Context: an optimization exercise on an open-source flow, tuned for small area. The choices shown serve that exercise and are no tape-out recipe. RTL that was checked went through simulation tests only; none was proved equivalent to the original. Not every run is shown, and edits may drop behaviour that the tests do not exercise. For runs 13 and 14, only the layout was checked, not whether the RTL still works. Power is estimated from default activity; no workload was simulated.

File: flow/run.sh
#!/bin/bash
# synth_recipe.tcl (not shown) runs the flow's synth.tcl, then flattens the netlist and writes it again
# the make line also repeats each setting of config.mk as NAME=value (left out here)
make -C /OpenROAD-flow-scripts/flow DESIGN_CONFIG=/design/flow/config.mk WORK_HOME=/design/flow/orfs CLKGATE_MAP_FILE= SYNTH_SCRIPT=/design/flow/synth_recipe.tcl finish
File: flow/config.mk
export PLATFORM = sky130hd
export DESIGN_NAME = LTSSM
export DESIGN_NICKNAME = LTSSM
export VERILOG_FILES = /design/flow/design.v
export SDC_FILE = /design/flow/constraint.sdc
export NUM_CORES = 4
export LEC_CHECK = 0
export CAP_MARGIN = 20
export CORE_AREA = 10 10 390 390
export DIE_AREA = 0 0 400 400
export SLEW_MARGIN = 20
File: flow/constraint.sdc
create_clock -name core_clock -period 8.0 [get_ports {clk}]
set_input_delay 1.6000 -clock core_clock [delete_from_list [all_inputs] [get_ports {clk}]]
set_output_delay 1.6000 -clock core_clock [all_outputs]
set_load 0.01 [all_outputs]
File: flow/design.v
`timescale 1ns/100ps
module core_fsm(
    input                    clk,  
    input                    rst,
    input                    mode,
    input[4-1:0]     elec_idle_break,
    output[4-1:0]    rx_det_seq_req,
    input[4-1:0]     rx_det_seq_ack,
    input[4-1:0]     rx_det_valid,
    output[7:0]              ts_info,  
    output                   ts_update,
    input[3:0]               ts_update_ack,
    output                   ts_stop,
    output[5:0]              curr_speed,
    output                   linkup,
    input[4-1:0]     tsa_p2c,     
    input[4-1:0]     tsa_p_a2c,    
    input[4-1:0]     tsa_c_ws2wa,
    input[4-1:0]     tsa_c_wa2nw,
    input[4-1:0]     tsa_c_nw2na,
    input[4-1:0]     tsa_c_na2c,
    input[4-1:0]     tsa_c_c2i
);
reg[31:0]                    cnt;
reg[31:0]                    timeout_val_reg, timeout_val_nxt;
reg                          cnt_start_reg, cnt_start_nxt;
reg                          pulse_set_reg, pulse_set_nxt;
reg[3:0]                     state_nxt, state_reg;
reg[1:0]                     detect_subst_nxt, detect_subst_reg;
reg[1:0]                     poll_subst_nxt, poll_subst_reg;
reg[3:0]                     cfg_subst_nxt, cfg_subst_reg;
reg[31:0]                    lane0_info_reg, lane1_info_reg, lane2_info_reg, lane3_info_reg;
reg[31:0]                    lane0_info_nxt, lane1_info_nxt, lane2_info_nxt, lane3_info_nxt;
reg[4-1:0]           rx_det_seq_req_nxt, rx_det_seq_req_reg;
assign                       rx_det_seq_req = rx_det_seq_req_reg;
reg                          ts_update_nxt, ts_update_reg;
assign                       ts_update = ts_update_reg;
reg[7:0]                     ts_info_nxt, ts_info_reg;
assign                       ts_info = ts_info_reg;
always@(posedge clk) begin
    if(rst) begin
        state_reg <= 4'h0;
        detect_subst_reg <= 2'b00;
        poll_subst_reg <= 4'b0000;
        cfg_subst_reg <= 4'b0000;
    end else begin
        state_reg <= state_nxt;
        detect_subst_reg <= detect_subst_nxt;
        poll_subst_reg <= poll_subst_nxt;
        cfg_subst_reg <= cfg_subst_nxt;        
    end
end
always@(posedge clk) begin
    if(rst) begin
        pulse_set_reg <= 4'h0;
        cnt_start_reg <= 1'b0;
        timeout_val_reg <= 0;
        ts_info_reg <= 0;
        ts_update_reg <= 0;
        rx_det_seq_req_reg <= 0;
    end else begin
        pulse_set_reg <= pulse_set_nxt;
        cnt_start_reg <= cnt_start_nxt;
        timeout_val_reg <= timeout_val_nxt;
        ts_info_reg <= ts_info_nxt;
        ts_update_reg <= ts_update_nxt;
        rx_det_seq_req_reg <= rx_det_seq_req_nxt;
    end
end
always@(posedge clk) begin
    if(rst) begin
        cnt <= 32'hffffffff;
    end else begin
        if(cnt_start_reg) begin
            cnt <= timeout_val_reg;
        end 
  else begin
            cnt <= cnt - 1;
        end
    end
end
wire timeout = ~|cnt & ~cnt_start_reg ;
always@* begin
    default_val_init;
    case(state_reg)
        4'h0: begin
            case(detect_subst_reg)
                2'b00: begin
                    if(~pulse_set_reg) begin  
                        pulse_set_nxt = 1'b1;
                        cnt_start_nxt = 1'b1;
                        timeout_val_nxt = 'd12000000;  
                    end else begin
                        cnt_start_nxt = 1'b0;
                    end
                    if(|elec_idle_break || timeout) begin  
                        detect_subst_nxt = 2'b01;
                        pulse_set_nxt = 1'b0;
                        rx_det_seq_req_nxt = 4'hF;
                    end
                end
                2'b01: begin
                    if(~pulse_set_reg) begin  
                        pulse_set_nxt = 1'b1;
                        cnt_start_nxt = 1'b1;
                        timeout_val_nxt = 'd12000;  
                    end else begin
                        cnt_start_nxt = 1'b0;
                    end
                    rx_det_seq_req_nxt = &rx_det_seq_ack ?  4'h0: rx_det_seq_req_reg ;
                    if(&rx_det_valid) begin  
                        state_nxt = 4'h1;
                        detect_subst_nxt = 2'b00;  
                        pulse_set_nxt = 1'b0;
                        rx_det_seq_req_nxt = 1'b0;
                    end
                    if(timeout) begin
                        detect_subst_nxt = 2'b00;
                    end
                end
            endcase
        end
        4'h1: begin
            case(poll_subst_reg)
                4'b0000: begin
                    if(~pulse_set_reg) begin  
                        pulse_set_nxt = 1'b1;
                        cnt_start_nxt = 1'b1;
                        timeout_val_nxt = 'd24000;  
                        ts_info_nxt = {4'h1,4'b0000}; 
                        ts_update_nxt = 1'b1;
                    end else begin
                        cnt_start_nxt = 1'b0;
                        ts_update_nxt = &ts_update_ack? 1'b0 :ts_update_reg ;
                    end
                    if(&tsa_p_a2c) begin
                        poll_subst_nxt = 4'b0001;
                        pulse_set_nxt = 1'b0;                        
                    end
                    if(timeout) begin
                        state_nxt = 4'h0;
                    end                    
                end
                4'b0001: begin
                    if(~pulse_set_reg) begin  
                        pulse_set_nxt = 1'b1;
                        cnt_start_nxt = 1'b1;
                        timeout_val_nxt = 'd24000;  
                        ts_info_nxt = {4'h1,4'b0001};
                        ts_update_nxt = 1'b1;
                    end else begin
                        cnt_start_nxt = 1'b0;
                        ts_update_nxt = &ts_update_ack? 1'b0 :ts_update_reg ;
                    end
                    if(&tsa_p2c) begin
                        state_nxt = 4'h2;
                        poll_subst_nxt = 4'b0000;
                        pulse_set_nxt = 1'b0;
                    end
                    if(timeout) begin
                        state_nxt = 4'h0;
                    end
                end
            endcase
        end
        4'h2: begin
            case(cfg_subst_reg)
                4'b0000: begin
                    init_proc({4'h2,4'b0000},32'd24000);
                    if(&tsa_c_ws2wa) begin
                        cfg_subst_nxt = 4'b0001;
                        pulse_set_nxt = 1'b0;
                    end
                    if(timeout) begin 
                        state_nxt = 4'h0;
                    end
                end
                4'b0001: begin
                    init_proc({4'h2,4'b0001},32'd24000);
                    if(&tsa_c_wa2nw) begin
                        cfg_subst_nxt = 4'b0111;
                        pulse_set_nxt = 1'b0;
                    end
                    if(timeout) begin 
                        state_nxt = 4'h0;
                    end
                end
                4'b0111: begin
                    init_proc({4'h2,4'b0111},32'd24000);
                    if(&tsa_c_nw2na) begin
                        cfg_subst_nxt = 4'b0011;
                        pulse_set_nxt = 1'b0;
                    end
                    if(timeout) begin 
                        state_nxt = 4'h0;
                    end
                end
                4'b0011: begin
                    init_proc({4'h2,4'b0011},32'd24000);
                    if(&tsa_c_na2c) begin
                        cfg_subst_nxt = 4'b1110;
                        pulse_set_nxt = 1'b0;
                    end
                    if(timeout) begin 
                        state_nxt = 4'h0;
                    end
                end
                4'b1110: begin
                    init_proc({4'h2,4'b1110},32'd24000);
                    if(&tsa_c_c2i) begin
                        cfg_subst_nxt = 4'b1100;
                        pulse_set_nxt = 1'b0;
                    end
                    if(timeout) begin 
                        state_nxt = 4'h0;
                    end
                end
                4'b1100: begin
                    init_proc({4'h2,4'b1100},32'd24000);
                    if(timeout) begin 
                        state_nxt = 4'h0;
                    end
                end
            endcase
        end
    endcase
end
assign curr_speed = 6'h01;
assign ts_stop = 1'b0;
assign linkup = (state_reg == 4'h2) && (cfg_subst_reg == 4'b1100);
task init_proc;
input[7:0] ts_info;
input[31:0] timeout;
begin
    if(~pulse_set_reg) begin  
        pulse_set_nxt = 1'b1;
        cnt_start_nxt = 1'b1;
        timeout_val_nxt = timeout;  
        ts_info_nxt = ts_info;
        ts_update_nxt = 1'b1;
    end else begin
        cnt_start_nxt = 1'b0;
        ts_update_nxt = &ts_update_ack? 1'b0 :ts_update_reg ;
    end
end
endtask
task default_val_init;
begin
    state_nxt = state_reg;
    detect_subst_nxt = detect_subst_reg;
    poll_subst_nxt = poll_subst_reg;
    cfg_subst_nxt = cfg_subst_reg;
    cnt_start_nxt = cnt_start_reg;
    timeout_val_nxt = timeout_val_reg;
    pulse_set_nxt = pulse_set_reg;
    ts_update_nxt = ts_update_reg;
    ts_info_nxt = ts_info_reg;
    rx_det_seq_req_nxt = rx_det_seq_req_reg;
end   
endtask
endmodule                  
`timescale 1ns/100ps
module ts_gen(
    input                clk,  
    input                rst,
    input[7:0]           ts_info,  
    input                ts_update,
    output               ts_update_ack,
    input                ts_stop,    
    input                speed,
    input                mode,
    input[3:0]           lane_num,
    output               to_tsa_ts_sent_enough,
    input[7:0]           from_tsa_rcv_link_num,  
    input                from_tsa_rcv_link_num_vld,
    input[7:0]           from_tsa_rcv_lane_num,  
    input                from_tsa_rcv_lane_num_vld,
    output               to_tsa_update_ack,
    output               ts_valid,
    output[127:0]        ts,
    input                ts_tx_fifo_full
);
wire[3:0] curr_state = ts_info[7:4];
wire[3:0] curr_sub_st = ts_info[3:0];
reg[15:0] cnt_nxt, cnt_reg;
reg[15:0] target_nxt, target_reg;
integer i;
reg[1:0] state_nxt, state_reg;
reg[7:0] symbol_nxt[0:15];
reg[7:0] symbol_reg[0:15];
reg to_tsa_ts_sent_enough_nxt, to_tsa_ts_sent_enough_reg;
assign to_tsa_ts_sent_enough = to_tsa_ts_sent_enough_reg;
reg to_tsa_update_ack_nxt, to_tsa_update_ack_reg;
assign to_tsa_update_ack = to_tsa_update_ack_reg;
reg link_num_acquired_nxt, link_num_acquired_reg;
reg lane_num_acquired_nxt, lane_num_acquired_reg;
reg ts_valid_nxt, ts_valid_reg;
reg ts_update_ack_nxt, ts_update_ack_reg;
assign ts_update_ack = ts_update_ack_reg;
assign ts = ts_reg;
assign ts_valid = ts_valid_reg;
wire tsa_update = from_tsa_rcv_link_num_vld | from_tsa_rcv_lane_num_vld;
wire[127:0] ts_reg = {
        symbol_reg[0],
        symbol_reg[1],
        symbol_reg[2],
        symbol_reg[3],
        symbol_reg[4],
        symbol_reg[5],
        symbol_reg[6],
        symbol_reg[7],
        symbol_reg[8],
        symbol_reg[9],
        symbol_reg[10],
        symbol_reg[11],
        symbol_reg[12],
        symbol_reg[13],
        symbol_reg[14],
        symbol_reg[15]};
wire[5:0]   rate_support = 6'h3E;
wire[7:0]   w_lane_num = {4'h0,lane_num};
always@(posedge clk) begin
    if(rst) begin
        for(i=0;i<16;i=i+1) begin
            symbol_reg[i] <= 0;
        end
    end else begin
        for(i=0;i<16;i=i+1) begin
            symbol_reg[i] <= symbol_nxt[i]; 
        end
    end
end
always@(posedge clk) begin
    if(rst) begin
        state_reg <= 2'b00;
        cnt_reg <= 0;
        target_reg <= 0;
        to_tsa_update_ack_reg <= 0;
        to_tsa_ts_sent_enough_reg <= 0;        
        ts_valid_reg <= 1'b0;
        ts_update_ack_reg <= 1'b0;
        link_num_acquired_reg <= 0;
        lane_num_acquired_reg <= 0;           
    end else begin
        state_reg <= state_nxt;
        cnt_reg <= cnt_nxt;
        target_reg <= target_nxt;
        to_tsa_update_ack_reg <= to_tsa_update_ack_nxt;
        to_tsa_ts_sent_enough_reg <= to_tsa_ts_sent_enough_nxt;        
        ts_valid_reg <= ts_valid_nxt ;
        ts_update_ack_reg <= ts_update_ack_nxt;
        link_num_acquired_reg <= link_num_acquired_nxt;
        lane_num_acquired_reg <= lane_num_acquired_nxt;        
    end
end
always@* begin
    state_nxt = state_reg;
    target_nxt = target_reg;
    ts_valid_nxt = ts_valid_reg; 
    to_tsa_ts_sent_enough_nxt = to_tsa_ts_sent_enough_reg;
    to_tsa_update_ack_nxt = to_tsa_update_ack_reg;    
    ts_update_ack_nxt = ts_update_ack_reg;
    link_num_acquired_nxt = link_num_acquired_reg;
    lane_num_acquired_nxt = lane_num_acquired_reg;
    for(i=0;i<16;i=i+1) begin
        symbol_nxt[i] = symbol_reg[i]; 
    end
    cnt_nxt = cnt_reg;
    case(state_reg)
        2'b00: begin  
            if(ts_update || tsa_update) begin
                state_nxt = 2'b01;  
                ts_update_ack_nxt = ts_update;
                to_tsa_update_ack_nxt = tsa_update;  
                to_tsa_ts_sent_enough_nxt = 1'b0;
                if(curr_state == 4'h1 ) begin
                    symbol_nxt[0]  = 8'hBC;
                    symbol_nxt[1]  = 8'hF7;
                    symbol_nxt[2]  = 8'hF7;
                    symbol_nxt[3]  = 8'hFF;
                    symbol_nxt[4]  = {2'b00,rate_support};
                    symbol_nxt[5]  = 8'h00;
                    symbol_nxt[6]  = curr_sub_st == 4'b0000 ? 8'h4A : 8'h45;
                    symbol_nxt[7]  = curr_sub_st == 4'b0000 ? 8'h4A : 8'h45;
                    symbol_nxt[8]  = curr_sub_st == 4'b0000 ? 8'h4A : 8'h45;
                    symbol_nxt[9]  = curr_sub_st == 4'b0000 ? 8'h4A : 8'h45;
                    symbol_nxt[10] = curr_sub_st == 4'b0000 ? 8'h4A : 8'h45;
                    symbol_nxt[11] = curr_sub_st == 4'b0000 ? 8'h4A : 8'h45;
                    symbol_nxt[12] = curr_sub_st == 4'b0000 ? 8'h4A : 8'h45;
                    symbol_nxt[13] = curr_sub_st == 4'b0000 ? 8'h4A : 8'h45;
                    symbol_nxt[14] = curr_sub_st == 4'b0000 ? 8'h4A : 8'h45;
                    symbol_nxt[15] = curr_sub_st == 4'b0000 ? 8'h4A : 8'h45;
                    target_nxt     = curr_sub_st == 4'b0000 ? 16'd1024: 16'd16 ;
                end else if(curr_state == 4'h2 ) begin
                    symbol_nxt[0]  = 8'hBC;
                    symbol_nxt[3]  = 8'hFF;
                    symbol_nxt[4]  = {2'b00,rate_support};
                    symbol_nxt[5]  = 8'h00;
                    symbol_nxt[6]  = curr_sub_st == 4'b1110 ? 8'h45 : 8'h4A;
                    symbol_nxt[7]  = curr_sub_st == 4'b1110 ? 8'h45 : 8'h4A;
                    symbol_nxt[8]  = curr_sub_st == 4'b1110 ? 8'h45 : 8'h4A;
                    symbol_nxt[9]  = curr_sub_st == 4'b1110 ? 8'h45 : 8'h4A;
                    symbol_nxt[10] = curr_sub_st == 4'b1110 ? 8'h45 : 8'h4A;
                    symbol_nxt[11] = curr_sub_st == 4'b1110 ? 8'h45 : 8'h4A;
                    symbol_nxt[12] = curr_sub_st == 4'b1110 ? 8'h45 : 8'h4A;
                    symbol_nxt[13] = curr_sub_st == 4'b1110 ? 8'h45 : 8'h4A;
                    symbol_nxt[14] = curr_sub_st == 4'b1110 ? 8'h45 : 8'h4A;
                    symbol_nxt[15] = curr_sub_st == 4'b1110 ? 8'h45 : 8'h4A;
                    target_nxt     = curr_sub_st == 4'b1110 ? 16'd16 : 16'd2;
                    case(curr_sub_st)
                        4'b0000: begin
                            if(mode==1'b0) begin  
                                symbol_nxt[1]  = 8'h00;
                                symbol_nxt[2]  = 8'hF7;
                            end else begin  
                                symbol_nxt[1]  = 8'hF7;
                                symbol_nxt[2]  = 8'hF7;
                            end
                        end
                        4'b0001: begin
                            if(mode==1'b0) begin  
                                symbol_nxt[1]  = 8'h00;
                                symbol_nxt[2]  = w_lane_num;  
                            end else begin
                                symbol_nxt[1]  =  link_num_acquired_reg? from_tsa_rcv_link_num: 8'hF7;   
                                symbol_nxt[2]  =  lane_num_acquired_reg? from_tsa_rcv_lane_num: 8'hF7;   
                            end
                        end
                        4'b0111: begin
                            if(mode==1'b1) begin
                                symbol_nxt[1]  = 8'h00;                                
                                symbol_nxt[2]  = lane_num_acquired_reg? from_tsa_rcv_lane_num: 8'hF7;
                            end
                        end
                        4'b0011: begin
                            to_tsa_update_ack_nxt = 0;
                        end
                        4'b1110: begin
                            to_tsa_update_ack_nxt = 0;
                        end
                        4'b1100: begin
                        end
                    endcase
                end
            end
        end
        2'b01: begin  
            ts_update_ack_nxt = 1'b0;
            to_tsa_update_ack_nxt = 1'b0;
            if(cnt_reg >= target_reg) begin  
                to_tsa_ts_sent_enough_nxt = 1'b1;
            end
            if(~ts_tx_fifo_full) begin
                ts_valid_nxt = 1'b1;
                cnt_nxt = cnt_reg + 1;
            end else begin
                ts_valid_nxt = 1'b0;
            end
            if(ts_update & ~ts_update_ack_reg  ) begin  
                state_nxt = 2'b00;
                ts_update_ack_nxt = 1'b1;
                cnt_nxt = 0;
                to_tsa_ts_sent_enough_nxt = 1'b0;
            end
            if( tsa_update & ~to_tsa_update_ack_reg ) begin
                state_nxt = 2'b00;
                to_tsa_update_ack_nxt = 1'b1;  
                cnt_nxt = 0;
                to_tsa_ts_sent_enough_nxt = 1'b0;
                link_num_acquired_nxt = from_tsa_rcv_link_num_vld ? 1'b1: link_num_acquired_reg ;
                lane_num_acquired_nxt = from_tsa_rcv_lane_num_vld ? 1'b1: lane_num_acquired_reg ;
            end
        end
    endcase
end
endmodule
`timescale 1ns/100ps
module tsa(
    input                clk,  
    input                rst,
    input[7:0]           ts_info,  
    input                ts_update,
    output               ts_update_ack,
    input                ts_stop,    
    input                speed,
    input                mode,
    input[3:0]           lane_num,
    input                to_tsa_ts_sent_enough,  
    output[7:0]          to_tsg_rcv_link_num,  
    output               to_tsg_rcv_link_num_vld,
    output[7:0]          to_tsg_rcv_lane_num,  
    output               to_tsg_rcv_lane_num_vld,
    input                from_tsg_update_ack,
    input                remote_ts_valid,
    input[127:0]         remote_ts,
    output               tsa_p_a2c,
    output               tsa_p2c,
    output               tsa_c_ws2wa,
    output               tsa_c_wa2nw,
    output               tsa_c_nw2na,
    output               tsa_c_na2c,
    output               tsa_c_c2i
);
reg[7:0] symbol_nxt[0:15];
reg[7:0] symbol_reg[0:15];
wire[7:0] w_lane_num = {4'h0,lane_num};
reg[1:0] state_nxt, state_reg;
wire[3:0] curr_state = ts_info[7:4];
wire[3:0] curr_sub_st = ts_info[3:0];
reg[15:0] cnt_nxt, cnt_reg;
reg[15:0] target_nxt, target_reg;
reg[127:0] symbol_mask_nxt, symbol_mask_reg;
reg[127:0] ts2_symbol_mask_nxt, ts2_symbol_mask_reg;
reg tsa_p_a2c_nxt, tsa_p_a2c_reg;
assign tsa_p_a2c = tsa_p_a2c_reg;
reg tsa_p2c_nxt, tsa_p2c_reg;
assign tsa_p2c = tsa_p2c_reg;
reg tsa_c_ws2wa_nxt, tsa_c_ws2wa_reg;
assign tsa_c_ws2wa = tsa_c_ws2wa_reg;
reg tsa_c_wa2nw_nxt, tsa_c_wa2nw_reg;
assign tsa_c_wa2nw = tsa_c_wa2nw_reg;
reg tsa_c_nw2na_nxt, tsa_c_nw2na_reg;
assign tsa_c_nw2na = tsa_c_nw2na_reg;
reg tsa_c_na2c_nxt, tsa_c_na2c_reg;
assign tsa_c_na2c = tsa_c_na2c_reg;
reg tsa_c_c2i_nxt, tsa_c_c2i_reg;
assign tsa_c_c2i = tsa_c_c2i_reg;
reg [7:0] to_tsg_rcv_link_num_nxt, to_tsg_rcv_link_num_reg;
reg [7:0] to_tsg_rcv_lane_num_nxt, to_tsg_rcv_lane_num_reg;
reg to_tsg_rcv_link_num_vld_nxt, to_tsg_rcv_link_num_vld_reg;
reg to_tsg_rcv_lane_num_vld_nxt, to_tsg_rcv_lane_num_vld_reg;
reg link_num_acquired_nxt, link_num_acquired_reg;
reg lane_num_acquired_nxt, lane_num_acquired_reg;
wire [127:0] remote_ts_masked = remote_ts&symbol_mask_reg;
wire [127:0] ts_reg_masked = ts_reg&symbol_mask_reg;
reg ts_update_ack_nxt, ts_update_ack_reg;
assign ts_update_ack = ts_update_ack_reg;
integer i;
wire[5:0]   rate_support = 6'h3E;
wire [7:0] symbol0  = remote_ts[127:120];
wire [7:0] symbol1  = remote_ts[119:112];
wire [7:0] symbol2  = remote_ts[111:104];
wire [7:0] symbol3  = remote_ts[103:96];
wire [7:0] symbol4  = remote_ts[95:88];
wire [7:0] symbol5  = remote_ts[87:80];
wire [7:0] symbol6  = remote_ts[79:72];
wire [7:0] symbol7  = remote_ts[71:64];
wire [7:0] symbol8  = remote_ts[63:56];
wire [7:0] symbol9  = remote_ts[55:48];
wire [7:0] symbol10 = remote_ts[47:40];
wire [7:0] symbol11 = remote_ts[39:32];
wire [7:0] symbol12 = remote_ts[31:24];
wire [7:0] symbol13 = remote_ts[23:16];
wire [7:0] symbol14 = remote_ts[15:8];
wire [7:0] symbol15 = remote_ts[7:0];
wire[127:0] ts_reg = {
        symbol_reg[0],
        symbol_reg[1],
        symbol_reg[2],
        symbol_reg[3],
        symbol_reg[4],
        symbol_reg[5],
        symbol_reg[6],
        symbol_reg[7],
        symbol_reg[8],
        symbol_reg[9],
        symbol_reg[10],
        symbol_reg[11],
        symbol_reg[12],
        symbol_reg[13],
        symbol_reg[14],
        symbol_reg[15]};
always@(posedge clk) begin
    if(rst) begin
        state_reg <= 2'b00;
        cnt_reg <= 0;
        target_reg <= 0;
        ts_update_ack_reg <= 1'b0;     
        tsa_p_a2c_reg <= 0; 
        tsa_p2c_reg <= 0; 
        tsa_c_ws2wa_reg <= 0;
        tsa_c_wa2nw_reg <= 0;
        tsa_c_nw2na_reg <= 0;
        tsa_c_na2c_reg <= 0;
        tsa_c_c2i_reg <= 0;
        symbol_mask_reg <= 0;
        ts2_symbol_mask_reg <= 0;
        to_tsg_rcv_link_num_vld_reg <= 0;
        to_tsg_rcv_link_num_reg <= 0;
        to_tsg_rcv_lane_num_vld_reg <= 0;
        to_tsg_rcv_lane_num_reg <= 0;
        link_num_acquired_reg <= 0;
        lane_num_acquired_reg <= 0;      
    end else begin
        state_reg <= state_nxt;
        cnt_reg <= cnt_nxt;
        target_reg <= target_nxt;
        ts_update_ack_reg <= ts_update_ack_nxt;  
        tsa_p_a2c_reg <= tsa_p_a2c_nxt; 
        tsa_p2c_reg <= tsa_p2c_nxt; 
        tsa_c_ws2wa_reg <= tsa_c_ws2wa_nxt;
        tsa_c_wa2nw_reg <= tsa_c_wa2nw_nxt;
        tsa_c_nw2na_reg <= tsa_c_nw2na_nxt;
        tsa_c_na2c_reg <= tsa_c_na2c_nxt;
        tsa_c_c2i_reg <= tsa_c_c2i_nxt;
        symbol_mask_reg <= symbol_mask_nxt;
        ts2_symbol_mask_reg <= ts2_symbol_mask_nxt;
        to_tsg_rcv_link_num_vld_reg <= to_tsg_rcv_link_num_vld_nxt;
        to_tsg_rcv_link_num_reg <= to_tsg_rcv_link_num_nxt;
        to_tsg_rcv_lane_num_vld_reg <= to_tsg_rcv_lane_num_vld_nxt;
        to_tsg_rcv_lane_num_reg <= to_tsg_rcv_lane_num_nxt;      
        link_num_acquired_reg <= link_num_acquired_nxt;
        lane_num_acquired_reg <= lane_num_acquired_nxt;
    end
end
always@(posedge clk) begin
    if(rst) begin
        for(i=0;i<16;i=i+1) begin
            symbol_reg[i] <= 0;
        end
    end else begin
        for(i=0;i<16;i=i+1) begin
            symbol_reg[i] <= symbol_nxt[i]; 
        end
    end
end
always@* begin
    default_val_init;
    case(state_reg)
        2'b00: begin  
            if(ts_update) begin
                state_nxt = 2'b01;  
                ts_update_ack_nxt = 1'b1;
                cnt_nxt = 0;
                if(curr_state == 4'h1 ) begin
                    target_nxt     = curr_sub_st == 4'b0000 ? 16'd8: 16'd8 ;
                    symbol_nxt[0]  = 8'hBC;
                    symbol_nxt[1]  = 8'hF7;
                    symbol_nxt[2]  = 8'hF7;
                    symbol_nxt[3]  = 8'hFF;
                    symbol_nxt[4]  = {2'b00,rate_support};
                    symbol_nxt[5]  = 8'h00;
                    symbol_nxt[6]  = curr_sub_st == 4'b0000 ? 8'h4A : 8'h45;
                    symbol_nxt[7]  = curr_sub_st == 4'b0000 ? 8'h4A : 8'h45;
                    symbol_nxt[8]  = curr_sub_st == 4'b0000 ? 8'h4A : 8'h45;
                    symbol_nxt[9]  = curr_sub_st == 4'b0000 ? 8'h4A : 8'h45;
                    symbol_nxt[10] = curr_sub_st == 4'b0000 ? 8'h4A : 8'h45;
                    symbol_nxt[11] = curr_sub_st == 4'b0000 ? 8'h4A : 8'h45;
                    symbol_nxt[12] = curr_sub_st == 4'b0000 ? 8'h4A : 8'h45;
                    symbol_nxt[13] = curr_sub_st == 4'b0000 ? 8'h4A : 8'h45;
                    symbol_nxt[14] = curr_sub_st == 4'b0000 ? 8'h4A : 8'h45;
                    symbol_nxt[15] = curr_sub_st == 4'b0000 ? 8'h4A : 8'h45;
                    symbol_mask_nxt = 128'hFF_FF_FF_FF_FF_FF_FF_FF_FF_FF_FF_FF_FF_FF_FF_FF;
                end  else if(curr_state == 4'h2 ) begin  
                    symbol_nxt[0]  = 8'hBC;
                    symbol_nxt[3]  = 8'hFF;
                    symbol_nxt[4]  = {2'b00,rate_support};
                    symbol_nxt[5]  = 8'h00;
                    symbol_nxt[6]  = curr_sub_st == 4'b1110 ? 8'h45 : 8'h4A;
                    symbol_nxt[7]  = curr_sub_st == 4'b1110 ? 8'h45 : 8'h4A;
                    symbol_nxt[8]  = curr_sub_st == 4'b1110 ? 8'h45 : 8'h4A;
                    symbol_nxt[9]  = curr_sub_st == 4'b1110 ? 8'h45 : 8'h4A;
                    symbol_nxt[10] = curr_sub_st == 4'b1110 ? 8'h45 : 8'h4A;
                    symbol_nxt[11] = curr_sub_st == 4'b1110 ? 8'h45 : 8'h4A;
                    symbol_nxt[12] = curr_sub_st == 4'b1110 ? 8'h45 : 8'h4A;
                    symbol_nxt[13] = curr_sub_st == 4'b1110 ? 8'h45 : 8'h4A;
                    symbol_nxt[14] = curr_sub_st == 4'b1110 ? 8'h45 : 8'h4A;
                    symbol_nxt[15] = curr_sub_st == 4'b1110 ? 8'h45 : 8'h4A;
                    target_nxt     = curr_sub_st == 4'b0000 ? 16'd8: curr_sub_st == 4'b1110 ? 16'd8 : 16'd2;
                    case(curr_sub_st)
                        4'b0000: begin
                            symbol_mask_nxt = 128'hFF_00_FF_FF_FF_FF_FF_FF_FF_FF_FF_FF_FF_FF_FF_FF;  
                            symbol_nxt[2]  = 8'hF7;  
                        end
                        4'b0001: begin
                            symbol_nxt[1]  = to_tsg_rcv_link_num_reg;  
                            symbol_mask_nxt = 128'hFF_FF_00_FF_FF_FF_FF_FF_FF_FF_FF_FF_FF_FF_FF_FF;  
                        end
                        4'b0111: begin
                            symbol_mask_nxt = 128'hFF_FF_00_FF_FF_FF_FF_FF_FF_FF_FF_FF_FF_FF_FF_FF;  
                            ts2_symbol_mask_nxt = 128'hFF_FF_00_FF_FF_FF_00_00_00_00_00_00_00_00_00_00;
                        end
                        4'b1110: begin
                            if(mode==1'b1) begin
                                symbol_nxt[1]  = to_tsg_rcv_link_num_reg;  
                                symbol_nxt[2]  = to_tsg_rcv_lane_num_reg;
                            end else begin
                                symbol_nxt[1]  = 8'h00;  
                                symbol_nxt[2]  = w_lane_num;
                            end
                            symbol_mask_nxt = 128'hFF_FF_FF_FF_FF_FF_FF_FF_FF_FF_FF_FF_FF_FF_FF_FF;  
                        end
                    endcase
                end 
            end
        end
        2'b01: begin  
            ts_update_ack_nxt = 1'b0;            
            if(curr_state==4'h1) begin
                if(remote_ts_valid) begin
                    cnt_nxt = remote_ts == ts_reg ? cnt_reg + 1: cnt_reg;
                end
                if(ts_update & ~ts_update_ack_reg ) begin  
                    state_nxt = 2'b00;
                    ts_update_ack_nxt = 1'b1;  
                    cnt_nxt = 0;
                end else if(cnt_reg >= target_reg && to_tsa_ts_sent_enough || cnt_reg >= target_reg && target_reg <= 16'd2) begin 
                    tsa_p_a2c_nxt = {curr_state,curr_sub_st}=={4'h1,4'b0000} ;
                    tsa_p2c_nxt = {curr_state,curr_sub_st}=={4'h1,4'b0001} ;
                    cnt_nxt = 0;
                end
            end
            if(curr_state==4'h2) begin
                case(curr_sub_st)
                    4'b0000: begin
                        if(mode==1'b0) begin  
                            if(remote_ts_valid) begin  
                                if (ts_reg_masked == remote_ts_masked) begin
                                    cnt_nxt = symbol1 ==8'h00 ? cnt_reg + 1 : cnt_reg;  
                                end
                            end
                            if(cnt_reg >= target_reg) begin  
                                tsa_c_ws2wa_nxt = 1'b1;
                                cnt_nxt = 0;
                            end
                        end else begin  
                            if(~link_num_acquired_reg) begin 
                                if(remote_ts_valid) begin  
                                    if (ts_reg_masked == remote_ts_masked) begin 
                                        cnt_nxt = cnt_reg + 1;
                                        to_tsg_rcv_link_num_nxt = symbol1;
                                        to_tsg_rcv_link_num_vld_nxt = 1'b1;  
                                        link_num_acquired_nxt = 1'b1;
                                    end                                     
                                end
                            end else begin
                                to_tsg_rcv_link_num_vld_nxt = from_tsg_update_ack? 1'b0: to_tsg_rcv_link_num_vld_reg;  
                                if(remote_ts_valid) begin  
                                    if (ts_reg_masked == remote_ts_masked) begin 
                                        cnt_nxt = cnt_reg + 1;
                                    end                                     
                                end
                            end
                            if(cnt_reg >= target_reg) begin  
                                tsa_c_ws2wa_nxt = 1'b1;
                                cnt_nxt = 0;
                            end
                        end
                    end
                    4'b0001: begin
                        if(mode==1'b0) begin 
                            tsa_c_wa2nw_nxt = 1'b1;
                            cnt_nxt = 0;
                        end else begin  
                            if(~lane_num_acquired_reg) begin 
                                if(remote_ts_valid) begin
                                    if (ts_reg_masked == remote_ts_masked) begin
                                        cnt_nxt = symbol2==w_lane_num? cnt_reg + 1 : cnt_nxt;
                                        to_tsg_rcv_lane_num_nxt = symbol2;
                                        to_tsg_rcv_lane_num_vld_nxt = symbol2==w_lane_num? 1'b1 : 1'b0;  
                                        lane_num_acquired_nxt = symbol2==w_lane_num? 1'b1 : lane_num_acquired_reg;
                                    end
                                end
                            end else begin
                                to_tsg_rcv_lane_num_vld_nxt = from_tsg_update_ack? 1'b0: to_tsg_rcv_lane_num_vld_reg;  
                                if(remote_ts_valid) begin  
                                    if (ts_reg_masked == remote_ts_masked) begin 
                                        cnt_nxt = cnt_reg + 1;
                                    end                                     
                                end
                            end
                            if(cnt_reg >= target_reg) begin  
                                tsa_c_wa2nw_nxt = 1'b1;
                                cnt_nxt = 0;
                            end
                        end
                    end
                    4'b0111: begin
                        if(mode==1'b0) begin  
                            if(remote_ts_valid) begin  
                                if (ts_reg_masked == remote_ts_masked) begin
                                    cnt_nxt = symbol2 != 8'hF7 ? cnt_reg + 1 : cnt_reg;  
                                end
                            end
                            if(cnt_reg >= target_reg) begin  
                                tsa_c_nw2na_nxt = 1'b1;
                                cnt_nxt = 0;
                            end
                        end else begin  
                            if(remote_ts_valid) begin  
                                if (ts_reg_masked == remote_ts_masked) begin  
                                    if (symbol2 != to_tsg_rcv_lane_num_reg) begin
                                        cnt_nxt = cnt_reg + 1;  
                                    end 
                                end else begin  
                                    if (symbol2 == to_tsg_rcv_lane_num_reg) begin  
                                        if((ts2_symbol_mask_reg & remote_ts) == (ts2_symbol_mask_reg & ts_reg) && symbol6 == 8'h45 && symbol7 == 8'h45 &&
                                            symbol8 == 8'h45 &&symbol9 == 8'h45 &&symbol10 == 8'h45 &&symbol11 == 8'h45 && symbol12 == 8'h45 &&
                                            symbol13 == 8'h45 && symbol14 == 8'h45 && symbol15 == 8'h45) begin
                                            cnt_nxt = cnt_reg + 1;
                                        end
                                    end
                                end
                            end
                            if(cnt_reg >= target_reg) begin  
                                tsa_c_nw2na_nxt = 1'b1;
                                cnt_nxt = 0;
                            end
                        end
                    end  
                    4'b0011: begin
                        if(mode==1'b0) begin  
                            if(remote_ts_valid) begin 
                                if (ts_reg_masked == remote_ts_masked) begin
                                    cnt_nxt = symbol2 == w_lane_num ? cnt_reg + 1 : cnt_reg;  
                                end  
                            end
                            if(cnt_reg >= target_reg ) begin  
                                tsa_c_na2c_nxt = 1'b1;  
                                cnt_nxt = 0;
                            end
                        end else begin  
                            if(remote_ts_valid) begin 
                                if (ts_reg_masked == remote_ts_masked) begin  
                                       if (symbol2 != to_tsg_rcv_lane_num_reg) begin
                                           cnt_nxt = cnt_reg + 1;  
                                       end 
                                end else begin  
                                    if (symbol2 == to_tsg_rcv_lane_num_reg) begin  
                                        if((ts2_symbol_mask_reg & remote_ts) == (ts2_symbol_mask_reg & ts_reg) && symbol6 == 8'h45 && symbol7 == 8'h45 &&
                                            symbol8 == 8'h45 &&symbol9 == 8'h45 &&symbol10 == 8'h45 &&symbol11 == 8'h45 && symbol12 == 8'h45 &&
                                            symbol13 == 8'h45 && symbol14 == 8'h45 && symbol15 == 8'h45) begin
                                            cnt_nxt = cnt_reg + 1;
                                        end
                                    end
                                end
                            end
                            if(cnt_reg >= target_reg) begin  
                                tsa_c_na2c_nxt = 1'b1;
                                cnt_nxt = 0;
                            end
                        end
                    end  
                    4'b1110: begin
                        if(mode==1'b0) begin  
                            if(remote_ts_valid) begin 
                                if (ts_reg_masked == remote_ts_masked) begin
                                    cnt_nxt = cnt_reg + 1;  
                                end  
                            end
                            if(cnt_reg >= target_reg && to_tsa_ts_sent_enough) begin  
                                tsa_c_c2i_nxt = 1'b1;  
                                cnt_nxt = 0;
                            end
                        end else begin  
                            if(remote_ts_valid) begin 
                                if (ts_reg_masked == remote_ts_masked) begin
                                    cnt_nxt = cnt_reg + 1;  
                                end  
                            end
                            if(cnt_reg >= target_reg && to_tsa_ts_sent_enough ) begin  
                                tsa_c_c2i_nxt = 1'b1;  
                                cnt_nxt = 0;
                            end
                        end
                    end  
                endcase
                if(ts_update & ~ts_update_ack_reg ) begin  
                    state_nxt = 2'b00;
                    ts_update_ack_nxt = 1'b1;  
                    cnt_nxt = 0;
                end 
            end  
        end
    endcase
end
assign to_tsg_rcv_link_num_vld = to_tsg_rcv_link_num_vld_reg;
assign to_tsg_rcv_link_num = to_tsg_rcv_link_num_reg;
assign to_tsg_rcv_lane_num_vld = to_tsg_rcv_lane_num_vld_reg;
assign to_tsg_rcv_lane_num = to_tsg_rcv_lane_num_reg;
task default_val_init;
begin
    state_nxt = state_reg;
    target_nxt = target_reg;
    cnt_nxt = cnt_reg;
    ts_update_ack_nxt = ts_update_ack_reg;   
    tsa_p_a2c_nxt = tsa_p_a2c_reg;
    tsa_p2c_nxt = tsa_p2c_reg;
    tsa_c_ws2wa_nxt = tsa_c_ws2wa_reg;
    tsa_c_wa2nw_nxt = tsa_c_wa2nw_reg;
    tsa_c_nw2na_nxt = tsa_c_nw2na_reg;
    tsa_c_na2c_nxt = tsa_c_na2c_reg;   
    tsa_c_c2i_nxt = tsa_c_c2i_reg;   
    symbol_mask_nxt = symbol_mask_reg;
    ts2_symbol_mask_nxt = ts2_symbol_mask_reg;
    to_tsg_rcv_link_num_vld_nxt = to_tsg_rcv_link_num_vld_reg;
    to_tsg_rcv_link_num_nxt = to_tsg_rcv_link_num_reg;
    to_tsg_rcv_lane_num_vld_nxt = to_tsg_rcv_lane_num_vld_reg;
    to_tsg_rcv_lane_num_nxt = to_tsg_rcv_lane_num_reg;
    link_num_acquired_nxt = link_num_acquired_reg;
    lane_num_acquired_nxt = lane_num_acquired_reg;
    for(i=0;i<16;i=i+1) begin
        symbol_nxt[i] = symbol_reg[i]; 
    end
end
endtask
endmodule
`timescale 1ns/100ps
module LTSSM(
    input            clk,  
    input            rst,
    input            mode,  
    input            lane0_rx_det,
    input            lane1_rx_det,
    input            lane2_rx_det,
    input            lane3_rx_det,
    input            lane0_idle_break,
    input            lane1_idle_break,
    input            lane2_idle_break,
    input            lane3_idle_break,
    output           lane0_rx_det_seq_req,
    output           lane1_rx_det_seq_req,
    output           lane2_rx_det_seq_req,
    output           lane3_rx_det_seq_req,
    input            lane0_rx_det_seq_ack,
    input            lane1_rx_det_seq_ack,
    input            lane2_rx_det_seq_ack,
    input            lane3_rx_det_seq_ack,
    input[127:0]     lane0_ts_i,
    input            lane0_ts_i_vld,
    output[127:0]    lane0_ts_o,
    output           lane0_ts_o_vld,
    input[127:0]     lane1_ts_i,
    input            lane1_ts_i_vld,
    output[127:0]    lane1_ts_o,
    output           lane1_ts_o_vld,
    input[127:0]     lane2_ts_i,
    input            lane2_ts_i_vld,
    output[127:0]    lane2_ts_o,
    output           lane2_ts_o_vld,
    input[127:0]     lane3_ts_i,
    input            lane3_ts_i_vld,
    output[127:0]    lane3_ts_o,
    output           lane3_ts_o_vld,
    input            lane0_tx_fifo_full,
    input            lane1_tx_fifo_full,
    input            lane2_tx_fifo_full,
    input            lane3_tx_fifo_full,
    output[5:0]      curr_speed,
    output           linkup
);
wire        ts_stop;
wire        w_ts_stop;
wire        speed = 1'b0;
wire        w_linkup;
assign      ts_stop = w_ts_stop;
assign      linkup = w_linkup;
wire[3:0]   w_elec_idle_brk     =   {lane3_idle_break,lane2_idle_break,lane1_idle_break,lane0_idle_break};
wire[3:0]   w_rx_det_seq_ack    =   {lane3_rx_det_seq_ack,lane2_rx_det_seq_ack,lane1_rx_det_seq_ack,lane0_rx_det_seq_ack};
wire[3:0]   w_rx_det_seq_req;
assign      {lane3_rx_det_seq_req,lane2_rx_det_seq_req,lane1_rx_det_seq_req,lane0_rx_det_seq_req} = w_rx_det_seq_req;
wire[3:0]   w_lanes_rx_det; 
assign      w_lanes_rx_det = {lane3_rx_det, lane2_rx_det, lane1_rx_det, lane0_rx_det} ;
wire[7:0]   w_ts_info;
wire        w_ts_update;
wire[3:0]   w_ts_update_ack_tx;
wire[3:0]   w_ts_update_ack_rx;
wire    lane0_sent_enough;
wire    lane1_sent_enough;
wire    lane2_sent_enough;
wire    lane3_sent_enough;
wire    lane0_tsa_p_a2c;
wire    lane1_tsa_p_a2c;
wire    lane2_tsa_p_a2c;
wire    lane3_tsa_p_a2c;
wire    lane0_tsa_p2c;
wire    lane1_tsa_p2c;
wire    lane2_tsa_p2c;
wire    lane3_tsa_p2c;
wire    lane3_tsa_c_ws2wa;
wire    lane2_tsa_c_ws2wa;
wire    lane1_tsa_c_ws2wa;
wire    lane0_tsa_c_ws2wa;
wire    lane3_tsa_c_wa2nw;
wire    lane2_tsa_c_wa2nw;
wire    lane1_tsa_c_wa2nw;
wire    lane0_tsa_c_wa2nw;
wire    lane3_tsa_c_nw2na;
wire    lane2_tsa_c_nw2na;
wire    lane1_tsa_c_nw2na;
wire    lane0_tsa_c_nw2na;
wire    lane3_tsa_c_na2c;
wire    lane2_tsa_c_na2c;
wire    lane1_tsa_c_na2c;
wire    lane0_tsa_c_na2c;
wire    lane3_tsa_c_c2i;
wire    lane2_tsa_c_c2i;
wire    lane1_tsa_c_c2i;
wire    lane0_tsa_c_c2i;
wire [7:0] lane0_rcv_link_num;   
wire       lane0_rcv_link_num_vld;
wire [7:0] lane0_rcv_lane_num;    
wire       lane0_rcv_lane_num_vld;
wire [7:0] lane1_rcv_link_num;   
wire       lane1_rcv_link_num_vld;
wire [7:0] lane1_rcv_lane_num;    
wire       lane1_rcv_lane_num_vld;
wire [7:0] lane2_rcv_link_num;   
wire       lane2_rcv_link_num_vld;
wire [7:0] lane2_rcv_lane_num;    
wire       lane2_rcv_lane_num_vld;
wire [7:0] lane3_rcv_link_num;   
wire       lane3_rcv_link_num_vld;
wire [7:0] lane3_rcv_lane_num;    
wire       lane3_rcv_lane_num_vld;
wire       lane_0_update_ack;
wire       lane_1_update_ack;
wire       lane_2_update_ack;
wire       lane_3_update_ack;
ts_gen ts_gen_u0(
   .clk                             (clk),  
   .rst                             (rst),
   .ts_info                         (w_ts_info),  
   .ts_update                       (w_ts_update),
   .ts_update_ack                   (w_ts_update_ack_tx[0]),   
   .ts_stop                         (ts_stop),
   .lane_num                        (4'b0001),
   .mode                            (mode),
   .to_tsa_ts_sent_enough           (lane0_sent_enough),
   .from_tsa_rcv_link_num           (lane0_rcv_link_num),
   .from_tsa_rcv_link_num_vld       (lane0_rcv_link_num_vld),
   .from_tsa_rcv_lane_num           (lane0_rcv_lane_num),
   .from_tsa_rcv_lane_num_vld       (lane0_rcv_lane_num_vld),
   .to_tsa_update_ack               (lane0_update_ack),
   .ts_valid                        (lane0_ts_o_vld),
   .ts                              (lane0_ts_o),
   .ts_tx_fifo_full                 (lane0_tx_fifo_full)
);
tsa u_tsa_u0 (
    .clk                            (clk),                   
    .rst                            (rst),
    .ts_info                        (w_ts_info),               
    .ts_update                      (w_ts_update),
    .ts_update_ack                  (w_ts_update_ack_rx[0]),
    .ts_stop                        (ts_stop),
    .speed                          (speed),
    .lane_num                       (4'b0001),
    .mode                           (mode),
    .to_tsa_ts_sent_enough          (lane0_sent_enough),  
    .to_tsg_rcv_link_num            (lane0_rcv_link_num),
    .to_tsg_rcv_link_num_vld        (lane0_rcv_link_num_vld),
    .to_tsg_rcv_lane_num            (lane0_rcv_lane_num),
    .to_tsg_rcv_lane_num_vld        (lane0_rcv_lane_num_vld),
    .from_tsg_update_ack            (lane0_update_ack),
    .remote_ts_valid                (lane0_ts_i_vld), 
    .remote_ts                      (lane0_ts_i),             
    .tsa_p_a2c                      (lane0_tsa_p_a2c),
    .tsa_c_ws2wa                    (lane0_tsa_c_ws2wa),
    .tsa_c_nw2na                    (lane0_tsa_c_nw2na),    
    .tsa_c_wa2nw                    (lane0_tsa_c_wa2nw),
    .tsa_c_na2c                     (lane0_tsa_c_na2c),
    .tsa_c_c2i                      (lane0_tsa_c_c2i),        
    .tsa_p2c                        (lane0_tsa_p2c)
);
ts_gen ts_gen_u1(
   .clk                             (clk),  
   .rst                             (rst),
   .ts_info                         (w_ts_info),  
   .ts_update                       (w_ts_update),
   .ts_update_ack                   (w_ts_update_ack_tx[1]), 
   .ts_stop                         (ts_stop),    
   .lane_num                        (4'b0010), 
   .mode                            (mode),  
   .to_tsa_ts_sent_enough           (lane1_sent_enough),
   .from_tsa_rcv_link_num           (lane1_rcv_link_num),
   .from_tsa_rcv_link_num_vld       (lane1_rcv_link_num_vld),
   .from_tsa_rcv_lane_num           (lane1_rcv_lane_num),
   .from_tsa_rcv_lane_num_vld       (lane1_rcv_lane_num_vld),
   .to_tsa_update_ack               (lane1_update_ack),
   .ts_valid                        (lane1_ts_o_vld),
   .ts                              (lane1_ts_o),
   .ts_tx_fifo_full                 (lane1_tx_fifo_full)
);
tsa u_tsa_u1 (
    .clk                            (clk),                   
    .rst                            (rst),
    .ts_info                        (w_ts_info),               
    .ts_update                      (w_ts_update),
    .ts_update_ack                  (w_ts_update_ack_rx[1]),
    .ts_stop                        (ts_stop),
    .lane_num                       (4'b0010),
    .mode                           (mode),   
    .speed                          (speed),
    .to_tsa_ts_sent_enough          (lane1_sent_enough),  
    .to_tsg_rcv_link_num            (lane1_rcv_link_num),
    .to_tsg_rcv_link_num_vld        (lane1_rcv_link_num_vld),
    .to_tsg_rcv_lane_num            (lane1_rcv_lane_num),
    .to_tsg_rcv_lane_num_vld        (lane1_rcv_lane_num_vld),
    .from_tsg_update_ack            (lane1_update_ack),    
    .remote_ts_valid                (lane1_ts_i_vld),
    .remote_ts                      (lane1_ts_i),             
    .tsa_p_a2c                      (lane1_tsa_p_a2c),
    .tsa_c_ws2wa                    (lane1_tsa_c_ws2wa),
    .tsa_c_nw2na                    (lane1_tsa_c_nw2na),    
    .tsa_c_wa2nw                    (lane1_tsa_c_wa2nw),
    .tsa_c_na2c                     (lane1_tsa_c_na2c),   
    .tsa_c_c2i                      (lane1_tsa_c_c2i),        
    .tsa_p2c                        (lane1_tsa_p2c)
);
ts_gen ts_gen_u2(
   .clk                             (clk),  
   .rst                             (rst),
   .ts_info                         (w_ts_info),  
   .ts_update                       (w_ts_update),
   .ts_update_ack                   (w_ts_update_ack_tx[2]),
   .ts_stop                         (ts_stop),    
   .lane_num                        (4'b0100),   
   .mode                            (mode),
   .to_tsa_ts_sent_enough           (lane2_sent_enough),
   .from_tsa_rcv_link_num           (lane2_rcv_link_num),
   .from_tsa_rcv_link_num_vld       (lane2_rcv_link_num_vld),
   .from_tsa_rcv_lane_num           (lane2_rcv_lane_num),
   .from_tsa_rcv_lane_num_vld       (lane2_rcv_lane_num_vld),
   .to_tsa_update_ack               (lane2_update_ack),
   .ts_valid                        (lane2_ts_o_vld),
   .ts                              (lane2_ts_o),
   .ts_tx_fifo_full                 (lane2_tx_fifo_full)
);
tsa u_tsa_u2 (
    .clk                            (clk),                   
    .rst                            (rst),
    .ts_info                        (w_ts_info),               
    .ts_update                      (w_ts_update),
    .ts_update_ack                  (w_ts_update_ack_rx[2]),
    .ts_stop                        (ts_stop),
    .lane_num                       (4'b0100),
    .mode                           (mode),
    .speed                          (speed),
    .to_tsa_ts_sent_enough          (lane2_sent_enough),  
    .to_tsg_rcv_link_num            (lane2_rcv_link_num),
    .to_tsg_rcv_link_num_vld        (lane2_rcv_link_num_vld),
    .to_tsg_rcv_lane_num            (lane2_rcv_lane_num),
    .to_tsg_rcv_lane_num_vld        (lane2_rcv_lane_num_vld),
    .from_tsg_update_ack            (lane2_update_ack),    
    .remote_ts_valid                (lane2_ts_i_vld),
    .remote_ts                      (lane2_ts_i),             
    .tsa_p_a2c                      (lane2_tsa_p_a2c),
    .tsa_c_ws2wa                    (lane2_tsa_c_ws2wa),
    .tsa_c_nw2na                    (lane2_tsa_c_nw2na),    
    .tsa_c_wa2nw                    (lane2_tsa_c_wa2nw), 
    .tsa_c_na2c                     (lane2_tsa_c_na2c),  
    .tsa_c_c2i                      (lane2_tsa_c_c2i),        
    .tsa_p2c                        (lane2_tsa_p2c)
);
ts_gen ts_gen_u3(
   .clk                             (clk),  
   .rst                             (rst),
   .ts_info                         (w_ts_info),  
   .ts_update                       (w_ts_update),
   .ts_update_ack                   (w_ts_update_ack_tx[3]),
   .ts_stop                         (ts_stop),
   .lane_num                        (4'b1000),
   .mode                            (mode),
   .from_tsa_rcv_link_num           (lane3_rcv_link_num),
   .from_tsa_rcv_link_num_vld       (lane3_rcv_link_num_vld),
   .from_tsa_rcv_lane_num           (lane3_rcv_lane_num),
   .from_tsa_rcv_lane_num_vld       (lane3_rcv_lane_num_vld),
   .to_tsa_update_ack               (lane3_update_ack),
   .to_tsa_ts_sent_enough           (lane3_sent_enough),
   .ts_valid                        (lane3_ts_o_vld),
   .ts                              (lane3_ts_o),
   .ts_tx_fifo_full                 (lane3_tx_fifo_full)
);
tsa u_tsa_u3 (
    .clk                            (clk),                   
    .rst                            (rst),
    .ts_info                        (w_ts_info),               
    .ts_update                      (w_ts_update),
    .ts_update_ack                  (w_ts_update_ack_rx[3]),
    .ts_stop                        (ts_stop),
    .speed                          (speed),
    .lane_num                       (4'b1000),
    .mode                           (mode),
    .to_tsa_ts_sent_enough          (lane3_sent_enough),  
    .to_tsg_rcv_link_num            (lane3_rcv_link_num),
    .to_tsg_rcv_link_num_vld        (lane3_rcv_link_num_vld),
    .to_tsg_rcv_lane_num            (lane3_rcv_lane_num),
    .to_tsg_rcv_lane_num_vld        (lane3_rcv_lane_num_vld),
    .from_tsg_update_ack            (lane3_update_ack),    
    .remote_ts_valid                (lane3_ts_i_vld),
    .remote_ts                      (lane3_ts_i),             
    .tsa_p_a2c                      (lane3_tsa_p_a2c),
    .tsa_c_ws2wa                    (lane3_tsa_c_ws2wa),
    .tsa_c_nw2na                    (lane3_tsa_c_nw2na),
    .tsa_c_wa2nw                    (lane3_tsa_c_wa2nw),
    .tsa_c_na2c                     (lane3_tsa_c_na2c),
    .tsa_c_c2i                      (lane3_tsa_c_c2i),    
    .tsa_p2c                        (lane3_tsa_p2c)
);
core_fsm core_fsm_u(
    .clk                            (clk),  
    .rst                            (rst),
    .mode                           (mode),
    .elec_idle_break                (w_elec_idle_brk),
    .rx_det_seq_req                 (w_rx_det_seq_req),
    .rx_det_seq_ack                 (w_rx_det_seq_ack),
    .rx_det_valid                   (w_lanes_rx_det),
    .ts_info                        (w_ts_info),  
    .ts_update                      (w_ts_update),
    .ts_update_ack                  (w_ts_update_ack_tx&w_ts_update_ack_rx),  
    .ts_stop                        (w_ts_stop),
    .curr_speed                     (curr_speed),
    .linkup                         (w_linkup),
    .tsa_p2c                        ({lane3_tsa_p2c , lane2_tsa_p2c , lane1_tsa_p2c , lane0_tsa_p2c}),
    .tsa_c_nw2na                    ({lane3_tsa_c_nw2na , lane2_tsa_c_nw2na , lane1_tsa_c_nw2na , lane0_tsa_c_nw2na}),
    .tsa_c_ws2wa                    ({lane3_tsa_c_ws2wa , lane2_tsa_c_ws2wa , lane1_tsa_c_ws2wa , lane0_tsa_c_ws2wa}),
    .tsa_c_wa2nw                    ({lane3_tsa_c_wa2nw , lane2_tsa_c_wa2nw , lane1_tsa_c_wa2nw , lane0_tsa_c_wa2nw}),
    .tsa_c_na2c                     ({lane3_tsa_c_na2c , lane2_tsa_c_na2c , lane1_tsa_c_na2c , lane0_tsa_c_na2c}),
    .tsa_c_c2i                      ({lane3_tsa_c_c2i , lane2_tsa_c_c2i , lane1_tsa_c_c2i , lane0_tsa_c_c2i}),        
    .tsa_p_a2c                      ({lane3_tsa_p_a2c , lane2_tsa_p_a2c , lane1_tsa_p_a2c , lane0_tsa_p_a2c})
);
endmodule
==> flow_summary.json, run 1 <==
{
  "ys_seq_elements": 519,
  "ir_drop_uv": 184,
  "area.growth.synth_to_final_pct": 30.9,
  "die_y_microns": 400,
  "fmax_mhz": 179,
  "slew_viol_final": 0,
  "endpoint_kind": "register",
  "slew-limit-headroom_pct": 28.1,
  "clockBufferDepth": 3,
  "synth-edff-count": 0,
  "ioPinCount": 1062,
  "synth.top_cell.area_share_pct": 31.5,
  "start_util_pct": 23.0,
  "routabilityCongestion": 0.904,
  "yosys.cell_types.count": 93,
  "tns_ps": 0,
  "synth_ff_type": "dfxtp_1",
  "synthTopCellsByArea": "dfxtp_1 (31%), buf_4 (10%), nor2_1 (6.5%)",
  "cp-start-kind": "input port",
  "htreeDepth": 2,
  "ys_warn_count": 11,
  "path_class": "in -> reg",
  "async_reset_ff_share_pct": 0,
  "fin_skew_ps": 61.8,
  "cts.sinks": 519,
  "fillers": 15400,
  "ant_nets": 0,
  "viasPerCell": 4.99,
  "wl_per_cell_microns": 21.3,
  "cts_tree": "built",
  "worst_pin_slew_ps": 1080,
  "finalPower_mw": 6.74,
  "path_clk_slew_ps": 60,
  "fin_crit_ps": 5580,
  "cellPowerDensity_nw_per_um2": 156,
  "hold_viol": 0,
  "leakagePower_nw": 14.5,
  "overflow": 0,
  "port_buffers": 879,
  "core_sq_um": 143000,
  "synth_top_cell_by_area": "dfxtp_1",
  "synth_top_cells_by_count": "nor2_1 (573), dfxtp_1 (519), buf_4 (449)",
  "required_ps": 8520,
  "grt_max_degree": 135,
  "post-cts-setup-buffers": 0,
  "whs_ps": 453,
  "hold_class": "reg -> reg",
  "synth_area_sq_um": 33000,
  "syn_avg_cell_area_sq_um": 7.58,
  "finalSetupViolations": 0,
  "cts_resized": 0,
  "first_pass_iters": 6,
  "hpwlAfterDp_microns": 115000,
  "crit_arrival_ps": 6100,
  "syn_inst": 4353,
  "outcome": "finished clean",
  "fin_nets": 5434,
  "drc": 0,
  "largest_reg_flops": 32,
  "die_w_microns": 400,
  "antenna_found_initial": 16,
  "fp-row-count": 139,
  "multi_input_area_sq_um": 18900,
  "ff_latch_area_sq_um": 10400,
  "synthMostInstantiatedCell": "nor2_1",
  "drive_above_1_share_pct": 4.56,
  "crit_path_max_fanout": 11,
  "yosysSeqAreaShare_pct": 31.5,
  "rsz0062_at_grt": "no",
  "grt_pass1_wl_microns": 211000,
  "dr.first_iter.drc_count": 2876,
  "max_cap_violations": 0,
  "grt_pass1_vias": 32300,
  "post-route-period-util_pct": 69.8,
  "grt_util_all_layers_pct": 16.8,
  "clock_latency_ps": 660,
  "ctsHoldBuffers": 0
}
[run 1: area by class of cell]
| class | instances | area share [%] |
|---|---|---|
| Antenna cell | 6 | 0.0348 |
| Multi-Input combinational cell | 3276 | 43.7 |
| Timing Repair Buffer | 929 | 21.3 |
| Tap cell | 1903 | 5.51 |
| Clock inverter | 25 | 0.814 |
| Inverter | 84 | 0.733 |
| Sequential cell | 519 | 24.1 |
| Clock buffer | 83 | 3.88 |
[run 1: metal layers]
| metal | up-vias | routed length [microns] | GRT usage, % |
|---|---|---|---|
| met5 | - | 102 | 0 |
| met4 | 14 | 3090 | 3.59 |
| met3 | 203 | 12300 | 3.63 |
| met2 | 1476 | 69500 | 28.7 |
| met1 | 16200 | 60300 | 21.5 |
| li1 | 16200 | - | - |
[run 1: worst max-delay path, cell delays in order]
cell	delay (ps)
clkdlybuf4s50_1	410
or4_1	560
o22a_1	210
a211oi_1	350
nand4_1	590
o31ai_4	630
and2_1	470
a41oi_1	480
nor2_1	570
a21oi_1	130
o31ai_1	80
[run 1: worst paths after layout]
| check | startpoint | to | slack, ps | cells after the start |
|---|---|---|---|---|
| worst max-delay path | lane1_ts_i[1] | u_tsa_u1.cnt_reg[0] | 2420 | 11 |
| worst min-delay path | ts_gen_u1.target_reg[10] | ts_gen_u1.target_reg[10] | 450 | 2 |
| worst max register to register | u_tsa_u1.symbol_reg[3][6] | u_tsa_u1.cnt_reg[0] | 3570 | 10 |
| worst min register to register | ts_gen_u1.target_reg[10] | ts_gen_u1.target_reg[10] | 450 | 2 |
[run 1: cell usage in the layout (no fill, tap or decap), drive strengths merged, types with 11 or more instances in the layout]
cell type	count
a211oi	90
a21boi	12
a21o	21
a21oi	309
a22oi	38
a311oi	11
a31oi	93
and2	18
and3	51
and4	33
buf	52
clkbuf	83
clkdlybuf4s50	877
clkinv	16
conb	182
dfxtp	519
ha	31
inv	83
mux2i	88
nand2	319
nand2b	32
nand3	138
nand4	115
nor2	575
nor2b	26
nor3	103
nor4	132
o211ai	15
o21ai	323
o22ai	20
o31ai	23
or2	22
or3	29
or4	51
xnor2	93
xor2	97
[run 1: power by group]
group	total, mW	internal (mW)	switching [mW]
combinational	1.12	0.467	0.654
sequential	2.74	2.65	0.0886
clock	2.88	1.69	1.19
total	6.74	4.80	1.93
[run 1: stage by stage]
step	setup slack, ps	std cells	instance area, sq um
floorplan	3500	4533	33700
finish	2420	6825	43200
global route	2120	6821	43200
detailed placement	1900	6710	41100
global placement	1940	6710	41100
CTS	2530	6818	43200
[run 1: logic make-up after synthesis]
family | Yosys count | synth area share [%]
and+or+nand+nor | 1686 | 25.4
AOI/OAI and AO/OA | 1095 | 20.5
buffers and inverters | 738 | 13.5
DFF | 519 | 31.5
xor gates and xnor gates | 190 | 5.04
muxes | 92 | 2.81
adders and majority gates | 31 | 1.18
other | 2 | 0.0228
Run 1, the metal 2 layer:
Scale bar: 100 microns.
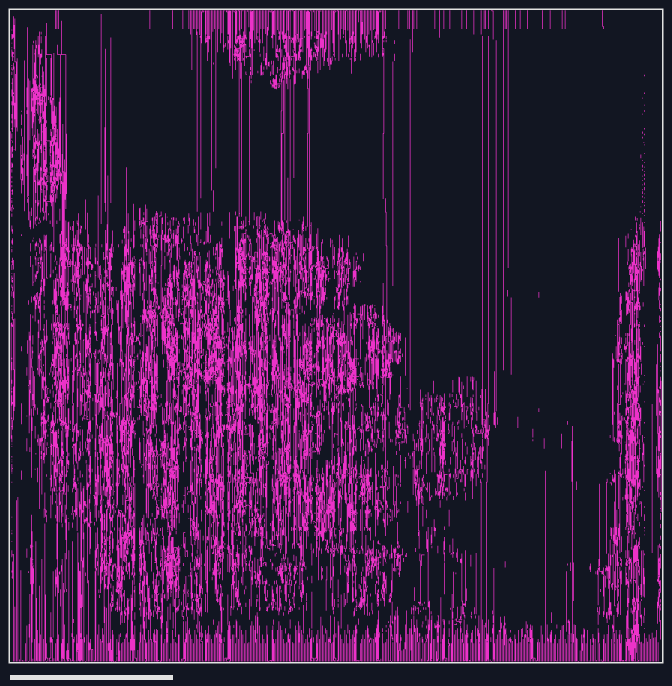
- nets with wire on the layer: 4,630
- share of all routed wire: 48%
- longest straight run: 240 microns
final wirelength: 145,000 microns
met2 usage: 28.7%
vias after detailed routing: 34.0k

Run 1, flops by top-level scope:
Other sequential cells in the stronger gray, the rest of the logic in the fainter gray.
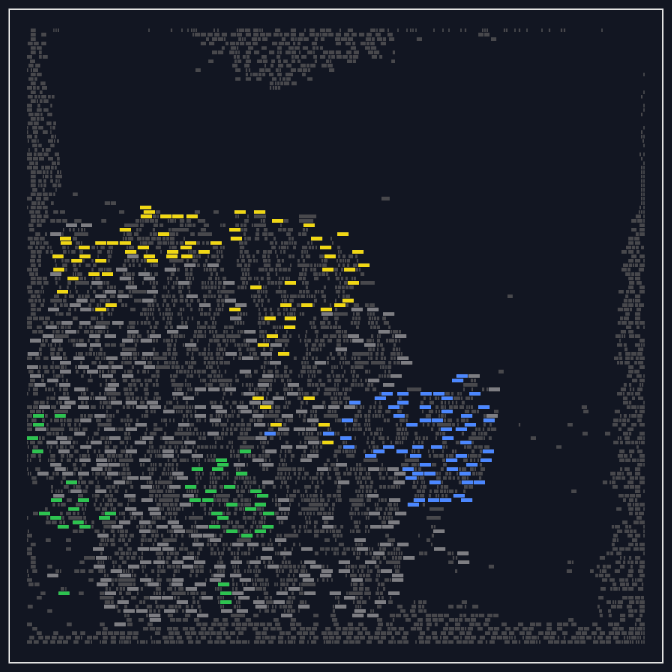
- green: ts_gen_u2 (flops 44)
- blue: core_fsm_u (flops 59)
- yellow: u_tsa_u3 (flops 71)
fin util: 30.1%
non-filler cells, final: 6,825
die area: 160,000 sq um

Run 1, clock tree branches:
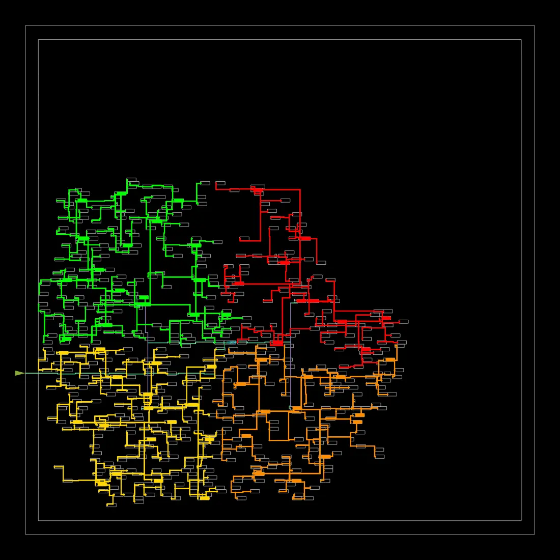
CTS Buf Count: 58
Seq cells: 519
clock root buffer: clkbuf_16

## Run 2: files that changed since run 1, shown whole
==> flow/design.v <==
module core_fsm(
    input            clk,
    input            rst,
    input  [3:0]     elec_idle_break,
    output           rx_det_seq_req,    
    input  [3:0]     rx_det_seq_ack,
    input  [3:0]     rx_det_valid,
    output [3:0]     ts_info,
    output           ts_update,
    input            ts_update_ack,     
    output           linkup,
    input            tsa_p2c,           
    input            tsa_p_a2c,
    input            tsa_c_ws2wa,
    input            tsa_c_wa2nw,
    input            tsa_c_nw2na,
    input            tsa_c_na2c,
    input            tsa_c_c2i
);
localparam DQ = 2'd0, DA = 2'd1, POLL = 2'd2, CFG = 2'd3;
localparam LD_NONE = 2'd0, LD_12M = 2'd1, LD_12K = 2'd2, LD_24K = 2'd3;
reg [1:0]  st, st_n;
reg        ps, ps_n;
reg [2:0]  cs, cs_n;
reg        pulse, pulse_n;
reg [1:0]  ld, ld_n;
reg [31:0] cnt;
reg [3:0]  ti, ti_n;
reg        upd, upd_n;
reg        req, req_n;
assign rx_det_seq_req = req;
assign ts_info = ti;
assign ts_update = upd;
assign linkup = (st == CFG) && (cs == 3'd5);
wire timeout = ~|cnt & ~|ld;
always @(posedge clk) begin
    if (rst) begin
        st <= DQ; ps <= 1'b0; cs <= 3'd0; pulse <= 1'b0; ld <= LD_NONE;
        ti <= 4'd0; upd <= 1'b0; req <= 1'b0;
    end else begin
        st <= st_n; ps <= ps_n; cs <= cs_n; pulse <= pulse_n; ld <= ld_n;
        ti <= ti_n; upd <= upd_n; req <= req_n;
    end
end
always @(posedge clk) begin
    if (rst)
        cnt <= 32'hffffffff;
    else case (ld)
        LD_12M: cnt <= 32'd12000000;
        LD_12K: cnt <= 32'd12000;
        LD_24K: cnt <= 32'd24000;
        default: cnt <= cnt - 32'd1;
    endcase
end
always @* begin
    st_n = st; ps_n = ps; cs_n = cs; pulse_n = pulse; ti_n = ti; upd_n = upd; req_n = req;
    ld_n = LD_NONE;
    if (~pulse) begin
        pulse_n = 1'b1;
        ld_n = (st == DQ) ? LD_12M : (st == DA) ? LD_12K : LD_24K;
        if (st[1]) begin
            ti_n = st[0] ? {1'b1, cs} : {3'b001, ps};
            upd_n = 1'b1;
        end
    end else if (st[1]) begin
        upd_n = upd & ~ts_update_ack;
    end
    case (st)
        DQ: if (|elec_idle_break || timeout) begin
                st_n = DA; pulse_n = 1'b0; req_n = 1'b1;
            end
        DA: begin
                if (&rx_det_seq_ack) req_n = 1'b0;
                if (&rx_det_valid) begin
                    st_n = POLL; pulse_n = 1'b0; req_n = 1'b0;
                end else if (timeout) begin
                    st_n = DQ;
                end
            end
        POLL: begin
                if (~ps) begin
                    if (tsa_p_a2c) begin ps_n = 1'b1; pulse_n = 1'b0; end
                end else if (tsa_p2c) begin
                    st_n = CFG; ps_n = 1'b0; pulse_n = 1'b0;
                end
                if (timeout) st_n = DQ;
            end
        CFG: begin
                case (cs)
                    3'd0: if (tsa_c_ws2wa) begin cs_n = 3'd1;   pulse_n = 1'b0; end
                    3'd1:   if (tsa_c_wa2nw) begin cs_n = 3'd2;  pulse_n = 1'b0; end
                    3'd2:  if (tsa_c_nw2na) begin cs_n = 3'd3;   pulse_n = 1'b0; end
                    3'd3:   if (tsa_c_na2c)  begin cs_n = 3'd4; pulse_n = 1'b0; end
                    3'd4: if (tsa_c_c2i)   begin cs_n = 3'd5;     pulse_n = 1'b0; end
                    default: ;
                endcase
                if (timeout) st_n = DQ;
            end
    endcase
end
endmodule
module ts_gen #(parameter [7:0] LANE = 8'h01) (
    input                clk,
    input                rst,
    input  [3:0]         ts_info,
    input                ts_update,
    output               ts_update_ack,
    input                mode,
    output               to_tsa_ts_sent_enough,
    input  [7:0]         from_tsa_rcv_link_num,
    input                from_tsa_rcv_link_num_vld,
    input                from_tsa_rcv_lane_num_vld,
    output               to_tsa_update_ack,
    output               ts_valid,
    output [127:0]       ts,
    input                ts_tx_fifo_full
);
wire       is_poll = ~ts_info[3] & ts_info[1];
wire       is_cfg  = ts_info[3];
wire [2:0] sub     = ts_info[2:0];
wire       complete = (sub == 3'd4);
reg        gs, gs_n;
reg        tack, tack_n;
reg        uack, uack_n;
reg        se, se_n;
reg        vld, vld_n;
reg        lka, lka_n;
reg        lna, lna_n;
reg        t1, t1_n;           
reg        t2, t2_n;           
reg        p1, p1_n;           
reg        k1, k1_n;           
reg        p2, p2_n;           
reg        n2, n2_n;           
reg [10:0] cnt, cnt_n;
reg [1:0]  tg, tg_n;
assign ts_update_ack = tack;
assign to_tsa_update_ack = uack;
assign to_tsa_ts_sent_enough = se;
assign ts_valid = vld;
wire tsa_update = from_tsa_rcv_link_num_vld | from_tsa_rcv_lane_num_vld;
wire ge = (tg == 2'd0) | ((tg == 2'd1) & |cnt[10:1]) | ((tg == 2'd2) & |cnt[10:4]) | ((tg == 2'd3) & cnt[10]);
always @(posedge clk) begin
    if (rst) begin
        gs <= 1'b0; tack <= 1'b0; uack <= 1'b0; se <= 1'b0; vld <= 1'b0;
        lka <= 1'b0; lna <= 1'b0; t1 <= 1'b0; t2 <= 1'b0;
        p1 <= 1'b0; k1 <= 1'b0; p2 <= 1'b0; n2 <= 1'b0; cnt <= 11'd0; tg <= 2'd0;
    end else begin
        gs <= gs_n; tack <= tack_n; uack <= uack_n; se <= se_n; vld <= vld_n;
        lka <= lka_n; lna <= lna_n; t1 <= t1_n; t2 <= t2_n;
        p1 <= p1_n; k1 <= k1_n; p2 <= p2_n; n2 <= n2_n; cnt <= cnt_n; tg <= tg_n;
    end
end
always @* begin
    gs_n = gs; tack_n = tack; uack_n = uack; se_n = se; vld_n = vld;
    lka_n = lka; lna_n = lna; t1_n = t1; t2_n = t2;
    p1_n = p1; k1_n = k1; p2_n = p2; n2_n = n2; cnt_n = cnt; tg_n = tg;
    if (~gs) begin
        if (ts_update | tsa_update) begin
            gs_n = 1'b1;
            tack_n = ts_update;
            uack_n = tsa_update;
            se_n = 1'b0;
            if (is_poll) begin
                t1_n = ~ts_info[0]; t2_n = ts_info[0];
                p1_n = 1'b1; k1_n = 1'b0; p2_n = 1'b1; n2_n = 1'b0;
                tg_n = ts_info[0] ? 2'd2 : 2'd3;
            end else if (is_cfg) begin
                t1_n = ~complete; t2_n = complete;
                tg_n = complete ? 2'd2 : 2'd1;
                case (sub)
                    3'd0: begin
                        p1_n = mode; k1_n = 1'b0; p2_n = 1'b1; n2_n = 1'b0;
                    end
                    3'd1: begin
                        if (~mode) begin
                            p1_n = 1'b0; k1_n = 1'b0; p2_n = 1'b0; n2_n = 1'b1;
                        end else begin
                            p1_n = ~lka; k1_n = lka; p2_n = ~lna; n2_n = lna;
                        end
                    end
                    3'd2: begin
                        if (mode) begin
                            p1_n = 1'b0; k1_n = 1'b0; p2_n = ~lna; n2_n = lna;
                        end
                    end
                    3'd3, 3'd4: uack_n = 1'b0;
                    default: ;
                endcase
            end
        end
    end else begin
        tack_n = 1'b0;
        uack_n = 1'b0;
        if (ge) se_n = 1'b1;
        vld_n = ~ts_tx_fifo_full;
        if (~ts_tx_fifo_full) cnt_n = cnt + 11'd1;
        if (ts_update & ~tack) begin
            gs_n = 1'b0; tack_n = 1'b1; cnt_n = 11'd0; se_n = 1'b0;
        end
        if (tsa_update & ~uack) begin
            gs_n = 1'b0; uack_n = 1'b1; cnt_n = 11'd0; se_n = 1'b0;
            if (from_tsa_rcv_link_num_vld) lka_n = 1'b1;
            if (from_tsa_rcv_lane_num_vld) lna_n = 1'b1;
        end
    end
end
wire       L  = t1 | t2;
wire [7:0] s0 = {L, 1'b0, L, L, L, L, 1'b0, 1'b0};            
wire [7:0] s1 = ({8{p1}} & 8'hF7) | ({8{k1}} & from_tsa_rcv_link_num);
wire [7:0] s2 = ({8{p2}} & 8'hF7) | ({8{n2}} & LANE);
wire [7:0] s3 = {8{L}};                                       
wire [7:0] s4 = {2'b00, L, L, L, L, L, 1'b0};                 
wire [7:0] s5 = 8'h00;
wire [7:0] sid = {1'b0, L, 2'b00, t1, t2, t1, t2};           
assign ts = {s0, s1, s2, s3, s4, s5, {10{sid}}};
endmodule
module tsa_ctl(
    input        clk,
    input        rst,
    input  [3:0] ts_info,
    input        ts_update,
    output       ts_update_ack,
    output       active,      
    output       upd_new,     
    output       t8,          
    output       et2,         
    output       e1_link,     
    output       e2_num,      
    output       m1,          
    output       m2,          
    output       ts2m         
);
wire       is_poll = ~ts_info[3] & ts_info[1];
wire       is_cfg  = ts_info[3];
wire [2:0] sub     = ts_info[2:0];
reg as, tack, rt8, ret2, re1, re2, rm1, rm2, rts2m;
assign ts_update_ack = tack;
assign active = as;
assign upd_new = ts_update & ~tack;
assign t8 = rt8; assign et2 = ret2; assign e1_link = re1; assign e2_num = re2;
assign m1 = rm1; assign m2 = rm2; assign ts2m = rts2m;
always @(posedge clk) begin
    if (rst) begin
        as <= 1'b0; tack <= 1'b0; rt8 <= 1'b0; ret2 <= 1'b0; re1 <= 1'b0; re2 <= 1'b0;
        rm1 <= 1'b0; rm2 <= 1'b0; rts2m <= 1'b0;
    end else if (~as) begin
        if (ts_update) begin
            as <= 1'b1;
            tack <= 1'b1;
            if (is_poll) begin
                rt8 <= 1'b1; ret2 <= ts_info[0]; re1 <= 1'b0; re2 <= 1'b0;
                rm1 <= 1'b0; rm2 <= 1'b0;
            end else if (is_cfg) begin
                rt8 <= (sub == 3'd0) | (sub == 3'd4);
                ret2 <= (sub == 3'd4);
                case (sub)
                    3'd0: begin rm1 <= 1'b1; rm2 <= 1'b0; re2 <= 1'b0; end
                    3'd1:   begin rm1 <= 1'b0; rm2 <= 1'b1; re1 <= 1'b1; end
                    3'd2:  begin rm1 <= 1'b0; rm2 <= 1'b1; rts2m <= 1'b1; end
                    3'd4: begin rm1 <= 1'b0; rm2 <= 1'b0; re1 <= 1'b1; re2 <= 1'b1; end
                    default: ;
                endcase
            end
        end
    end else begin
        tack <= 1'b0;
        if (ts_update & ~tack) begin
            as <= 1'b0;
            tack <= 1'b1;
        end
    end
end
endmodule
module tsa #(parameter [7:0] LANE = 8'h01) (
    input                clk,
    input                rst,
    input  [3:0]         ts_info,
    input                mode,
    input                active,
    input                upd_new,
    input                t8,
    input                et2,
    input                e1_link,
    input                e2_num,
    input                m1,
    input                m2,
    input                ts2m,
    input                to_tsa_ts_sent_enough,
    output [7:0]         to_tsg_rcv_link_num,
    output               to_tsg_rcv_link_num_vld,
    output               to_tsg_rcv_lane_num_vld,
    input                from_tsg_update_ack,
    input                remote_ts_valid,
    input  [127:0]       remote_ts,
    output               tsa_p_a2c,
    output               tsa_p2c,
    output               tsa_c_ws2wa,
    output               tsa_c_wa2nw,
    output               tsa_c_nw2na,
    output               tsa_c_na2c,
    output               tsa_c_c2i
);
wire       is_poll = ~ts_info[3] & ts_info[1];
wire       is_cfg  = ts_info[3];
wire [2:0] sub     = ts_info[2:0];
reg [15:0] cnt;
reg        f_pa2c, f_p2c, f_ws2wa, f_wa2nw, f_nw2na, f_na2c, f_c2i;
reg [7:0]  link_num, lane_num;
reg        link_vld, lane_vld, link_acq, lane_acq;
assign tsa_p_a2c = f_pa2c;
assign tsa_p2c = f_p2c;
assign tsa_c_ws2wa = f_ws2wa;
assign tsa_c_wa2nw = f_wa2nw;
assign tsa_c_nw2na = f_nw2na;
assign tsa_c_na2c = f_na2c;
assign tsa_c_c2i = f_c2i;
assign to_tsg_rcv_link_num = link_num;
assign to_tsg_rcv_link_num_vld = link_vld;
assign to_tsg_rcv_lane_num_vld = lane_vld;
wire [7:0] r0 = remote_ts[127:120];
wire [7:0] r1 = remote_ts[119:112];
wire [7:0] r2 = remote_ts[111:104];
wire [7:0] r3 = remote_ts[103:96];
wire [7:0] r4 = remote_ts[95:88];
wire [7:0] r5 = remote_ts[87:80];
reg all_ts1, all_ts2;
integer i;
always @* begin
    all_ts1 = 1'b1; all_ts2 = 1'b1;
    for (i = 0; i < 10; i = i + 1) begin
        all_ts1 = all_ts1 & (remote_ts[8*i +: 8] == 8'h4A);
        all_ts2 = all_ts2 & (remote_ts[8*i +: 8] == 8'h45);
    end
end
wire       r1_link = (r1 == link_num);
wire       r2_lane = (r2 == lane_num);
wire       r2_wl   = (r2 == LANE);
wire       r2_pad  = (r2 == 8'hF7);
wire       eq_c    = (r0 == 8'hBC) & (r3 == 8'hFF) & (r4 == 8'h3E) & (r5 == 8'h00);
wire       eq1     = e1_link ? r1_link : (r1 == 8'hF7);
wire       eq2     = e2_num ? (mode ? r2_lane : r2_wl) : r2_pad;
wire       eq_id   = et2 ? all_ts2 : all_ts1;
wire       base    = eq_c & eq_id;
wire       full    = base & eq1 & eq2;
wire       mm      = base & (m1 | eq1) & (m2 | eq2);
wire       ts2ok   = (~ts2m | (eq_c & eq1)) & all_ts2;
wire       ge      = t8 ? |cnt[15:3] : |cnt[15:1];
wire       v       = remote_ts_valid;
wire       vm      = v & mm;
wire       usp_ln  = v & (mm ? ~r2_lane : (r2_lane & ts2ok));
reg inc, clr;
always @* begin
    inc = 1'b0; clr = 1'b0;
    if (is_poll) begin
        inc = v & full;
        if (upd_new) clr = 1'b1;
        else if (ge & (to_tsa_ts_sent_enough | ~t8)) clr = 1'b1;
    end
    if (is_cfg) begin
        case (sub)
            3'd0: begin
                inc = vm & (mode | (r1 == 8'h00));
                if (ge) clr = 1'b1;
            end
            3'd1: begin
                if (~mode) clr = 1'b1;
                else begin
                    inc = vm & (lane_acq | r2_wl);
                    if (ge) clr = 1'b1;
                end
            end
            3'd2, 3'd3: begin
                if (~mode) inc = vm & ((sub == 3'd2) ? ~r2_pad : r2_wl);
                else inc = usp_ln;
                if (ge) clr = 1'b1;
            end
            3'd4: begin
                inc = vm;
                if (ge & to_tsa_ts_sent_enough) clr = 1'b1;
            end
            default: ;
        endcase
        if (upd_new) clr = 1'b1;
    end
end
always @(posedge clk) begin
    if (active) begin
        if (clr) cnt <= 16'd0;
        else if (inc) cnt <= cnt + 16'd1;
    end else begin
        cnt <= 16'd0;
    end
end
always @(posedge clk) begin
    if (rst) begin
        f_pa2c <= 1'b0; f_p2c <= 1'b0; f_ws2wa <= 1'b0; f_wa2nw <= 1'b0;
        f_nw2na <= 1'b0; f_na2c <= 1'b0; f_c2i <= 1'b0;
        link_num <= 8'd0; lane_num <= 8'd0;
        link_vld <= 1'b0; lane_vld <= 1'b0; link_acq <= 1'b0; lane_acq <= 1'b0;
    end else if (active) begin
        if (is_poll & ~upd_new & ge & (to_tsa_ts_sent_enough | ~t8)) begin
            f_pa2c <= ~ts_info[0];
            f_p2c <= ts_info[0];
        end
        if (is_cfg) begin
            case (sub)
                3'd0: begin
                    if (ge) f_ws2wa <= 1'b1;
                    if (mode) begin
                        if (~link_acq) begin
                            if (vm) begin
                                link_num <= r1; link_vld <= 1'b1; link_acq <= 1'b1;
                            end
                        end else if (from_tsg_update_ack) begin
                            link_vld <= 1'b0;
                        end
                    end
                end
                3'd1: begin
                    if (~mode | ge) f_wa2nw <= 1'b1;
                    if (mode) begin
                        if (~lane_acq) begin
                            if (vm) begin
                                lane_num <= r2; lane_vld <= r2_wl; lane_acq <= r2_wl;
                            end
                        end else if (from_tsg_update_ack) begin
                            lane_vld <= 1'b0;
                        end
                    end
                end
                3'd2: if (ge) f_nw2na <= 1'b1;
                3'd3:  if (ge) f_na2c <= 1'b1;
                3'd4: if (ge & to_tsa_ts_sent_enough) f_c2i <= 1'b1;
                default: ;
            endcase
        end
    end
end
endmodule
module LTSSM(
    input            clk,  
    input            rst,
    input            mode,  
    input            lane0_rx_det,
    input            lane1_rx_det,
    input            lane2_rx_det,
    input            lane3_rx_det,
    input            lane0_idle_break,
    input            lane1_idle_break,
    input            lane2_idle_break,
    input            lane3_idle_break,
    output           lane0_rx_det_seq_req,
    output           lane1_rx_det_seq_req,
    output           lane2_rx_det_seq_req,
    output           lane3_rx_det_seq_req,
    input            lane0_rx_det_seq_ack,
    input            lane1_rx_det_seq_ack,
    input            lane2_rx_det_seq_ack,
    input            lane3_rx_det_seq_ack,
    input[127:0]     lane0_ts_i,
    input            lane0_ts_i_vld,
    output[127:0]    lane0_ts_o,
    output           lane0_ts_o_vld,
    input[127:0]     lane1_ts_i,
    input            lane1_ts_i_vld,
    output[127:0]    lane1_ts_o,
    output           lane1_ts_o_vld,
    input[127:0]     lane2_ts_i,
    input            lane2_ts_i_vld,
    output[127:0]    lane2_ts_o,
    output           lane2_ts_o_vld,
    input[127:0]     lane3_ts_i,
    input            lane3_ts_i_vld,
    output[127:0]    lane3_ts_o,
    output           lane3_ts_o_vld,
    input            lane0_tx_fifo_full,
    input            lane1_tx_fifo_full,
    input            lane2_tx_fifo_full,
    input            lane3_tx_fifo_full,
    output[5:0]      curr_speed,
    output           linkup
);
wire [3:0]  ts_info;
wire        ts_update;
wire        req;
wire [3:0]  gen_ack;
wire        rx_ack;
wire        active, upd_new, t8, et2, e1_link, e2_num, m1, m2, ts2m;
wire [3:0]  p_a2c, p2c, ws2wa, wa2nw, nw2na, na2c, c2i;
assign curr_speed = 6'h01;
assign {lane3_rx_det_seq_req, lane2_rx_det_seq_req, lane1_rx_det_seq_req, lane0_rx_det_seq_req} = {4{req}};
core_fsm core_fsm_u(
    .clk             (clk),
    .rst             (rst),
    .elec_idle_break ({lane3_idle_break, lane2_idle_break, lane1_idle_break, lane0_idle_break}),
    .rx_det_seq_req  (req),
    .rx_det_seq_ack  ({lane3_rx_det_seq_ack, lane2_rx_det_seq_ack, lane1_rx_det_seq_ack, lane0_rx_det_seq_ack}),
    .rx_det_valid    ({lane3_rx_det, lane2_rx_det, lane1_rx_det, lane0_rx_det}),
    .ts_info         (ts_info),
    .ts_update       (ts_update),
    .ts_update_ack   (&gen_ack & rx_ack),
    .linkup          (linkup),
    .tsa_p2c         (&p2c),
    .tsa_p_a2c       (&p_a2c),
    .tsa_c_ws2wa     (&ws2wa),
    .tsa_c_wa2nw     (&wa2nw),
    .tsa_c_nw2na     (&nw2na),
    .tsa_c_na2c      (&na2c),
    .tsa_c_c2i       (&c2i)
);
tsa_ctl tsa_ctl_u(
    .clk           (clk),
    .rst           (rst),
    .ts_info       (ts_info),
    .ts_update     (ts_update),
    .ts_update_ack (rx_ack),
    .active        (active),
    .upd_new       (upd_new),
    .t8            (t8),
    .et2           (et2),
    .e1_link       (e1_link),
    .e2_num        (e2_num),
    .m1            (m1),
    .m2            (m2),
    .ts2m          (ts2m)
);
wire [7:0] lane0_link_num;
wire       lane0_link_vld, lane0_lane_vld, lane0_sent_enough, lane0_uack;
ts_gen #(.LANE(8'h01)) ts_gen_u0(
    .clk                       (clk),
    .rst                       (rst),
    .ts_info                   (ts_info),
    .ts_update                 (ts_update),
    .ts_update_ack             (gen_ack[0]),
    .mode                      (mode),
    .to_tsa_ts_sent_enough     (lane0_sent_enough),
    .from_tsa_rcv_link_num     (lane0_link_num),
    .from_tsa_rcv_link_num_vld (lane0_link_vld),
    .from_tsa_rcv_lane_num_vld (lane0_lane_vld),
    .to_tsa_update_ack         (lane0_uack),
    .ts_valid                  (lane0_ts_o_vld),
    .ts                        (lane0_ts_o),
    .ts_tx_fifo_full           (lane0_tx_fifo_full)
);
tsa #(.LANE(8'h01)) u_tsa_u0(
    .clk                     (clk),
    .rst                     (rst),
    .ts_info                 (ts_info),
    .mode                    (mode),
    .active                  (active),
    .upd_new                 (upd_new),
    .t8                      (t8),
    .et2                     (et2),
    .e1_link                 (e1_link),
    .e2_num                  (e2_num),
    .m1                      (m1),
    .m2                      (m2),
    .ts2m                    (ts2m),
    .to_tsa_ts_sent_enough   (lane0_sent_enough),
    .to_tsg_rcv_link_num     (lane0_link_num),
    .to_tsg_rcv_link_num_vld (lane0_link_vld),
    .to_tsg_rcv_lane_num_vld (lane0_lane_vld),
    .from_tsg_update_ack     (lane0_uack),
    .remote_ts_valid         (lane0_ts_i_vld),
    .remote_ts               (lane0_ts_i),
    .tsa_p_a2c               (p_a2c[0]),
    .tsa_p2c                 (p2c[0]),
    .tsa_c_ws2wa             (ws2wa[0]),
    .tsa_c_wa2nw             (wa2nw[0]),
    .tsa_c_nw2na             (nw2na[0]),
    .tsa_c_na2c              (na2c[0]),
    .tsa_c_c2i               (c2i[0])
);
wire [7:0] lane1_link_num;
wire       lane1_link_vld, lane1_lane_vld, lane1_sent_enough, lane1_uack;
ts_gen #(.LANE(8'h02)) ts_gen_u1(
    .clk                       (clk),
    .rst                       (rst),
    .ts_info                   (ts_info),
    .ts_update                 (ts_update),
    .ts_update_ack             (gen_ack[1]),
    .mode                      (mode),
    .to_tsa_ts_sent_enough     (lane1_sent_enough),
    .from_tsa_rcv_link_num     (lane1_link_num),
    .from_tsa_rcv_link_num_vld (lane1_link_vld),
    .from_tsa_rcv_lane_num_vld (lane1_lane_vld),
    .to_tsa_update_ack         (lane1_uack),
    .ts_valid                  (lane1_ts_o_vld),
    .ts                        (lane1_ts_o),
    .ts_tx_fifo_full           (lane1_tx_fifo_full)
);
tsa #(.LANE(8'h02)) u_tsa_u1(
    .clk                     (clk),
    .rst                     (rst),
    .ts_info                 (ts_info),
    .mode                    (mode),
    .active                  (active),
    .upd_new                 (upd_new),
    .t8                      (t8),
    .et2                     (et2),
    .e1_link                 (e1_link),
    .e2_num                  (e2_num),
    .m1                      (m1),
    .m2                      (m2),
    .ts2m                    (ts2m),
    .to_tsa_ts_sent_enough   (lane1_sent_enough),
    .to_tsg_rcv_link_num     (lane1_link_num),
    .to_tsg_rcv_link_num_vld (lane1_link_vld),
    .to_tsg_rcv_lane_num_vld (lane1_lane_vld),
    .from_tsg_update_ack     (lane1_uack),
    .remote_ts_valid         (lane1_ts_i_vld),
    .remote_ts               (lane1_ts_i),
    .tsa_p_a2c               (p_a2c[1]),
    .tsa_p2c                 (p2c[1]),
    .tsa_c_ws2wa             (ws2wa[1]),
    .tsa_c_wa2nw             (wa2nw[1]),
    .tsa_c_nw2na             (nw2na[1]),
    .tsa_c_na2c              (na2c[1]),
    .tsa_c_c2i               (c2i[1])
);
wire [7:0] lane2_link_num;
wire       lane2_link_vld, lane2_lane_vld, lane2_sent_enough, lane2_uack;
ts_gen #(.LANE(8'h04)) ts_gen_u2(
    .clk                       (clk),
    .rst                       (rst),
    .ts_info                   (ts_info),
    .ts_update                 (ts_update),
    .ts_update_ack             (gen_ack[2]),
    .mode                      (mode),
    .to_tsa_ts_sent_enough     (lane2_sent_enough),
    .from_tsa_rcv_link_num     (lane2_link_num),
    .from_tsa_rcv_link_num_vld (lane2_link_vld),
    .from_tsa_rcv_lane_num_vld (lane2_lane_vld),
    .to_tsa_update_ack         (lane2_uack),
    .ts_valid                  (lane2_ts_o_vld),
    .ts                        (lane2_ts_o),
    .ts_tx_fifo_full           (lane2_tx_fifo_full)
);
tsa #(.LANE(8'h04)) u_tsa_u2(
    .clk                     (clk),
    .rst                     (rst),
    .ts_info                 (ts_info),
    .mode                    (mode),
    .active                  (active),
    .upd_new                 (upd_new),
    .t8                      (t8),
    .et2                     (et2),
    .e1_link                 (e1_link),
    .e2_num                  (e2_num),
    .m1                      (m1),
    .m2                      (m2),
    .ts2m                    (ts2m),
    .to_tsa_ts_sent_enough   (lane2_sent_enough),
    .to_tsg_rcv_link_num     (lane2_link_num),
    .to_tsg_rcv_link_num_vld (lane2_link_vld),
    .to_tsg_rcv_lane_num_vld (lane2_lane_vld),
    .from_tsg_update_ack     (lane2_uack),
    .remote_ts_valid         (lane2_ts_i_vld),
    .remote_ts               (lane2_ts_i),
    .tsa_p_a2c               (p_a2c[2]),
    .tsa_p2c                 (p2c[2]),
    .tsa_c_ws2wa             (ws2wa[2]),
    .tsa_c_wa2nw             (wa2nw[2]),
    .tsa_c_nw2na             (nw2na[2]),
    .tsa_c_na2c              (na2c[2]),
    .tsa_c_c2i               (c2i[2])
);
wire [7:0] lane3_link_num;
wire       lane3_link_vld, lane3_lane_vld, lane3_sent_enough, lane3_uack;
ts_gen #(.LANE(8'h08)) ts_gen_u3(
    .clk                       (clk),
    .rst                       (rst),
    .ts_info                   (ts_info),
    .ts_update                 (ts_update),
    .ts_update_ack             (gen_ack[3]),
    .mode                      (mode),
    .to_tsa_ts_sent_enough     (lane3_sent_enough),
    .from_tsa_rcv_link_num     (lane3_link_num),
    .from_tsa_rcv_link_num_vld (lane3_link_vld),
    .from_tsa_rcv_lane_num_vld (lane3_lane_vld),
    .to_tsa_update_ack         (lane3_uack),
    .ts_valid                  (lane3_ts_o_vld),
    .ts                        (lane3_ts_o),
    .ts_tx_fifo_full           (lane3_tx_fifo_full)
);
tsa #(.LANE(8'h08)) u_tsa_u3(
    .clk                     (clk),
    .rst                     (rst),
    .ts_info                 (ts_info),
    .mode                    (mode),
    .active                  (active),
    .upd_new                 (upd_new),
    .t8                      (t8),
    .et2                     (et2),
    .e1_link                 (e1_link),
    .e2_num                  (e2_num),
    .m1                      (m1),
    .m2                      (m2),
    .ts2m                    (ts2m),
    .to_tsa_ts_sent_enough   (lane3_sent_enough),
    .to_tsg_rcv_link_num     (lane3_link_num),
    .to_tsg_rcv_link_num_vld (lane3_link_vld),
    .to_tsg_rcv_lane_num_vld (lane3_lane_vld),
    .from_tsg_update_ack     (lane3_uack),
    .remote_ts_valid         (lane3_ts_i_vld),
    .remote_ts               (lane3_ts_i),
    .tsa_p_a2c               (p_a2c[3]),
    .tsa_p2c                 (p2c[3]),
    .tsa_c_ws2wa             (ws2wa[3]),
    .tsa_c_wa2nw             (wa2nw[3]),
    .tsa_c_nw2na             (nw2na[3]),
    .tsa_c_na2c              (na2c[3]),
    .tsa_c_c2i               (c2i[3])
);
endmodule
==> flow/config.mk <==
export PLATFORM = sky130hd
export DESIGN_NAME = LTSSM
export DESIGN_NICKNAME = LTSSM
export VERILOG_FILES = /design/flow/design.v
export SDC_FILE = /design/flow/constraint.sdc
export NUM_CORES = 4
export LEC_CHECK = 0
export ABC_AREA = 1
export CAP_MARGIN = 20
export CORE_AREA = 10 10 390 390
export DIE_AREA = 0 0 400 400
export SLEW_MARGIN = 20
==> run 2 against run 1 <==
  * Cell area is 24% lower
  * Maximum frequency increased by 13%
  * Sequential share of layout area down 4.0 points
  * Die area unchanged
  * Area after synthesis down 29%
  * Clock-buffer cell count down 25
  * Utilization shrank 7.3 points
  * Critical path type unchanged
  * Highest routed layer unchanged
==> flow_summary.json, run 2 <==
{
  "outcome": "finished clean",
  "start_util_pct": 16.2,
  "final_cell_mix": "clkdlybuf4s50_1 (875), nand2_1 (551), nor2_1 (479)",
  "viasPerCell": 4.00,
  "clkPwrFrac_pct": 47.1,
  "path_clk_slew_ps": 60,
  "die_w_microns": 400,
  "tns_ps": 0,
  "cts_tree": "built",
  "worst_pin_slew_ps": 1100,
  "cellPowerDensity_nw_per_um2": 131,
  "endpoint_kind": "register",
  "yosys.cell_types.count": 57,
  "ff_latch_area_sq_um": 6570,
  "clock_latency_ps": 610,
  "largest_reg_flops": 32,
  "antenna_found_initial": 16,
  "synthMostInstantiatedCell": "nand2_1",
  "synth_area_sq_um": 23300,
  "hpwlAfterDp_microns": 93100,
  "post-cts-setup-buffers": 0,
  "ant_nets": 0,
  "syn_avg_cell_area_sq_um": 6.53,
  "rsz0062_at_grt": "no",
  "required_ps": 8470,
  "max_cap_violations": 0,
  "hold_class": "reg -> reg",
  "ctsHoldBuffers": 0,
  "final_common_cell": "clkdlybuf4s50_1",
  "multi_input_area_sq_um": 11700,
  "netSwitchingPower_mw": 1.13,
  "combPwrFrac_pct": 13.5,
  "grt_pass1_vias": 22600,
  "pwr-share-seq_pct": 39.4,
  "post-route-period-util_pct": 61.9,
  "grt_pass1_wl_microns": 151000,
  "dr.first_iter.drc_count": 1608,
  "first_pass_iters": 6,
  "overflow": 0,
  "slew-limit-headroom_pct": 26.4,
  "fillers": 16000,
  "whs_ps": 450,
  "fmax_mhz": 202,
  "core_sq_um": 143000,
  "ioPinCount": 1062,
  "die_y_microns": 400,
  "port_buffers": 876,
  "fin_nets": 4682,
  "routabilityCongestion": 0.930,
  "grt_util_all_layers_pct": 12.5,
  "syn_inst": 3563,
  "fin_crit_ps": 4950,
  "drive_above_1_share_pct": 3.24,
  "clockBufferDepth": 3,
  "leakagePower_nw": 11.9,
  "synth.top_cell.area_share_pct": 28.2,
  "synth-edff-count": 0,
  "yosysSeqAreaShare_pct": 28.2,
  "area.growth.synth_to_final_pct": 40.7,
  "slew_viol_final": 0,
  "ys_warn_count": 10,
  "synth_top_cells_by_count": "nand2_1 (551), buf_4 (487), nor2_1 (479)",
  "path_class": "in -> reg",
  "ir_drop_uv": 139,
  "hold_viol": 0,
  "cp-start-kind": "input port",
  "synth_ff_type": "dfxtp_1",
  "switching_share_pct": 26.4,
  "grt_max_degree": 89,
  "fp-row-count": 139,
  "crit_arrival_ps": 5420,
  "finalSetupViolations": 0,
  "cts_resized": 0,
  "clock-root-buffer": "clkbuf_16",
  "dieArea_sq_um": 160000
}
==> run 2: area by class of cell <==
type                    instances  area share, %
clock inverters                18          0.837
multi-input cells            2395           35.6
inverters                     477           5.47
clock buffers                  58           3.64
flip-flops and latches        328           20.1
well taps                    1903           7.27
repair buffers                889           27.1
diodes                          9         0.0688
==> run 2: per-stage QoR <==
| step | cells | setup WS (ps) | utilization, % | total power, mW | cell area (sq um) |
|---|---|---|---|---|---|
| floorplan | 3746 | 4610 | - | 1.99 | 24000 |
| global placement | 5992 | 2540 | 21.8 | 2.29 | 31300 |
| detailed placement | 5992 | 2430 | 21.8 | 2.29 | 31300 |
| CTS | 6068 | 3090 | 22.8 | 4.34 | 32700 |
| global route | 6068 | 2670 | 22.8 | 4.46 | 32700 |
| finish | 6077 | 3050 | 22.8 | 4.29 | 32700 |
==> run 2: layer usage <==
| metal | routed length (microns) | track usage (%) | vias to the layer above |
|---|---|---|---|
| met5 | 27 | 0 | - |
| met4 | 2190 | 3.02 | 4 |
| met3 | 9880 | 2.45 | 98 |
| met2 | 49900 | 20.6 | 941 |
| met1 | 47500 | 16.6 | 11200 |
| li1 | - | - | 12100 |
==> run 2: final timing paths <==
kind	startpoint	endpoint	slack, ps	cells after the start
min	u_tsa_u3.f_wa2nw	u_tsa_u3.f_wa2nw	450	2
min reg2reg	u_tsa_u3.f_wa2nw	u_tsa_u3.f_wa2nw	450	2
max reg2reg	tsa_ctl_u.re1	u_tsa_u1.cnt[14]	4070	11
max	mode	u_tsa_u2.lane_num[1]	3050	12
==> run 2: power groups by stage <==
stage / Combinational (mW) / Clock (mW) / Sequential, mW
floorplan: 0.275 / 0 / 1.72
global placement: 0.564 / 0 / 1.72
detailed placement: 0.570 / 0 / 1.72
CTS: 0.574 / 2.08 / 1.69
global route: 0.630 / 2.13 / 1.69
finish: 0.580 / 2.02 / 1.69
==> run 2: cell families (layout without fill, tap and decap cells) <==
kind of cell    Yosys count  in the layout  share of synthesized area [%]
buf+inv                1023           1442                           24.7
fa+ha+maj                14             14                          0.753
simple gates           1567           1567                           30.0
other cells               2            194                         0.0323
compound gates          532            532                           12.6
xor+xnor                 97             97                           3.65
flops                   328            328                           28.2
==> run 2: critical path, cell delays in order <==
cell and delay, ps:
clkdlybuf4s50_1 880, clkinv_1 490, nor2_1 260, inv_1 160
nor2_2 350, inv_1 160, nor2_1 180, inv_1 70
nor2_1 550, inv_1 370, o21ai_0 250, a21oi_1 60
Run 2, clock tree branches:
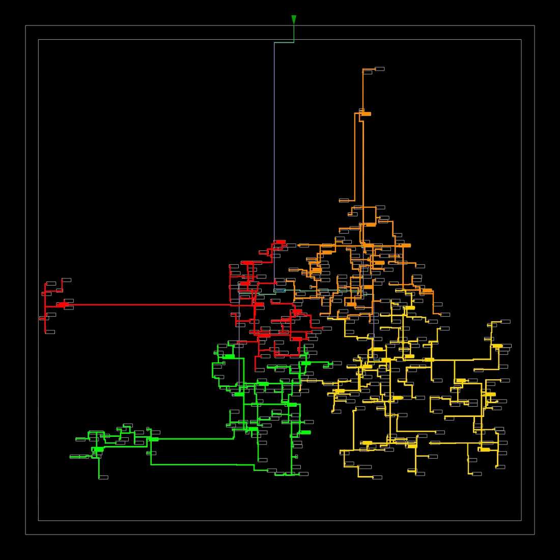
Max H-tree Level: 2
Sink Count: 328
Seq cells: 328
CTS Buf Count: 42

Run 2, flops by top-level scope:
Other sequential cells in the stronger gray, the rest of the logic in the fainter gray.
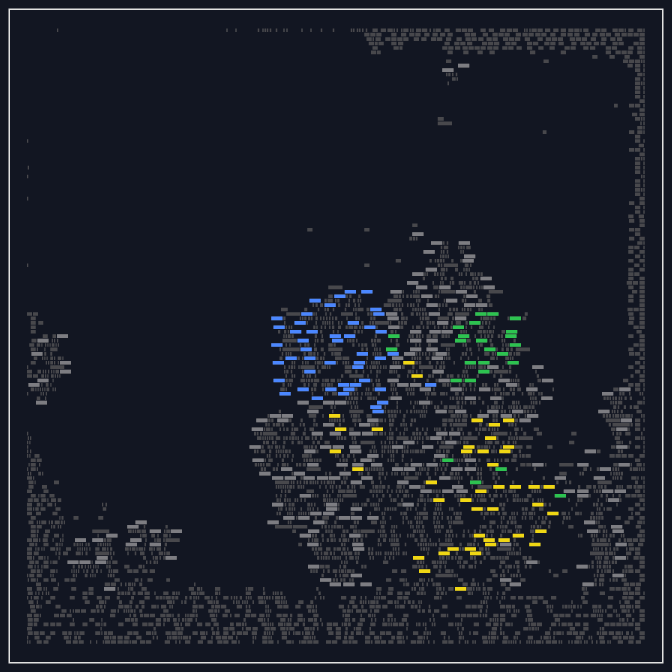
- blue: core_fsm_u (flops 47; where middle)
- green: ts_gen_u2 (flops 25; where right middle)
- yellow: u_tsa_u3 (flops 43; where bottom right)
- not colored: 213
non-filler cells, final: 6,077
fin util: 22.8%

Run 2, the metal 2 layer:
Scale bar: 100 microns.
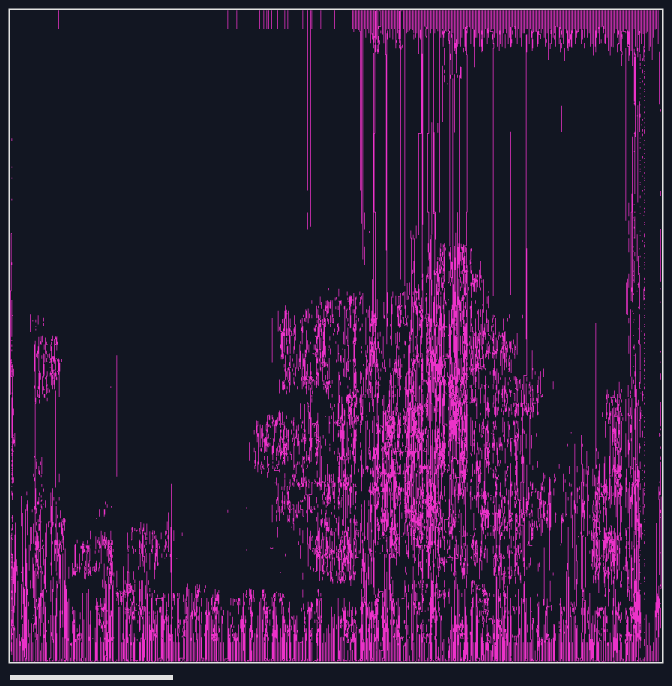
- main direction: vertical
- longest straight run: 191 microns
- nets with wire on the layer: 3,866
- share of all routed wire: 46%
- wire length on this layer: 49.9 mm
vias after detailed routing: 24.3k
met2 usage: 20.6%
final wirelength: 109,000 microns

Run 2, routed metal per tile:
Scale bar: 100 microns. The die is cut into 40 by 40 equal tiles; dark purple is low, yellow is high, scaled to the fullest tile. Values are wire area over tile area, all layers added.
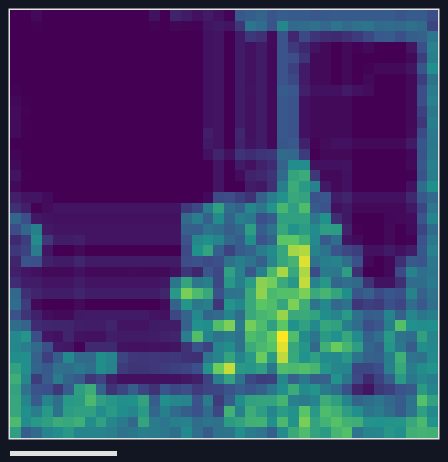

==> run 2 -> run 3 <==
--- a/flow/config.mk
+++ b/flow/config.mk
@@ -5,7 +5,6 @@
 export SDC_FILE = /design/flow/constraint.sdc
 export NUM_CORES = 4
 export LEC_CHECK = 0
-export ABC_AREA = 1
 export CAP_MARGIN = 20
 export CORE_AREA = 10 10 390 390
 export DIE_AREA = 0 0 400 400
Run 3, routed metal per tile:
Scale bar: 100 microns. The die is cut into 40 by 40 equal tiles; dark purple is low, yellow is high, scaled to the fullest tile. Values are wire area over tile area, all layers added.
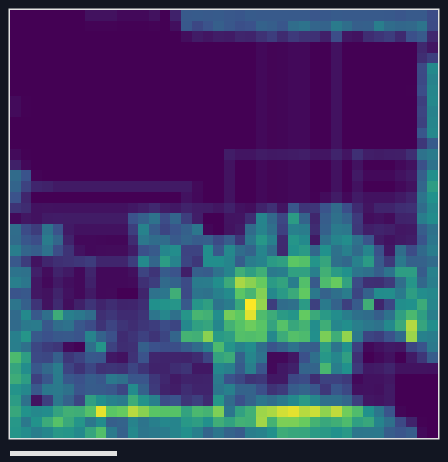
- densest ninth of the die: bottom middle
- tiles over half the peak: 12%
- nearly empty tiles: 32%
- mean over tiles: 0.11
- fullest tile: 0.54
final wirelength: 106,000 microns
Avg WL per Cell: 20.3 microns
total global-route track usage: 12.1%
vias after detailed routing: 21.6k

Run 3, cell classes on the final placement:
Scale bar: 100 microns.
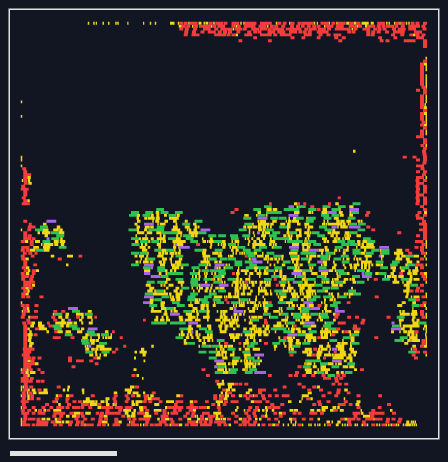
- purple: clock drivers and dummy loads (cells 60; share of their area 3.9%)
- red: remaining buffers and delay cells (cells 909; share of their area 31%)
- green: registers (cells 328; share of their area 23%)
- yellow: remaining logic cells (cells 2,033; share of their area 42%)
Cell Rows: 139
Core Box Area: 143,000 sq um
fin util: 21.8%
sequential share of cell area: 21.0%
design area: 31,200 sq um

Run 3, flops by top-level scope:
Other sequential cells in the stronger gray, the rest of the logic in the fainter gray.
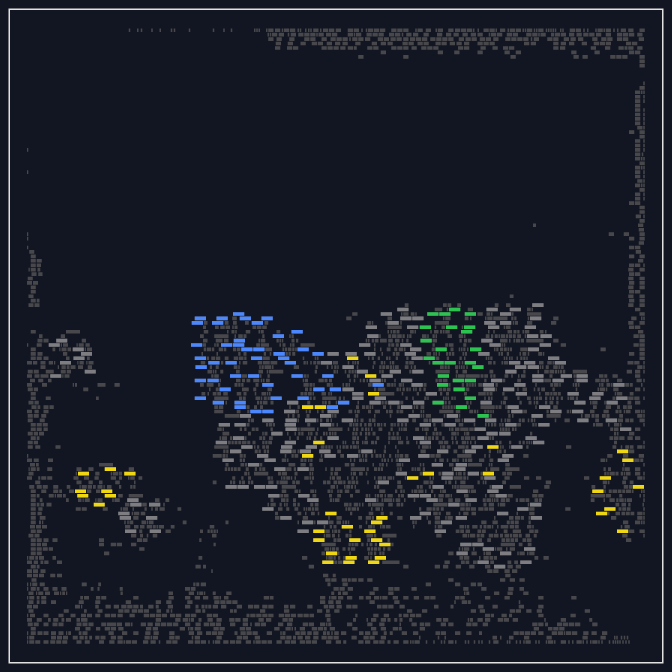
- yellow: u_tsa_u3 (flops 43; where a horizontal strip, bottom)
- blue: core_fsm_u (flops 47)
- green: ts_gen_u2 (flops 25)
- not colored: 213
non-filler cells, final: 5,238

==> run 3 against run 2 <==
  * Still clean on timing, DRC and antenna
  * Area after synthesis is 5.6% lower
  * Non-clock buffer count is 20 higher
  * Routed wire length is 3.0% lower
  * Maximum frequency is 8.9% lower
  * Clock power is 18% lower
  * Synthesized cell count is 23% lower
  * Hold slack better by 1.2 ps
  * Sequential power hardly changed
  * Via count is 11% lower
==> flow_summary.json, run 3 <==
{
  "ioPinCount": 1062,
  "ant_nets": 0,
  "leakagePower_nw": 10.6,
  "post-route-period-util_pct": 67.9,
  "slew_viol_final": 0,
  "fillers": 15800,
  "path_class": "in -> reg",
  "clock_latency_ps": 570,
  "internal-power_mw": 2.89,
  "syn_avg_cell_area_sq_um": 7.98,
  "die_w_microns": 400,
  "regMostFlops": "core_fsm_u.cnt",
  "grt_pass1_wl_microns": 145000,
  "finalPower_mw": 3.92,
  "hold_class": "reg -> reg",
  "drc": 0,
  "ir_drop_uv": 115,
  "synth-edff-count": 0,
  "finalSetupViolations": 0,
  "cts_resized": 0,
  "ctsHoldBuffers": 0,
  "pwr-share-seq_pct": 43.0,
  "antenna_found_initial": 26,
  "synth_ff_type": "dfxtp_1",
  "async_reset_ff_share_pct": 0,
  "drive_above_1_share_pct": 4.47,
  "synthMostInstantiatedCell": "buf_4",
  "overflow": 0,
  "combPwrFrac_pct": 14.5,
  "outcome": "finished clean",
  "start_util_pct": 15.3,
  "cts_tree": "built",
  "fin_nets": 3855,
  "final_common_cell": "clkdlybuf4s50_1",
  "worst_pin_slew_ps": 1250,
  "r2r_setup_slack_ps": 3540,
  "synth_top_cells_by_count": "buf_4 (487), nor2_1 (345), dfxtp_1 (328)",
  "hold_depth": 2,
  "area.growth.synth_to_final_pct": 42.2,
  "crit_path_max_fanout": 8,
  "clkPwrFrac_pct": 42.5,
  "whs_ps": 451,
  "crit_arrival_ps": 5850,
  "htreeDepth": 2,
  "rsz0062_at_grt": "no",
  "slew-limit-headroom_pct": 16.0,
  "ys_warn_count": 10,
  "max_cap_violations": 0,
  "final_cell_mix": "clkdlybuf4s50_1 (875), nor2_1 (345), dfxtp_1 (328)",
  "yosys.cell_types.count": 82,
  "syn_inst": 2752,
  "fin_crit_ps": 5430,
  "synth_area_sq_um": 22000,
  "fmax_mhz": 184,
  "post-cts-setup-buffers": 0,
  "hold_viol": 0,
  "place_area_sq_um": 30100,
  "port_buffers": 876,
  "cp-start-kind": "input port",
  "synth_top_cell_by_area": "dfxtp_1",
  "cellPowerDensity_nw_per_um2": 125,
  "netSwitchingPower_mw": 1.02,
  "routabilityCongestion": 0.935,
  "dieArea_sq_um": 160000,
  "dr.first_iter.drc_count": 1746,
  "required_ps": 8420,
  "clockBufferDepth": 3,
  "tns_ps": 0,
  "grt_pass1_vias": 20500,
  "fin_skew_ps": 47.6,
  "switching_share_pct": 26.1,
  "clock-root-buffer": "clkbuf_16",
  "yosysSeqAreaShare_pct": 29.9,
  "r2r_cells": 10,
  "numCtsBuffers": 34,
  "grt_max_degree": 150,
  "endpoint_kind": "register",
  "cts.sinks": 328,
  "viasPerCell": 4.12,
  "synth.top_cell.area_share_pct": 29.9,
  "largest_reg_flops": 32,
  "synthTopCellsByArea": "dfxtp_1 (30%), buf_4 (17%), nor2_1 (5.9%)",
  "die_y_microns": 400,
  "hpwlAfterDp_microns": 90100,
  "path_clk_slew_ps": 70,
  "ys_seq_elements": 328,
  "first_pass_iters": 8
}
[run 3: stage by stage]
stage	utilization (%)	cells	setup slack, ps
floorplan	-	2935	4000
global placement	20.9	5172	1910
detailed placement	21.0	5173	2190
CTS	21.8	5233	2780
global route	21.8	5233	2380
finish	21.8	5238	2570
[run 3: final timing paths]
| path | to | start |
|---|---|---|
| max | u_tsa_u1.link_num[2] | lane1_ts_i[34] |
| min | u_tsa_u2.f_wa2nw | u_tsa_u2.f_wa2nw |
| max reg2reg | u_tsa_u1.link_num[2] | tsa_ctl_u.re1 |
| min reg2reg | u_tsa_u2.f_wa2nw | u_tsa_u2.f_wa2nw |
[run 3: power groups by stage]
stage / Clock [mW] / Combinational (mW) / Sequential [mW]
global placement: 0 / 0.552 / 1.72
global route: 1.77 / 0.605 / 1.69
floorplan: 0 / 0.255 / 1.71
CTS: 1.71 / 0.559 / 1.69
finish: 1.66 / 0.568 / 1.69
detailed placement: 0 / 0.556 / 1.72
[run 3: per-layer routing]
layer	track usage (%)	share of wire [%]	vias to the layer above
met5	0	0.12	-
met4	1.35	0.85	18
met3	3.44	9.5	86
met2	18.5	44	846
met1	17.2	46	10300
li1	-	-	10300
[run 3: kinds of logic (layout without fill, tap and decap cells)]
| logic type | Yosys count | after routing | synth area share [%] |
|---|---|---|---|
| DFF | 328 | 328 | 29.9 |
| buffers and inverters | 616 | 1011 | 19.0 |
| muxes | 82 | 82 | 3.74 |
| other | 2 | 190 | 0.0342 |
| AOI/OAI and AO/OA | 459 | 459 | 13.1 |
| xor gates and xnor gates | 124 | 124 | 4.94 |
| adders and majority gates | 14 | 14 | 0.797 |
| and+or+nand+nor | 1127 | 1127 | 28.5 |
[run 3: cell type report]
class | count | area (sq um) | share of cell area (%)
antenna | 5 | 12.5 | 0.0400
clock buffer | 44 | 960 | 3.07
clock inverter | 16 | 174 | 0.557
inverter | 42 | 158 | 0.505
multi-input combinational | 1991 | 12000 | 38.3
sequential | 328 | 6570 | 21.0
tap | 1903 | 2380 | 7.62
timing repair buffer | 909 | 9030 | 28.9
[run 3: critical path, stage by stage]
cell and delay [ps]:
clkdlybuf4s50_1 720, nor4bb_1 790, nand4_1 190, nor4_1 500, a22o_1 270, o2111a_1 270, nand2_1 230, nor3_2 930
mux2i_1 280, nor2_1 50
Run 3, the metal 2 layer:
Scale bar: 100 microns.
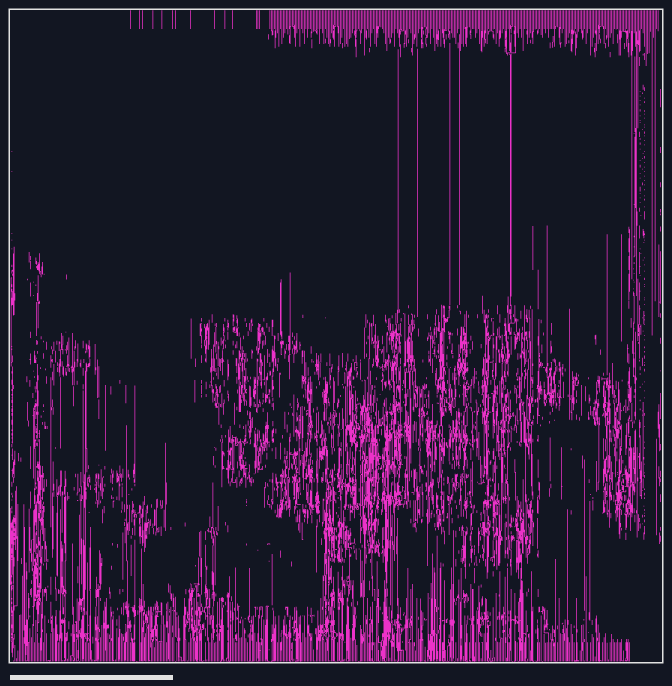

==> run 3 -> run 4 <==
--- a/flow/design.v
+++ b/flow/design.v
@@ -11,53 +11,57 @@
     output           linkup,
     input            tsa_p2c,           
     input            tsa_p_a2c,
-    input            tsa_c_ws2wa,
-    input            tsa_c_wa2nw,
-    input            tsa_c_nw2na,
-    input            tsa_c_na2c,
-    input            tsa_c_c2i
+    output           cfg_new,           
+    input            tsa_cfg            
 );
 localparam DQ = 2'd0, DA = 2'd1, POLL = 2'd2, CFG = 2'd3;
-localparam LD_NONE = 2'd0, LD_12M = 2'd1, LD_12K = 2'd2, LD_24K = 2'd3;
 reg [1:0]  st, st_n;
 reg        ps, ps_n;
 reg [2:0]  cs, cs_n;
 reg        pulse, pulse_n;
-reg [1:0]  ld, ld_n;
-reg [31:0] cnt;
 reg [3:0]  ti, ti_n;
 reg        upd, upd_n;
 reg        req, req_n;
+reg [2:0]  lcfg;                      
+assign cfg_new = ts_info[3] & (ts_info[2:0] != lcfg);
+always @(posedge clk) begin
+    if (rst) lcfg <= 3'd0;
+    else if (ts_info[3]) lcfg <= ts_info[2:0];
+end
 assign rx_det_seq_req = req;
 assign ts_info = ti;
 assign ts_update = upd;
 assign linkup = (st == CFG) && (cs == 3'd5);
-wire timeout = ~|cnt & ~|ld;
+reg  [31:0] q;
+wire [32:0] c;
+assign c[0] = 1'b1;
+genvar gi;
+generate for (gi = 0; gi < 32; gi = gi + 1) begin : g_inc
+    assign c[gi+1] = c[gi] & q[gi];
+end endgenerate
+wire timeout = c[32];
+wire [31:0] load_val = (st == DQ) ? ~(32'd12000000 + 32'd1) : (st == DA) ? ~(32'd12000 + 32'd1) : ~(32'd24000 + 32'd1);
+always @(posedge clk) begin
+    if (rst)
+        q <= 32'd0;
+    else if (~pulse)
+        q <= load_val;
+    else
+        q <= q ^ c[31:0];
+end
 always @(posedge clk) begin
     if (rst) begin
-        st <= DQ; ps <= 1'b0; cs <= 3'd0; pulse <= 1'b0; ld <= LD_NONE;
+        st <= DQ; ps <= 1'b0; cs <= 3'd0; pulse <= 1'b0;
         ti <= 4'd0; upd <= 1'b0; req <= 1'b0;
     end else begin
-        st <= st_n; ps <= ps_n; cs <= cs_n; pulse <= pulse_n; ld <= ld_n;
+        st <= st_n; ps <= ps_n; cs <= cs_n; pulse <= pulse_n;
         ti <= ti_n; upd <= upd_n; req <= req_n;
     end
 end
-always @(posedge clk) begin
-    if (rst)
-        cnt <= 32'hffffffff;
-    else case (ld)
-        LD_12M: cnt <= 32'd12000000;
-        LD_12K: cnt <= 32'd12000;
-        LD_24K: cnt <= 32'd24000;
-        default: cnt <= cnt - 32'd1;
-    endcase
-end
 always @* begin
     st_n = st; ps_n = ps; cs_n = cs; pulse_n = pulse; ti_n = ti; upd_n = upd; req_n = req;
-    ld_n = LD_NONE;
     if (~pulse) begin
         pulse_n = 1'b1;
-        ld_n = (st == DQ) ? LD_12M : (st == DA) ? LD_12K : LD_24K;
         if (st[1]) begin
             ti_n = st[0] ? {1'b1, cs} : {3'b001, ps};
             upd_n = 1'b1;
@@ -86,14 +90,9 @@
                 if (timeout) st_n = DQ;
             end
         CFG: begin
-                case (cs)
-                    3'd0: if (tsa_c_ws2wa) begin cs_n = 3'd1;   pulse_n = 1'b0; end
-                    3'd1:   if (tsa_c_wa2nw) begin cs_n = 3'd2;  pulse_n = 1'b0; end
-                    3'd2:  if (tsa_c_nw2na) begin cs_n = 3'd3;   pulse_n = 1'b0; end
-                    3'd3:   if (tsa_c_na2c)  begin cs_n = 3'd4; pulse_n = 1'b0; end
-                    3'd4: if (tsa_c_c2i)   begin cs_n = 3'd5;     pulse_n = 1'b0; end
-                    default: ;
-                endcase
+                if (tsa_cfg && cs == lcfg && cs != 3'd5) begin
+                    cs_n = cs + 3'd1; pulse_n = 1'b0;
+                end
                 if (timeout) st_n = DQ;
             end
     endcase
@@ -132,29 +131,39 @@
 reg        k1, k1_n;           
 reg        p2, p2_n;           
 reg        n2, n2_n;           
-reg [10:0] cnt, cnt_n;
-reg [1:0]  tg, tg_n;
 assign ts_update_ack = tack;
 assign to_tsa_update_ack = uack;
 assign to_tsa_ts_sent_enough = se;
 assign ts_valid = vld;
 wire tsa_update = from_tsa_rcv_link_num_vld | from_tsa_rcv_lane_num_vld;
-wire ge = (tg == 2'd0) | ((tg == 2'd1) & |cnt[10:1]) | ((tg == 2'd2) & |cnt[10:4]) | ((tg == 2'd3) & cnt[10]);
+reg  [10:0] left;
+wire [11:0] b;
+assign b[0] = ~ts_tx_fifo_full;
+genvar gi;
+generate for (gi = 0; gi < 11; gi = gi + 1) begin : g_dec
+    assign b[gi+1] = b[gi] & ~left[gi];
+end endgenerate
+wire [10:0] target = is_poll ? (ts_info[0] ? 11'd16 : 11'd1024) : (complete ? 11'd16 : 11'd2);
+wire ge = ~|left;
+always @(posedge clk) begin
+    if (~gs) left <= target;
+    else     left <= left ^ b[10:0];
+end
 always @(posedge clk) begin
     if (rst) begin
         gs <= 1'b0; tack <= 1'b0; uack <= 1'b0; se <= 1'b0; vld <= 1'b0;
         lka <= 1'b0; lna <= 1'b0; t1 <= 1'b0; t2 <= 1'b0;
-        p1 <= 1'b0; k1 <= 1'b0; p2 <= 1'b0; n2 <= 1'b0; cnt <= 11'd0; tg <= 2'd0;
+        p1 <= 1'b0; k1 <= 1'b0; p2 <= 1'b0; n2 <= 1'b0;
     end else begin
         gs <= gs_n; tack <= tack_n; uack <= uack_n; se <= se_n; vld <= vld_n;
         lka <= lka_n; lna <= lna_n; t1 <= t1_n; t2 <= t2_n;
-        p1 <= p1_n; k1 <= k1_n; p2 <= p2_n; n2 <= n2_n; cnt <= cnt_n; tg <= tg_n;
+        p1 <= p1_n; k1 <= k1_n; p2 <= p2_n; n2 <= n2_n;
     end
 end
 always @* begin
     gs_n = gs; tack_n = tack; uack_n = uack; se_n = se; vld_n = vld;
     lka_n = lka; lna_n = lna; t1_n = t1; t2_n = t2;
-    p1_n = p1; k1_n = k1; p2_n = p2; n2_n = n2; cnt_n = cnt; tg_n = tg;
+    p1_n = p1; k1_n = k1; p2_n = p2; n2_n = n2;
     if (~gs) begin
         if (ts_update | tsa_update) begin
             gs_n = 1'b1;
@@ -164,10 +173,8 @@
             if (is_poll) begin
                 t1_n = ~ts_info[0]; t2_n = ts_info[0];
                 p1_n = 1'b1; k1_n = 1'b0; p2_n = 1'b1; n2_n = 1'b0;
-                tg_n = ts_info[0] ? 2'd2 : 2'd3;
             end else if (is_cfg) begin
                 t1_n = ~complete; t2_n = complete;
-                tg_n = complete ? 2'd2 : 2'd1;
                 case (sub)
                     3'd0: begin
                         p1_n = mode; k1_n = 1'b0; p2_n = 1'b1; n2_n = 1'b0;
@@ -194,12 +201,11 @@
         uack_n = 1'b0;
         if (ge) se_n = 1'b1;
         vld_n = ~ts_tx_fifo_full;
-        if (~ts_tx_fifo_full) cnt_n = cnt + 11'd1;
         if (ts_update & ~tack) begin
-            gs_n = 1'b0; tack_n = 1'b1; cnt_n = 11'd0; se_n = 1'b0;
+            gs_n = 1'b0; tack_n = 1'b1; se_n = 1'b0;
         end
         if (tsa_update & ~uack) begin
-            gs_n = 1'b0; uack_n = 1'b1; cnt_n = 11'd0; se_n = 1'b0;
+            gs_n = 1'b0; uack_n = 1'b1; se_n = 1'b0;
             if (from_tsa_rcv_link_num_vld) lka_n = 1'b1;
             if (from_tsa_rcv_lane_num_vld) lna_n = 1'b1;
         end
@@ -295,26 +301,20 @@
     input  [127:0]       remote_ts,
     output               tsa_p_a2c,
     output               tsa_p2c,
-    output               tsa_c_ws2wa,
-    output               tsa_c_wa2nw,
-    output               tsa_c_nw2na,
-    output               tsa_c_na2c,
-    output               tsa_c_c2i
+    input                cfg_new,           
+    output               tsa_cfg            
 );
 wire       is_poll = ~ts_info[3] & ts_info[1];
 wire       is_cfg  = ts_info[3];
 wire [2:0] sub     = ts_info[2:0];
 reg [15:0] cnt;
-reg        f_pa2c, f_p2c, f_ws2wa, f_wa2nw, f_nw2na, f_na2c, f_c2i;
+reg        f_pa2c, f_p2c;
+reg        f_cfg;
 reg [7:0]  link_num, lane_num;
 reg        link_vld, lane_vld, link_acq, lane_acq;
 assign tsa_p_a2c = f_pa2c;
 assign tsa_p2c = f_p2c;
-assign tsa_c_ws2wa = f_ws2wa;
-assign tsa_c_wa2nw = f_wa2nw;
-assign tsa_c_nw2na = f_nw2na;
-assign tsa_c_na2c = f_na2c;
-assign tsa_c_c2i = f_c2i;
+assign tsa_cfg = f_cfg;
 assign to_tsg_rcv_link_num = link_num;
 assign to_tsg_rcv_link_num_vld = link_vld;
 assign to_tsg_rcv_lane_num_vld = lane_vld;
@@ -384,21 +384,23 @@
         if (upd_new) clr = 1'b1;
     end
 end
+wire [16:0] cc;
+assign cc[0] = inc;
+genvar gi;
+generate for (gi = 0; gi < 16; gi = gi + 1) begin : g_inc
+    assign cc[gi+1] = cc[gi] & cnt[gi];
+end endgenerate
 always @(posedge clk) begin
-    if (active) begin
-        if (clr) cnt <= 16'd0;
-        else if (inc) cnt <= cnt + 16'd1;
-    end else begin
-        cnt <= 16'd0;
-    end
+    cnt <= (cnt ^ cc[15:0]) & {16{active & ~clr}};
 end
 always @(posedge clk) begin
     if (rst) begin
-        f_pa2c <= 1'b0; f_p2c <= 1'b0; f_ws2wa <= 1'b0; f_wa2nw <= 1'b0;
-        f_nw2na <= 1'b0; f_na2c <= 1'b0; f_c2i <= 1'b0;
+        f_pa2c <= 1'b0; f_p2c <= 1'b0; f_cfg <= 1'b0;
         link_num <= 8'd0; lane_num <= 8'd0;
         link_vld <= 1'b0; lane_vld <= 1'b0; link_acq <= 1'b0; lane_acq <= 1'b0;
-    end else if (active) begin
+    end else begin
+        if (cfg_new) f_cfg <= 1'b0;
+        if (active) begin
         if (is_poll & ~upd_new & ge & (to_tsa_ts_sent_enough | ~t8)) begin
             f_pa2c <= ~ts_info[0];
             f_p2c <= ts_info[0];
@@ -406,7 +408,7 @@
         if (is_cfg) begin
             case (sub)
                 3'd0: begin
-                    if (ge) f_ws2wa <= 1'b1;
+                    if (ge) f_cfg <= 1'b1;
                     if (mode) begin
                         if (~link_acq) begin
                             if (vm) begin
@@ -418,7 +420,7 @@
                     end
                 end
                 3'd1: begin
-                    if (~mode | ge) f_wa2nw <= 1'b1;
+                    if (~mode | ge) f_cfg <= 1'b1;
                     if (mode) begin
                         if (~lane_acq) begin
                             if (vm) begin
@@ -429,12 +431,12 @@
                         end
                     end
                 end
-                3'd2: if (ge) f_nw2na <= 1'b1;
-                3'd3:  if (ge) f_na2c <= 1'b1;
-                3'd4: if (ge & to_tsa_ts_sent_enough) f_c2i <= 1'b1;
+                3'd2, 3'd3: if (ge) f_cfg <= 1'b1;
+                3'd4: if (ge & to_tsa_ts_sent_enough) f_cfg <= 1'b1;
                 default: ;
             endcase
         end
+        end
     end
 end
 endmodule
@@ -487,7 +489,8 @@
 wire [3:0]  gen_ack;
 wire        rx_ack;
 wire        active, upd_new, t8, et2, e1_link, e2_num, m1, m2, ts2m;
-wire [3:0]  p_a2c, p2c, ws2wa, wa2nw, nw2na, na2c, c2i;
+wire [3:0]  p_a2c, p2c, fcfg;
+wire        cfg_new;
 assign curr_speed = 6'h01;
 assign {lane3_rx_det_seq_req, lane2_rx_det_seq_req, lane1_rx_det_seq_req, lane0_rx_det_seq_req} = {4{req}};
 core_fsm core_fsm_u(
@@ -503,11 +506,8 @@
     .linkup          (linkup),
     .tsa_p2c         (&p2c),
     .tsa_p_a2c       (&p_a2c),
-    .tsa_c_ws2wa     (&ws2wa),
-    .tsa_c_wa2nw     (&wa2nw),
-    .tsa_c_nw2na     (&nw2na),
-    .tsa_c_na2c      (&na2c),
-    .tsa_c_c2i       (&c2i)
+    .cfg_new         (cfg_new),
+    .tsa_cfg         (&fcfg)
 );
 tsa_ctl tsa_ctl_u(
     .clk           (clk),
@@ -566,11 +566,8 @@
     .remote_ts               (lane0_ts_i),
     .tsa_p_a2c               (p_a2c[0]),
     .tsa_p2c                 (p2c[0]),
-    .tsa_c_ws2wa             (ws2wa[0]),
-    .tsa_c_wa2nw             (wa2nw[0]),
-    .tsa_c_nw2na             (nw2na[0]),
-    .tsa_c_na2c              (na2c[0]),
-    .tsa_c_c2i               (c2i[0])
+    .cfg_new                 (cfg_new),
+    .tsa_cfg                 (fcfg[0])
 );
 wire [7:0] lane1_link_num;
 wire       lane1_link_vld, lane1_lane_vld, lane1_sent_enough, lane1_uack;
@@ -613,11 +610,8 @@
     .remote_ts               (lane1_ts_i),
     .tsa_p_a2c               (p_a2c[1]),
     .tsa_p2c                 (p2c[1]),
-    .tsa_c_ws2wa             (ws2wa[1]),
-    .tsa_c_wa2nw             (wa2nw[1]),
-    .tsa_c_nw2na             (nw2na[1]),
-    .tsa_c_na2c              (na2c[1]),
-    .tsa_c_c2i               (c2i[1])
+    .cfg_new                 (cfg_new),
+    .tsa_cfg                 (fcfg[1])
 );
 wire [7:0] lane2_link_num;
 wire       lane2_link_vld, lane2_lane_vld, lane2_sent_enough, lane2_uack;
@@ -660,11 +654,8 @@
     .remote_ts               (lane2_ts_i),
     .tsa_p_a2c               (p_a2c[2]),
     .tsa_p2c                 (p2c[2]),
-    .tsa_c_ws2wa             (ws2wa[2]),
-    .tsa_c_wa2nw             (wa2nw[2]),
-    .tsa_c_nw2na             (nw2na[2]),
-    .tsa_c_na2c              (na2c[2]),
-    .tsa_c_c2i               (c2i[2])
+    .cfg_new                 (cfg_new),
+    .tsa_cfg                 (fcfg[2])
 );
 wire [7:0] lane3_link_num;
 wire       lane3_link_vld, lane3_lane_vld, lane3_sent_enough, lane3_uack;
@@ -707,10 +698,7 @@
     .remote_ts               (lane3_ts_i),
     .tsa_p_a2c               (p_a2c[3]),
     .tsa_p2c                 (p2c[3]),
-    .tsa_c_ws2wa             (ws2wa[3]),
-    .tsa_c_wa2nw             (wa2nw[3]),
-    .tsa_c_nw2na             (nw2na[3]),
-    .tsa_c_na2c              (na2c[3]),
-    .tsa_c_c2i               (c2i[3])
+    .cfg_new                 (cfg_new),
+    .tsa_cfg                 (fcfg[3])
 );
 endmodule
==> flow/flow/run.sh (new file) <==
#!/bin/bash
# Standard layout with two changes:
#  - synthesis maps the logic with an area-oriented ABC script (flow/abc_area.script);
#    the registers and every other synthesis step are the standard ones;
#  - the port buffers are the smallest buffer cell.
set -euo pipefail
{ head -n 1 synth_recipe.tcl; cat flow/abc_wrap.tcl; tail -n +2 synth_recipe.tcl; } > area_synth.tcl
export FLOW_ABC_SCRIPT="$PWD/flow/abc_area.script"
export BUFFER_PORTS_ARGS="-buffer_cell sky130_fd_sc_hd__buf_1"
bash standard.sh SYNTH_SCRIPT="$PWD/area_synth.tcl" finish > standard.log 2>&1
==> flow/flow/abc_area.script (new file) <==
&get -n
&st
&syn2
&dch -f
&nf -a -R 1000
&st
&dch -f
&nf -a -R 1000
&put
topo
stime -c
dnsize -c
==> flow/flow/abc_wrap.tcl (new file) <==
# Run ABC with the area-oriented script given in FLOW_ABC_SCRIPT instead of
# the one the standard synthesis picks; everything else stays as it is.
proc abc {args} {
  set i [lsearch -exact $args -script]
  if { $i >= 0 } {
    lset args [expr { $i + 1 }] $::env(FLOW_ABC_SCRIPT)
  }
  puts "abc (area script): $args"
  yosys abc {*}$args
}
==> flow/standard.sh (new file) <==
#!/bin/bash
# synth_recipe.tcl (not shown) runs the flow's synth.tcl, then flattens the netlist and writes it again
# the make line also repeats each setting of config.mk as NAME=value (left out here)
make -C /OpenROAD-flow-scripts/flow DESIGN_CONFIG=/design/flow/config.mk WORK_HOME=/design/flow/orfs CLKGATE_MAP_FILE= SYNTH_SCRIPT=/design/flow/synth_recipe.tcl "${@:-finish}"
removed: flow/run.sh
Run 4, the metal 2 layer:
Scale bar: 100 microns.
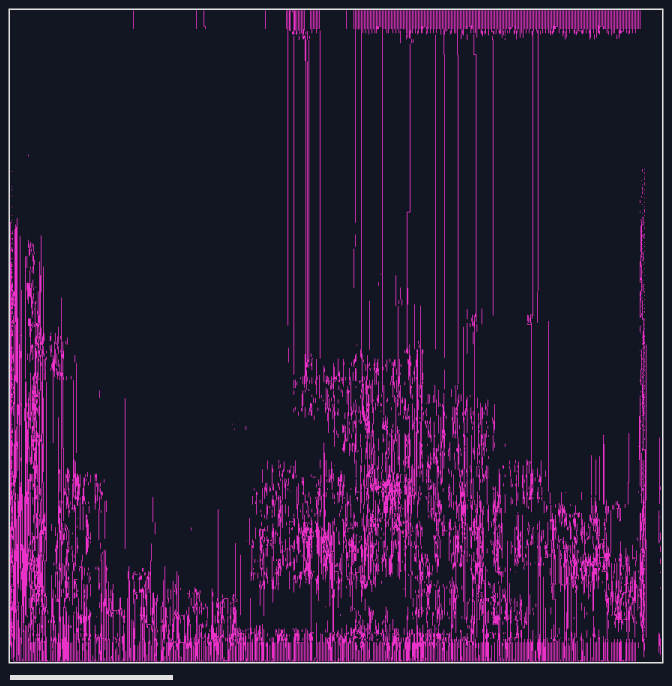
- share of all routed wire: 46%
- longest straight run: 234 microns
- main direction: vertical
final wirelength: 88,700 microns
met2 usage: 16.4%
vias after detailed routing: 18.7k

Run 4, cell classes on the final placement:
Scale bar: 100 microns.
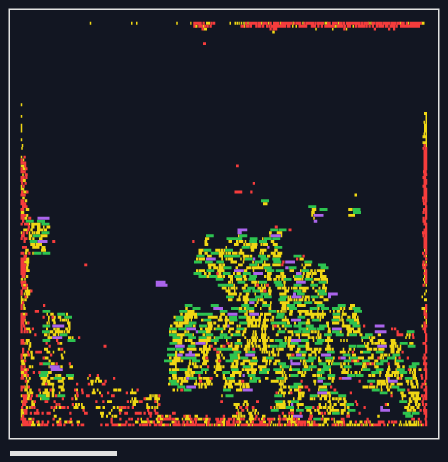
fin util: 16.7%
sequential share of cell area: 25.9%
design area: 23,900 sq um

==> run 4 against run 3 <==
  * Synthesized cell count is 14% lower
  * Via count fell by 13%
  * Clock power up 5%
  * Maximum frequency down 25%
  * Hold slack worse by 24 ps
  * Clock skew is 16 ps lower
  * Highest routed layer unchanged
==> flow_summary.json, run 4 <==
{
  "outcome": "finished clean",
  "crit_path_start": "lane1_ts_i[53]",
  "r2r-end": "core_fsm_u.st[0]",
  "fillers": 16300,
  "cp-start-kind": "input port",
  "regToRegStartpoint": "core_fsm_u.q[0]",
  "cts_resized": 0,
  "antenna_found_initial": 25,
  "rsz0062_at_grt": "no",
  "synth_ff_type": "dfxtp_1",
  "path_class": "in -> reg",
  "dp.cells": 4879,
  "async_reset_ff_share_pct": 0,
  "ctsHoldBuffers": 0,
  "finalPower_mw": 3.66,
  "r2r_cells": 35,
  "cp_common_cell": "ha_1",
  "yosysSeqAreaShare_pct": 31.5,
  "first_pass_iters": 6,
  "dr.first_iter.drc_count": 1216,
  "ff_latch_area_sq_um": 6190,
  "cts.sinks": 309,
  "viasPerCell": 3.79,
  "met3_usage_pct": 2.58,
  "slew_viol_final": 0,
  "ant_nets": 0,
  "grt_util_all_layers_pct": 10.1,
  "synth_compound_area_share_pct": 10.3,
  "yosys.area_share.adder_pct": 8.48,
  "ys_warn_count": 10,
  "crit_path_max_fanout": 2,
  "busiest_layer": "met2",
  "fin_nets": 3682,
  "wl_per_cell_microns": 17.9,
  "numCtsBuffers": 36,
  "final_common_cell": "buf_1",
  "final_cell_mix": "buf_1 (875), dfxtp_1 (308), nor2_1 (287)",
  "hpwlAfterDp_microns": 76200,
  "core_sq_um": 143000,
  "leakagePower_nw": 8.90,
  "synth_top_family_by_area": "simple AND/OR/NAND/NOR gates",
  "synth_top_cell_by_area": "dfxtp_1",
  "r2r_setup_slack_ps": 1130,
  "die_y_microns": 400,
  "multi_input_area_sq_um": 10200,
  "fin_crit_ps": 7280,
  "crit_arrival_ps": 7750,
  "clock-root-buffer": "clkbuf_16",
  "worst_pin_slew_ps": 1050,
  "largest_reg_flops": 32,
  "port_buffers": 876,
  "path_depth": 31,
  "synthSimpleGateAreaFrac_pct": 25.0,
  "whs_ps": 427,
  "slew-limit-headroom_pct": 30.0,
  "fin_skew_ps": 31.4,
  "fmax_mhz": 137,
  "yosys.cell_types.count": 55,
  "synth_top_cells_by_count": "buf_4 (486), dfxtp_1 (309), nor2_1 (287)",
  "syn_inst": 2363,
  "hold_viol": 0,
  "drive_above_1_share_pct": 3.46,
  "start_util_pct": 13.7,
  "synthTopCellsByArea": "dfxtp_1 (32%), buf_4 (19%), ha_1 (8.5%)",
  "grt_max_degree": 190,
  "routabilityCongestion": 0.934,
  "synth_mux_area_share_pct": 2.09,
  "finalSetupViolations": 0,
  "synth-xor-area-share_pct": 2.28,
  "crit_end": "u_tsa_u1.cnt[15]",
  "clockBufferDepth": 3,
  "synth-edff-count": 0,
  "grt_pass1_vias": 17700,
  "synth.top_cell.area_share_pct": 31.5,
  "synthMostInstantiatedCell": "buf_4",
  "path_delay_family": "adder cells",
  "drc": 0,
  "max_cap_violations": 0,
  "ir_drop_uv": 129,
  "required_ps": 8470,
  "post-route-period-util_pct": 91.0,
  "synth_area_sq_um": 19600,
  "ys_seq_elements": 309,
  "cellPowerDensity_nw_per_um2": 153,
  "globalRouteMet1Util_pct": 13.3,
  "path_clk_slew_ps": 60,
  "slowest_stage": "nor3_1",
  "overflow": 0,
  "cp_slowest_stage_delay_ps": 860,
  "post-cts-setup-buffers": 0,
  "fp-row-count": 139,
  "ioPinCount": 1062,
  "syn_avg_cell_area_sq_um": 8.30,
  "endpoint_kind": "register",
  "clock_latency_ps": 580,
  "htreeDepth": 2,
  "dieArea_sq_um": 160000,
  "grt_pass1_wl_microns": 121000,
  "die_w_microns": 400,
  "regMostFlops": "core_fsm_u.q",
  "hold_class": "reg -> reg",
  "area.growth.synth_to_final_pct": 21.9,
  "worst-path-buf-inv": 3,
  "cts_tree": "built"
}
Run 4, flops by top-level scope:
Other sequential cells in the stronger gray, the rest of the logic in the fainter gray.
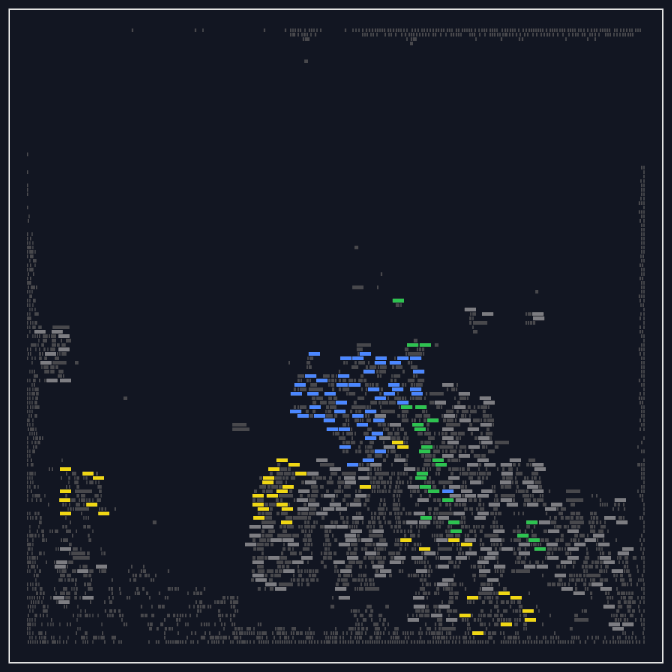
- green: ts_gen_u2 (flops 24)
- yellow: u_tsa_u3 (flops 39; where a horizontal strip, bottom)
- blue: core_fsm_u (flops 48; where middle)
- not colored: 198
non-filler cells, final: 4,945

[run 4: final cells by class]
class                      count  area share [%]
tap                         1903            9.96
multi-input combinational   1664            42.5
sequential                   309            25.9
antenna                        3          0.0314
timing repair buffer         916            15.1
clock inverter                16           0.973
clock buffer                  47            4.19
inverter                      87            1.37
[run 4: cells by family (layout without fill, tap and decap cells)]
group | count (synthesis) | in the layout
buffers and inverters | 573 | 1066
muxes | 41 | 41
other | 2 | 188
and+or+nand+nor | 939 | 939
DFF | 309 | 309
AOI/OAI and AO/OA | 315 | 315
adders and majority gates | 133 | 133
xor gates and xnor gates | 51 | 51
[run 4: routing by layer]
metal	up-vias	share of wire [%]
li1	8975	-
met1	8786	43
met2	866	46
met3	101	9.8
met4	12	1.6
met5	-	0.090
[run 4: report_power, final]
part / internal [mW] / switching, mW
Sequential: 1.56 / 0.0181
Combinational: 0.118 / 0.214
Clock: 1.02 / 0.729
Total: 2.70 / 0.961
[run 4: how the worst min path moves through the flow]
stage / startpoint / endpoint / cells past startpoint / slack, ps
after detailed placement: core_fsm_u.q[0] / core_fsm_u.q[0] / 1 / 420
after floorplan: core_fsm_u.q[0] / core_fsm_u.q[0] / 1 / 400
after CTS: core_fsm_u.q[0] / core_fsm_u.q[0] / 1 / 430
final: core_fsm_u.q[0] / core_fsm_u.q[0] / 1 / 430
after global routing: core_fsm_u.q[0] / core_fsm_u.q[0] / 1 / 450
after global placement: core_fsm_u.q[0] / core_fsm_u.q[0] / 1 / 410
[run 4: per-stage QoR]
step | instance area [sq um] | setup WS, ps | TNS [ps]
after floorplan | 20300 | 1400 | 0
after global placement | 22600 | -24.4 | -24.4
after detailed placement | 22600 | 125 | 0
after CTS | 23900 | 727 | 0
after global routing | 23900 | 380 | 0
final | 23900 | 724 | 0
==> run 4 -> run 5 <==
--- a/flow/config.mk
+++ b/flow/config.mk
@@ -7,5 +7,7 @@
 export LEC_CHECK = 0
 export CAP_MARGIN = 20
 export CORE_AREA = 10 10 390 390
+export CTS_CLUSTER_DIAMETER = 60
+export CTS_CLUSTER_SIZE = 24
 export DIE_AREA = 0 0 400 400
 export SLEW_MARGIN = 20
Run 5, clock tree branches:
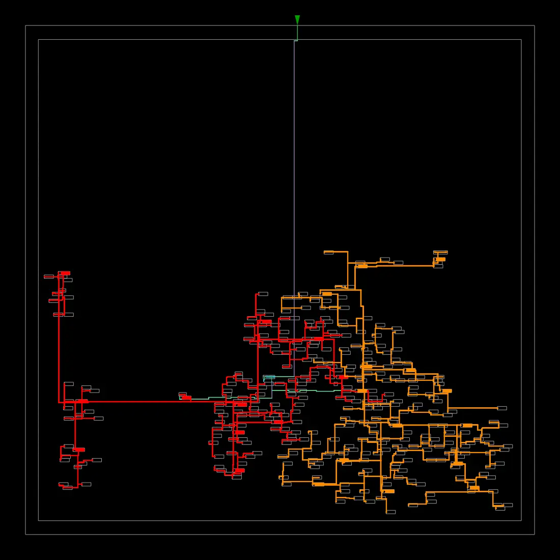
Sink Count: 309
Max H-tree Level: 1
Seq cells: 309
CTS Buf Count: 26

Run 5, flops by top-level scope:
Other sequential cells in the stronger gray, the rest of the logic in the fainter gray.
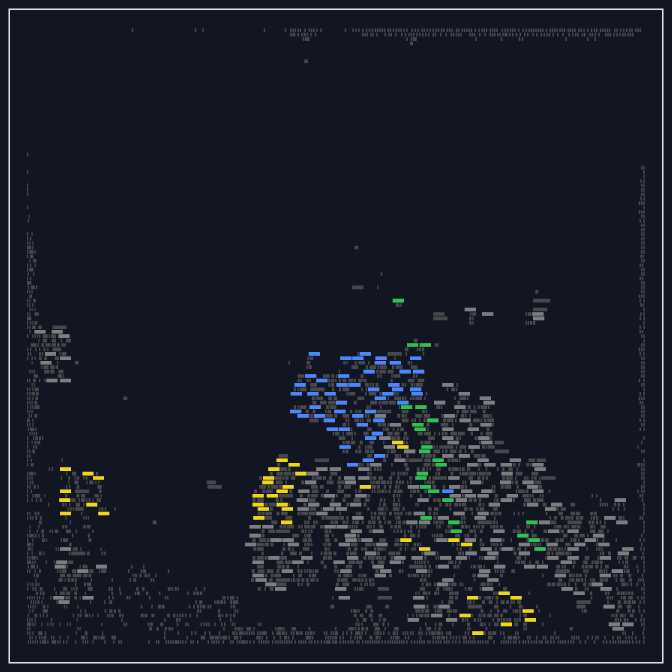
- yellow: u_tsa_u3 (flops 39; where a horizontal strip, bottom)
- blue: core_fsm_u (flops 48; where middle)
- green: ts_gen_u2 (flops 24)
- not colored: 198
non-filler cells, final: 4,928
fin util: 16.5%

Run 5, the metal 2 layer:
Scale bar: 100 microns.
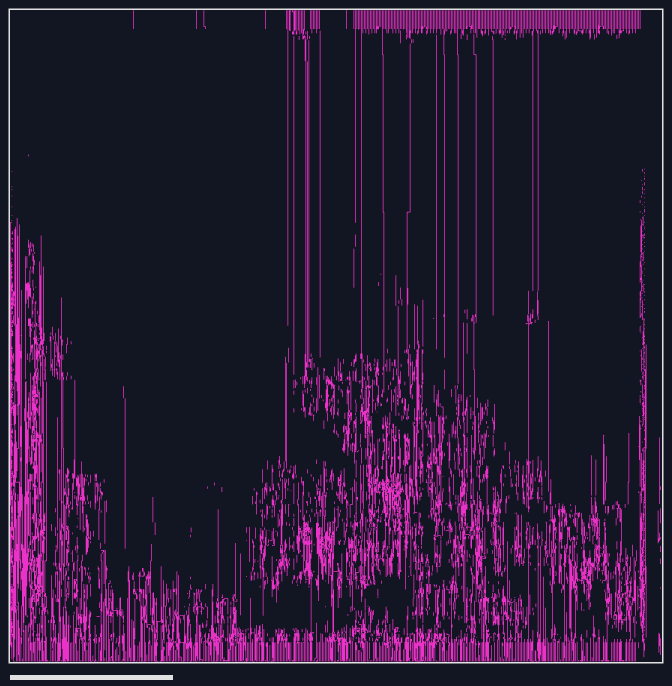
- longest straight run: 214 microns
- nets with wire on the layer: 3,138
met2 usage: 16.4%
vias after detailed routing: 18.7k
final wirelength: 88,300 microns

==> run 5 against run 4 <==
  * Synthesized cell count did not move
  * Combinational power barely moved
  * Sequential share of layout area rose by 0.29 points
  * Routed wire length fell by 0.52%
  * Largest power group is now registers
  * Highest routed layer unchanged
==> flow_summary.json, run 5 <==
{
  "die_w_microns": 400,
  "cp-start-kind": "input port",
  "max_cap_violations": 0,
  "dieArea_sq_um": 160000,
  "setup_slack_ps": 819,
  "post-route-period-util_pct": 89.8,
  "fmax_mhz": 139,
  "endpoint_kind": "register",
  "wl_per_cell_microns": 17.9,
  "yosys.area_share.adder_pct": 8.48,
  "synthMostInstantiatedCell": "buf_4",
  "largest_reg_flops": 32,
  "drc": 0,
  "fin_nets": 3672,
  "fp-row-count": 139,
  "area.growth.synth_to_final_pct": 20.6,
  "routabilityCongestion": 0.934,
  "drive_above_1_share_pct": 3.11,
  "cp_common_cell": "ha_1",
  "synth_ff_type": "dfxtp_1",
  "die_y_microns": 400,
  "dr.first_iter.drc_count": 1344,
  "clock_latency_ps": 610,
  "grt_max_degree": 190,
  "hold_viol": 0,
  "synth_top_cell_by_area": "dfxtp_1",
  "syn_avg_cell_area_sq_um": 8.30,
  "synthSimpleGateAreaFrac_pct": 25.0,
  "grt_util_all_layers_pct": 9.99,
  "leakagePower_nw": 8.77,
  "ant_nets": 0,
  "post-cts-setup-buffers": 0,
  "overflow": 0,
  "path_clk_slew_ps": 90,
  "synthTopCellsByArea": "dfxtp_1 (32%), buf_4 (19%), ha_1 (8.5%)",
  "antenna_found_initial": 24,
  "required_ps": 8500,
  "final_cell_mix": "buf_1 (875), dfxtp_1 (308), nor2_1 (287)",
  "finalSetupViolations": 0,
  "async_reset_ff_share_pct": 0,
  "synth_top_cells_by_count": "buf_4 (486), dfxtp_1 (309), nor2_1 (287)",
  "cts_tree": "built",
  "synth_mux_area_share_pct": 2.09,
  "hpwlAfterDp_microns": 76200,
  "synth.top_cell.area_share_pct": 31.5,
  "port_buffers": 876,
  "clock-root-buffer": "clkbuf_16",
  "slew_viol_final": 0,
  "grt_pass1_wl_microns": 120000,
  "synth_area_sq_um": 19600,
  "whs_ps": 431,
  "core_sq_um": 143000,
  "synth_compound_area_share_pct": 10.3,
  "synth-xor-area-share_pct": 2.28,
  "fin_crit_ps": 7180,
  "first_pass_iters": 5,
  "ir_drop_uv": 145,
  "synth-edff-count": 0,
  "ys_seq_elements": 309,
  "post-place-ws_ps": 125,
  "ys_warn_count": 10,
  "crit_arrival_ps": 7680,
  "yosysSeqAreaShare_pct": 31.5,
  "path_class": "in -> reg",
  "fillers": 16300,
  "syn_inst": 2363,
  "cts_resized": 0,
  "slowest_stage": "nor3_1",
  "worst_pin_slew_ps": 1110,
  "hold_class": "reg -> reg",
  "crit_path_max_fanout": 2,
  "rsz0062_at_grt": "no",
  "outcome": "finished clean",
  "ctsHoldBuffers": 0,
  "start_util_pct": 13.7,
  "cellPowerDensity_nw_per_um2": 142,
  "ioPinCount": 1062,
  "synth_top_family_by_area": "simple AND/OR/NAND/NOR gates",
  "viasPerCell": 3.80,
  "clockBufferDepth": 3,
  "cp_slowest_stage_delay_ps": 800,
  "regMostFlops": "core_fsm_u.q",
  "grt_pass1_vias": 17600,
  "tns_ps": 0,
  "slew-limit-headroom_pct": 25.1,
  "fin_skew_ps": 29.0,
  "yosys.cell_types.count": 55,
  "final_common_cell": "buf_1"
}
==> run 5: cell counts after synthesis <==
Identical to the previous run, type by type.
==> run 5: final timing paths <==
| check | start | end | slack [ps] | depth (start not counted) |
|---|---|---|---|---|
| max reg2reg | core_fsm_u.q[0] | core_fsm_u.st[0] | 1140 | 35 |
| min | core_fsm_u.q[0] | core_fsm_u.q[0] | 430 | 1 |
| max | lane1_ts_i[52] | u_tsa_u1.cnt[15] | 820 | 31 |
| min reg2reg | core_fsm_u.q[0] | core_fsm_u.q[0] | 430 | 1 |
==> run 5: critical path, delay by kind of cell <==
| family | cells | cell delay [ps] |
|---|---|---|
| compound gates | 2 | 250 |
| xor+xnor | 1 | 130 |
| fa+ha+maj | 15 | 2700 |
| buf+inv | 3 | 400 |
| simple gates | 10 | 2600 |
==> run 5: through the flow <==
stage	total power, mW	std cells	area [sq um]
after floorplan	1.81	2546	20300
after global placement	1.93	4879	22600
after detailed placement	1.93	4879	22600
after CTS	3.41	4926	23600
after global routing	3.51	4927	23600
final	3.36	4928	23600
==> run 5: area by class of cell <==
| class | count | area, sq um | area share (%) |
|---|---|---|---|
| multi-input combinational | 1664 | 10200 | 43.0 |
| sequential | 309 | 6190 | 26.2 |
| timing repair buffer | 916 | 3600 | 15.2 |
| tap | 1903 | 2380 | 10.1 |
| clock buffer | 28 | 678 | 2.87 |
| inverter | 87 | 327 | 1.38 |
| clock inverter | 19 | 297 | 1.25 |
| antenna | 2 | 5.00 | 0.0212 |
==> run 5: power breakdown <==
part	total (mW)	switching, mW	internal (mW)	leakage [nW]
clock	1.45	0.766	0.686	0.465
sequential	1.57	0.0182	1.56	2.50
combinational	0.332	0.214	0.118	5.81
==> run 5: cell families after synthesis <==
| family | Yosys count |
|---|---|
| compound gates | 315 |
| xor+xnor | 51 |
| fa+ha+maj | 133 |
| buf+inv | 573 |
| flops | 309 |
| mux | 41 |
| other cells | 2 |
| simple gates | 939 |
==> run 5: routing by layer <==
metal  up-vias  part of all wire (%)  global-route usage [%]
li1       8966                     -                       -
met1      8763                    43                    13.4
met2       884                    46                    16.4
met3        91                   9.7                    2.37
met4        12                   1.5                    1.71
met5         -                 0.091                       0
==> run 5 -> run 6 <==
--- a/flow/flow/run.sh
+++ b/flow/flow/run.sh
@@ -7,4 +7,5 @@
 { head -n 1 synth_recipe.tcl; cat flow/abc_wrap.tcl; tail -n +2 synth_recipe.tcl; } > area_synth.tcl
 export FLOW_ABC_SCRIPT="$PWD/flow/abc_area.script"
 export BUFFER_PORTS_ARGS="-buffer_cell sky130_fd_sc_hd__buf_1"
+export SKIP_REPAIR_TIE_FANOUT=1
 bash standard.sh SYNTH_SCRIPT="$PWD/area_synth.tcl" finish > standard.log 2>&1
Run 6, routed metal per tile:
Scale bar: 100 microns. The die is cut into 40 by 40 equal tiles; dark purple is low, yellow is high, scaled to the fullest tile. Values are wire area over tile area, all layers added.
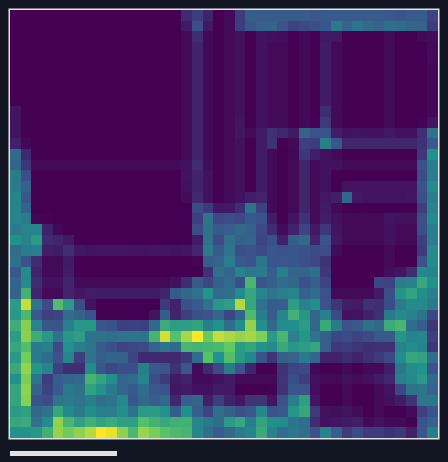
- tiles over half the peak: 8.6%
- mean over tiles: 0.088
- densest ninth of the die: bottom left
- fullest tile: 0.53
- nearly empty tiles: 33%
- emptiest ninth of the die: top left
total global-route track usage: 9.94%
vias after detailed routing: 17.9k
final wirelength: 86,300 microns
Avg WL per Cell: 18.1 microns

Run 6, cell classes on the final placement:
Scale bar: 100 microns.
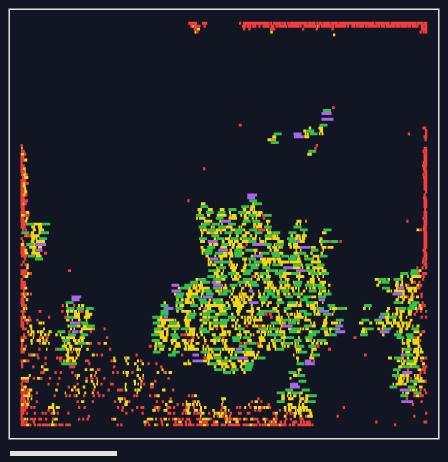
- yellow: remaining logic cells (cells 1,568; share of their area 47%)
- purple: clock drivers and dummy loads (cells 53; share of their area 5.5%)
- green: registers (cells 309; share of their area 30%)
- red: remaining buffers and delay cells (cells 908; share of their area 17%)
design area: 23,100 sq um
fin util: 16.1%

==> run 6 against run 5 <==
  * Largest cell class unchanged
  * Hold slack lost 2.4 ps
  * Critical path depth unchanged
  * Global-route usage shrank 0.051 points
  * Clock-buffer cell count up 1
  * Largest power group is now clock
  * Synthesized cell count unchanged
  * Combinational power fell by 2%
  * First-iteration DRC count down 14%
  * Register-to-register slack got worse by 20 ps
  * Sequential power about the same
  * Utilization fell by 0.37 points
  * Total power up 5.0%
==> flow_summary.json, run 6 <==
{
  "clock-root-buffer": "clkbuf_16",
  "multi_input_area_sq_um": 9490,
  "dp.cells": 4688,
  "yosys.cell_types.count": 55,
  "hold_class": "reg -> reg",
  "fillers": 16400,
  "cellPowerDensity_nw_per_um2": 152,
  "hold_depth": 1,
  "min_from": "core_fsm_u.q[0]",
  "fmax_mhz": 139,
  "synth_top_cells_by_count": "buf_4 (486), dfxtp_1 (309), nor2_1 (287)",
  "dieArea_sq_um": 160000,
  "cp_common_cell": "ha_1",
  "area.growth.synth_to_final_pct": 17.8,
  "ff_latch_area_sq_um": 6190,
  "place_area_sq_um": 21900,
  "first_pass_iters": 5,
  "ctsHoldBuffers": 0,
  "slew_viol_final": 0,
  "htreeDepth": 1,
  "dr.first_iter.drc_count": 1158,
  "async_reset_ff_share_pct": 0,
  "die_w_microns": 400,
  "ioPinCount": 1062,
  "finalSetupViolations": 0,
  "crit_arrival_ps": 7690,
  "synth-edff-count": 0,
  "ant_nets": 0,
  "slew-limit-headroom_pct": 23.2,
  "grt_pass1_wl_microns": 119000,
  "leakagePower_nw": 8.22,
  "fin_nets": 3484,
  "cp_slowest_stage_delay_ps": 570,
  "fp-row-count": 139,
  "synth_area_sq_um": 19600,
  "cp-start-kind": "input port",
  "post-route-period-util_pct": 89.9,
  "worst_pin_slew_ps": 1150,
  "core_sq_um": 143000,
  "clock_latency_ps": 640,
  "clockBufferDepth": 3,
  "path_clk_slew_ps": 90,
  "port_buffers": 876,
  "path_class": "in -> reg",
  "hold_viol": 0,
  "r2r_setup_slack_ps": 1120,
  "syn_avg_cell_area_sq_um": 8.30,
  "drc": 0,
  "max_cap_violations": 0,
  "yosysSeqAreaShare_pct": 31.5,
  "drive_above_1_share_pct": 3.21,
  "synth.top_cell.area_share_pct": 31.5,
  "regToRegStartpoint": "core_fsm_u.q[0]",
  "final_cell_mix": "buf_1 (875), dfxtp_1 (309), nor2_1 (287)",
  "viasPerCell": 3.77,
  "fin_skew_ps": 43.1,
  "r2r-end": "core_fsm_u.st[0]",
  "cts_resized": 0,
  "syn_inst": 2363,
  "finalPower_mw": 3.52,
  "cts.sinks": 309,
  "r2r_cells": 35,
  "synth_ff_type": "dfxtp_1",
  "ys_seq_elements": 309,
  "slowest_stage": "nor4b_1",
  "regMostFlops": "core_fsm_u.q",
  "overflow": 0,
  "final_common_cell": "buf_1",
  "hpwlAfterDp_microns": 74500,
  "post-cts-setup-buffers": 0,
  "tns_ps": 0,
  "finalNonFillerCells": 4759,
  "outcome": "finished clean",
  "endpoint_kind": "register",
  "grt_max_degree": 185,
  "fin_crit_ps": 7190,
  "crit_path_max_fanout": 2,
  "largest_reg_flops": 32,
  "routabilityCongestion": 0.949,
  "required_ps": 8500,
  "ys_warn_count": 10,
  "die_y_microns": 400,
  "cts_tree": "built",
  "antenna_found_initial": 35,
  "synth_top_cell_by_area": "dfxtp_1",
  "ir_drop_uv": 148,
  "synthMostInstantiatedCell": "buf_4",
  "rsz0062_at_grt": "no",
  "start_util_pct": 13.7,
  "holdPathEnd": "core_fsm_u.q[0]",
  "grt_pass1_vias": 17600,
  "synthTopCellsByArea": "dfxtp_1 (32%), buf_4 (19%), ha_1 (8.5%)",
  "whs_ps": 428
}
Run 6, clock tree branches:
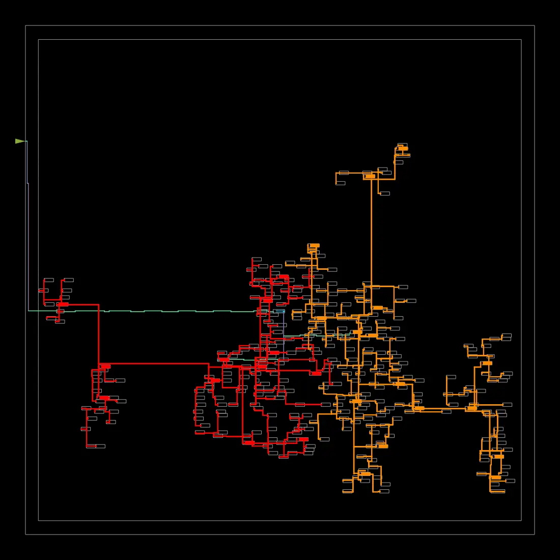
CTS Buf Count: 29

==> run 6: cell counts after synthesis <==
No cell type changed its count.
==> run 6: how the worst max path moves through the flow <==
| stage | from | end | slack [ps] | cells after the start |
|---|---|---|---|---|
| 2_1_floorplan | lane3_ts_i[25] | u_tsa_u3.cnt[15] | 1400 | 30 |
| 3_3_place_gp | lane1_ts_i[20] | u_tsa_u1.cnt[15] | 70 | 31 |
| 3_5_place_dp | lane1_ts_i[20] | u_tsa_u1.cnt[15] | -30 | 31 |
| 4_1_cts | lane1_ts_i[20] | u_tsa_u1.cnt[15] | 620 | 31 |
| 5_1_grt | lane1_ts_i[12] | u_tsa_u1.cnt[15] | 290 | 31 |
| 6_report | lane1_ts_i[20] | u_tsa_u1.cnt[15] | 810 | 31 |
==> run 6: routing by layer <==
| layer | vias to the layer above | global-route usage [%] | routed length [microns] | part of all wire [%] |
|---|---|---|---|---|
| met5 | - | 0.696 | 90 | 0.10 |
| met4 | 16 | 2.68 | 1550 | 1.8 |
| met3 | 89 | 2.97 | 7200 | 8.3 |
| met2 | 686 | 16.8 | 41500 | 48 |
| met1 | 8343 | 12.1 | 36000 | 42 |
| li1 | 8802 | - | - | - |
==> run 6: per-stage QoR <==
stage,setup WS (ps),utilization [%]
2_1_floorplan,1400,-
3_3_place_gp,69.8,15.3
3_5_place_dp,-25.9,15.3
4_1_cts,617,16.1
5_1_grt,287,16.1
6_report,810,16.1
==> run 6: final cells by class <==
type	instances	area share (%)
well taps	1903	10.3
inverters	87	1.41
repair buffers	908	15.3
clock inverters	24	1.81
diodes	18	0.195
flip-flops and latches	309	26.8
multi-input cells	1481	41.0
clock buffers	29	3.14
==> run 6: critical path, delay by kind of cell <==
family	cells	cell delay, ps
AOI/OAI and AO/OA	2	430
and+or+nand+nor	10	2380
xor gates and xnor gates	1	130
adders and majority gates	15	2710
buffers and inverters	3	420
==> run 6: logic make-up after synthesis <==
logic type                 synth area share [%]
AOI/OAI and AO/OA                          10.3
xor gates and xnor gates                   2.28
adders and majority gates                  8.48
buffers and inverters                      20.3
DFF                                        31.5
muxes                                      2.09
other                                    0.0383
and+or+nand+nor                            25.0
==> run 6: power breakdown <==
part           internal, mW  switching [mW]  leakage (nW)
sequential             1.56          0.0177          2.50
clock                 0.794           0.831         0.547
combinational         0.117           0.208          5.17
==> run 6 -> run 7 <==
--- a/flow/flow/run.sh
+++ b/flow/flow/run.sh
@@ -7,5 +7,4 @@
 { head -n 1 synth_recipe.tcl; cat flow/abc_wrap.tcl; tail -n +2 synth_recipe.tcl; } > area_synth.tcl
 export FLOW_ABC_SCRIPT="$PWD/flow/abc_area.script"
 export BUFFER_PORTS_ARGS="-buffer_cell sky130_fd_sc_hd__buf_1"
-export SKIP_REPAIR_TIE_FANOUT=1
 bash standard.sh SYNTH_SCRIPT="$PWD/area_synth.tcl" finish > standard.log 2>&1
--- a/flow/config.mk
+++ b/flow/config.mk
@@ -7,7 +7,7 @@
 export LEC_CHECK = 0
 export CAP_MARGIN = 20
 export CORE_AREA = 10 10 390 390
-export CTS_CLUSTER_DIAMETER = 60
-export CTS_CLUSTER_SIZE = 24
+export CTS_CLUSTER_DIAMETER = 80
+export CTS_CLUSTER_SIZE = 28
 export DIE_AREA = 0 0 400 400
 export SLEW_MARGIN = 20
==> run 7 against run 6 <==
  * Hold slack better by 5.4 ps
  * Register-to-register slack about the same
  * Non-clock buffer count increased by 8
  * Final cell count increased by 3.2%
  * Sequential cell count stayed put
  * Combinational power increased by 2%
  * Global-route usage about the same
  * Critical path depth unchanged
  * Total power decreased by 14%
  * Sequential power about the same
  * Critical endpoint unchanged
  * Largest cell class unchanged
==> flow_summary.json, run 7 <==
{
  "synth_top_cell_by_area": "dfxtp_1",
  "rsz0062_at_grt": "no",
  "endpoint_kind": "register",
  "finalPower_mw": 3.02,
  "cts_tree": "built",
  "final_cell_mix": "buf_1 (875), dfxtp_1 (308), nor2_1 (287)",
  "regMostFlops": "core_fsm_u.q",
  "outcome": "finished clean",
  "clockBufferDepth": 3,
  "antenna_found_initial": 25,
  "post-place-ws_ps": 125,
  "required_ps": 8460,
  "routabilityCongestion": 0.934,
  "grt_max_degree": 190,
  "synth-edff-count": 0,
  "ant_nets": 0,
  "port_buffers": 876,
  "final_common_cell": "buf_1",
  "die_w_microns": 400,
  "area.growth.synth_to_final_pct": 18.9,
  "synth_ff_type": "dfxtp_1",
  "drc": 0,
  "synthMostInstantiatedCell": "buf_4",
  "fp-row-count": 139,
  "synth.top_cell.area_share_pct": 31.5,
  "finalSetupViolations": 0,
  "grt_pass1_vias": 17500,
  "post-cts-setup-buffers": 0,
  "viasPerCell": 3.80,
  "yosys.cell_types.count": 55,
  "leakagePower_nw": 8.61,
  "path_class": "in -> reg",
  "yosysSeqAreaShare_pct": 31.5,
  "cp_common_cell": "ha_1",
  "crit_path_max_fanout": 2,
  "largest_reg_flops": 32,
  "hold_viol": 0,
  "overflow": 0,
  "cp_slowest_stage_delay_ps": 860,
  "hold_class": "reg -> reg",
  "synth_top_cells_by_count": "buf_4 (486), dfxtp_1 (309), nor2_1 (287)",
  "ys_seq_elements": 309,
  "grt_pass1_wl_microns": 120000,
  "fmax_mhz": 137,
  "clock-root-buffer": "clkbuf_16",
  "slew-limit-headroom_pct": 25.5,
  "fin_crit_ps": 7290,
  "cp-start-kind": "input port",
  "ir_drop_uv": 129,
  "dp.cells": 4879,
  "synthTopCellsByArea": "dfxtp_1 (32%), buf_4 (19%), ha_1 (8.5%)",
  "slew_viol_final": 0,
  "hpwlAfterDp_microns": 76200,
  "die_y_microns": 400,
  "syn_inst": 2363,
  "htreeDepth": 1,
  "slowest_stage": "nor3_1",
  "fin_nets": 3665,
  "dr.first_iter.drc_count": 1349,
  "syn_avg_cell_area_sq_um": 8.30,
  "drive_above_1_share_pct": 2.53,
  "async_reset_ff_share_pct": 0,
  "ys_warn_count": 10,
  "cts_resized": 0,
  "post-route-period-util_pct": 91.2,
  "setup_slack_ps": 707,
  "start_util_pct": 13.7,
  "tns_ps": 0,
  "worst_pin_slew_ps": 1110,
  "first_pass_iters": 6
}
[run 7: changes by cell type in the layout (fill, tap and decap cells not counted), sizes merged]
cell	change
buf	+8
bufinv	-1
clkbuf	-10
clkinv	-1
conb	+183
diode	-16
inv	-12
[run 7: layout make-up]
class	count	area [sq um]
diodes	2	5.00
flip-flops and latches	309	6190
fillers	16400	120000
multi-input cells	1664	10200
clock inverters	10	178
clock buffers	19	475
repair buffers	916	3600
inverters	87	327
well taps	1903	2380
[run 7: where the power goes]
part	switching [mW]	internal [mW]	leakage, nW	total [mW]
registers	0.0180	1.56	2.50	1.57
clock network	0.641	0.478	0.307	1.12
logic	0.214	0.118	5.81	0.332
total	0.873	2.15	8.61	3.02
[run 7: metal layers]
layer  wire [microns]  part of all wire, %  track usage [%]  up-vias
met5               87                0.099                0        -
met4             1270                  1.4             1.66       12
met3             8430                  9.6             2.33       78
met2            40500                   46             16.4      883
met1            37500                   43             13.3     8773
li1                 -                    -                -     8927
[run 7: logic make-up after synthesis]
| family | share of synthesized area (%) |
|---|---|
| AOI/OAI and AO/OA | 10.3 |
| xor gates and xnor gates | 2.28 |
| adders and majority gates | 8.48 |
| buffers and inverters | 20.3 |
| DFF | 31.5 |
| muxes | 2.09 |
| other | 0.0383 |
| and+or+nand+nor | 25.0 |
[run 7: worst paths after layout]
path	startpoint	end	slack [ps]	cells past startpoint
min	core_fsm_u.q[0]	core_fsm_u.q[0]	430	1
max reg2reg	core_fsm_u.q[0]	core_fsm_u.st[0]	1130	35
max	lane1_ts_i[53]	u_tsa_u1.cnt[15]	710	31
min reg2reg	core_fsm_u.q[0]	core_fsm_u.q[0]	430	1
[run 7: stage by stage]
| step | utilization, % | cell area [sq um] | hold WS [ps] |
|---|---|---|---|
| floorplan | - | 20300 | 398 |
| global placement | 15.8 | 22600 | 410 |
| detailed placement | 15.8 | 22600 | 418 |
| CTS | 16.2 | 23300 | 434 |
| global route | 16.3 | 23300 | 456 |
| finish | 16.3 | 23300 | 434 |
[run 7: worst max-delay path: cells and delay by family]
kind	cells	cell delay, ps
xor+xnor	1	130
fa+ha+maj	15	2700
compound gates	2	240
simple gates	10	2660
buf+inv	3	410
Run 7, clock tree branches:
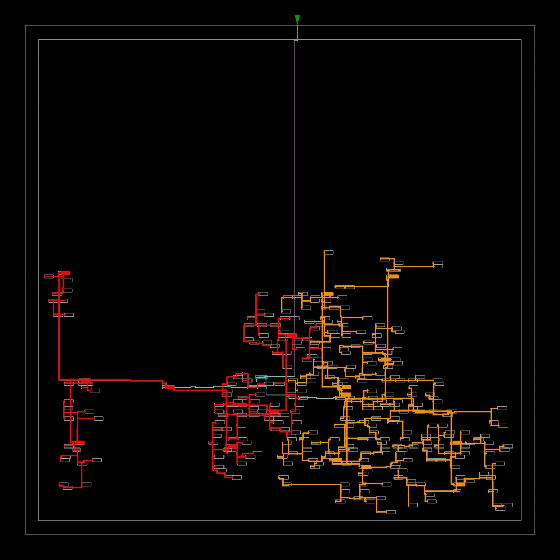
CTS Buf Count: 19

Run 7, routed metal per tile:
Scale bar: 100 microns. The die is cut into 40 by 40 equal tiles; dark purple is low, yellow is high, scaled to the fullest tile. Values are wire area over tile area, all layers added.
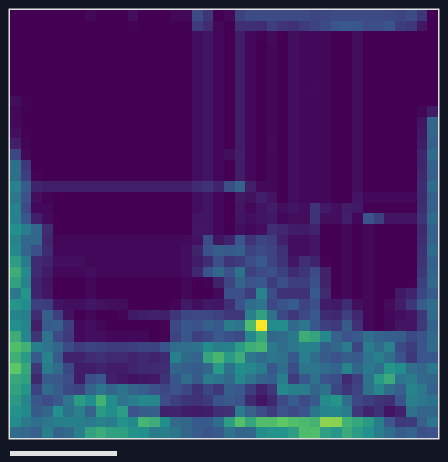
- emptiest ninth of the die: top left
- fullest tile: 0.68
- tiles over half the peak: 4.4%
- mean over tiles: 0.090
- nearly empty tiles: 36%
final wirelength: 87,900 microns
Avg WL per Cell: 17.9 microns
vias after detailed routing: 18.7k
total global-route track usage: 9.96%

Run 7, cell classes on the final placement:
Scale bar: 100 microns.
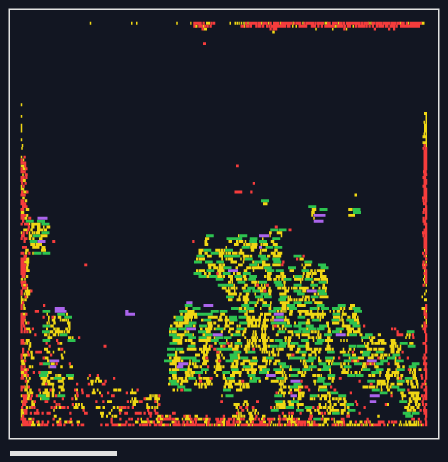
- yellow: remaining logic cells (cells 1,751; share of their area 50%)
- green: registers (cells 309; share of their area 30%)
- red: remaining buffers and delay cells (cells 916; share of their area 17%)
- purple: clock drivers and dummy loads (cells 29; share of their area 3.1%)
sequential share of cell area: 26.5%
design area: 23,300 sq um
fin util: 16.3%

==> run 7 -> run 8 <==
==> flow/config.mk (replaced) <==
export PLATFORM = sky130hd
export DESIGN_NAME = LTSSM
export DESIGN_NICKNAME = LTSSM
export VERILOG_FILES = /design/flow/design.v
export SDC_FILE = /design/flow/constraint.sdc
export NUM_CORES = 4
export LEC_CHECK = 0
export CAP_MARGIN = 20
export CORE_AREA = 10 10 250 250
export DIE_AREA = 0 0 260 260
export SLEW_MARGIN = 20
==> run 8 against run 7 <==
  * The run now fails in I/O pin placement
  * Area after synthesis stayed put
  * Synthesized cell count stayed put
==> flow_summary.json, run 8 <==
{
  "yosys.cell_types.count": 55,
  "synth_top_cell_by_area": "dfxtp_1",
  "start_util_pct": 34.6,
  "ys_warn_count": 10,
  "synth_area_sq_um": 19600,
  "die_w_microns": 260,
  "synth_ff_type": "dfxtp_1",
  "synth_top_cells_by_count": "buf_4 (486), dfxtp_1 (309), nor2_1 (287)",
  "outcome": "did not finish",
  "ys_seq_elements": 309,
  "yosysSeqAreaShare_pct": 31.5,
  "synthTopCellsByArea": "dfxtp_1 (32%), buf_4 (19%), ha_1 (8.5%)",
  "haltStage": "I/O pin placement",
  "syn_inst": 2363,
  "firstError": "[ERROR PPL-0024] Number of IO pins (1062) exceeds maximum number of available positions (936). Increase the die perimeter from 1040.00um to 1444.32um.",
  "synthMostInstantiatedCell": "buf_4",
  "syn_avg_cell_area_sq_um": 8.30,
  "fp-row-count": 87,
  "synth.top_cell.area_share_pct": 31.5,
  "die_y_microns": 260,
  "async_reset_ff_share_pct": 0,
  "synth-edff-count": 0
}
==> run 8: cell counts after synthesis <==
Identical to the previous run, type by type.
==> run 8: kinds of logic after synthesis <==
group / Yosys count / synth area share, %
buffers and inverters: 573 / 20.3
other: 2 / 0.0383
AO/OA/AOI/OAI: 315 / 10.3
XOR/XNOR: 51 / 2.28
adder cells (fa/ha/maj): 133 / 8.48
flip-flops: 309 / 31.5
multiplexers: 41 / 2.09
AND/OR/NAND/NOR: 939 / 25.0
==> run 8 -> run 9 <==
--- a/flow/flow/run.sh
+++ b/flow/flow/run.sh
@@ -7,4 +7,6 @@
 { head -n 1 synth_recipe.tcl; cat flow/abc_wrap.tcl; tail -n +2 synth_recipe.tcl; } > area_synth.tcl
 export FLOW_ABC_SCRIPT="$PWD/flow/abc_area.script"
 export BUFFER_PORTS_ARGS="-buffer_cell sky130_fd_sc_hd__buf_1"
+export SKIP_REPAIR_TIE_FANOUT=1
+export CTS_ARGS="-sink_clustering_enable -repair_clock_nets -sink_clustering_size 24 -sink_clustering_max_diameter 60 -dont_use_dummy_load"
 bash standard.sh SYNTH_SCRIPT="$PWD/area_synth.tcl" finish > standard.log 2>&1
--- a/flow/config.mk
+++ b/flow/config.mk
@@ -6,6 +6,6 @@
 export NUM_CORES = 4
 export LEC_CHECK = 0
 export CAP_MARGIN = 20
-export CORE_AREA = 10 10 250 250
-export DIE_AREA = 0 0 260 260
+export CORE_AREA = 10 10 390 390
+export DIE_AREA = 0 0 400 400
 export SLEW_MARGIN = 20
Run 9, flops by top-level scope:
Other sequential cells in the stronger gray, the rest of the logic in the fainter gray.
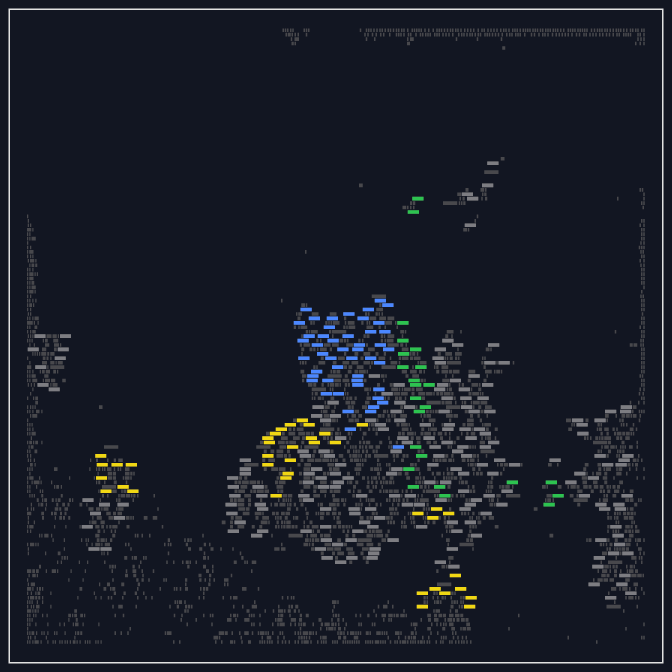
- green: ts_gen_u2 (flops 24)
- yellow: u_tsa_u3 (flops 39)
- blue: core_fsm_u (flops 48; where middle)
- not colored: 198
non-filler cells, final: 4,735
fin util: 15.8%

Run 9, cell classes on the final placement:
Scale bar: 100 microns.
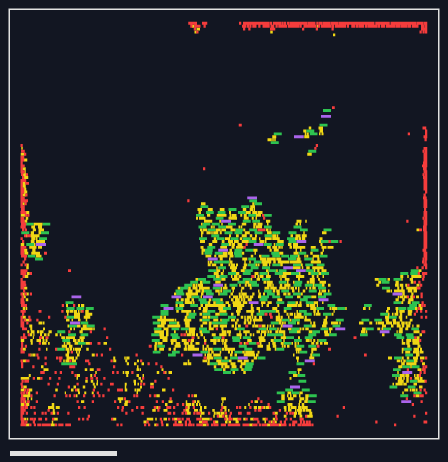
- red: remaining buffers and delay cells (cells 908; share of their area 17%)
- green: registers (cells 309; share of their area 31%)
- yellow: remaining logic cells (cells 1,568; share of their area 48%)
- purple: clock-net drivers (cells 29; share of their area 3.6%)
sequential share of cell area: 27.3%
design area: 22,700 sq um

==> run 9 against run 8 <==
  * Now clean on timing, DRC and antenna
  * Area after synthesis unchanged
  * Synthesized cell count unchanged
==> flow_summary.json, run 9 <==
{
  "synthMostInstantiatedCell": "buf_4",
  "grt_pass1_vias": 17600,
  "dieArea_sq_um": 160000,
  "antenna_found_initial": 35,
  "clock-root-buffer": "clkbuf_16",
  "async_reset_ff_share_pct": 0,
  "hold_class": "reg -> reg",
  "post-cts-setup-buffers": 0,
  "crit_path_max_fanout": 2,
  "grt_max_degree": 185,
  "rsz0062_at_grt": "no",
  "port_buffers": 876,
  "overflow": 0,
  "fin_nets": 3484,
  "post-place-ws_ps": -25.9,
  "leakagePower_nw": 8.03,
  "crit_end": "u_tsa_u1.cnt[15]",
  "path_clk_slew_ps": 100,
  "netSwitchingPower_uw": 801,
  "synth_top_cells_by_count": "buf_4 (486), dfxtp_1 (309), nor2_1 (287)",
  "clockBufferDepth": 3,
  "final_cell_mix": "buf_1 (875), dfxtp_1 (309), nor2_1 (287)",
  "clkPwrFrac_pct": 38.8,
  "yosys.cell_types.count": 55,
  "cellPowerDensity_nw_per_um2": 137,
  "hpwlAfterDp_microns": 74500,
  "whs_ps": 431,
  "hold_viol": 0,
  "die_w_microns": 400,
  "htreeDepth": 1,
  "ir_drop_uv": 146,
  "fin_skew_ps": 104,
  "combPwrFrac_pct": 10.5,
  "cts.sinks": 309,
  "cp-start-kind": "input port",
  "required_ps": 8450,
  "worst_pin_slew_ps": 1210,
  "fp-row-count": 139,
  "finalPower_mw": 3.11,
  "ctsHoldBuffers": 0,
  "fillers": 16400,
  "internal-power_mw": 2.30,
  "path_class": "in -> reg",
  "dr.first_iter.drc_count": 1150,
  "place_area_sq_um": 21900,
  "pwr-share-seq_pct": 50.7,
  "r2r_setup_slack_ps": 1070,
  "synthTopCellsByArea": "dfxtp_1 (32%), buf_4 (19%), ha_1 (8.5%)",
  "ioPinCount": 1062,
  "ff_latch_area_sq_um": 6190,
  "crit_path_start": "lane1_ts_i[20]",
  "syn_avg_cell_area_sq_um": 8.30,
  "synth_area_sq_um": 19600,
  "ant_nets": 0,
  "r2r-end": "core_fsm_u.st[0]",
  "area.growth.synth_to_final_pct": 15.7,
  "slew_viol_final": 0,
  "ys_seq_elements": 309,
  "outcome": "finished clean",
  "finalSetupViolations": 0,
  "drc": 0,
  "viasPerCell": 3.79,
  "tns_ps": 0,
  "synth-edff-count": 0,
  "slew-limit-headroom_pct": 19.1,
  "routabilityCongestion": 0.949,
  "yosysSeqAreaShare_pct": 31.5,
  "setup_slack_ps": 736,
  "final_common_cell": "buf_1",
  "endpoint_kind": "register",
  "r2r_cells": 35,
  "grt_pass1_wl_microns": 118000,
  "cts_resized": 0,
  "drive_above_1_share_pct": 2.38,
  "largest_reg_flops": 32,
  "cp_slowest_stage_delay_ps": 570,
  "core_sq_um": 143000,
  "die_y_microns": 400,
  "drt-total-wl_microns": 86300,
  "synth_ff_type": "dfxtp_1",
  "regToRegStartpoint": "core_fsm_u.q[0]",
  "fin_crit_ps": 7260,
  "numCtsBuffers": 29,
  "synth_top_cell_by_area": "dfxtp_1",
  "cp_common_cell": "ha_1",
  "synth.top_cell.area_share_pct": 31.5,
  "syn_inst": 2363,
  "first_pass_iters": 5,
  "max_cap_violations": 0,
  "multi_input_area_sq_um": 9490,
  "ys_warn_count": 10,
  "fmax_mhz": 138,
  "slowest_stage": "nor4b_1",
  "switching_share_pct": 25.8,
  "start_util_pct": 13.7,
  "crit_arrival_ps": 7710,
  "cts_tree": "built",
  "post-route-period-util_pct": 90.8,
  "dp.cells": 4688,
  "clock_latency_ps": 630,
  "regMostFlops": "core_fsm_u.q"
}
Run 9, routed metal per tile:
Scale bar: 100 microns. The die is cut into 40 by 40 equal tiles; dark purple is low, yellow is high, scaled to the fullest tile. Values are wire area over tile area, all layers added.
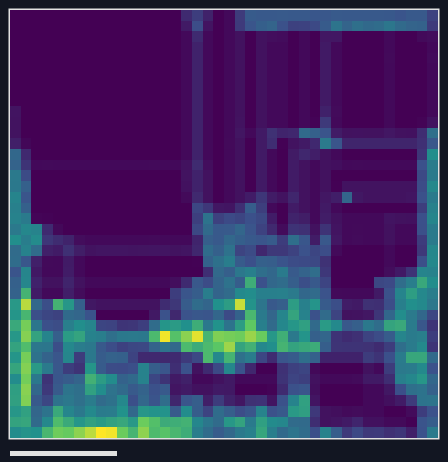
Avg WL per Cell: 18.2 microns
vias after detailed routing: 17.9k
total global-route track usage: 9.93%

[run 9: cell counts after synthesis]
No cell type changed its count.
[run 9: logic make-up (layout without fill, tap and decap cells)]
family                     after synthesis  count (layout)  synth area share [%]
AOI/OAI and AO/OA                      315             315                  10.3
muxes                                   41              41                  2.09
and+or+nand+nor                        939             939                  25.0
adders and majority gates              133             133                  8.48
DFF                                    309             309                  31.5
xor gates and xnor gates                51              51                  2.28
other                                    2              20                0.0383
buffers and inverters                  573            1024                  20.3
[run 9: worst min path at each step]
stage,start,endpoint,slack [ps],depth (start not counted)
2_1_floorplan,core_fsm_u.q[0],core_fsm_u.q[0],400,1
3_3_place_gp,core_fsm_u.q[0],core_fsm_u.q[0],410,1
3_5_place_dp,core_fsm_u.q[0],core_fsm_u.q[0],420,1
4_1_cts,core_fsm_u.q[0],core_fsm_u.q[0],430,1
5_1_grt,core_fsm_u.q[0],core_fsm_u.q[0],460,1
6_report,core_fsm_u.q[0],core_fsm_u.q[0],430,1
[run 9: worst max-delay path: cells and delay by family]
| family | cells | cell delay, ps |
|---|---|---|
| xor+xnor | 1 | 130 |
| buf+inv | 3 | 420 |
| fa+ha+maj | 15 | 2710 |
| simple gates | 10 | 2400 |
| compound gates | 2 | 450 |
[run 9: final cells by class]
class	instances	area share, %
Antenna cell	18	0.198
Timing Repair Buffer	908	15.6
Tap cell	1903	10.5
Multi-Input combinational cell	1481	41.8
Clock buffer	29	3.20
Sequential cell	309	27.3
Inverter	87	1.44
[run 9: power groups by stage]
stage | combinational (mW) | clock, mW | sequential [mW]
5_1_grt | 0.363 | 1.31 | 1.58
6_report | 0.325 | 1.21 | 1.58
3_3_place_gp | 0.322 | 0 | 1.61
3_5_place_dp | 0.324 | 0 | 1.61
2_1_floorplan | 0.201 | 0 | 1.61
4_1_cts | 0.325 | 1.27 | 1.58
[run 9: layer usage]
metal	wire (microns)	GRT usage (%)	part of all wire [%]	vias up
met5	90	0.696	0.10	-
met4	1530	2.66	1.8	16
met3	7210	2.97	8.4	82
met2	41500	16.8	48	673
met1	36000	12.1	42	8366
li1	-	-	-	8790
==> run 9 -> run 10 <==
==> flow/flow/run.sh (replaced) <==
#!/bin/bash
# Standard layout (standard.sh) with these changes:
#  - synthesis maps the logic with an area-oriented ABC script (flow/abc_area.script);
#    the registers and every other synthesis step are the standard ones;
#  - the port buffers are the smallest buffer cell (every port still gets one);
#  - one tie cell drives all constant outputs instead of one tie cell each;
#  - clock tree: larger sink clusters and no dummy loads.
set -euo pipefail
{ head -n 1 synth_recipe.tcl; cat flow/abc_wrap.tcl; tail -n +2 synth_recipe.tcl; } > area_synth.tcl
export FLOW_ABC_SCRIPT="$PWD/flow/abc_area.script"
export BUFFER_PORTS_ARGS="-buffer_cell sky130_fd_sc_hd__buf_1"
export SKIP_REPAIR_TIE_FANOUT=1
export CTS_ARGS="-sink_clustering_enable -repair_clock_nets -sink_clustering_size 28 -sink_clustering_max_diameter 80 -dont_use_dummy_load"
bash standard.sh SYNTH_SCRIPT="$PWD/area_synth.tcl" finish > standard.log 2>&1
--- a/flow/config.mk
+++ b/flow/config.mk
@@ -5,7 +5,7 @@
 export SDC_FILE = /design/flow/constraint.sdc
 export NUM_CORES = 4
 export LEC_CHECK = 0
-export CAP_MARGIN = 20
+export CAP_MARGIN = 0
 export CORE_AREA = 10 10 390 390
 export DIE_AREA = 0 0 400 400
-export SLEW_MARGIN = 20
+export SLEW_MARGIN = 0
Run 10, the metal 2 layer:
Scale bar: 100 microns.
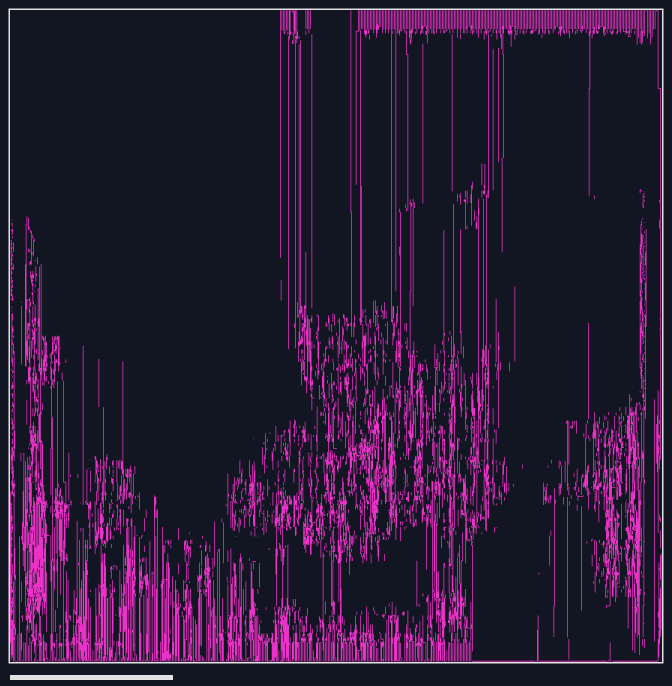
- main direction: vertical
- share of all routed wire: 48%
- nets with wire on the layer: 2,942
- longest straight run: 228 microns
final wirelength: 86,100 microns
met2 usage: 16.8%
vias after detailed routing: 17.9k

Run 10, clock tree branches:
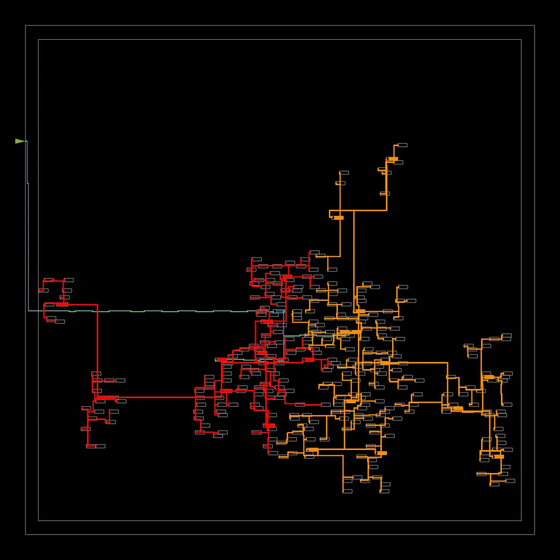
CTS Buf Count: 22

Run 10, routed metal per tile:
Scale bar: 100 microns. The die is cut into 40 by 40 equal tiles; dark purple is low, yellow is high, scaled to the fullest tile. Values are wire area over tile area, all layers added.
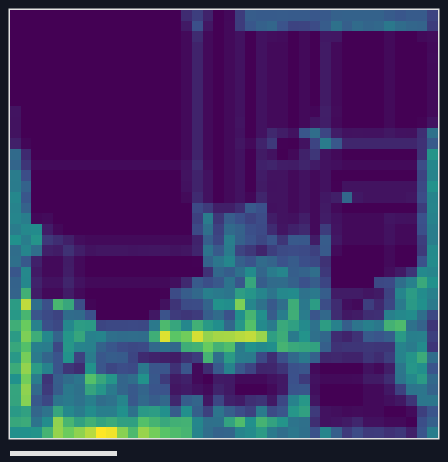
- nearly empty tiles: 33%
- fullest tile: 0.53
- densest ninth of the die: bottom left
- mean over tiles: 0.087
total global-route track usage: 9.90%
Avg WL per Cell: 18.2 microns

==> run 10 against run 9 <==
  * Sequential share of layout area grew 0.23 points
  * Area after synthesis unchanged
  * Hold slack improved by 8.3 ps
  * Utilization fell by 0.13 points
  * Non-clock buffer count unchanged
  * Largest power group unchanged
  * Highest routed layer unchanged
==> flow_summary.json, run 10 <==
{
  "outcome": "finished clean",
  "r2r_cells": 35,
  "drc": 0,
  "die_w_microns": 400,
  "ctsHoldBuffers": 0,
  "internal-power_mw": 2.16,
  "dieArea_sq_um": 160000,
  "regMostFlops": "core_fsm_u.q",
  "routabilityCongestion": 0.949,
  "fillers": 16400,
  "fp-row-count": 139,
  "grt_max_degree": 185,
  "cellPowerDensity_nw_per_um2": 130,
  "cp-start-kind": "input port",
  "final_cell_area_sq_um": 22500,
  "fin_nets": 3477,
  "endpoint_kind": "register",
  "ir_drop_uv": 154,
  "finalPower_mw": 2.93,
  "cts_resized": 0,
  "area.growth.synth_to_final_pct": 14.7,
  "slew-limit-headroom_pct": 18.1,
  "cp_common_cell": "ha_1",
  "post-cts-setup-buffers": 0,
  "start_util_pct": 13.7,
  "worst_pin_slew_ps": 1220,
  "syn_inst": 2363,
  "path_clk_slew_ps": 100,
  "viasPerCell": 3.78,
  "async_reset_ff_share_pct": 0,
  "ys_warn_count": 10,
  "core_sq_um": 143000,
  "synth_top_cells_by_count": "buf_4 (486), dfxtp_1 (309), nor2_1 (287)",
  "yosys.cell_types.count": 55,
  "hold_depth": 1,
  "crit_arrival_ps": 7680,
  "largest_reg_flops": 32,
  "final_common_cell": "buf_1",
  "grt_pass1_vias": 17500,
  "netSwitchingPower_uw": 772,
  "slowest_stage": "nor4b_1",
  "finalSetupViolations": 0,
  "yosysSeqAreaShare_pct": 31.5,
  "drive_above_1_share_pct": 2.07,
  "syn_avg_cell_area_sq_um": 8.30,
  "ys_seq_elements": 309,
  "setup_slack_ps": 773,
  "fin_skew_ps": 108,
  "cts.sinks": 309,
  "crit_path_max_fanout": 2,
  "overflow": 0,
  "clockBufferDepth": 3,
  "rsz0062_at_grt": "no",
  "grt_pass1_wl_microns": 118000,
  "required_ps": 8450,
  "port_buffers": 876,
  "dp.cells": 4688,
  "synth_ff_type": "dfxtp_1",
  "post-route-period-util_pct": 90.3,
  "die_y_microns": 400,
  "clkPwrFrac_pct": 35.2,
  "whs_ps": 440,
  "clock-root-buffer": "clkbuf_16",
  "switching_share_pct": 26.3,
  "slew_viol_final": 0,
  "path_class": "in -> reg",
  "final_cell_mix": "buf_1 (875), dfxtp_1 (309), nor2_1 (287)",
  "fmax_mhz": 138,
  "finalNonFillerCells": 4728,
  "combPwrFrac_pct": 11.1,
  "ioPinCount": 1062,
  "leakagePower_nw": 7.94,
  "hpwlAfterDp_microns": 74500,
  "first_pass_iters": 5,
  "fin_crit_ps": 7230,
  "tns_ps": 0,
  "cts_tree": "built",
  "antenna_found_initial": 35,
  "synthTopCellsByArea": "dfxtp_1 (32%), buf_4 (19%), ha_1 (8.5%)",
  "max_cap_violations": 0,
  "ant_nets": 0,
  "pwr-share-seq_pct": 53.7,
  "hold_viol": 0,
  "clock_latency_ps": 600,
  "final_core_util_pct": 15.7,
  "dr.first_iter.drc_count": 1079,
  "synth_area_sq_um": 19600,
  "htreeDepth": 1,
  "post-place-ws_ps": -25.9,
  "cp_slowest_stage_delay_ps": 570,
  "synth-edff-count": 0,
  "synth_top_cell_by_area": "dfxtp_1",
  "synth.top_cell.area_share_pct": 31.5,
  "hold_class": "reg -> reg",
  "place_area_sq_um": 21900,
  "synthMostInstantiatedCell": "buf_4"
}
[run 10: cell count changes in the layout (fill, tap and decap cells not counted)]
| cell | previous run | this run |
|---|---|---|
| clkbuf_16 | 29 | 22 |
| nor3_1 | 104 | 105 |
| nor3_4 | 1 | 0 |
| o22ai_1 | 12 | 13 |
| o22ai_2 | 1 | 0 |
[run 10: metal layers]
layer  global-route usage (%)  routed length [microns]  vias to the layer above
met1                     12.1                    36000                     8306
met2                     16.8                    41400                      682
met5                    0.696                       91                        -
met3                     2.97                     7100                       88
li1                         -                        -                     8764
met4                     2.50                     1560                       16
[run 10: worst paths after layout]
kind	from	to	slack [ps]
worst max-delay path	lane1_ts_i[20]	u_tsa_u1.cnt[15]	770
worst min register to register	core_fsm_u.q[0]	core_fsm_u.q[0]	440
worst min-delay path	core_fsm_u.q[0]	core_fsm_u.q[0]	440
worst max register to register	core_fsm_u.q[0]	core_fsm_u.st[0]	1060
[run 10: cell families after synthesis]
group           share of synthesized area, %
simple gates                            25.0
buf+inv                                 20.3
compound gates                          10.3
flops                                   31.5
fa+ha+maj                               8.48
xor+xnor                                2.28
mux                                     2.09
other cells                           0.0383
[run 10: layout make-up]
| type | count | area, sq um | share of cell area (%) |
|---|---|---|---|
| multi-input cells | 1481 | 9470 | 42.1 |
| flip-flops and latches | 309 | 6190 | 27.5 |
| clock buffers | 22 | 551 | 2.45 |
| repair buffers | 908 | 3540 | 15.8 |
| diodes | 18 | 45.0 | 0.200 |
| inverters | 87 | 327 | 1.45 |
| well taps | 1903 | 2380 | 10.6 |
[run 10: worst max-delay path, delay by kind of cell]
kind	cells	cell delay, ps
and+or+nand+nor	10	2380
adders and majority gates	15	2710
xor gates and xnor gates	1	130
buffers and inverters	3	420
AOI/OAI and AO/OA	2	430
[run 10: power by group through the flow]
stage / Sequential (mW) / Clock (mW) / Combinational (mW)
3_3_place_gp: 1.61 / 0 / 0.322
3_5_place_dp: 1.61 / 0 / 0.324
6_report: 1.57 / 1.03 / 0.324
5_1_grt: 1.58 / 1.13 / 0.363
2_1_floorplan: 1.61 / 0 / 0.201
4_1_cts: 1.58 / 1.09 / 0.326
==> run 10 -> run 11 <==
--- a/flow/config.mk
+++ b/flow/config.mk
@@ -5,7 +5,7 @@
 export SDC_FILE = /design/flow/constraint.sdc
 export NUM_CORES = 4
 export LEC_CHECK = 0
-export CAP_MARGIN = 0
+export CAP_MARGIN = 20
 export CORE_AREA = 10 10 390 390
 export DIE_AREA = 0 0 400 400
-export SLEW_MARGIN = 0
+export SLEW_MARGIN = 20
==> run 11 against run 10 <==
  * Sequential power hardly changed
  * Setup slack better by 2.9 ps
  * Non-clock buffer count stayed put
  * Still clean
  * Register-to-register slack hardly changed
  * First-iteration DRC count is 1.9% higher
  * Sequential cell count stayed put
  * Total power hardly changed
  * Clock skew is 1.9 ps lower
==> flow_summary.json, run 11 <==
{
  "hold_viol": 0,
  "antenna_found_initial": 35,
  "path_clk_slew_ps": 110,
  "path_class": "in -> reg",
  "final_common_cell": "buf_1",
  "ctsHoldBuffers": 0,
  "numCtsBuffers": 22,
  "hpwlAfterDp_microns": 74500,
  "die_w_microns": 400,
  "regMostFlops": "core_fsm_u.q",
  "htreeDepth": 1,
  "post-route-period-util_pct": 90.3,
  "worst_pin_slew_ps": 1160,
  "place_area_sq_um": 21900,
  "globalRouteMet1Util_pct": 12.1,
  "switching_share_pct": 26.4,
  "area.growth.synth_to_final_pct": 14.8,
  "synth-edff-count": 0,
  "combPwrFrac_pct": 11.1,
  "async_reset_ff_share_pct": 0,
  "core_sq_um": 143000,
  "synthMostInstantiatedCell": "buf_4",
  "slew_viol_final": 0,
  "cp_slowest_stage_delay_ps": 570,
  "whs_ps": 433,
  "grt_pass1_vias": 17500,
  "fp-row-count": 139,
  "r2r_setup_slack_ps": 1060,
  "post-cts-setup-buffers": 0,
  "routabilityCongestion": 0.949,
  "ys_warn_count": 10,
  "cts.sinks": 309,
  "cp-start-kind": "input port",
  "dr.first_iter.drc_count": 1099,
  "slowest_stage": "nor4b_1",
  "yosysSeqAreaShare_pct": 31.5,
  "ir_drop_uv": 154,
  "synth_top_cell_by_area": "dfxtp_1",
  "rsz0062_at_grt": "no",
  "ys_seq_elements": 309,
  "fillers": 16400,
  "clkPwrFrac_pct": 35.3,
  "cts_tree": "built",
  "cellPowerDensity_nw_per_um2": 130,
  "synth_top_cells_by_count": "buf_4 (486), dfxtp_1 (309), nor2_1 (287)",
  "ant_nets": 0,
  "holdPathEnd": "core_fsm_u.q[0]",
  "crit_path_max_fanout": 2,
  "outcome": "finished clean",
  "r2r_cells": 35,
  "max_cap_violations": 0,
  "largest_reg_flops": 32,
  "crit_arrival_ps": 7680,
  "drc": 0,
  "grt_util_all_layers_pct": 9.90,
  "drive_above_1_share_pct": 2.14,
  "viasPerCell": 3.78,
  "r2r-end": "core_fsm_u.st[0]",
  "cp_common_cell": "ha_1",
  "synth_area_sq_um": 19600,
  "clock-root-buffer": "clkbuf_16",
  "leakagePower_nw": 7.94,
  "die_y_microns": 400,
  "min_from": "core_fsm_u.q[0]",
  "fin_nets": 3477,
  "use_met2_pct": 16.8,
  "clockBufferDepth": 3,
  "slew-limit-headroom_pct": 22.2,
  "clock_latency_ps": 600,
  "busiest_layer": "met2",
  "grt_pass1_wl_microns": 118000,
  "netSwitchingPower_uw": 774,
  "syn_inst": 2363,
  "met3_usage_pct": 2.97,
  "required_ps": 8450,
  "ioPinCount": 1062,
  "finalSetupViolations": 0,
  "pwr-share-seq_pct": 53.7,
  "fmax_mhz": 138,
  "regToRegStartpoint": "core_fsm_u.q[0]",
  "endpoint_kind": "register",
  "yosys.cell_types.count": 55,
  "cts_resized": 0,
  "dp.cells": 4688,
  "synthTopCellsByArea": "dfxtp_1 (32%), buf_4 (19%), ha_1 (8.5%)",
  "hold_class": "reg -> reg",
  "overflow": 0,
  "first_pass_iters": 5,
  "syn_avg_cell_area_sq_um": 8.30,
  "fin_skew_ps": 106,
  "start_util_pct": 13.7,
  "final_cell_area_sq_um": 22500,
  "synth.top_cell.area_share_pct": 31.5,
  "synth_ff_type": "dfxtp_1",
  "final_cell_mix": "buf_1 (875), dfxtp_1 (309), nor2_1 (287)",
  "fin_crit_ps": 7220,
  "port_buffers": 876,
  "grt_max_degree": 185,
  "dieArea_sq_um": 160000,
  "internal-power_mw": 2.16,
  "tns_ps": 0,
  "hold_depth": 1
}
==> run 11: cell type report <==
class | instances | area [sq um] | share of cell area, %
Sequential cell | 309 | 6190 | 27.5
Tap cell | 1903 | 2380 | 10.6
Clock buffer | 22 | 551 | 2.44
Inverter | 87 | 327 | 1.45
Timing Repair Buffer | 908 | 3540 | 15.7
Antenna cell | 17 | 42.5 | 0.189
Multi-Input combinational cell | 1481 | 9490 | 42.1
==> run 11: metal layers <==
layer  share of wire (%)  routed length, microns
met1                  42                   36000
met2                  48                   41400
met3                 8.2                    7090
met4                 1.8                    1540
met5                0.11                      91
==> run 11: power groups by stage <==
stage          clock network (mW)  logic (mW)  registers, mW
2_1_floorplan                   0       0.201           1.61
3_3_place_gp                    0       0.322           1.61
3_5_place_dp                    0       0.324           1.61
4_1_cts                      1.09       0.326           1.58
5_1_grt                      1.13       0.363           1.58
6_report                     1.03       0.325           1.57
==> run 11: worst max path at each step <==
stage / endpoint / start / slack, ps / cells after the start
floorplan: u_tsa_u3.cnt[15] / lane3_ts_i[25] / 1400 / 30
global placement: u_tsa_u1.cnt[15] / lane1_ts_i[20] / 70 / 31
detailed placement: u_tsa_u1.cnt[15] / lane1_ts_i[20] / -30 / 31
CTS: u_tsa_u1.cnt[15] / lane1_ts_i[20] / 570 / 31
global route: u_tsa_u1.cnt[15] / lane1_ts_i[12] / 240 / 31
finish: u_tsa_u1.cnt[15] / lane1_ts_i[20] / 780 / 31
==> run 11: stage by stage <==
step	worst slack, ps	power, mW
final	776	2.93
after global placement	69.8	1.93
after CTS	571	2.99
after detailed placement	-25.9	1.93
after global routing	242	3.07
after floorplan	1400	1.81
==> run 11: cells by family after synthesis <==
| family | synth area share [%] |
|---|---|
| xor gates and xnor gates | 2.28 |
| AOI/OAI and AO/OA | 10.3 |
| muxes | 2.09 |
| adders and majority gates | 8.48 |
| DFF | 31.5 |
| buffers and inverters | 20.3 |
| other | 0.0383 |
| and+or+nand+nor | 25.0 |
==> run 11: critical path: cells and delay by family <==
kind | cells | cell delay (ps)
AOI/OAI and AO/OA | 2 | 430
xor gates and xnor gates | 1 | 130
adders and majority gates | 15 | 2710
buffers and inverters | 3 | 420
and+or+nand+nor | 10 | 2380
Run 11, flops by top-level scope:
Other sequential cells in the stronger gray, the rest of the logic in the fainter gray.
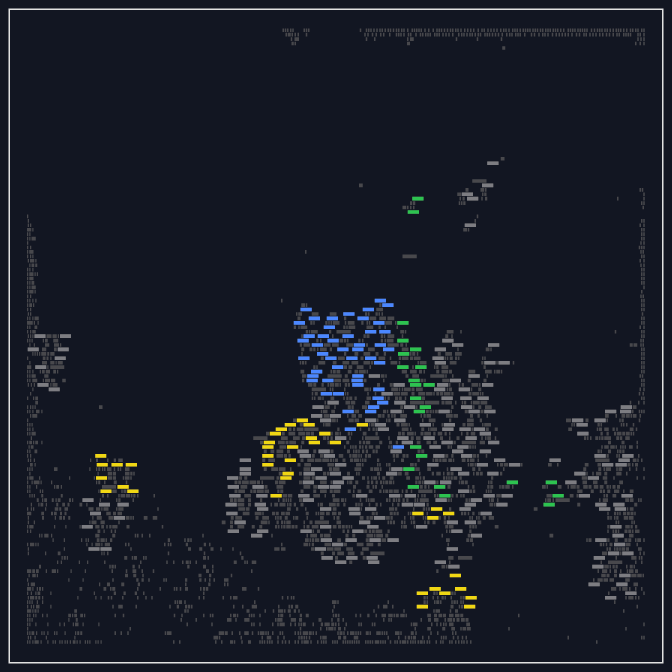
- green: ts_gen_u2 (flops 24)
- yellow: u_tsa_u3 (flops 39)
- blue: core_fsm_u (flops 48; where middle)
- not colored: 198
non-filler cells, final: 4,727
fin util: 15.7%

Run 11, routed metal per tile:
Scale bar: 100 microns. The die is cut into 40 by 40 equal tiles; dark purple is low, yellow is high, scaled to the fullest tile. Values are wire area over tile area, all layers added.
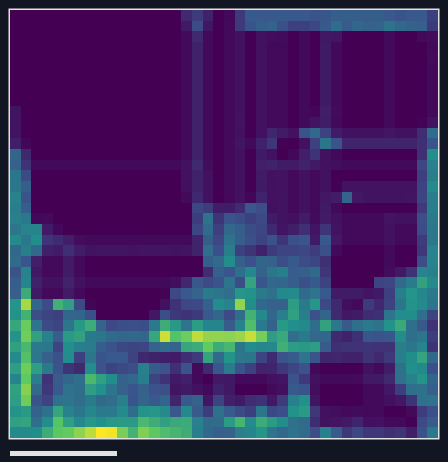
- fullest tile: 0.56
- emptiest ninth of the die: top left
- nearly empty tiles: 33%
- mean over tiles: 0.087
- tiles over half the peak: 7.2%
vias after detailed routing: 17.9k
Avg WL per Cell: 18.2 microns
final wirelength: 86,100 microns

Run 11, the metal 2 layer:
Scale bar: 100 microns.
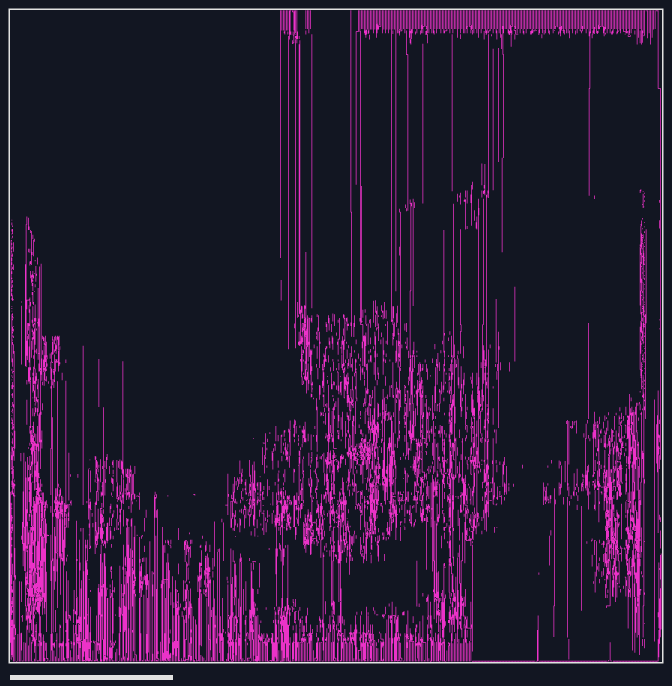
- nets with wire on the layer: 2,940
- longest straight run: 228 microns
- share of all routed wire: 48%
- wire length on this layer: 41.4 mm
- main direction: vertical

==> run 11 -> run 12 <==
--- a/flow/design.v
+++ b/flow/design.v
@@ -22,12 +22,9 @@
 reg [3:0]  ti, ti_n;
 reg        upd, upd_n;
 reg        req, req_n;
-reg [2:0]  lcfg;                      
-assign cfg_new = ts_info[3] & (ts_info[2:0] != lcfg);
-always @(posedge clk) begin
-    if (rst) lcfg <= 3'd0;
-    else if (ts_info[3]) lcfg <= ts_info[2:0];
-end
+reg        shown;
+wire       show_cs = ts_info[3] & (ts_info[2:0] == cs);
+assign cfg_new = show_cs & ~shown;
 assign rx_det_seq_req = req;
 assign ts_info = ti;
 assign ts_update = upd;
@@ -58,6 +55,11 @@
         ti <= ti_n; upd <= upd_n; req <= req_n;
     end
 end
+always @(posedge clk) begin
+    if (rst) shown <= 1'b1;
+    else if (cs_n != cs) shown <= 1'b0;
+    else if (show_cs) shown <= 1'b1;
+end
 always @* begin
     st_n = st; ps_n = ps; cs_n = cs; pulse_n = pulse; ti_n = ti; upd_n = upd; req_n = req;
     if (~pulse) begin
@@ -90,7 +92,7 @@
                 if (timeout) st_n = DQ;
             end
         CFG: begin
-                if (tsa_cfg && cs == lcfg && cs != 3'd5) begin
+                if (tsa_cfg && shown && cs != 3'd5) begin
                     cs_n = cs + 3'd1; pulse_n = 1'b0;
                 end
                 if (timeout) st_n = DQ;
@@ -114,7 +116,7 @@
     output [127:0]       ts,
     input                ts_tx_fifo_full
 );
-wire       is_poll = ~ts_info[3] & ts_info[1];
+wire       is_poll = ~ts_info[3];    
 wire       is_cfg  = ts_info[3];
 wire [2:0] sub     = ts_info[2:0];
 wire       complete = (sub == 3'd4);
@@ -237,8 +239,6 @@
     output       m2,          
     output       ts2m         
 );
-wire       is_poll = ~ts_info[3] & ts_info[1];
-wire       is_cfg  = ts_info[3];
 wire [2:0] sub     = ts_info[2:0];
 reg as, tack, rt8, ret2, re1, re2, rm1, rm2, rts2m;
 assign ts_update_ack = tack;
@@ -246,27 +246,17 @@
 assign upd_new = ts_update & ~tack;
 assign t8 = rt8; assign et2 = ret2; assign e1_link = re1; assign e2_num = re2;
 assign m1 = rm1; assign m2 = rm2; assign ts2m = rts2m;
+wire load = ~as & ts_update;
 always @(posedge clk) begin
     if (rst) begin
-        as <= 1'b0; tack <= 1'b0; rt8 <= 1'b0; ret2 <= 1'b0; re1 <= 1'b0; re2 <= 1'b0;
-        rm1 <= 1'b0; rm2 <= 1'b0; rts2m <= 1'b0;
+        as <= 1'b0; tack <= 1'b0; rts2m <= 1'b0;
     end else if (~as) begin
         if (ts_update) begin
             as <= 1'b1;
             tack <= 1'b1;
-            if (is_poll) begin
-                rt8 <= 1'b1; ret2 <= ts_info[0]; re1 <= 1'b0; re2 <= 1'b0;
-                rm1 <= 1'b0; rm2 <= 1'b0;
-            end else if (is_cfg) begin
-                rt8 <= (sub == 3'd0) | (sub == 3'd4);
-                ret2 <= (sub == 3'd4);
-                case (sub)
-                    3'd0: begin rm1 <= 1'b1; rm2 <= 1'b0; re2 <= 1'b0; end
-                    3'd1:   begin rm1 <= 1'b0; rm2 <= 1'b1; re1 <= 1'b1; end
-                    3'd2:  begin rm1 <= 1'b0; rm2 <= 1'b1; rts2m <= 1'b1; end
-                    3'd4: begin rm1 <= 1'b0; rm2 <= 1'b0; re1 <= 1'b1; re2 <= 1'b1; end
-                    default: ;
-                endcase
+            if (~ts_info[3]) begin
+            end else if (sub == 3'd2) begin
+                rts2m <= 1'b1;
             end
         end
     end else begin
@@ -277,6 +267,24 @@
         end
     end
 end
+always @(posedge clk) begin
+    if (load) begin
+        if (~ts_info[3]) begin
+            rt8 <= 1'b1; ret2 <= ts_info[0]; re1 <= 1'b0; re2 <= 1'b0;
+            rm1 <= 1'b0; rm2 <= 1'b0;
+        end else begin
+            rt8 <= (sub == 3'd0) | (sub == 3'd4);
+            ret2 <= (sub == 3'd4);
+            case (sub)
+                3'd0: begin rm1 <= 1'b1; rm2 <= 1'b0; re2 <= 1'b0; end
+                3'd1:   begin rm1 <= 1'b0; rm2 <= 1'b1; re1 <= 1'b1; end
+                3'd2:  begin rm1 <= 1'b0; rm2 <= 1'b1; end
+                3'd4: begin rm1 <= 1'b0; rm2 <= 1'b0; re1 <= 1'b1; re2 <= 1'b1; end
+                default: ;
+            endcase
+        end
+    end
+end
 endmodule
 module tsa #(parameter [7:0] LANE = 8'h01) (
     input                clk,
@@ -304,7 +312,7 @@
     input                cfg_new,           
     output               tsa_cfg            
 );
-wire       is_poll = ~ts_info[3] & ts_info[1];
+wire       is_poll = ~ts_info[3];    
 wire       is_cfg  = ts_info[3];
 wire [2:0] sub     = ts_info[2:0];
 reg [15:0] cnt;
--- a/flow/config.mk
+++ b/flow/config.mk
@@ -5,7 +5,7 @@
 export SDC_FILE = /design/flow/constraint.sdc
 export NUM_CORES = 4
 export LEC_CHECK = 0
-export CAP_MARGIN = 20
+export CAP_MARGIN = 0
 export CORE_AREA = 10 10 390 390
 export DIE_AREA = 0 0 400 400
-export SLEW_MARGIN = 20
+export SLEW_MARGIN = 0
Run 12, routed metal per tile:
Scale bar: 100 microns. The die is cut into 40 by 40 equal tiles; dark purple is low, yellow is high, scaled to the fullest tile. Values are wire area over tile area, all layers added.
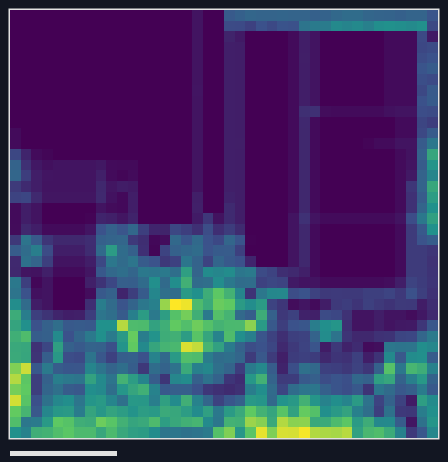
Avg WL per Cell: 20.3 microns
vias after detailed routing: 17.3k
final wirelength: 94,100 microns
total global-route track usage: 10.9%

Run 12, the metal 2 layer:
Scale bar: 100 microns.
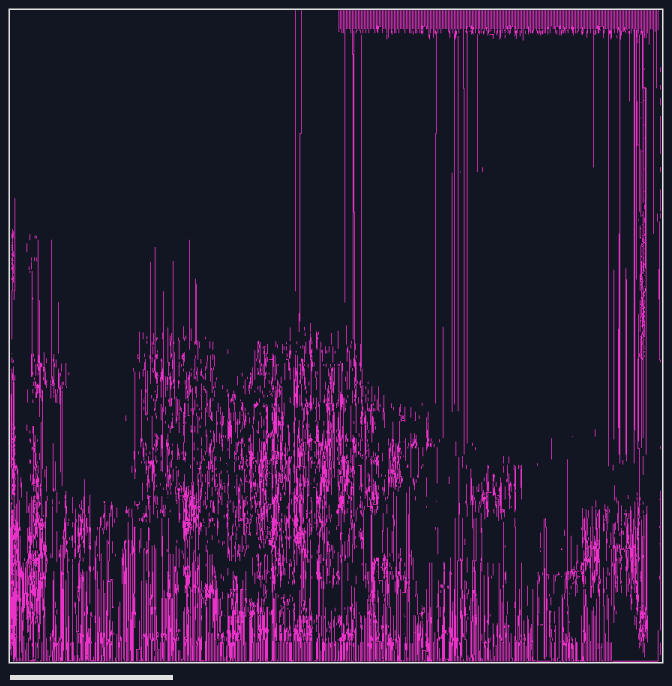
- share of all routed wire: 48%
- wire length on this layer: 44.8 mm
- main direction: vertical
- longest straight run: 280 microns
met2 usage: 18.4%

Run 12, cell classes on the final placement:
Scale bar: 100 microns.
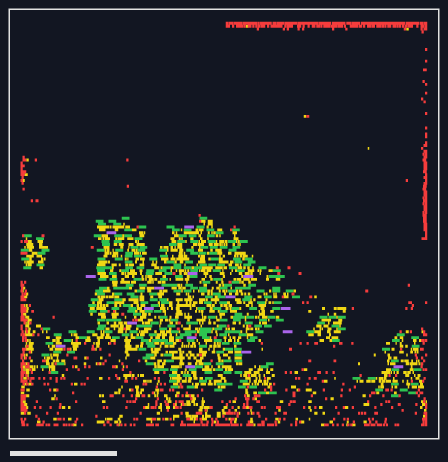
- red: remaining buffers and delay cells (cells 908; share of their area 18%)
- yellow: remaining logic cells (cells 1,505; share of their area 49%)
- purple: clock-net drivers (cells 16; share of their area 2.0%)
- green: registers (cells 307; share of their area 31%)
fin util: 15.4%
sequential share of cell area: 28.0%
design area: 22,200 sq um

==> run 12 against run 11 <==
  * Sequential share of layout area up 0.54 points
  * Synthesized cell count is 2.8% lower
  * Area after synthesis fell by 0.82%
  * Sequential power barely moved
  * Die area did not move
  * Routed wire length rose by 9.4%
  * Critical path type is now reg -> reg
  * Highest routed layer unchanged
==> flow_summary.json, run 12 <==
{
  "outcome": "finished clean",
  "fmax_mhz": 140,
  "regMostFlops": "core_fsm_u.q",
  "ant_nets": 0,
  "die_w_microns": 400,
  "cts_resized": 0,
  "cellPowerDensity_nw_per_um2": 131,
  "fin_crit_ps": 7170,
  "fin_skew_ps": 69.6,
  "grt_max_degree": 185,
  "synth_area_sq_um": 19500,
  "drive_above_1_share_pct": 1.90,
  "yosysSeqAreaShare_pct": 31.9,
  "synthTopCellsByArea": "dfxtp_1 (31%), buf_4 (19%), ha_1 (8.6%)",
  "ys_warn_count": 10,
  "numCtsBuffers": 16,
  "viasPerCell": 3.73,
  "hold_class": "reg -> reg",
  "rsz0062_at_grt": "no",
  "ioPinCount": 1062,
  "hpwlAfterDp_microns": 82600,
  "r2r-end": "core_fsm_u.req",
  "synth_top_cell_by_area": "dfxtp_1",
  "regToRegStartpoint": "core_fsm_u.q[0]",
  "cts.sinks": 307,
  "grt_pass1_vias": 16700,
  "fin_nets": 3406,
  "clock-root-buffer": "clkbuf_16",
  "grt_pass1_wl_microns": 127000,
  "cp-start-kind": "register",
  "start_util_pct": 13.6,
  "port_buffers": 876,
  "synth_ff_type": "dfxtp_1",
  "fp-row-count": 139,
  "hold_viol": 0,
  "cts_tree": "built",
  "path_depth": 35,
  "syn_avg_cell_area_sq_um": 8.46,
  "antenna_found_initial": 15,
  "yosys.cell_types.count": 55,
  "ctsHoldBuffers": 0,
  "synth_top_cells_by_count": "buf_4 (486), dfxtp_1 (301), nor2_1 (267)",
  "path_clk_slew_ps": 100,
  "ys_seq_elements": 307,
  "dr.first_iter.drc_count": 1142,
  "clock_latency_ps": 570,
  "endpoint_kind": "register",
  "crit_path_start": "core_fsm_u.q[0]",
  "synth.top_cell.area_share_pct": 31.0,
  "max_cap_violations": 0,
  "post-cts-setup-buffers": 0,
  "crit_path_max_fanout": 4,
  "dieArea_sq_um": 160000,
  "die_y_microns": 400,
  "post-route-period-util_pct": 89.6,
  "leakagePower_nw": 7.77,
  "synthMostInstantiatedCell": "buf_4",
  "htreeDepth": 1,
  "path_class": "reg -> reg",
  "overflow": 0,
  "area.growth.synth_to_final_pct": 13.9,
  "slew_viol_final": 0,
  "first_pass_iters": 5,
  "crit_arrival_ps": 7650,
  "r2r_cells": 35,
  "finalPower_mw": 2.90
}
[run 12: cell types whose count changed after synthesis, sizes merged, moves of 22 or more]
cell	delta
nor3	-48
and2	+48
nor2b	-37
and3	-48
mux2i	+27
clkinv	+22
[run 12: cell families (layout without fill, tap and decap cells)]
group | Yosys count | in the layout | share of synthesized area [%]
AOI/OAI and AO/OA | 317 | 317 | 10.3
DFF | 307 | 307 | 31.9
buffers and inverters | 595 | 1033 | 20.9
xor gates and xnor gates | 47 | 47 | 2.12
and+or+nand+nor | 829 | 829 | 22.7
muxes | 68 | 68 | 3.50
adders and majority gates | 133 | 133 | 8.56
other | 2 | 10 | 0.0386
[run 12: worst min path at each step]
stage	from	endpoint	slack [ps]	cells after the start
3_3_place_gp	core_fsm_u.q[0]	core_fsm_u.q[0]	420	1
3_5_place_dp	core_fsm_u.q[0]	core_fsm_u.q[0]	420	1
6_report	core_fsm_u.q[0]	core_fsm_u.q[0]	430	1
4_1_cts	core_fsm_u.q[0]	core_fsm_u.q[0]	440	1
2_1_floorplan	core_fsm_u.q[0]	core_fsm_u.q[0]	400	1
5_1_grt	core_fsm_u.q[0]	core_fsm_u.q[0]	480	1
[run 12: stage by stage]
stage                     worst slack (ps)  hold WS, ps  cells  utilization, %
after global routing                   323          480   4642            15.4
after global placement                 339          419   4623            15.1
final                                  832          431   4647            15.4
after floorplan                       1400          396   2298               -
after detailed placement               455          420   4623            15.1
after CTS                              785          437   4639            15.4
[run 12: area by class of cell]
class | instances | share of cell area [%]
antenna | 8 | 0.0904
clock buffer | 16 | 1.81
inverter | 109 | 1.85
multi-input combinational | 1396 | 41.5
sequential | 307 | 28.0
tap | 1903 | 10.7
timing repair buffer | 908 | 15.9
[run 12: where the power goes]
part,internal [mW],switching (mW)
logic,0.150,0.280
registers,1.56,0.0266
clock network,0.361,0.522
total,2.07,0.828
[run 12: layer usage]
layer | share of wire, % | vias up | routed length (microns) | track usage (%)
li1 | - | 8445 | - | -
met1 | 46 | 8270 | 43500 | 15.3
met2 | 48 | 566 | 44800 | 18.4
met3 | 5.4 | 35 | 5070 | 1.05
met4 | 0.78 | 2 | 735 | 1.28
met5 | 0.014 | - | 13 | 0
[run 12: worst register-to-register path, delay by kind of cell, from the launching register on]
kind / cells / cell delay [ps]
adder cells (fa/ha/maj): 31 / 5680
AND/OR/NAND/NOR: 2 / 800
flip-flops: 1 / 320
AO/OA/AOI/OAI: 1 / 240
buffers and inverters: 1 / 70
==> run 12 -> run 13 <==
--- a/flow/design.v
+++ b/flow/design.v
@@ -138,18 +138,18 @@
 assign to_tsa_ts_sent_enough = se;
 assign ts_valid = vld;
 wire tsa_update = from_tsa_rcv_link_num_vld | from_tsa_rcv_lane_num_vld;
-reg  [10:0] left;
+reg  [10:0] nleft;
 wire [11:0] b;
 assign b[0] = ~ts_tx_fifo_full;
 genvar gi;
-generate for (gi = 0; gi < 11; gi = gi + 1) begin : g_dec
-    assign b[gi+1] = b[gi] & ~left[gi];
+generate for (gi = 0; gi < 11; gi = gi + 1) begin : g_cnt
+    assign b[gi+1] = b[gi] & nleft[gi];
 end endgenerate
 wire [10:0] target = is_poll ? (ts_info[0] ? 11'd16 : 11'd1024) : (complete ? 11'd16 : 11'd2);
-wire ge = ~|left;
+wire ge = &nleft;
 always @(posedge clk) begin
-    if (~gs) left <= target;
-    else     left <= left ^ b[10:0];
+    if (~gs) nleft <= ~target;
+    else     nleft <= nleft ^ b[10:0];
 end
 always @(posedge clk) begin
     if (rst) begin
==> run 13 against run 12 <==
  * Largest power group unchanged
  * Routed wire length rose by 2.5%
  * Total power up 8.3%
  * Cell area grew 1.1%
  * Clock skew rose by 100 ps
==> flow_summary.json, run 13 <==
{
  "hpwlAfterDp_microns": 85000,
  "netSwitchingPower_uw": 865,
  "viasPerCell": 3.74,
  "cellPowerDensity_nw_per_um2": 140,
  "synth-xor-area-share_pct": 1.94,
  "ys_seq_elements": 307,
  "fp-row-count": 139,
  "cp_slowest_stage_delay_ps": 320,
  "final_cell_mix": "buf_1 (875), dfxtp_1 (300), nor2_1 (250)",
  "drc": 0,
  "yosys.cell_types.count": 57,
  "cp-start-kind": "register",
  "r2r_cells": 35,
  "synth_top_cell_by_area": "dfxtp_1",
  "clockBufferDepth": 3,
  "clkPwrFrac_pct": 36.0,
  "path_clk_slew_ps": 70,
  "cts_tree": "built",
  "htreeDepth": 1,
  "fin_crit_ps": 6890,
  "ir_drop_uv": 178,
  "max_cap_violations": 0,
  "post-route-period-util_pct": 86.2,
  "grt_max_degree": 185,
  "cts_resized": 0,
  "start_util_pct": 13.5,
  "largest_reg_flops": 32,
  "tns_ps": 0,
  "combPwrFrac_pct": 13.4,
  "r2r_setup_slack_ps": 1110,
  "internal-power_mw": 2.27,
  "port_buffers": 876,
  "synth_area_sq_um": 19400,
  "grt_pass1_vias": 16900,
  "synth_compound_area_share_pct": 9.93,
  "dieArea_sq_um": 160000,
  "holdPathEnd": "core_fsm_u.q[0]",
  "regMostFlops": "core_fsm_u.q",
  "rsz0062_at_grt": "no",
  "drive_above_1_share_pct": 2.44,
  "leakagePower_nw": 7.86,
  "dr.first_iter.drc_count": 1114,
  "regToRegStartpoint": "core_fsm_u.q[0]",
  "finalSetupViolations": 0,
  "dp.cells": 4582,
  "grt_pass1_wl_microns": 128000,
  "synth_ff_type": "dfxtp_1",
  "synthMostInstantiatedCell": "buf_4",
  "ioPinCount": 1062,
  "synthSimpleGateAreaFrac_pct": 23.7,
  "required_ps": 8430,
  "wl_per_cell_microns": 20.9,
  "path_class": "reg -> reg",
  "route.met3.wl_microns": 7080,
  "fin_nets": 3375,
  "pwr-share-seq_pct": 50.6,
  "area.growth.synth_to_final_pct": 15.4,
  "final_cell_area_sq_um": 22400,
  "async_reset_ff_share_pct": 0,
  "cp_common_cell": "ha_1",
  "overflow": 0,
  "slew_viol_final": 0,
  "routed.top_layer": "met5",
  "syn_avg_cell_area_sq_um": 8.60,
  "fin_skew_ps": 172,
  "min_from": "core_fsm_u.q[0]",
  "yosys.area_share.adder_pct": 8.58,
  "worst-path-buf-inv": 0,
  "place_area_sq_um": 21700,
  "clock_latency_ps": 660,
  "worst_pin_slew_ps": 1180,
  "fmax_mhz": 145,
  "switching_share_pct": 27.6,
  "synthTopCellsByArea": "dfxtp_1 (31%), buf_4 (19%), ha_1 (8.6%)",
  "final_common_cell": "buf_1",
  "post-cts-setup-buffers": 0,
  "slew-limit-headroom_pct": 21.1,
  "crit_path_max_fanout": 3,
  "setup_slack_ps": 1110,
  "hold_depth": 1,
  "ctsHoldBuffers": 0,
  "die_w_microns": 400,
  "clock-root-buffer": "clkbuf_16",
  "syn_inst": 2255,
  "first_pass_iters": 5,
  "synth-edff-count": 6,
  "met1_length_microns": 41400,
  "endpoint_kind": "register",
  "crit_arrival_ps": 7330,
  "fillers": 16400,
  "synth_mux_area_share_pct": 3.95,
  "ys_warn_count": 10,
  "ant_nets": 0,
  "r2r-end": "core_fsm_u.req",
  "antenna_found_initial": 23,
  "post-place-ws_ps": 445,
  "wl_met2_microns": 46400,
  "synth_top_family_by_area": "simple AND/OR/NAND/NOR gates",
  "die_y_microns": 400,
  "core_sq_um": 143000,
  "routabilityCongestion": 0.927,
  "slowest_stage": "dfxtp_1",
  "synth_top_cells_by_count": "buf_4 (486), dfxtp_1 (301), nor2_1 (250)",
  "yosysSeqAreaShare_pct": 32.0,
  "synth.top_cell.area_share_pct": 31.1,
  "outcome": "finished clean",
  "hold_class": "reg -> reg",
  "path_delay_family": "adder cells",
  "hold_viol": 0
}
==> run 13: power groups by stage <==
stage	clock [mW]	combinational, mW	sequential [mW]
after floorplan	0	0.286	1.61
after CTS	1.20	0.421	1.59
after detailed placement	0	0.418	1.62
after global routing	1.24	0.471	1.59
final	1.13	0.420	1.59
after global placement	0	0.416	1.62
==> run 13: how the worst max path moves through the flow <==
stage	from	endpoint	slack (ps)	cells past startpoint
3_5_place_dp	lane3_ts_i[76]	u_tsa_u3.cnt[15]	450	30
5_1_grt	tsa_ctl_u.re1	u_tsa_u0.cnt[15]	670	29
6_report	core_fsm_u.q[0]	core_fsm_u.req	1110	35
2_1_floorplan	lane0_ts_i[116]	u_tsa_u0.cnt[15]	1340	27
3_3_place_gp	lane3_ts_i[76]	u_tsa_u3.cnt[15]	360	30
4_1_cts	core_fsm_u.q[0]	core_fsm_u.req	990	35
==> run 13: area by class of cell <==
| cell class | count | area [sq um] | share of cell area (%) |
|---|---|---|---|
| Timing Repair Buffer | 910 | 3550 | 15.8 |
| Inverter | 56 | 210 | 0.939 |
| Sequential cell | 307 | 6210 | 27.7 |
| Tap cell | 1903 | 2380 | 10.6 |
| Antenna cell | 15 | 37.5 | 0.168 |
| Clock buffer | 26 | 651 | 2.91 |
| Multi-Input combinational cell | 1406 | 9360 | 41.8 |
==> run 13: through the flow <==
step	hold WS, ps	power [mW]
after floorplan	396	1.90
after global placement	417	2.04
after detailed placement	419	2.04
after CTS	433	3.21
after global routing	450	3.30
final	430	3.14
==> run 13: routing by layer <==
metal  vias to the layer above  global-route usage, %
li1                       8421                      -
met4                         8                   2.56
met5                         -                      0
met3                        80                   2.52
met2                       598                   18.8
met1                      8181                   14.3
==> run 13: logic make-up after synthesis <==
family          count (synthesis)
compound gates                307
other cells                     2
xor+xnor                       43
buf+inv                       542
fa+ha+maj                     133
simple gates                  845
mux                            76
flops                         307
Run 13, flops by top-level scope:
Other sequential cells in the stronger gray, the rest of the logic in the fainter gray.
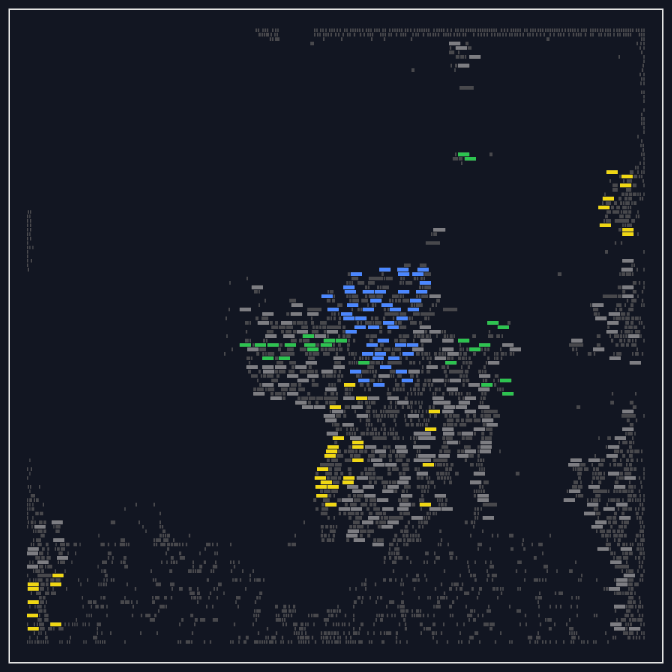
- blue: core_fsm_u (flops 46; where middle)
- yellow: u_tsa_u3 (flops 39)
- green: ts_gen_u2 (flops 24; where middle)
non-filler cells, final: 4,623
fin util: 15.6%

Run 13, clock tree branches:
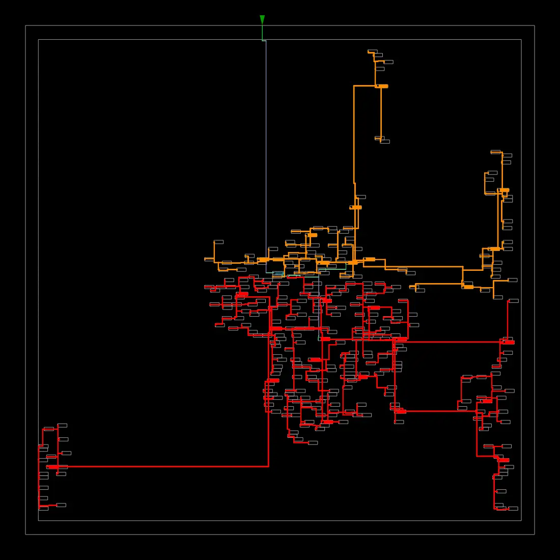
Sink Count: 307
Seq cells: 307
CTS Buf Count: 26

Run 13, routed metal per tile:
Scale bar: 100 microns. The die is cut into 40 by 40 equal tiles; dark purple is low, yellow is high, scaled to the fullest tile. Values are wire area over tile area, all layers added.
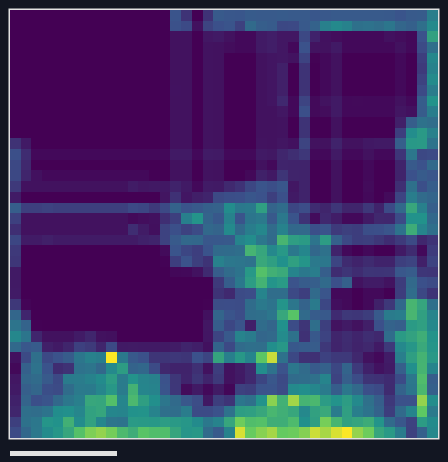
- emptiest ninth of the die: top left
- tiles over half the peak: 9.2%
- nearly empty tiles: 30%
- densest ninth of the die: bottom right
- mean over tiles: 0.096
total global-route track usage: 11.1%
vias after detailed routing: 17.3k
final wirelength: 96,500 microns

==> run 13 -> run 14 <==
--- a/flow/design.v
+++ b/flow/design.v
@@ -346,7 +346,8 @@
 wire       r2_wl   = (r2 == LANE);
 wire       r2_pad  = (r2 == 8'hF7);
 wire       eq_c    = (r0 == 8'hBC) & (r3 == 8'hFF) & (r4 == 8'h3E) & (r5 == 8'h00);
-wire       eq1     = e1_link ? r1_link : (r1 == 8'hF7);
+wire       r1_00   = (r1 == 8'h00);
+wire       eq1     = e1_link ? (link_acq ? r1_link : r1_00) : (r1 == 8'hF7);
 wire       eq2     = e2_num ? (mode ? r2_lane : r2_wl) : r2_pad;
 wire       eq_id   = et2 ? all_ts2 : all_ts1;
 wire       base    = eq_c & eq_id;
@@ -368,7 +369,7 @@
     if (is_cfg) begin
         case (sub)
             3'd0: begin
-                inc = vm & (mode | (r1 == 8'h00));
+                inc = vm & (mode | r1_00);
                 if (ge) clr = 1'b1;
             end
             3'd1: begin
@@ -392,6 +393,10 @@
         if (upd_new) clr = 1'b1;
     end
 end
+always @(posedge clk) begin
+    if (active & is_cfg & (sub == 3'd0) & mode & ~link_acq & vm)
+        link_num <= r1;
+end
 wire [16:0] cc;
 assign cc[0] = inc;
 genvar gi;
@@ -404,7 +409,7 @@
 always @(posedge clk) begin
     if (rst) begin
         f_pa2c <= 1'b0; f_p2c <= 1'b0; f_cfg <= 1'b0;
-        link_num <= 8'd0; lane_num <= 8'd0;
+        lane_num <= 8'd0;
         link_vld <= 1'b0; lane_vld <= 1'b0; link_acq <= 1'b0; lane_acq <= 1'b0;
     end else begin
         if (cfg_new) f_cfg <= 1'b0;
@@ -420,7 +425,7 @@
                     if (mode) begin
                         if (~link_acq) begin
                             if (vm) begin
-                                link_num <= r1; link_vld <= 1'b1; link_acq <= 1'b1;
+                                link_vld <= 1'b1; link_acq <= 1'b1;
                             end
                         end else if (from_tsg_update_ack) begin
                             link_vld <= 1'b0;
Run 14, routed metal per tile:
Scale bar: 100 microns. The die is cut into 40 by 40 equal tiles; dark purple is low, yellow is high, scaled to the fullest tile. Values are wire area over tile area, all layers added.
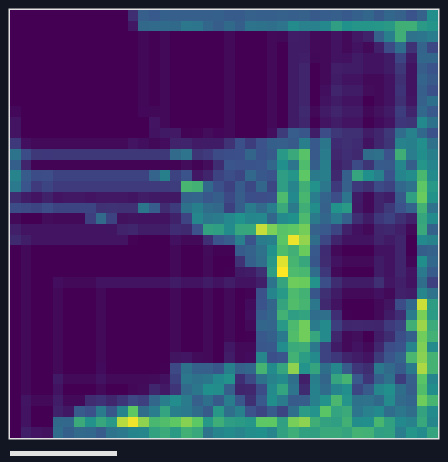
- densest ninth of the die: bottom right
- nearly empty tiles: 30%
- mean over tiles: 0.094
- emptiest ninth of the die: top left
- fullest tile: 0.50
vias after detailed routing: 17.1k
Avg WL per Cell: 20.2 microns

Run 14, the metal 2 layer:
Scale bar: 100 microns.
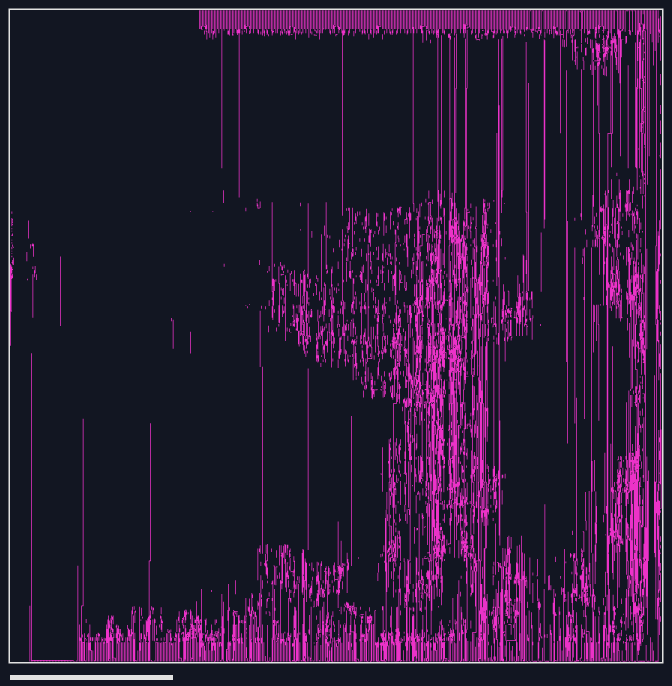
final wirelength: 91,400 microns
met2 usage: 18.2%

Run 14, cell classes on the final placement:
Scale bar: 100 microns.
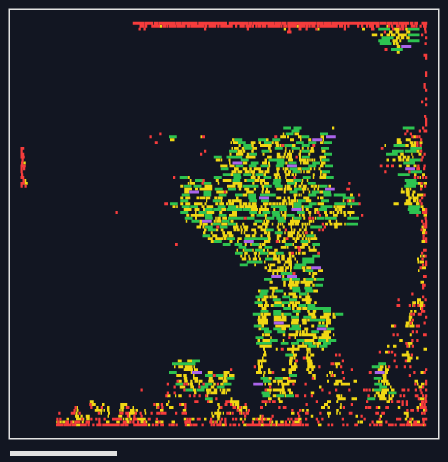
- red: remaining buffers and delay cells (cells 908; share of their area 18%)
- green: registers (cells 307; share of their area 33%)
- yellow: remaining logic cells (cells 1,388; share of their area 46%)
- purple: clock-net drivers (cells 20; share of their area 2.5%)
design area: 22,100 sq um
fin util: 15.4%

==> run 14 against run 13 <==
  * Clock skew down 51 ps
  * Hold slack better by 3.2 ps
  * Clock-buffer cell count down 6
  * Utilization down 0.20 points
  * Non-clock buffer count down 2
  * Critical endpoint is now u_tsa_u1.cnt[15]
  * Largest cell class unchanged
==> flow_summary.json, run 14 <==
{
  "synth_top_cell_by_area": "dfxtp_1",
  "path_clk_slew_ps": 100,
  "combPwrFrac_pct": 13.9,
  "drive_above_1_share_pct": 2.25,
  "routabilityCongestion": 0.963,
  "clkPwrFrac_pct": 32.5,
  "slew_viol_final": 0,
  "finalSetupViolations": 0,
  "endpoint_kind": "register",
  "finalNonFillerCells": 4536,
  "post-place-ws_ps": -42.7,
  "hold_class": "reg -> reg",
  "dr.first_iter.drc_count": 1036,
  "ioPinCount": 1062,
  "internal-power_mw": 2.18,
  "cp_slowest_stage_delay_ps": 620,
  "drc": 0,
  "cts_resized": 0,
  "ys_warn_count": 10,
  "synth.top_cell.area_share_pct": 27.9,
  "overflow": 0,
  "numCtsBuffers": 20,
  "cp_common_cell": "ha_1",
  "setup_slack_ps": 754,
  "grt_max_degree": 185,
  "core_sq_um": 143000,
  "switching_share_pct": 27.4,
  "largest_reg_flops": 32,
  "fin_crit_ps": 7250,
  "fin_skew_ps": 121,
  "syn_avg_cell_area_sq_um": 8.84,
  "r2r_setup_slack_ps": 1050,
  "yosysSeqAreaShare_pct": 33.8,
  "die_w_microns": 400,
  "hold_viol": 0,
  "fp-row-count": 139,
  "slowest_stage": "nor4b_1",
  "async_reset_ff_share_pct": 0,
  "post-cts-setup-buffers": 0,
  "regToRegStartpoint": "core_fsm_u.q[0]",
  "hold_depth": 1,
  "outcome": "finished clean",
  "htreeDepth": 1,
  "ant_nets": 0,
  "syn_inst": 2181,
  "ys_seq_elements": 307,
  "synthMostInstantiatedCell": "buf_4",
  "dieArea_sq_um": 160000,
  "die_y_microns": 400,
  "synth-edff-count": 38,
  "cts.sinks": 307,
  "leakagePower_nw": 7.43,
  "yosys.cell_types.count": 56,
  "fmax_mhz": 138,
  "crit_arrival_ps": 7740,
  "final_cell_mix": "buf_1 (873), dfxtp_1 (268), nor2_1 (181)",
  "synth_area_sq_um": 19300,
  "r2r_cells": 36,
  "rsz0062_at_grt": "no",
  "start_util_pct": 13.4,
  "cellPowerDensity_nw_per_um2": 136,
  "final_common_cell": "buf_1",
  "synth_top_cells_by_count": "buf_4 (486), dfxtp_1 (269), nor2_1 (181)",
  "path_class": "in -> reg",
  "pwr-share-seq_pct": 53.7,
  "clock_latency_ps": 610,
  "port_buffers": 876,
  "netSwitchingPower_uw": 820,
  "hpwlAfterDp_microns": 79900,
  "synthTopCellsByArea": "dfxtp_1 (28%), buf_4 (19%), ha_1 (8.6%)",
  "worst_pin_slew_ps": 1450,
  "grt_util_all_layers_pct": 10.5,
  "finalPower_mw": 3.00,
  "min_from": "core_fsm_u.q[0]",
  "synth_ff_type": "dfxtp_1",
  "cp-start-kind": "input port",
  "grt_pass1_wl_microns": 122000,
  "dp.cells": 4505,
  "grt_pass1_vias": 16700,
  "max_cap_violations": 0,
  "r2r-end": "core_fsm_u.req",
  "slew-limit-headroom_pct": 3.61,
  "tns_ps": 0,
  "ctsHoldBuffers": 0,
  "viasPerCell": 3.77,
  "cts_tree": "built",
  "first_pass_iters": 5,
  "ir_drop_uv": 137,
  "required_ps": 8490,
  "clockBufferDepth": 3,
  "clock-root-buffer": "clkbuf_16",
  "regMostFlops": "core_fsm_u.q",
  "area.growth.synth_to_final_pct": 14.6,
  "post-route-period-util_pct": 90.6
}
-- run 14: power by group through the flow --
stage	logic [mW]	registers (mW)	clock network, mW
2_1_floorplan	0.292	1.63	0
3_3_place_gp	0.410	1.64	0
3_5_place_dp	0.413	1.64	0
4_1_cts	0.416	1.61	1.02
5_1_grt	0.466	1.61	1.07
6_report	0.415	1.61	0.973
-- run 14: worst max path at each step --
stage | from | endpoint | slack, ps | cells after the start
after floorplan | lane2_ts_i[85] | u_tsa_u2.cnt[15] | 1440 | 27
after global placement | lane1_ts_i[21] | u_tsa_u1.cnt[15] | 160 | 32
after detailed placement | lane1_ts_i[21] | u_tsa_u1.cnt[15] | -40 | 32
after CTS | lane1_ts_i[21] | u_tsa_u1.cnt[15] | 600 | 32
after global routing | lane1_ts_i[21] | u_tsa_u1.cnt[15] | 200 | 32
final | lane1_ts_i[21] | u_tsa_u1.cnt[15] | 750 | 32
-- run 14: logic make-up after synthesis --
kind of cell,synth area share (%)
AOI/OAI and AO/OA,11.1
xor gates and xnor gates,2.27
adders and majority gates,8.63
buffers and inverters,20.0
DFF,33.8
muxes,1.95
other,0.0389
and+or+nand+nor,22.2
-- run 14: per-layer routing --
metal,track usage [%],vias up,part of all wire (%)
met5,0,-,0.14
li1,-,8187,-
met3,2.91,117,8.0
met1,12.5,8139,40
met2,18.2,615,49
met4,2.84,22,2.8
-- run 14: layout make-up --
class / count / area, sq um
repair buffers: 908 / 3540
clock buffers: 20 / 500
diodes: 10 / 25.0
inverters: 55 / 206
well taps: 1903 / 2380
multi-input cells: 1333 / 8920
fillers: 16500 / 121000
flip-flops and latches: 307 / 6530
-- run 14: critical path: cells and delay by family --
family / cells / cell delay (ps)
and+or+nand+nor: 8 / 2250
xor gates and xnor gates: 1 / 140
AOI/OAI and AO/OA: 5 / 680
buffers and inverters: 3 / 260
adders and majority gates: 15 / 2800
-- run 14: through the flow --
step | area (sq um) | hold slack, ps
4_1_cts | 22100 | 431
6_report | 22100 | 433
5_1_grt | 22100 | 472
3_3_place_gp | 21600 | 408
3_5_place_dp | 21600 | 416
2_1_floorplan | 19300 | 396
==> run 14 -> run 15 <==
--- a/flow/design.v
+++ b/flow/design.v
@@ -414,41 +414,41 @@
     end else begin
         if (cfg_new) f_cfg <= 1'b0;
         if (active) begin
-        if (is_poll & ~upd_new & ge & (to_tsa_ts_sent_enough | ~t8)) begin
-            f_pa2c <= ~ts_info[0];
-            f_p2c <= ts_info[0];
-        end
-        if (is_cfg) begin
-            case (sub)
-                3'd0: begin
-                    if (ge) f_cfg <= 1'b1;
-                    if (mode) begin
-                        if (~link_acq) begin
-                            if (vm) begin
-                                link_vld <= 1'b1; link_acq <= 1'b1;
+            if (is_poll & ~upd_new & ge & (to_tsa_ts_sent_enough | ~t8)) begin
+                f_pa2c <= ~ts_info[0];
+                f_p2c <= ts_info[0];
+            end
+            if (is_cfg) begin
+                case (sub)
+                    3'd0: begin
+                        if (ge) f_cfg <= 1'b1;
+                        if (mode) begin
+                            if (~link_acq) begin
+                                if (vm) begin
+                                    link_vld <= 1'b1; link_acq <= 1'b1;
+                                end
+                            end else if (from_tsg_update_ack) begin
+                                link_vld <= 1'b0;
                             end
-                        end else if (from_tsg_update_ack) begin
-                            link_vld <= 1'b0;
                         end
                     end
-                end
-                3'd1: begin
-                    if (~mode | ge) f_cfg <= 1'b1;
-                    if (mode) begin
-                        if (~lane_acq) begin
-                            if (vm) begin
-                                lane_num <= r2; lane_vld <= r2_wl; lane_acq <= r2_wl;
+                    3'd1: begin
+                        if (~mode | ge) f_cfg <= 1'b1;
+                        if (mode) begin
+                            if (~lane_acq) begin
+                                if (vm) begin
+                                    lane_num <= r2; lane_vld <= r2_wl; lane_acq <= r2_wl;
+                                end
+                            end else if (from_tsg_update_ack) begin
+                                lane_vld <= 1'b0;
                             end
-                        end else if (from_tsg_update_ack) begin
-                            lane_vld <= 1'b0;
                         end
                     end
-                end
-                3'd2, 3'd3: if (ge) f_cfg <= 1'b1;
-                3'd4: if (ge & to_tsa_ts_sent_enough) f_cfg <= 1'b1;
-                default: ;
-            endcase
-        end
+                    3'd2, 3'd3: if (ge) f_cfg <= 1'b1;
+                    3'd4: if (ge & to_tsa_ts_sent_enough) f_cfg <= 1'b1;
+                    default: ;
+                endcase
+            end
         end
     end
 end
--- a/flow/flow/run.sh
+++ b/flow/flow/run.sh
@@ -10,5 +10,5 @@
 export FLOW_ABC_SCRIPT="$PWD/flow/abc_area.script"
 export BUFFER_PORTS_ARGS="-buffer_cell sky130_fd_sc_hd__buf_1"
 export SKIP_REPAIR_TIE_FANOUT=1
-export CTS_ARGS="-sink_clustering_enable -repair_clock_nets -sink_clustering_size 28 -sink_clustering_max_diameter 80 -dont_use_dummy_load"
+export CTS_ARGS="-sink_clustering_enable -repair_clock_nets -sink_clustering_size 30 -sink_clustering_max_diameter 120 -dont_use_dummy_load"
 bash standard.sh SYNTH_SCRIPT="$PWD/area_synth.tcl" finish > standard.log 2>&1
Run 15, routed metal per tile:
Scale bar: 100 microns. The die is cut into 40 by 40 equal tiles; dark purple is low, yellow is high, scaled to the fullest tile. Values are wire area over tile area, all layers added.
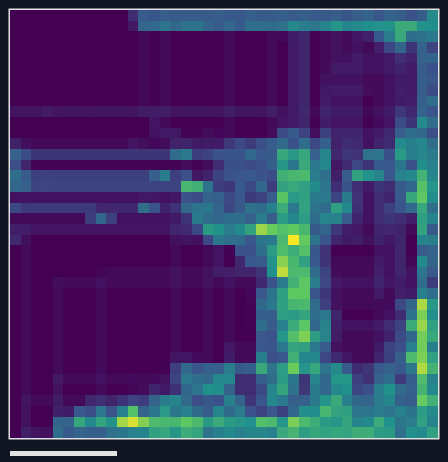
- emptiest ninth of the die: top left
- densest ninth of the die: bottom right
- fullest tile: 0.52
- tiles over half the peak: 10%
- mean over tiles: 0.093
final wirelength: 91,400 microns
vias after detailed routing: 17.1k
total global-route track usage: 10.5%
Avg WL per Cell: 20.1 microns

Run 15, flops by top-level scope:
Other sequential cells in the stronger gray, the rest of the logic in the fainter gray.
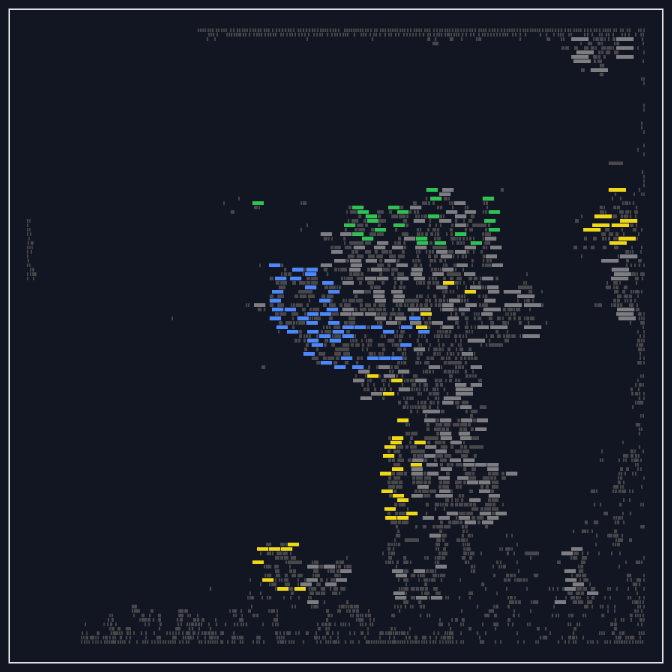
non-filler cells, final: 4,535
fin util: 15.4%

==> run 15 against run 14 <==
  * Critical endpoint unchanged
  * Global-route usage is essentially flat
  * Sequential cell count is the same
  * Critical path depth is the same
  * Hold slack gained 1.3 ps
  * Non-clock buffer count is the same
  * Critical path type unchanged
  * Final cell count is essentially flat
  * Utilization is essentially flat
  * Synthesized cell count is the same
  * Clock-buffer cell count shrank 3
  * Cell area shrank 0.32%
  * Maximum frequency is essentially flat
  * Sequential share of layout area grew 0.094 points
==> flow_summary.json, run 15 <==
{
  "hpwlAfterDp_microns": 79900,
  "regToRegStartpoint": "core_fsm_u.q[0]",
  "fp-row-count": 139,
  "die_y_microns": 400,
  "overflow": 0,
  "antenna_found_initial": 32,
  "port_buffers": 876,
  "cts_tree": "built",
  "max_cap_violations": 0,
  "finalSetupViolations": 0,
  "yosysSeqAreaShare_pct": 33.8,
  "synthMostInstantiatedCell": "buf_4",
  "crit_path_max_fanout": 2,
  "start_util_pct": 13.4,
  "holdPathEnd": "core_fsm_u.q[0]",
  "largest_reg_flops": 32,
  "syn_avg_cell_area_sq_um": 8.84,
  "slowest_stage": "nor4b_1",
  "r2r_cells": 36,
  "fin_skew_ps": 68.6,
  "path_class": "in -> reg",
  "dieArea_sq_um": 160000,
  "r2r-end": "core_fsm_u.req",
  "clock-root-buffer": "clkbuf_16",
  "grt_pass1_vias": 16700,
  "cp-start-kind": "input port",
  "final_common_cell": "buf_1",
  "fin_nets": 3290,
  "leakagePower_nw": 7.39,
  "slew-limit-headroom_pct": 3.21,
  "viasPerCell": 3.77,
  "hold_viol": 0,
  "synth.top_cell.area_share_pct": 27.9,
  "synth_ff_type": "dfxtp_1",
  "worst_pin_slew_ps": 1450,
  "path_clk_slew_ps": 120,
  "async_reset_ff_share_pct": 0,
  "post-route-period-util_pct": 90.6,
  "die_w_microns": 400,
  "rsz0062_at_grt": "no",
  "clock_latency_ps": 560,
  "outcome": "finished clean",
  "yosys.cell_types.count": 56,
  "syn_inst": 2181,
  "ir_drop_uv": 124,
  "htreeDepth": 1,
  "ys_warn_count": 10,
  "endpoint_kind": "register",
  "post-place-ws_ps": -42.7,
  "path_delay_family": "adder cells",
  "required_ps": 8450,
  "fin_crit_ps": 7250,
  "ant_nets": 0,
  "worst-path-buf-inv": 3,
  "cts_resized": 0,
  "synth-edff-count": 38,
  "drive_above_1_share_pct": 2.14,
  "fmax_mhz": 138,
  "area.growth.synth_to_final_pct": 14.2,
  "grt_pass1_wl_microns": 122000,
  "r2r_setup_slack_ps": 980,
  "hold_depth": 1,
  "synth_top_cell_by_area": "dfxtp_1",
  "synthTopCellsByArea": "dfxtp_1 (28%), buf_4 (19%), ha_1 (8.6%)",
  "final_cell_mix": "buf_1 (873), dfxtp_1 (268), nor2_1 (181)",
  "whs_ps": 434,
  "ioPinCount": 1062,
  "numCtsBuffers": 17,
  "cp_slowest_stage_delay_ps": 610,
  "cts.sinks": 307,
  "grt_max_degree": 185,
  "dr.first_iter.drc_count": 987,
  "tns_ps": 0,
  "ys_seq_elements": 307,
  "min_from": "core_fsm_u.q[0]",
  "synth_area_sq_um": 19300,
  "cellPowerDensity_nw_per_um2": 133,
  "cp_common_cell": "ha_1",
  "slew_viol_final": 0,
  "core_sq_um": 143000,
  "ctsHoldBuffers": 0,
  "post-cts-setup-buffers": 0,
  "drc": 0,
  "regMostFlops": "core_fsm_u.q",
  "crit_arrival_ps": 7700,
  "clockBufferDepth": 3,
  "synth_top_cells_by_count": "buf_4 (486), dfxtp_1 (269), nor2_1 (181)",
  "setup_slack_ps": 752,
  "routabilityCongestion": 0.963,
  "first_pass_iters": 5,
  "hold_class": "reg -> reg"
}
Run 15, cell classes on the final placement:
Scale bar: 100 microns.
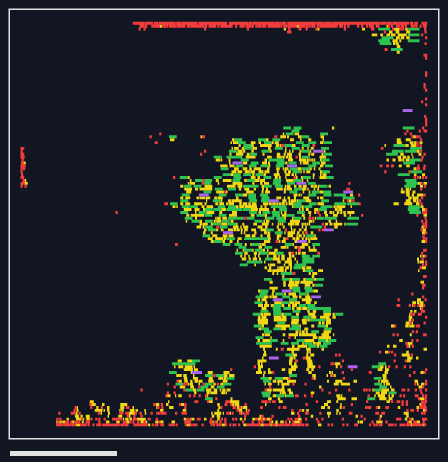
- purple: clock-net drivers (cells 17; share of their area 2.2%)
- yellow: remaining logic cells (cells 1,388; share of their area 46%)
- red: remaining buffers and delay cells (cells 908; share of their area 18%)
- green: registers (cells 307; share of their area 33%)
design area: 22,000 sq um
sequential share of cell area: 29.6%

==> run 15: cell counts after synthesis <==
Identical to the previous run, type by type.
==> run 15: worst max path at each step <==
| stage | cells after the start | startpoint | end | slack, ps |
|---|---|---|---|---|
| 2_1_floorplan | 27 | lane2_ts_i[85] | u_tsa_u2.cnt[15] | 1440 |
| 3_3_place_gp | 32 | lane1_ts_i[21] | u_tsa_u1.cnt[15] | 160 |
| 3_5_place_dp | 32 | lane1_ts_i[21] | u_tsa_u1.cnt[15] | -40 |
| 4_1_cts | 32 | lane1_ts_i[21] | u_tsa_u1.cnt[15] | 540 |
| 5_1_grt | 32 | lane1_ts_i[21] | u_tsa_u1.cnt[15] | 160 |
| 6_report | 32 | lane1_ts_i[21] | u_tsa_u1.cnt[15] | 750 |
==> run 15: layer usage <==
metal  global-route usage (%)  share of wire (%)  up-vias
met5                        0               0.14        -
met4                     2.73                2.7       22
met3                     2.79                7.9      108
met2                     18.2                 49      626
met1                     12.6                 40     8149
li1                         -                  -     8190
==> run 15: final cells by class <==
class | instances | area [sq um]
multi-input cells | 1333 | 8920
repair buffers | 908 | 3540
fillers | 16500 | 121000
flip-flops and latches | 307 | 6530
well taps | 1903 | 2380
diodes | 12 | 30.0
clock buffers | 17 | 425
inverters | 55 | 206
==> run 15: through the flow <==
step	power (mW)	instances	instance area, sq um
6_report	2.93	4535	22000
5_1_grt	3.08	4528	22000
4_1_cts	2.97	4522	22000
3_5_place_dp	2.06	4505	21600
3_3_place_gp	2.05	4505	21600
2_1_floorplan	1.93	2181	19300
==> run 15: cells by family (layout without fill, tap and decap cells) <==
kind of cell / after synthesis / in the layout / synth area share [%]
and+or+nand+nor: 782 / 782 / 22.2
buffers and inverters: 541 / 980 / 20.0
AOI/OAI and AO/OA: 329 / 329 / 11.1
DFF: 307 / 307 / 33.8
adders and majority gates: 133 / 133 / 8.63
xor gates and xnor gates: 50 / 50 / 2.27
muxes: 37 / 37 / 1.95
other: 2 / 14 / 0.0389
==> run 15: where the power goes <==
part / total [mW] / internal, mW / switching, mW
Combinational: 0.415 / 0.151 / 0.264
Sequential: 1.61 / 1.58 / 0.0263
Clock: 0.906 / 0.382 / 0.524
==> run 15 -> run 16 <==
--- a/flow/flow/run.sh
+++ b/flow/flow/run.sh
@@ -10,5 +10,5 @@
 export FLOW_ABC_SCRIPT="$PWD/flow/abc_area.script"
 export BUFFER_PORTS_ARGS="-buffer_cell sky130_fd_sc_hd__buf_1"
 export SKIP_REPAIR_TIE_FANOUT=1
-export CTS_ARGS="-sink_clustering_enable -repair_clock_nets -sink_clustering_size 30 -sink_clustering_max_diameter 120 -dont_use_dummy_load"
+export CTS_ARGS="-sink_clustering_enable -repair_clock_nets -sink_clustering_size 28 -sink_clustering_max_diameter 80 -dont_use_dummy_load"
 bash standard.sh SYNTH_SCRIPT="$PWD/area_synth.tcl" finish > standard.log 2>&1
==> flow/flow/abc_area.script (replaced) <==
&get -n
&st
&syn2
&dch -f
&nf -a -R 1000
&st
&dch -f
&nf -a -R 1000
&put
mfs3 -ae
topo
stime -c
dnsize -c
Run 16, cell classes on the final placement:
Scale bar: 100 microns.
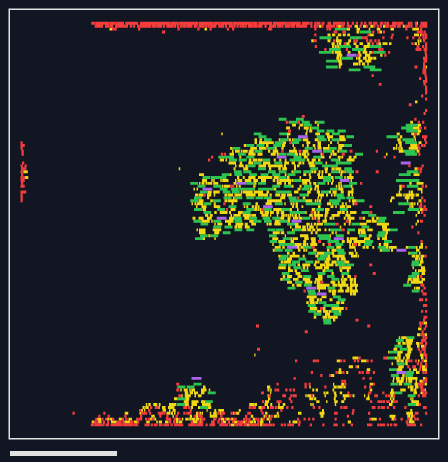
- green: registers (cells 307; share of their area 33%)
- yellow: remaining logic cells (cells 1,415; share of their area 46%)
- red: remaining buffers and delay cells (cells 926; share of their area 19%)
- purple: clock-net drivers (cells 18; share of their area 2.3%)
sequential share of cell area: 29.5%
design area: 22,100 sq um

Run 16, clock tree branches:
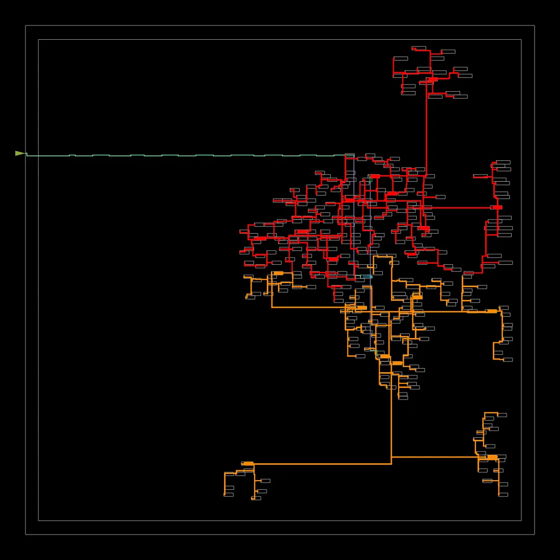
CTS Buf Count: 18

==> run 16 against run 15 <==
  * First-iteration DRC count increased by 21%
  * Register-to-register slack better by 20 ps
  * Final cell count grew 0.97%
  * Clock-buffer cell count grew 1
  * Global-route usage fell by 0.15 points
  * Critical path depth fell by 2
  * Via count decreased by 0.81%
  * Routed wire length shrank 1.4%
  * Total power rose by 0.55%
  * Sequential share of layout area decreased by 0.15 points
  * Critical path type unchanged
  * Largest cell class unchanged
==> flow_summary.json, run 16 <==
{
  "outcome": "finished clean",
  "clock-root-buffer": "clkbuf_16",
  "grt_max_degree": 185,
  "crit_arrival_ps": 7750,
  "yosysSeqAreaShare_pct": 34.0,
  "met3_usage_pct": 2.71,
  "ir_drop_uv": 107,
  "regToRegStartpoint": "core_fsm_u.q[0]",
  "synthMostInstantiatedCell": "buf_4",
  "area.growth.synth_to_final_pct": 15.2,
  "async_reset_ff_share_pct": 0,
  "hold_depth": 1,
  "cp-start-kind": "input port",
  "hold_class": "reg -> reg",
  "synthTopCellsByArea": "dfxtp_1 (28%), buf_4 (19%), ha_1 (8.7%)",
  "tns_ps": 0,
  "drc": 0,
  "r2r_cells": 36,
  "die_w_microns": 400,
  "synth_area_sq_um": 19200,
  "fmax_mhz": 136,
  "largest_reg_flops": 32,
  "drive_above_1_share_pct": 2.89,
  "setup_slack_ps": 670,
  "required_ps": 8430,
  "ys_warn_count": 10,
  "min_from": "core_fsm_u.q[0]",
  "start_util_pct": 13.4,
  "cellPowerDensity_nw_per_um2": 133,
  "regMostFlops": "core_fsm_u.q",
  "fin_skew_ps": 53.4,
  "first_pass_iters": 7,
  "cts_resized": 0,
  "fin_nets": 3336,
  "final_common_cell": "buf_1",
  "final_cell_mix": "buf_1 (875), dfxtp_1 (269), nor2_1 (210)",
  "slew_viol_final": 0,
  "endpoint_kind": "register",
  "rsz0062_at_grt": "no",
  "syn_avg_cell_area_sq_um": 8.70,
  "cts.sinks": 307,
  "max_cap_violations": 0,
  "ant_nets": 0,
  "crit_path_start": "lane2_ts_i[3]",
  "r2r_setup_slack_ps": 1000,
  "synth.top_cell.area_share_pct": 28.0,
  "busiest_layer": "met2",
  "port_buffers": 876,
  "htreeDepth": 1,
  "antenna_found_initial": 24,
  "leakagePower_nw": 7.42,
  "viasPerCell": 3.70,
  "path_class": "in -> reg",
  "hold_viol": 0,
  "synth_top_cell_by_area": "dfxtp_1",
  "overflow": 0,
  "grt_util_all_layers_pct": 10.3,
  "worst_pin_slew_ps": 1170,
  "die_y_microns": 400,
  "ctsHoldBuffers": 0,
  "synth_ff_type": "dfxtp_1",
  "fp-row-count": 139,
  "slowest_stage": "buf_1",
  "cts_tree": "built",
  "synth-edff-count": 38,
  "post-cts-setup-buffers": 0,
  "syn_inst": 2208,
  "whs_ps": 430,
  "post-place-ws_ps": -7.56,
  "finalSetupViolations": 0,
  "grt_pass1_vias": 16400,
  "routabilityCongestion": 0.908,
  "globalRouteMet1Util_pct": 12.5,
  "cp_slowest_stage_delay_ps": 430,
  "finalPower_mw": 2.94,
  "ioPinCount": 1062,
  "synth_top_cells_by_count": "buf_4 (486), dfxtp_1 (269), nor2_1 (210)",
  "crit_path_max_fanout": 2,
  "r2r-end": "core_fsm_u.req",
  "clockBufferDepth": 3,
  "holdPathEnd": "core_fsm_u.q[0]",
  "wl_per_cell_microns": 19.7,
  "grt_pass1_wl_microns": 120000,
  "clock_latency_ps": 560,
  "yosys.cell_types.count": 53,
  "path_clk_slew_ps": 100,
  "fin_crit_ps": 7330
}
Run 16, the metal 2 layer:
Scale bar: 100 microns.
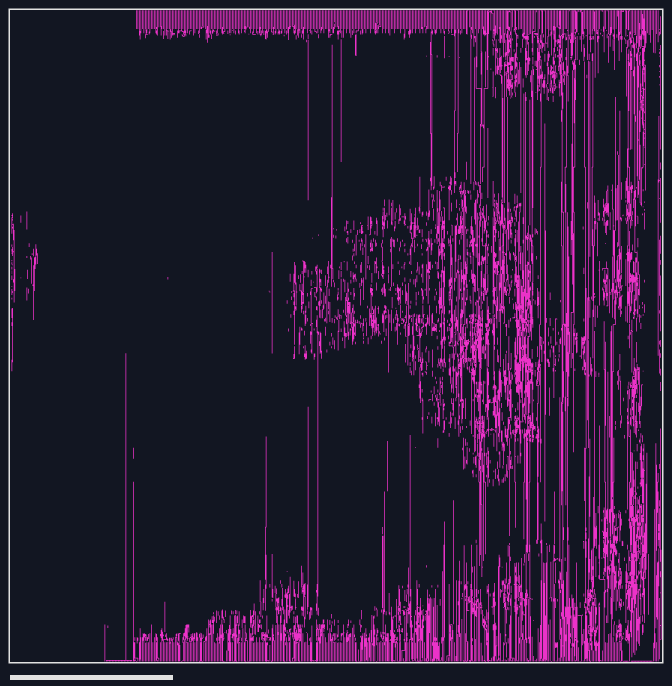
- longest straight run: 244 microns
- wire length on this layer: 44.7 mm
vias after detailed routing: 17.0k
final wirelength: 90,100 microns
met2 usage: 17.9%

run 16: worst max path at each step:
| stage | end | slack (ps) | cells after the start |
|---|---|---|---|
| 6_report | u_tsa_u2.cnt[15] | 670 | 30 |
| 5_1_grt | u_tsa_u2.cnt[15] | 240 | 30 |
| 3_3_place_gp | u_tsa_u2.cnt[15] | -40 | 30 |
| 2_1_floorplan | u_tsa_u3.cnt[15] | 1250 | 29 |
| 3_5_place_dp | u_tsa_u2.cnt[15] | -8 | 30 |
| 4_1_cts | u_tsa_u2.cnt[15] | 580 | 30 |
run 16: per-layer routing:
layer | part of all wire, % | routed length (microns)
met2 | 50 | 44700
met3 | 8.2 | 7420
met4 | 2.5 | 2300
met5 | 0.062 | 56
met1 | 39 | 35600
run 16: stage by stage:
step	std cells	instance area [sq um]	util (%)
floorplan	2208	19200	-
global placement	4551	21700	15.1
detailed placement	4551	21700	15.1
CTS	4569	22100	15.4
global route	4572	22100	15.4
finish	4579	22100	15.4
run 16: cell families (layout without fill, tap and decap cells):
logic type | Yosys count | count (layout) | share of synthesized area, %
simple gates | 821 | 821 | 22.5
other cells | 2 | 12 | 0.0391
buf+inv | 546 | 1004 | 20.2
fa+ha+maj | 133 | 133 | 8.66
compound gates | 308 | 308 | 10.2
flops | 307 | 307 | 34.0
xor+xnor | 50 | 50 | 2.28
mux | 41 | 41 | 2.19
run 16: critical path, delay by kind of cell:
family,cells,cell delay (ps)
AO/OA/AOI/OAI,4,510
multiplexers,1,310
adder cells (fa/ha/maj),15,2970
buffers and inverters,2,620
AND/OR/NAND/NOR,7,1580
XOR/XNOR,1,140
run 16: cell type report:
type,instances,area (sq um)
Antenna cell,10,25.0
Inverter,60,225
Sequential cell,307,6530
Clock buffer,18,450
Fill cell,16500,121000
Timing Repair Buffer,926,3670
Multi-Input combinational cell,1355,8860
Tap cell,1903,2380
run 16: power breakdown:
group	total, mW	switching (mW)	internal, mW
Combinational	0.415	0.268	0.148
Sequential	1.61	0.0276	1.58
Clock	0.920	0.518	0.403
Total	2.94	0.813	2.13

## Gallery

Cell classes on the final placement.
Scale bar: 100 microns.
panel A
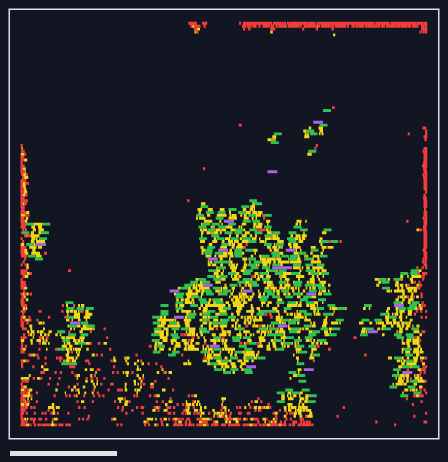
panel B
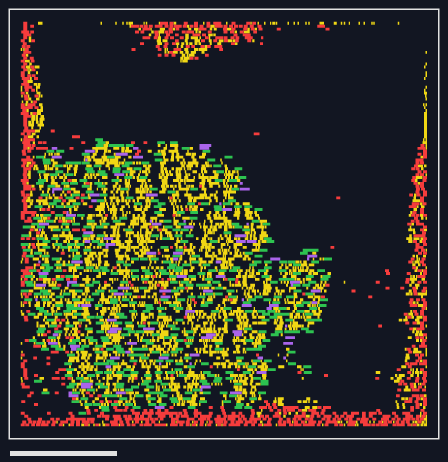
panel C
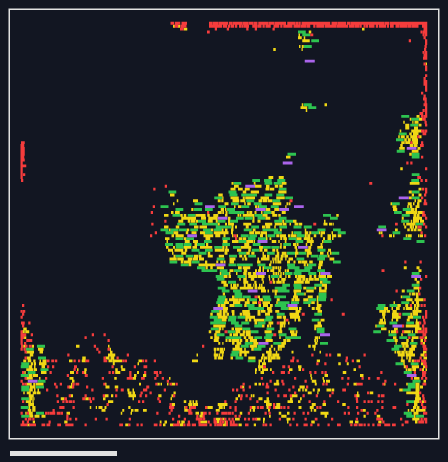
- panel C = run 13
- panel A = run 11
- panel B = run 1

Key to panel C:
- purple: clock-net drivers (cells 26; share of their area 3.3%)
- green: registers (cells 307; share of their area 31%)
- red: remaining buffers and delay cells (cells 910; share of their area 18%)
- yellow: remaining logic cells (cells 1,462; share of their area 48%)


==> gallery <==
Clock tree branches.
shot_01.png
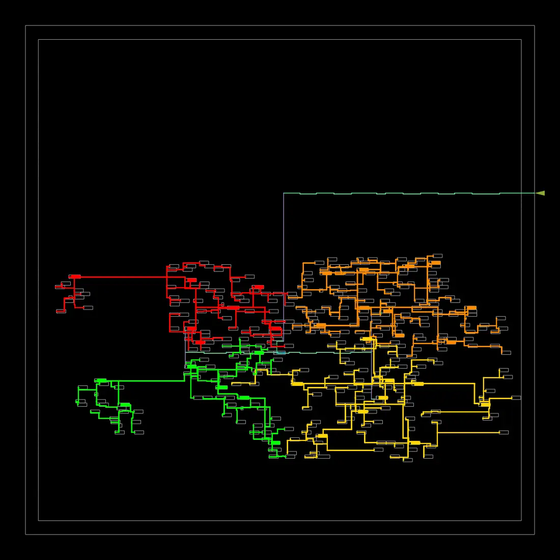
shot_02.png
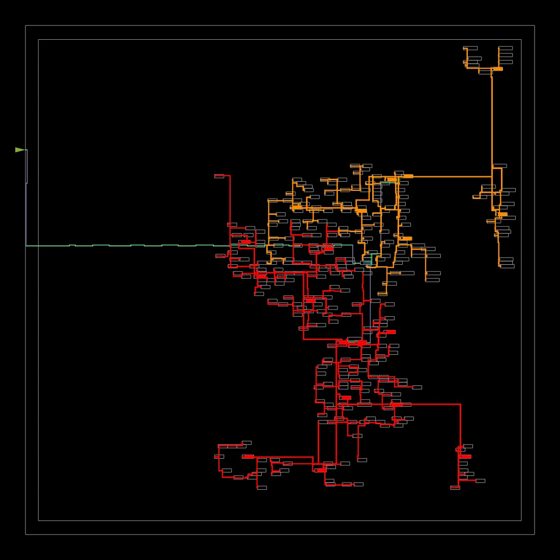
shot_03.png
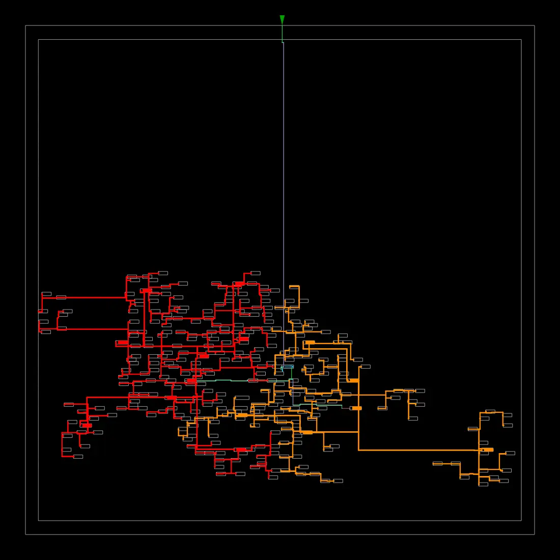
shot_04.png
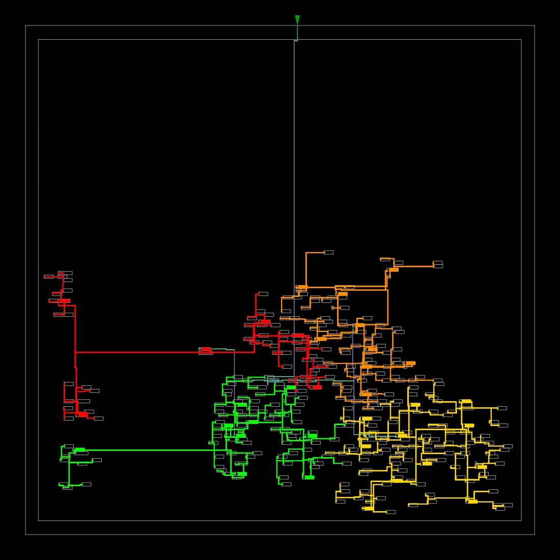
shot_05.png
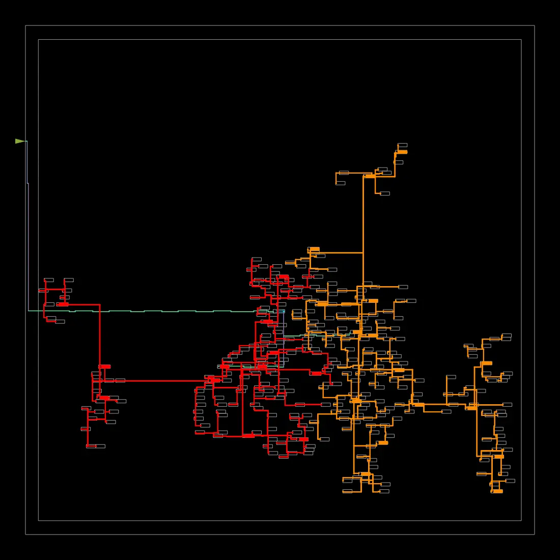
shot_04.png -> run 4
shot_01.png -> run 3
shot_03.png -> run 12
shot_05.png -> run 9
shot_02.png -> run 14

re-timing with driven ports:
No port has a modelled driver above. Below, the same layouts with a new extraction and two added sets of constraints.
Step 1 sets driving cells, clkbuf_16 on the clock port and buf_2 on the other inputs (assumed; they add their load-dependent delay and slew).
Step 2 moves the port delays by t, midway between the first and last clock arrival at a register: inputs arrive t later, outputs are due t later. That takes back most of the time a late clock gives input paths.
a / b / c = ideal / step 1 / step 2; a / b = the first two.
run	t (ns)	setup WS [ns]	hold WS [ns]	worst setup path at the end	worst slew at a driven data input, ns
run 1	0.687	2.418 / 2.446 / 1.759	0.453 / 0.453 / 0.453	input to register	0.14
run 2	0.635	3.051 / 2.954 / 2.320	0.450 / 0.450 / 0.450	input to register	0.34
run 3	0.620	2.568 / 2.592 / 1.972	0.451 / 0.451 / 0.451	input to register	0.35
run 4	0.633	0.724 / 0.762 / 0.129	0.427 / 0.427 / 0.427	input to register	0.25
run 5	0.665	0.819 / 0.862 / 0.197	0.431 / 0.431 / 0.431	input to register	0.25
run 6	0.678	0.810 / 0.847 / 0.168	0.428 / 0.428 / 0.428	input to register	0.26
run 7	0.621	0.707 / 0.746 / 0.125	0.434 / 0.434 / 0.434	input to register	0.24
run 9	0.641	0.736 / 0.773 / 0.132	0.431 / 0.431 / 0.431	input to register	0.25
run 10	0.612	0.773 / 0.810 / 0.198	0.440 / 0.440 / 0.440	input to register	0.25
run 11	0.611	0.776 / 0.813 / 0.202	0.433 / 0.433 / 0.433	input to register	0.25
run 12	0.596	0.832 / 0.832 / 0.391	0.431 / 0.431 / 0.431	input to register	0.24
run 13	0.627	1.107 / 1.107 / 0.548	0.430 / 0.430 / 0.430	input to register	0.23
run 14	0.620	0.754 / 0.760 / 0.140	0.433 / 0.433 / 0.433	input to register	0.32
run 15	0.607	0.752 / 0.766 / 0.158	0.434 / 0.434 / 0.434	input to register	0.32
run 16	0.609	0.670 / 0.667 / 0.058	0.430 / 0.430 / 0.430	input to register	0.42
After both steps every run listed still meets setup and hold. For run 2, which loses most, drivers alone change the setup slack by -0.097 ns; drivers and shift together by -0.731 ns.
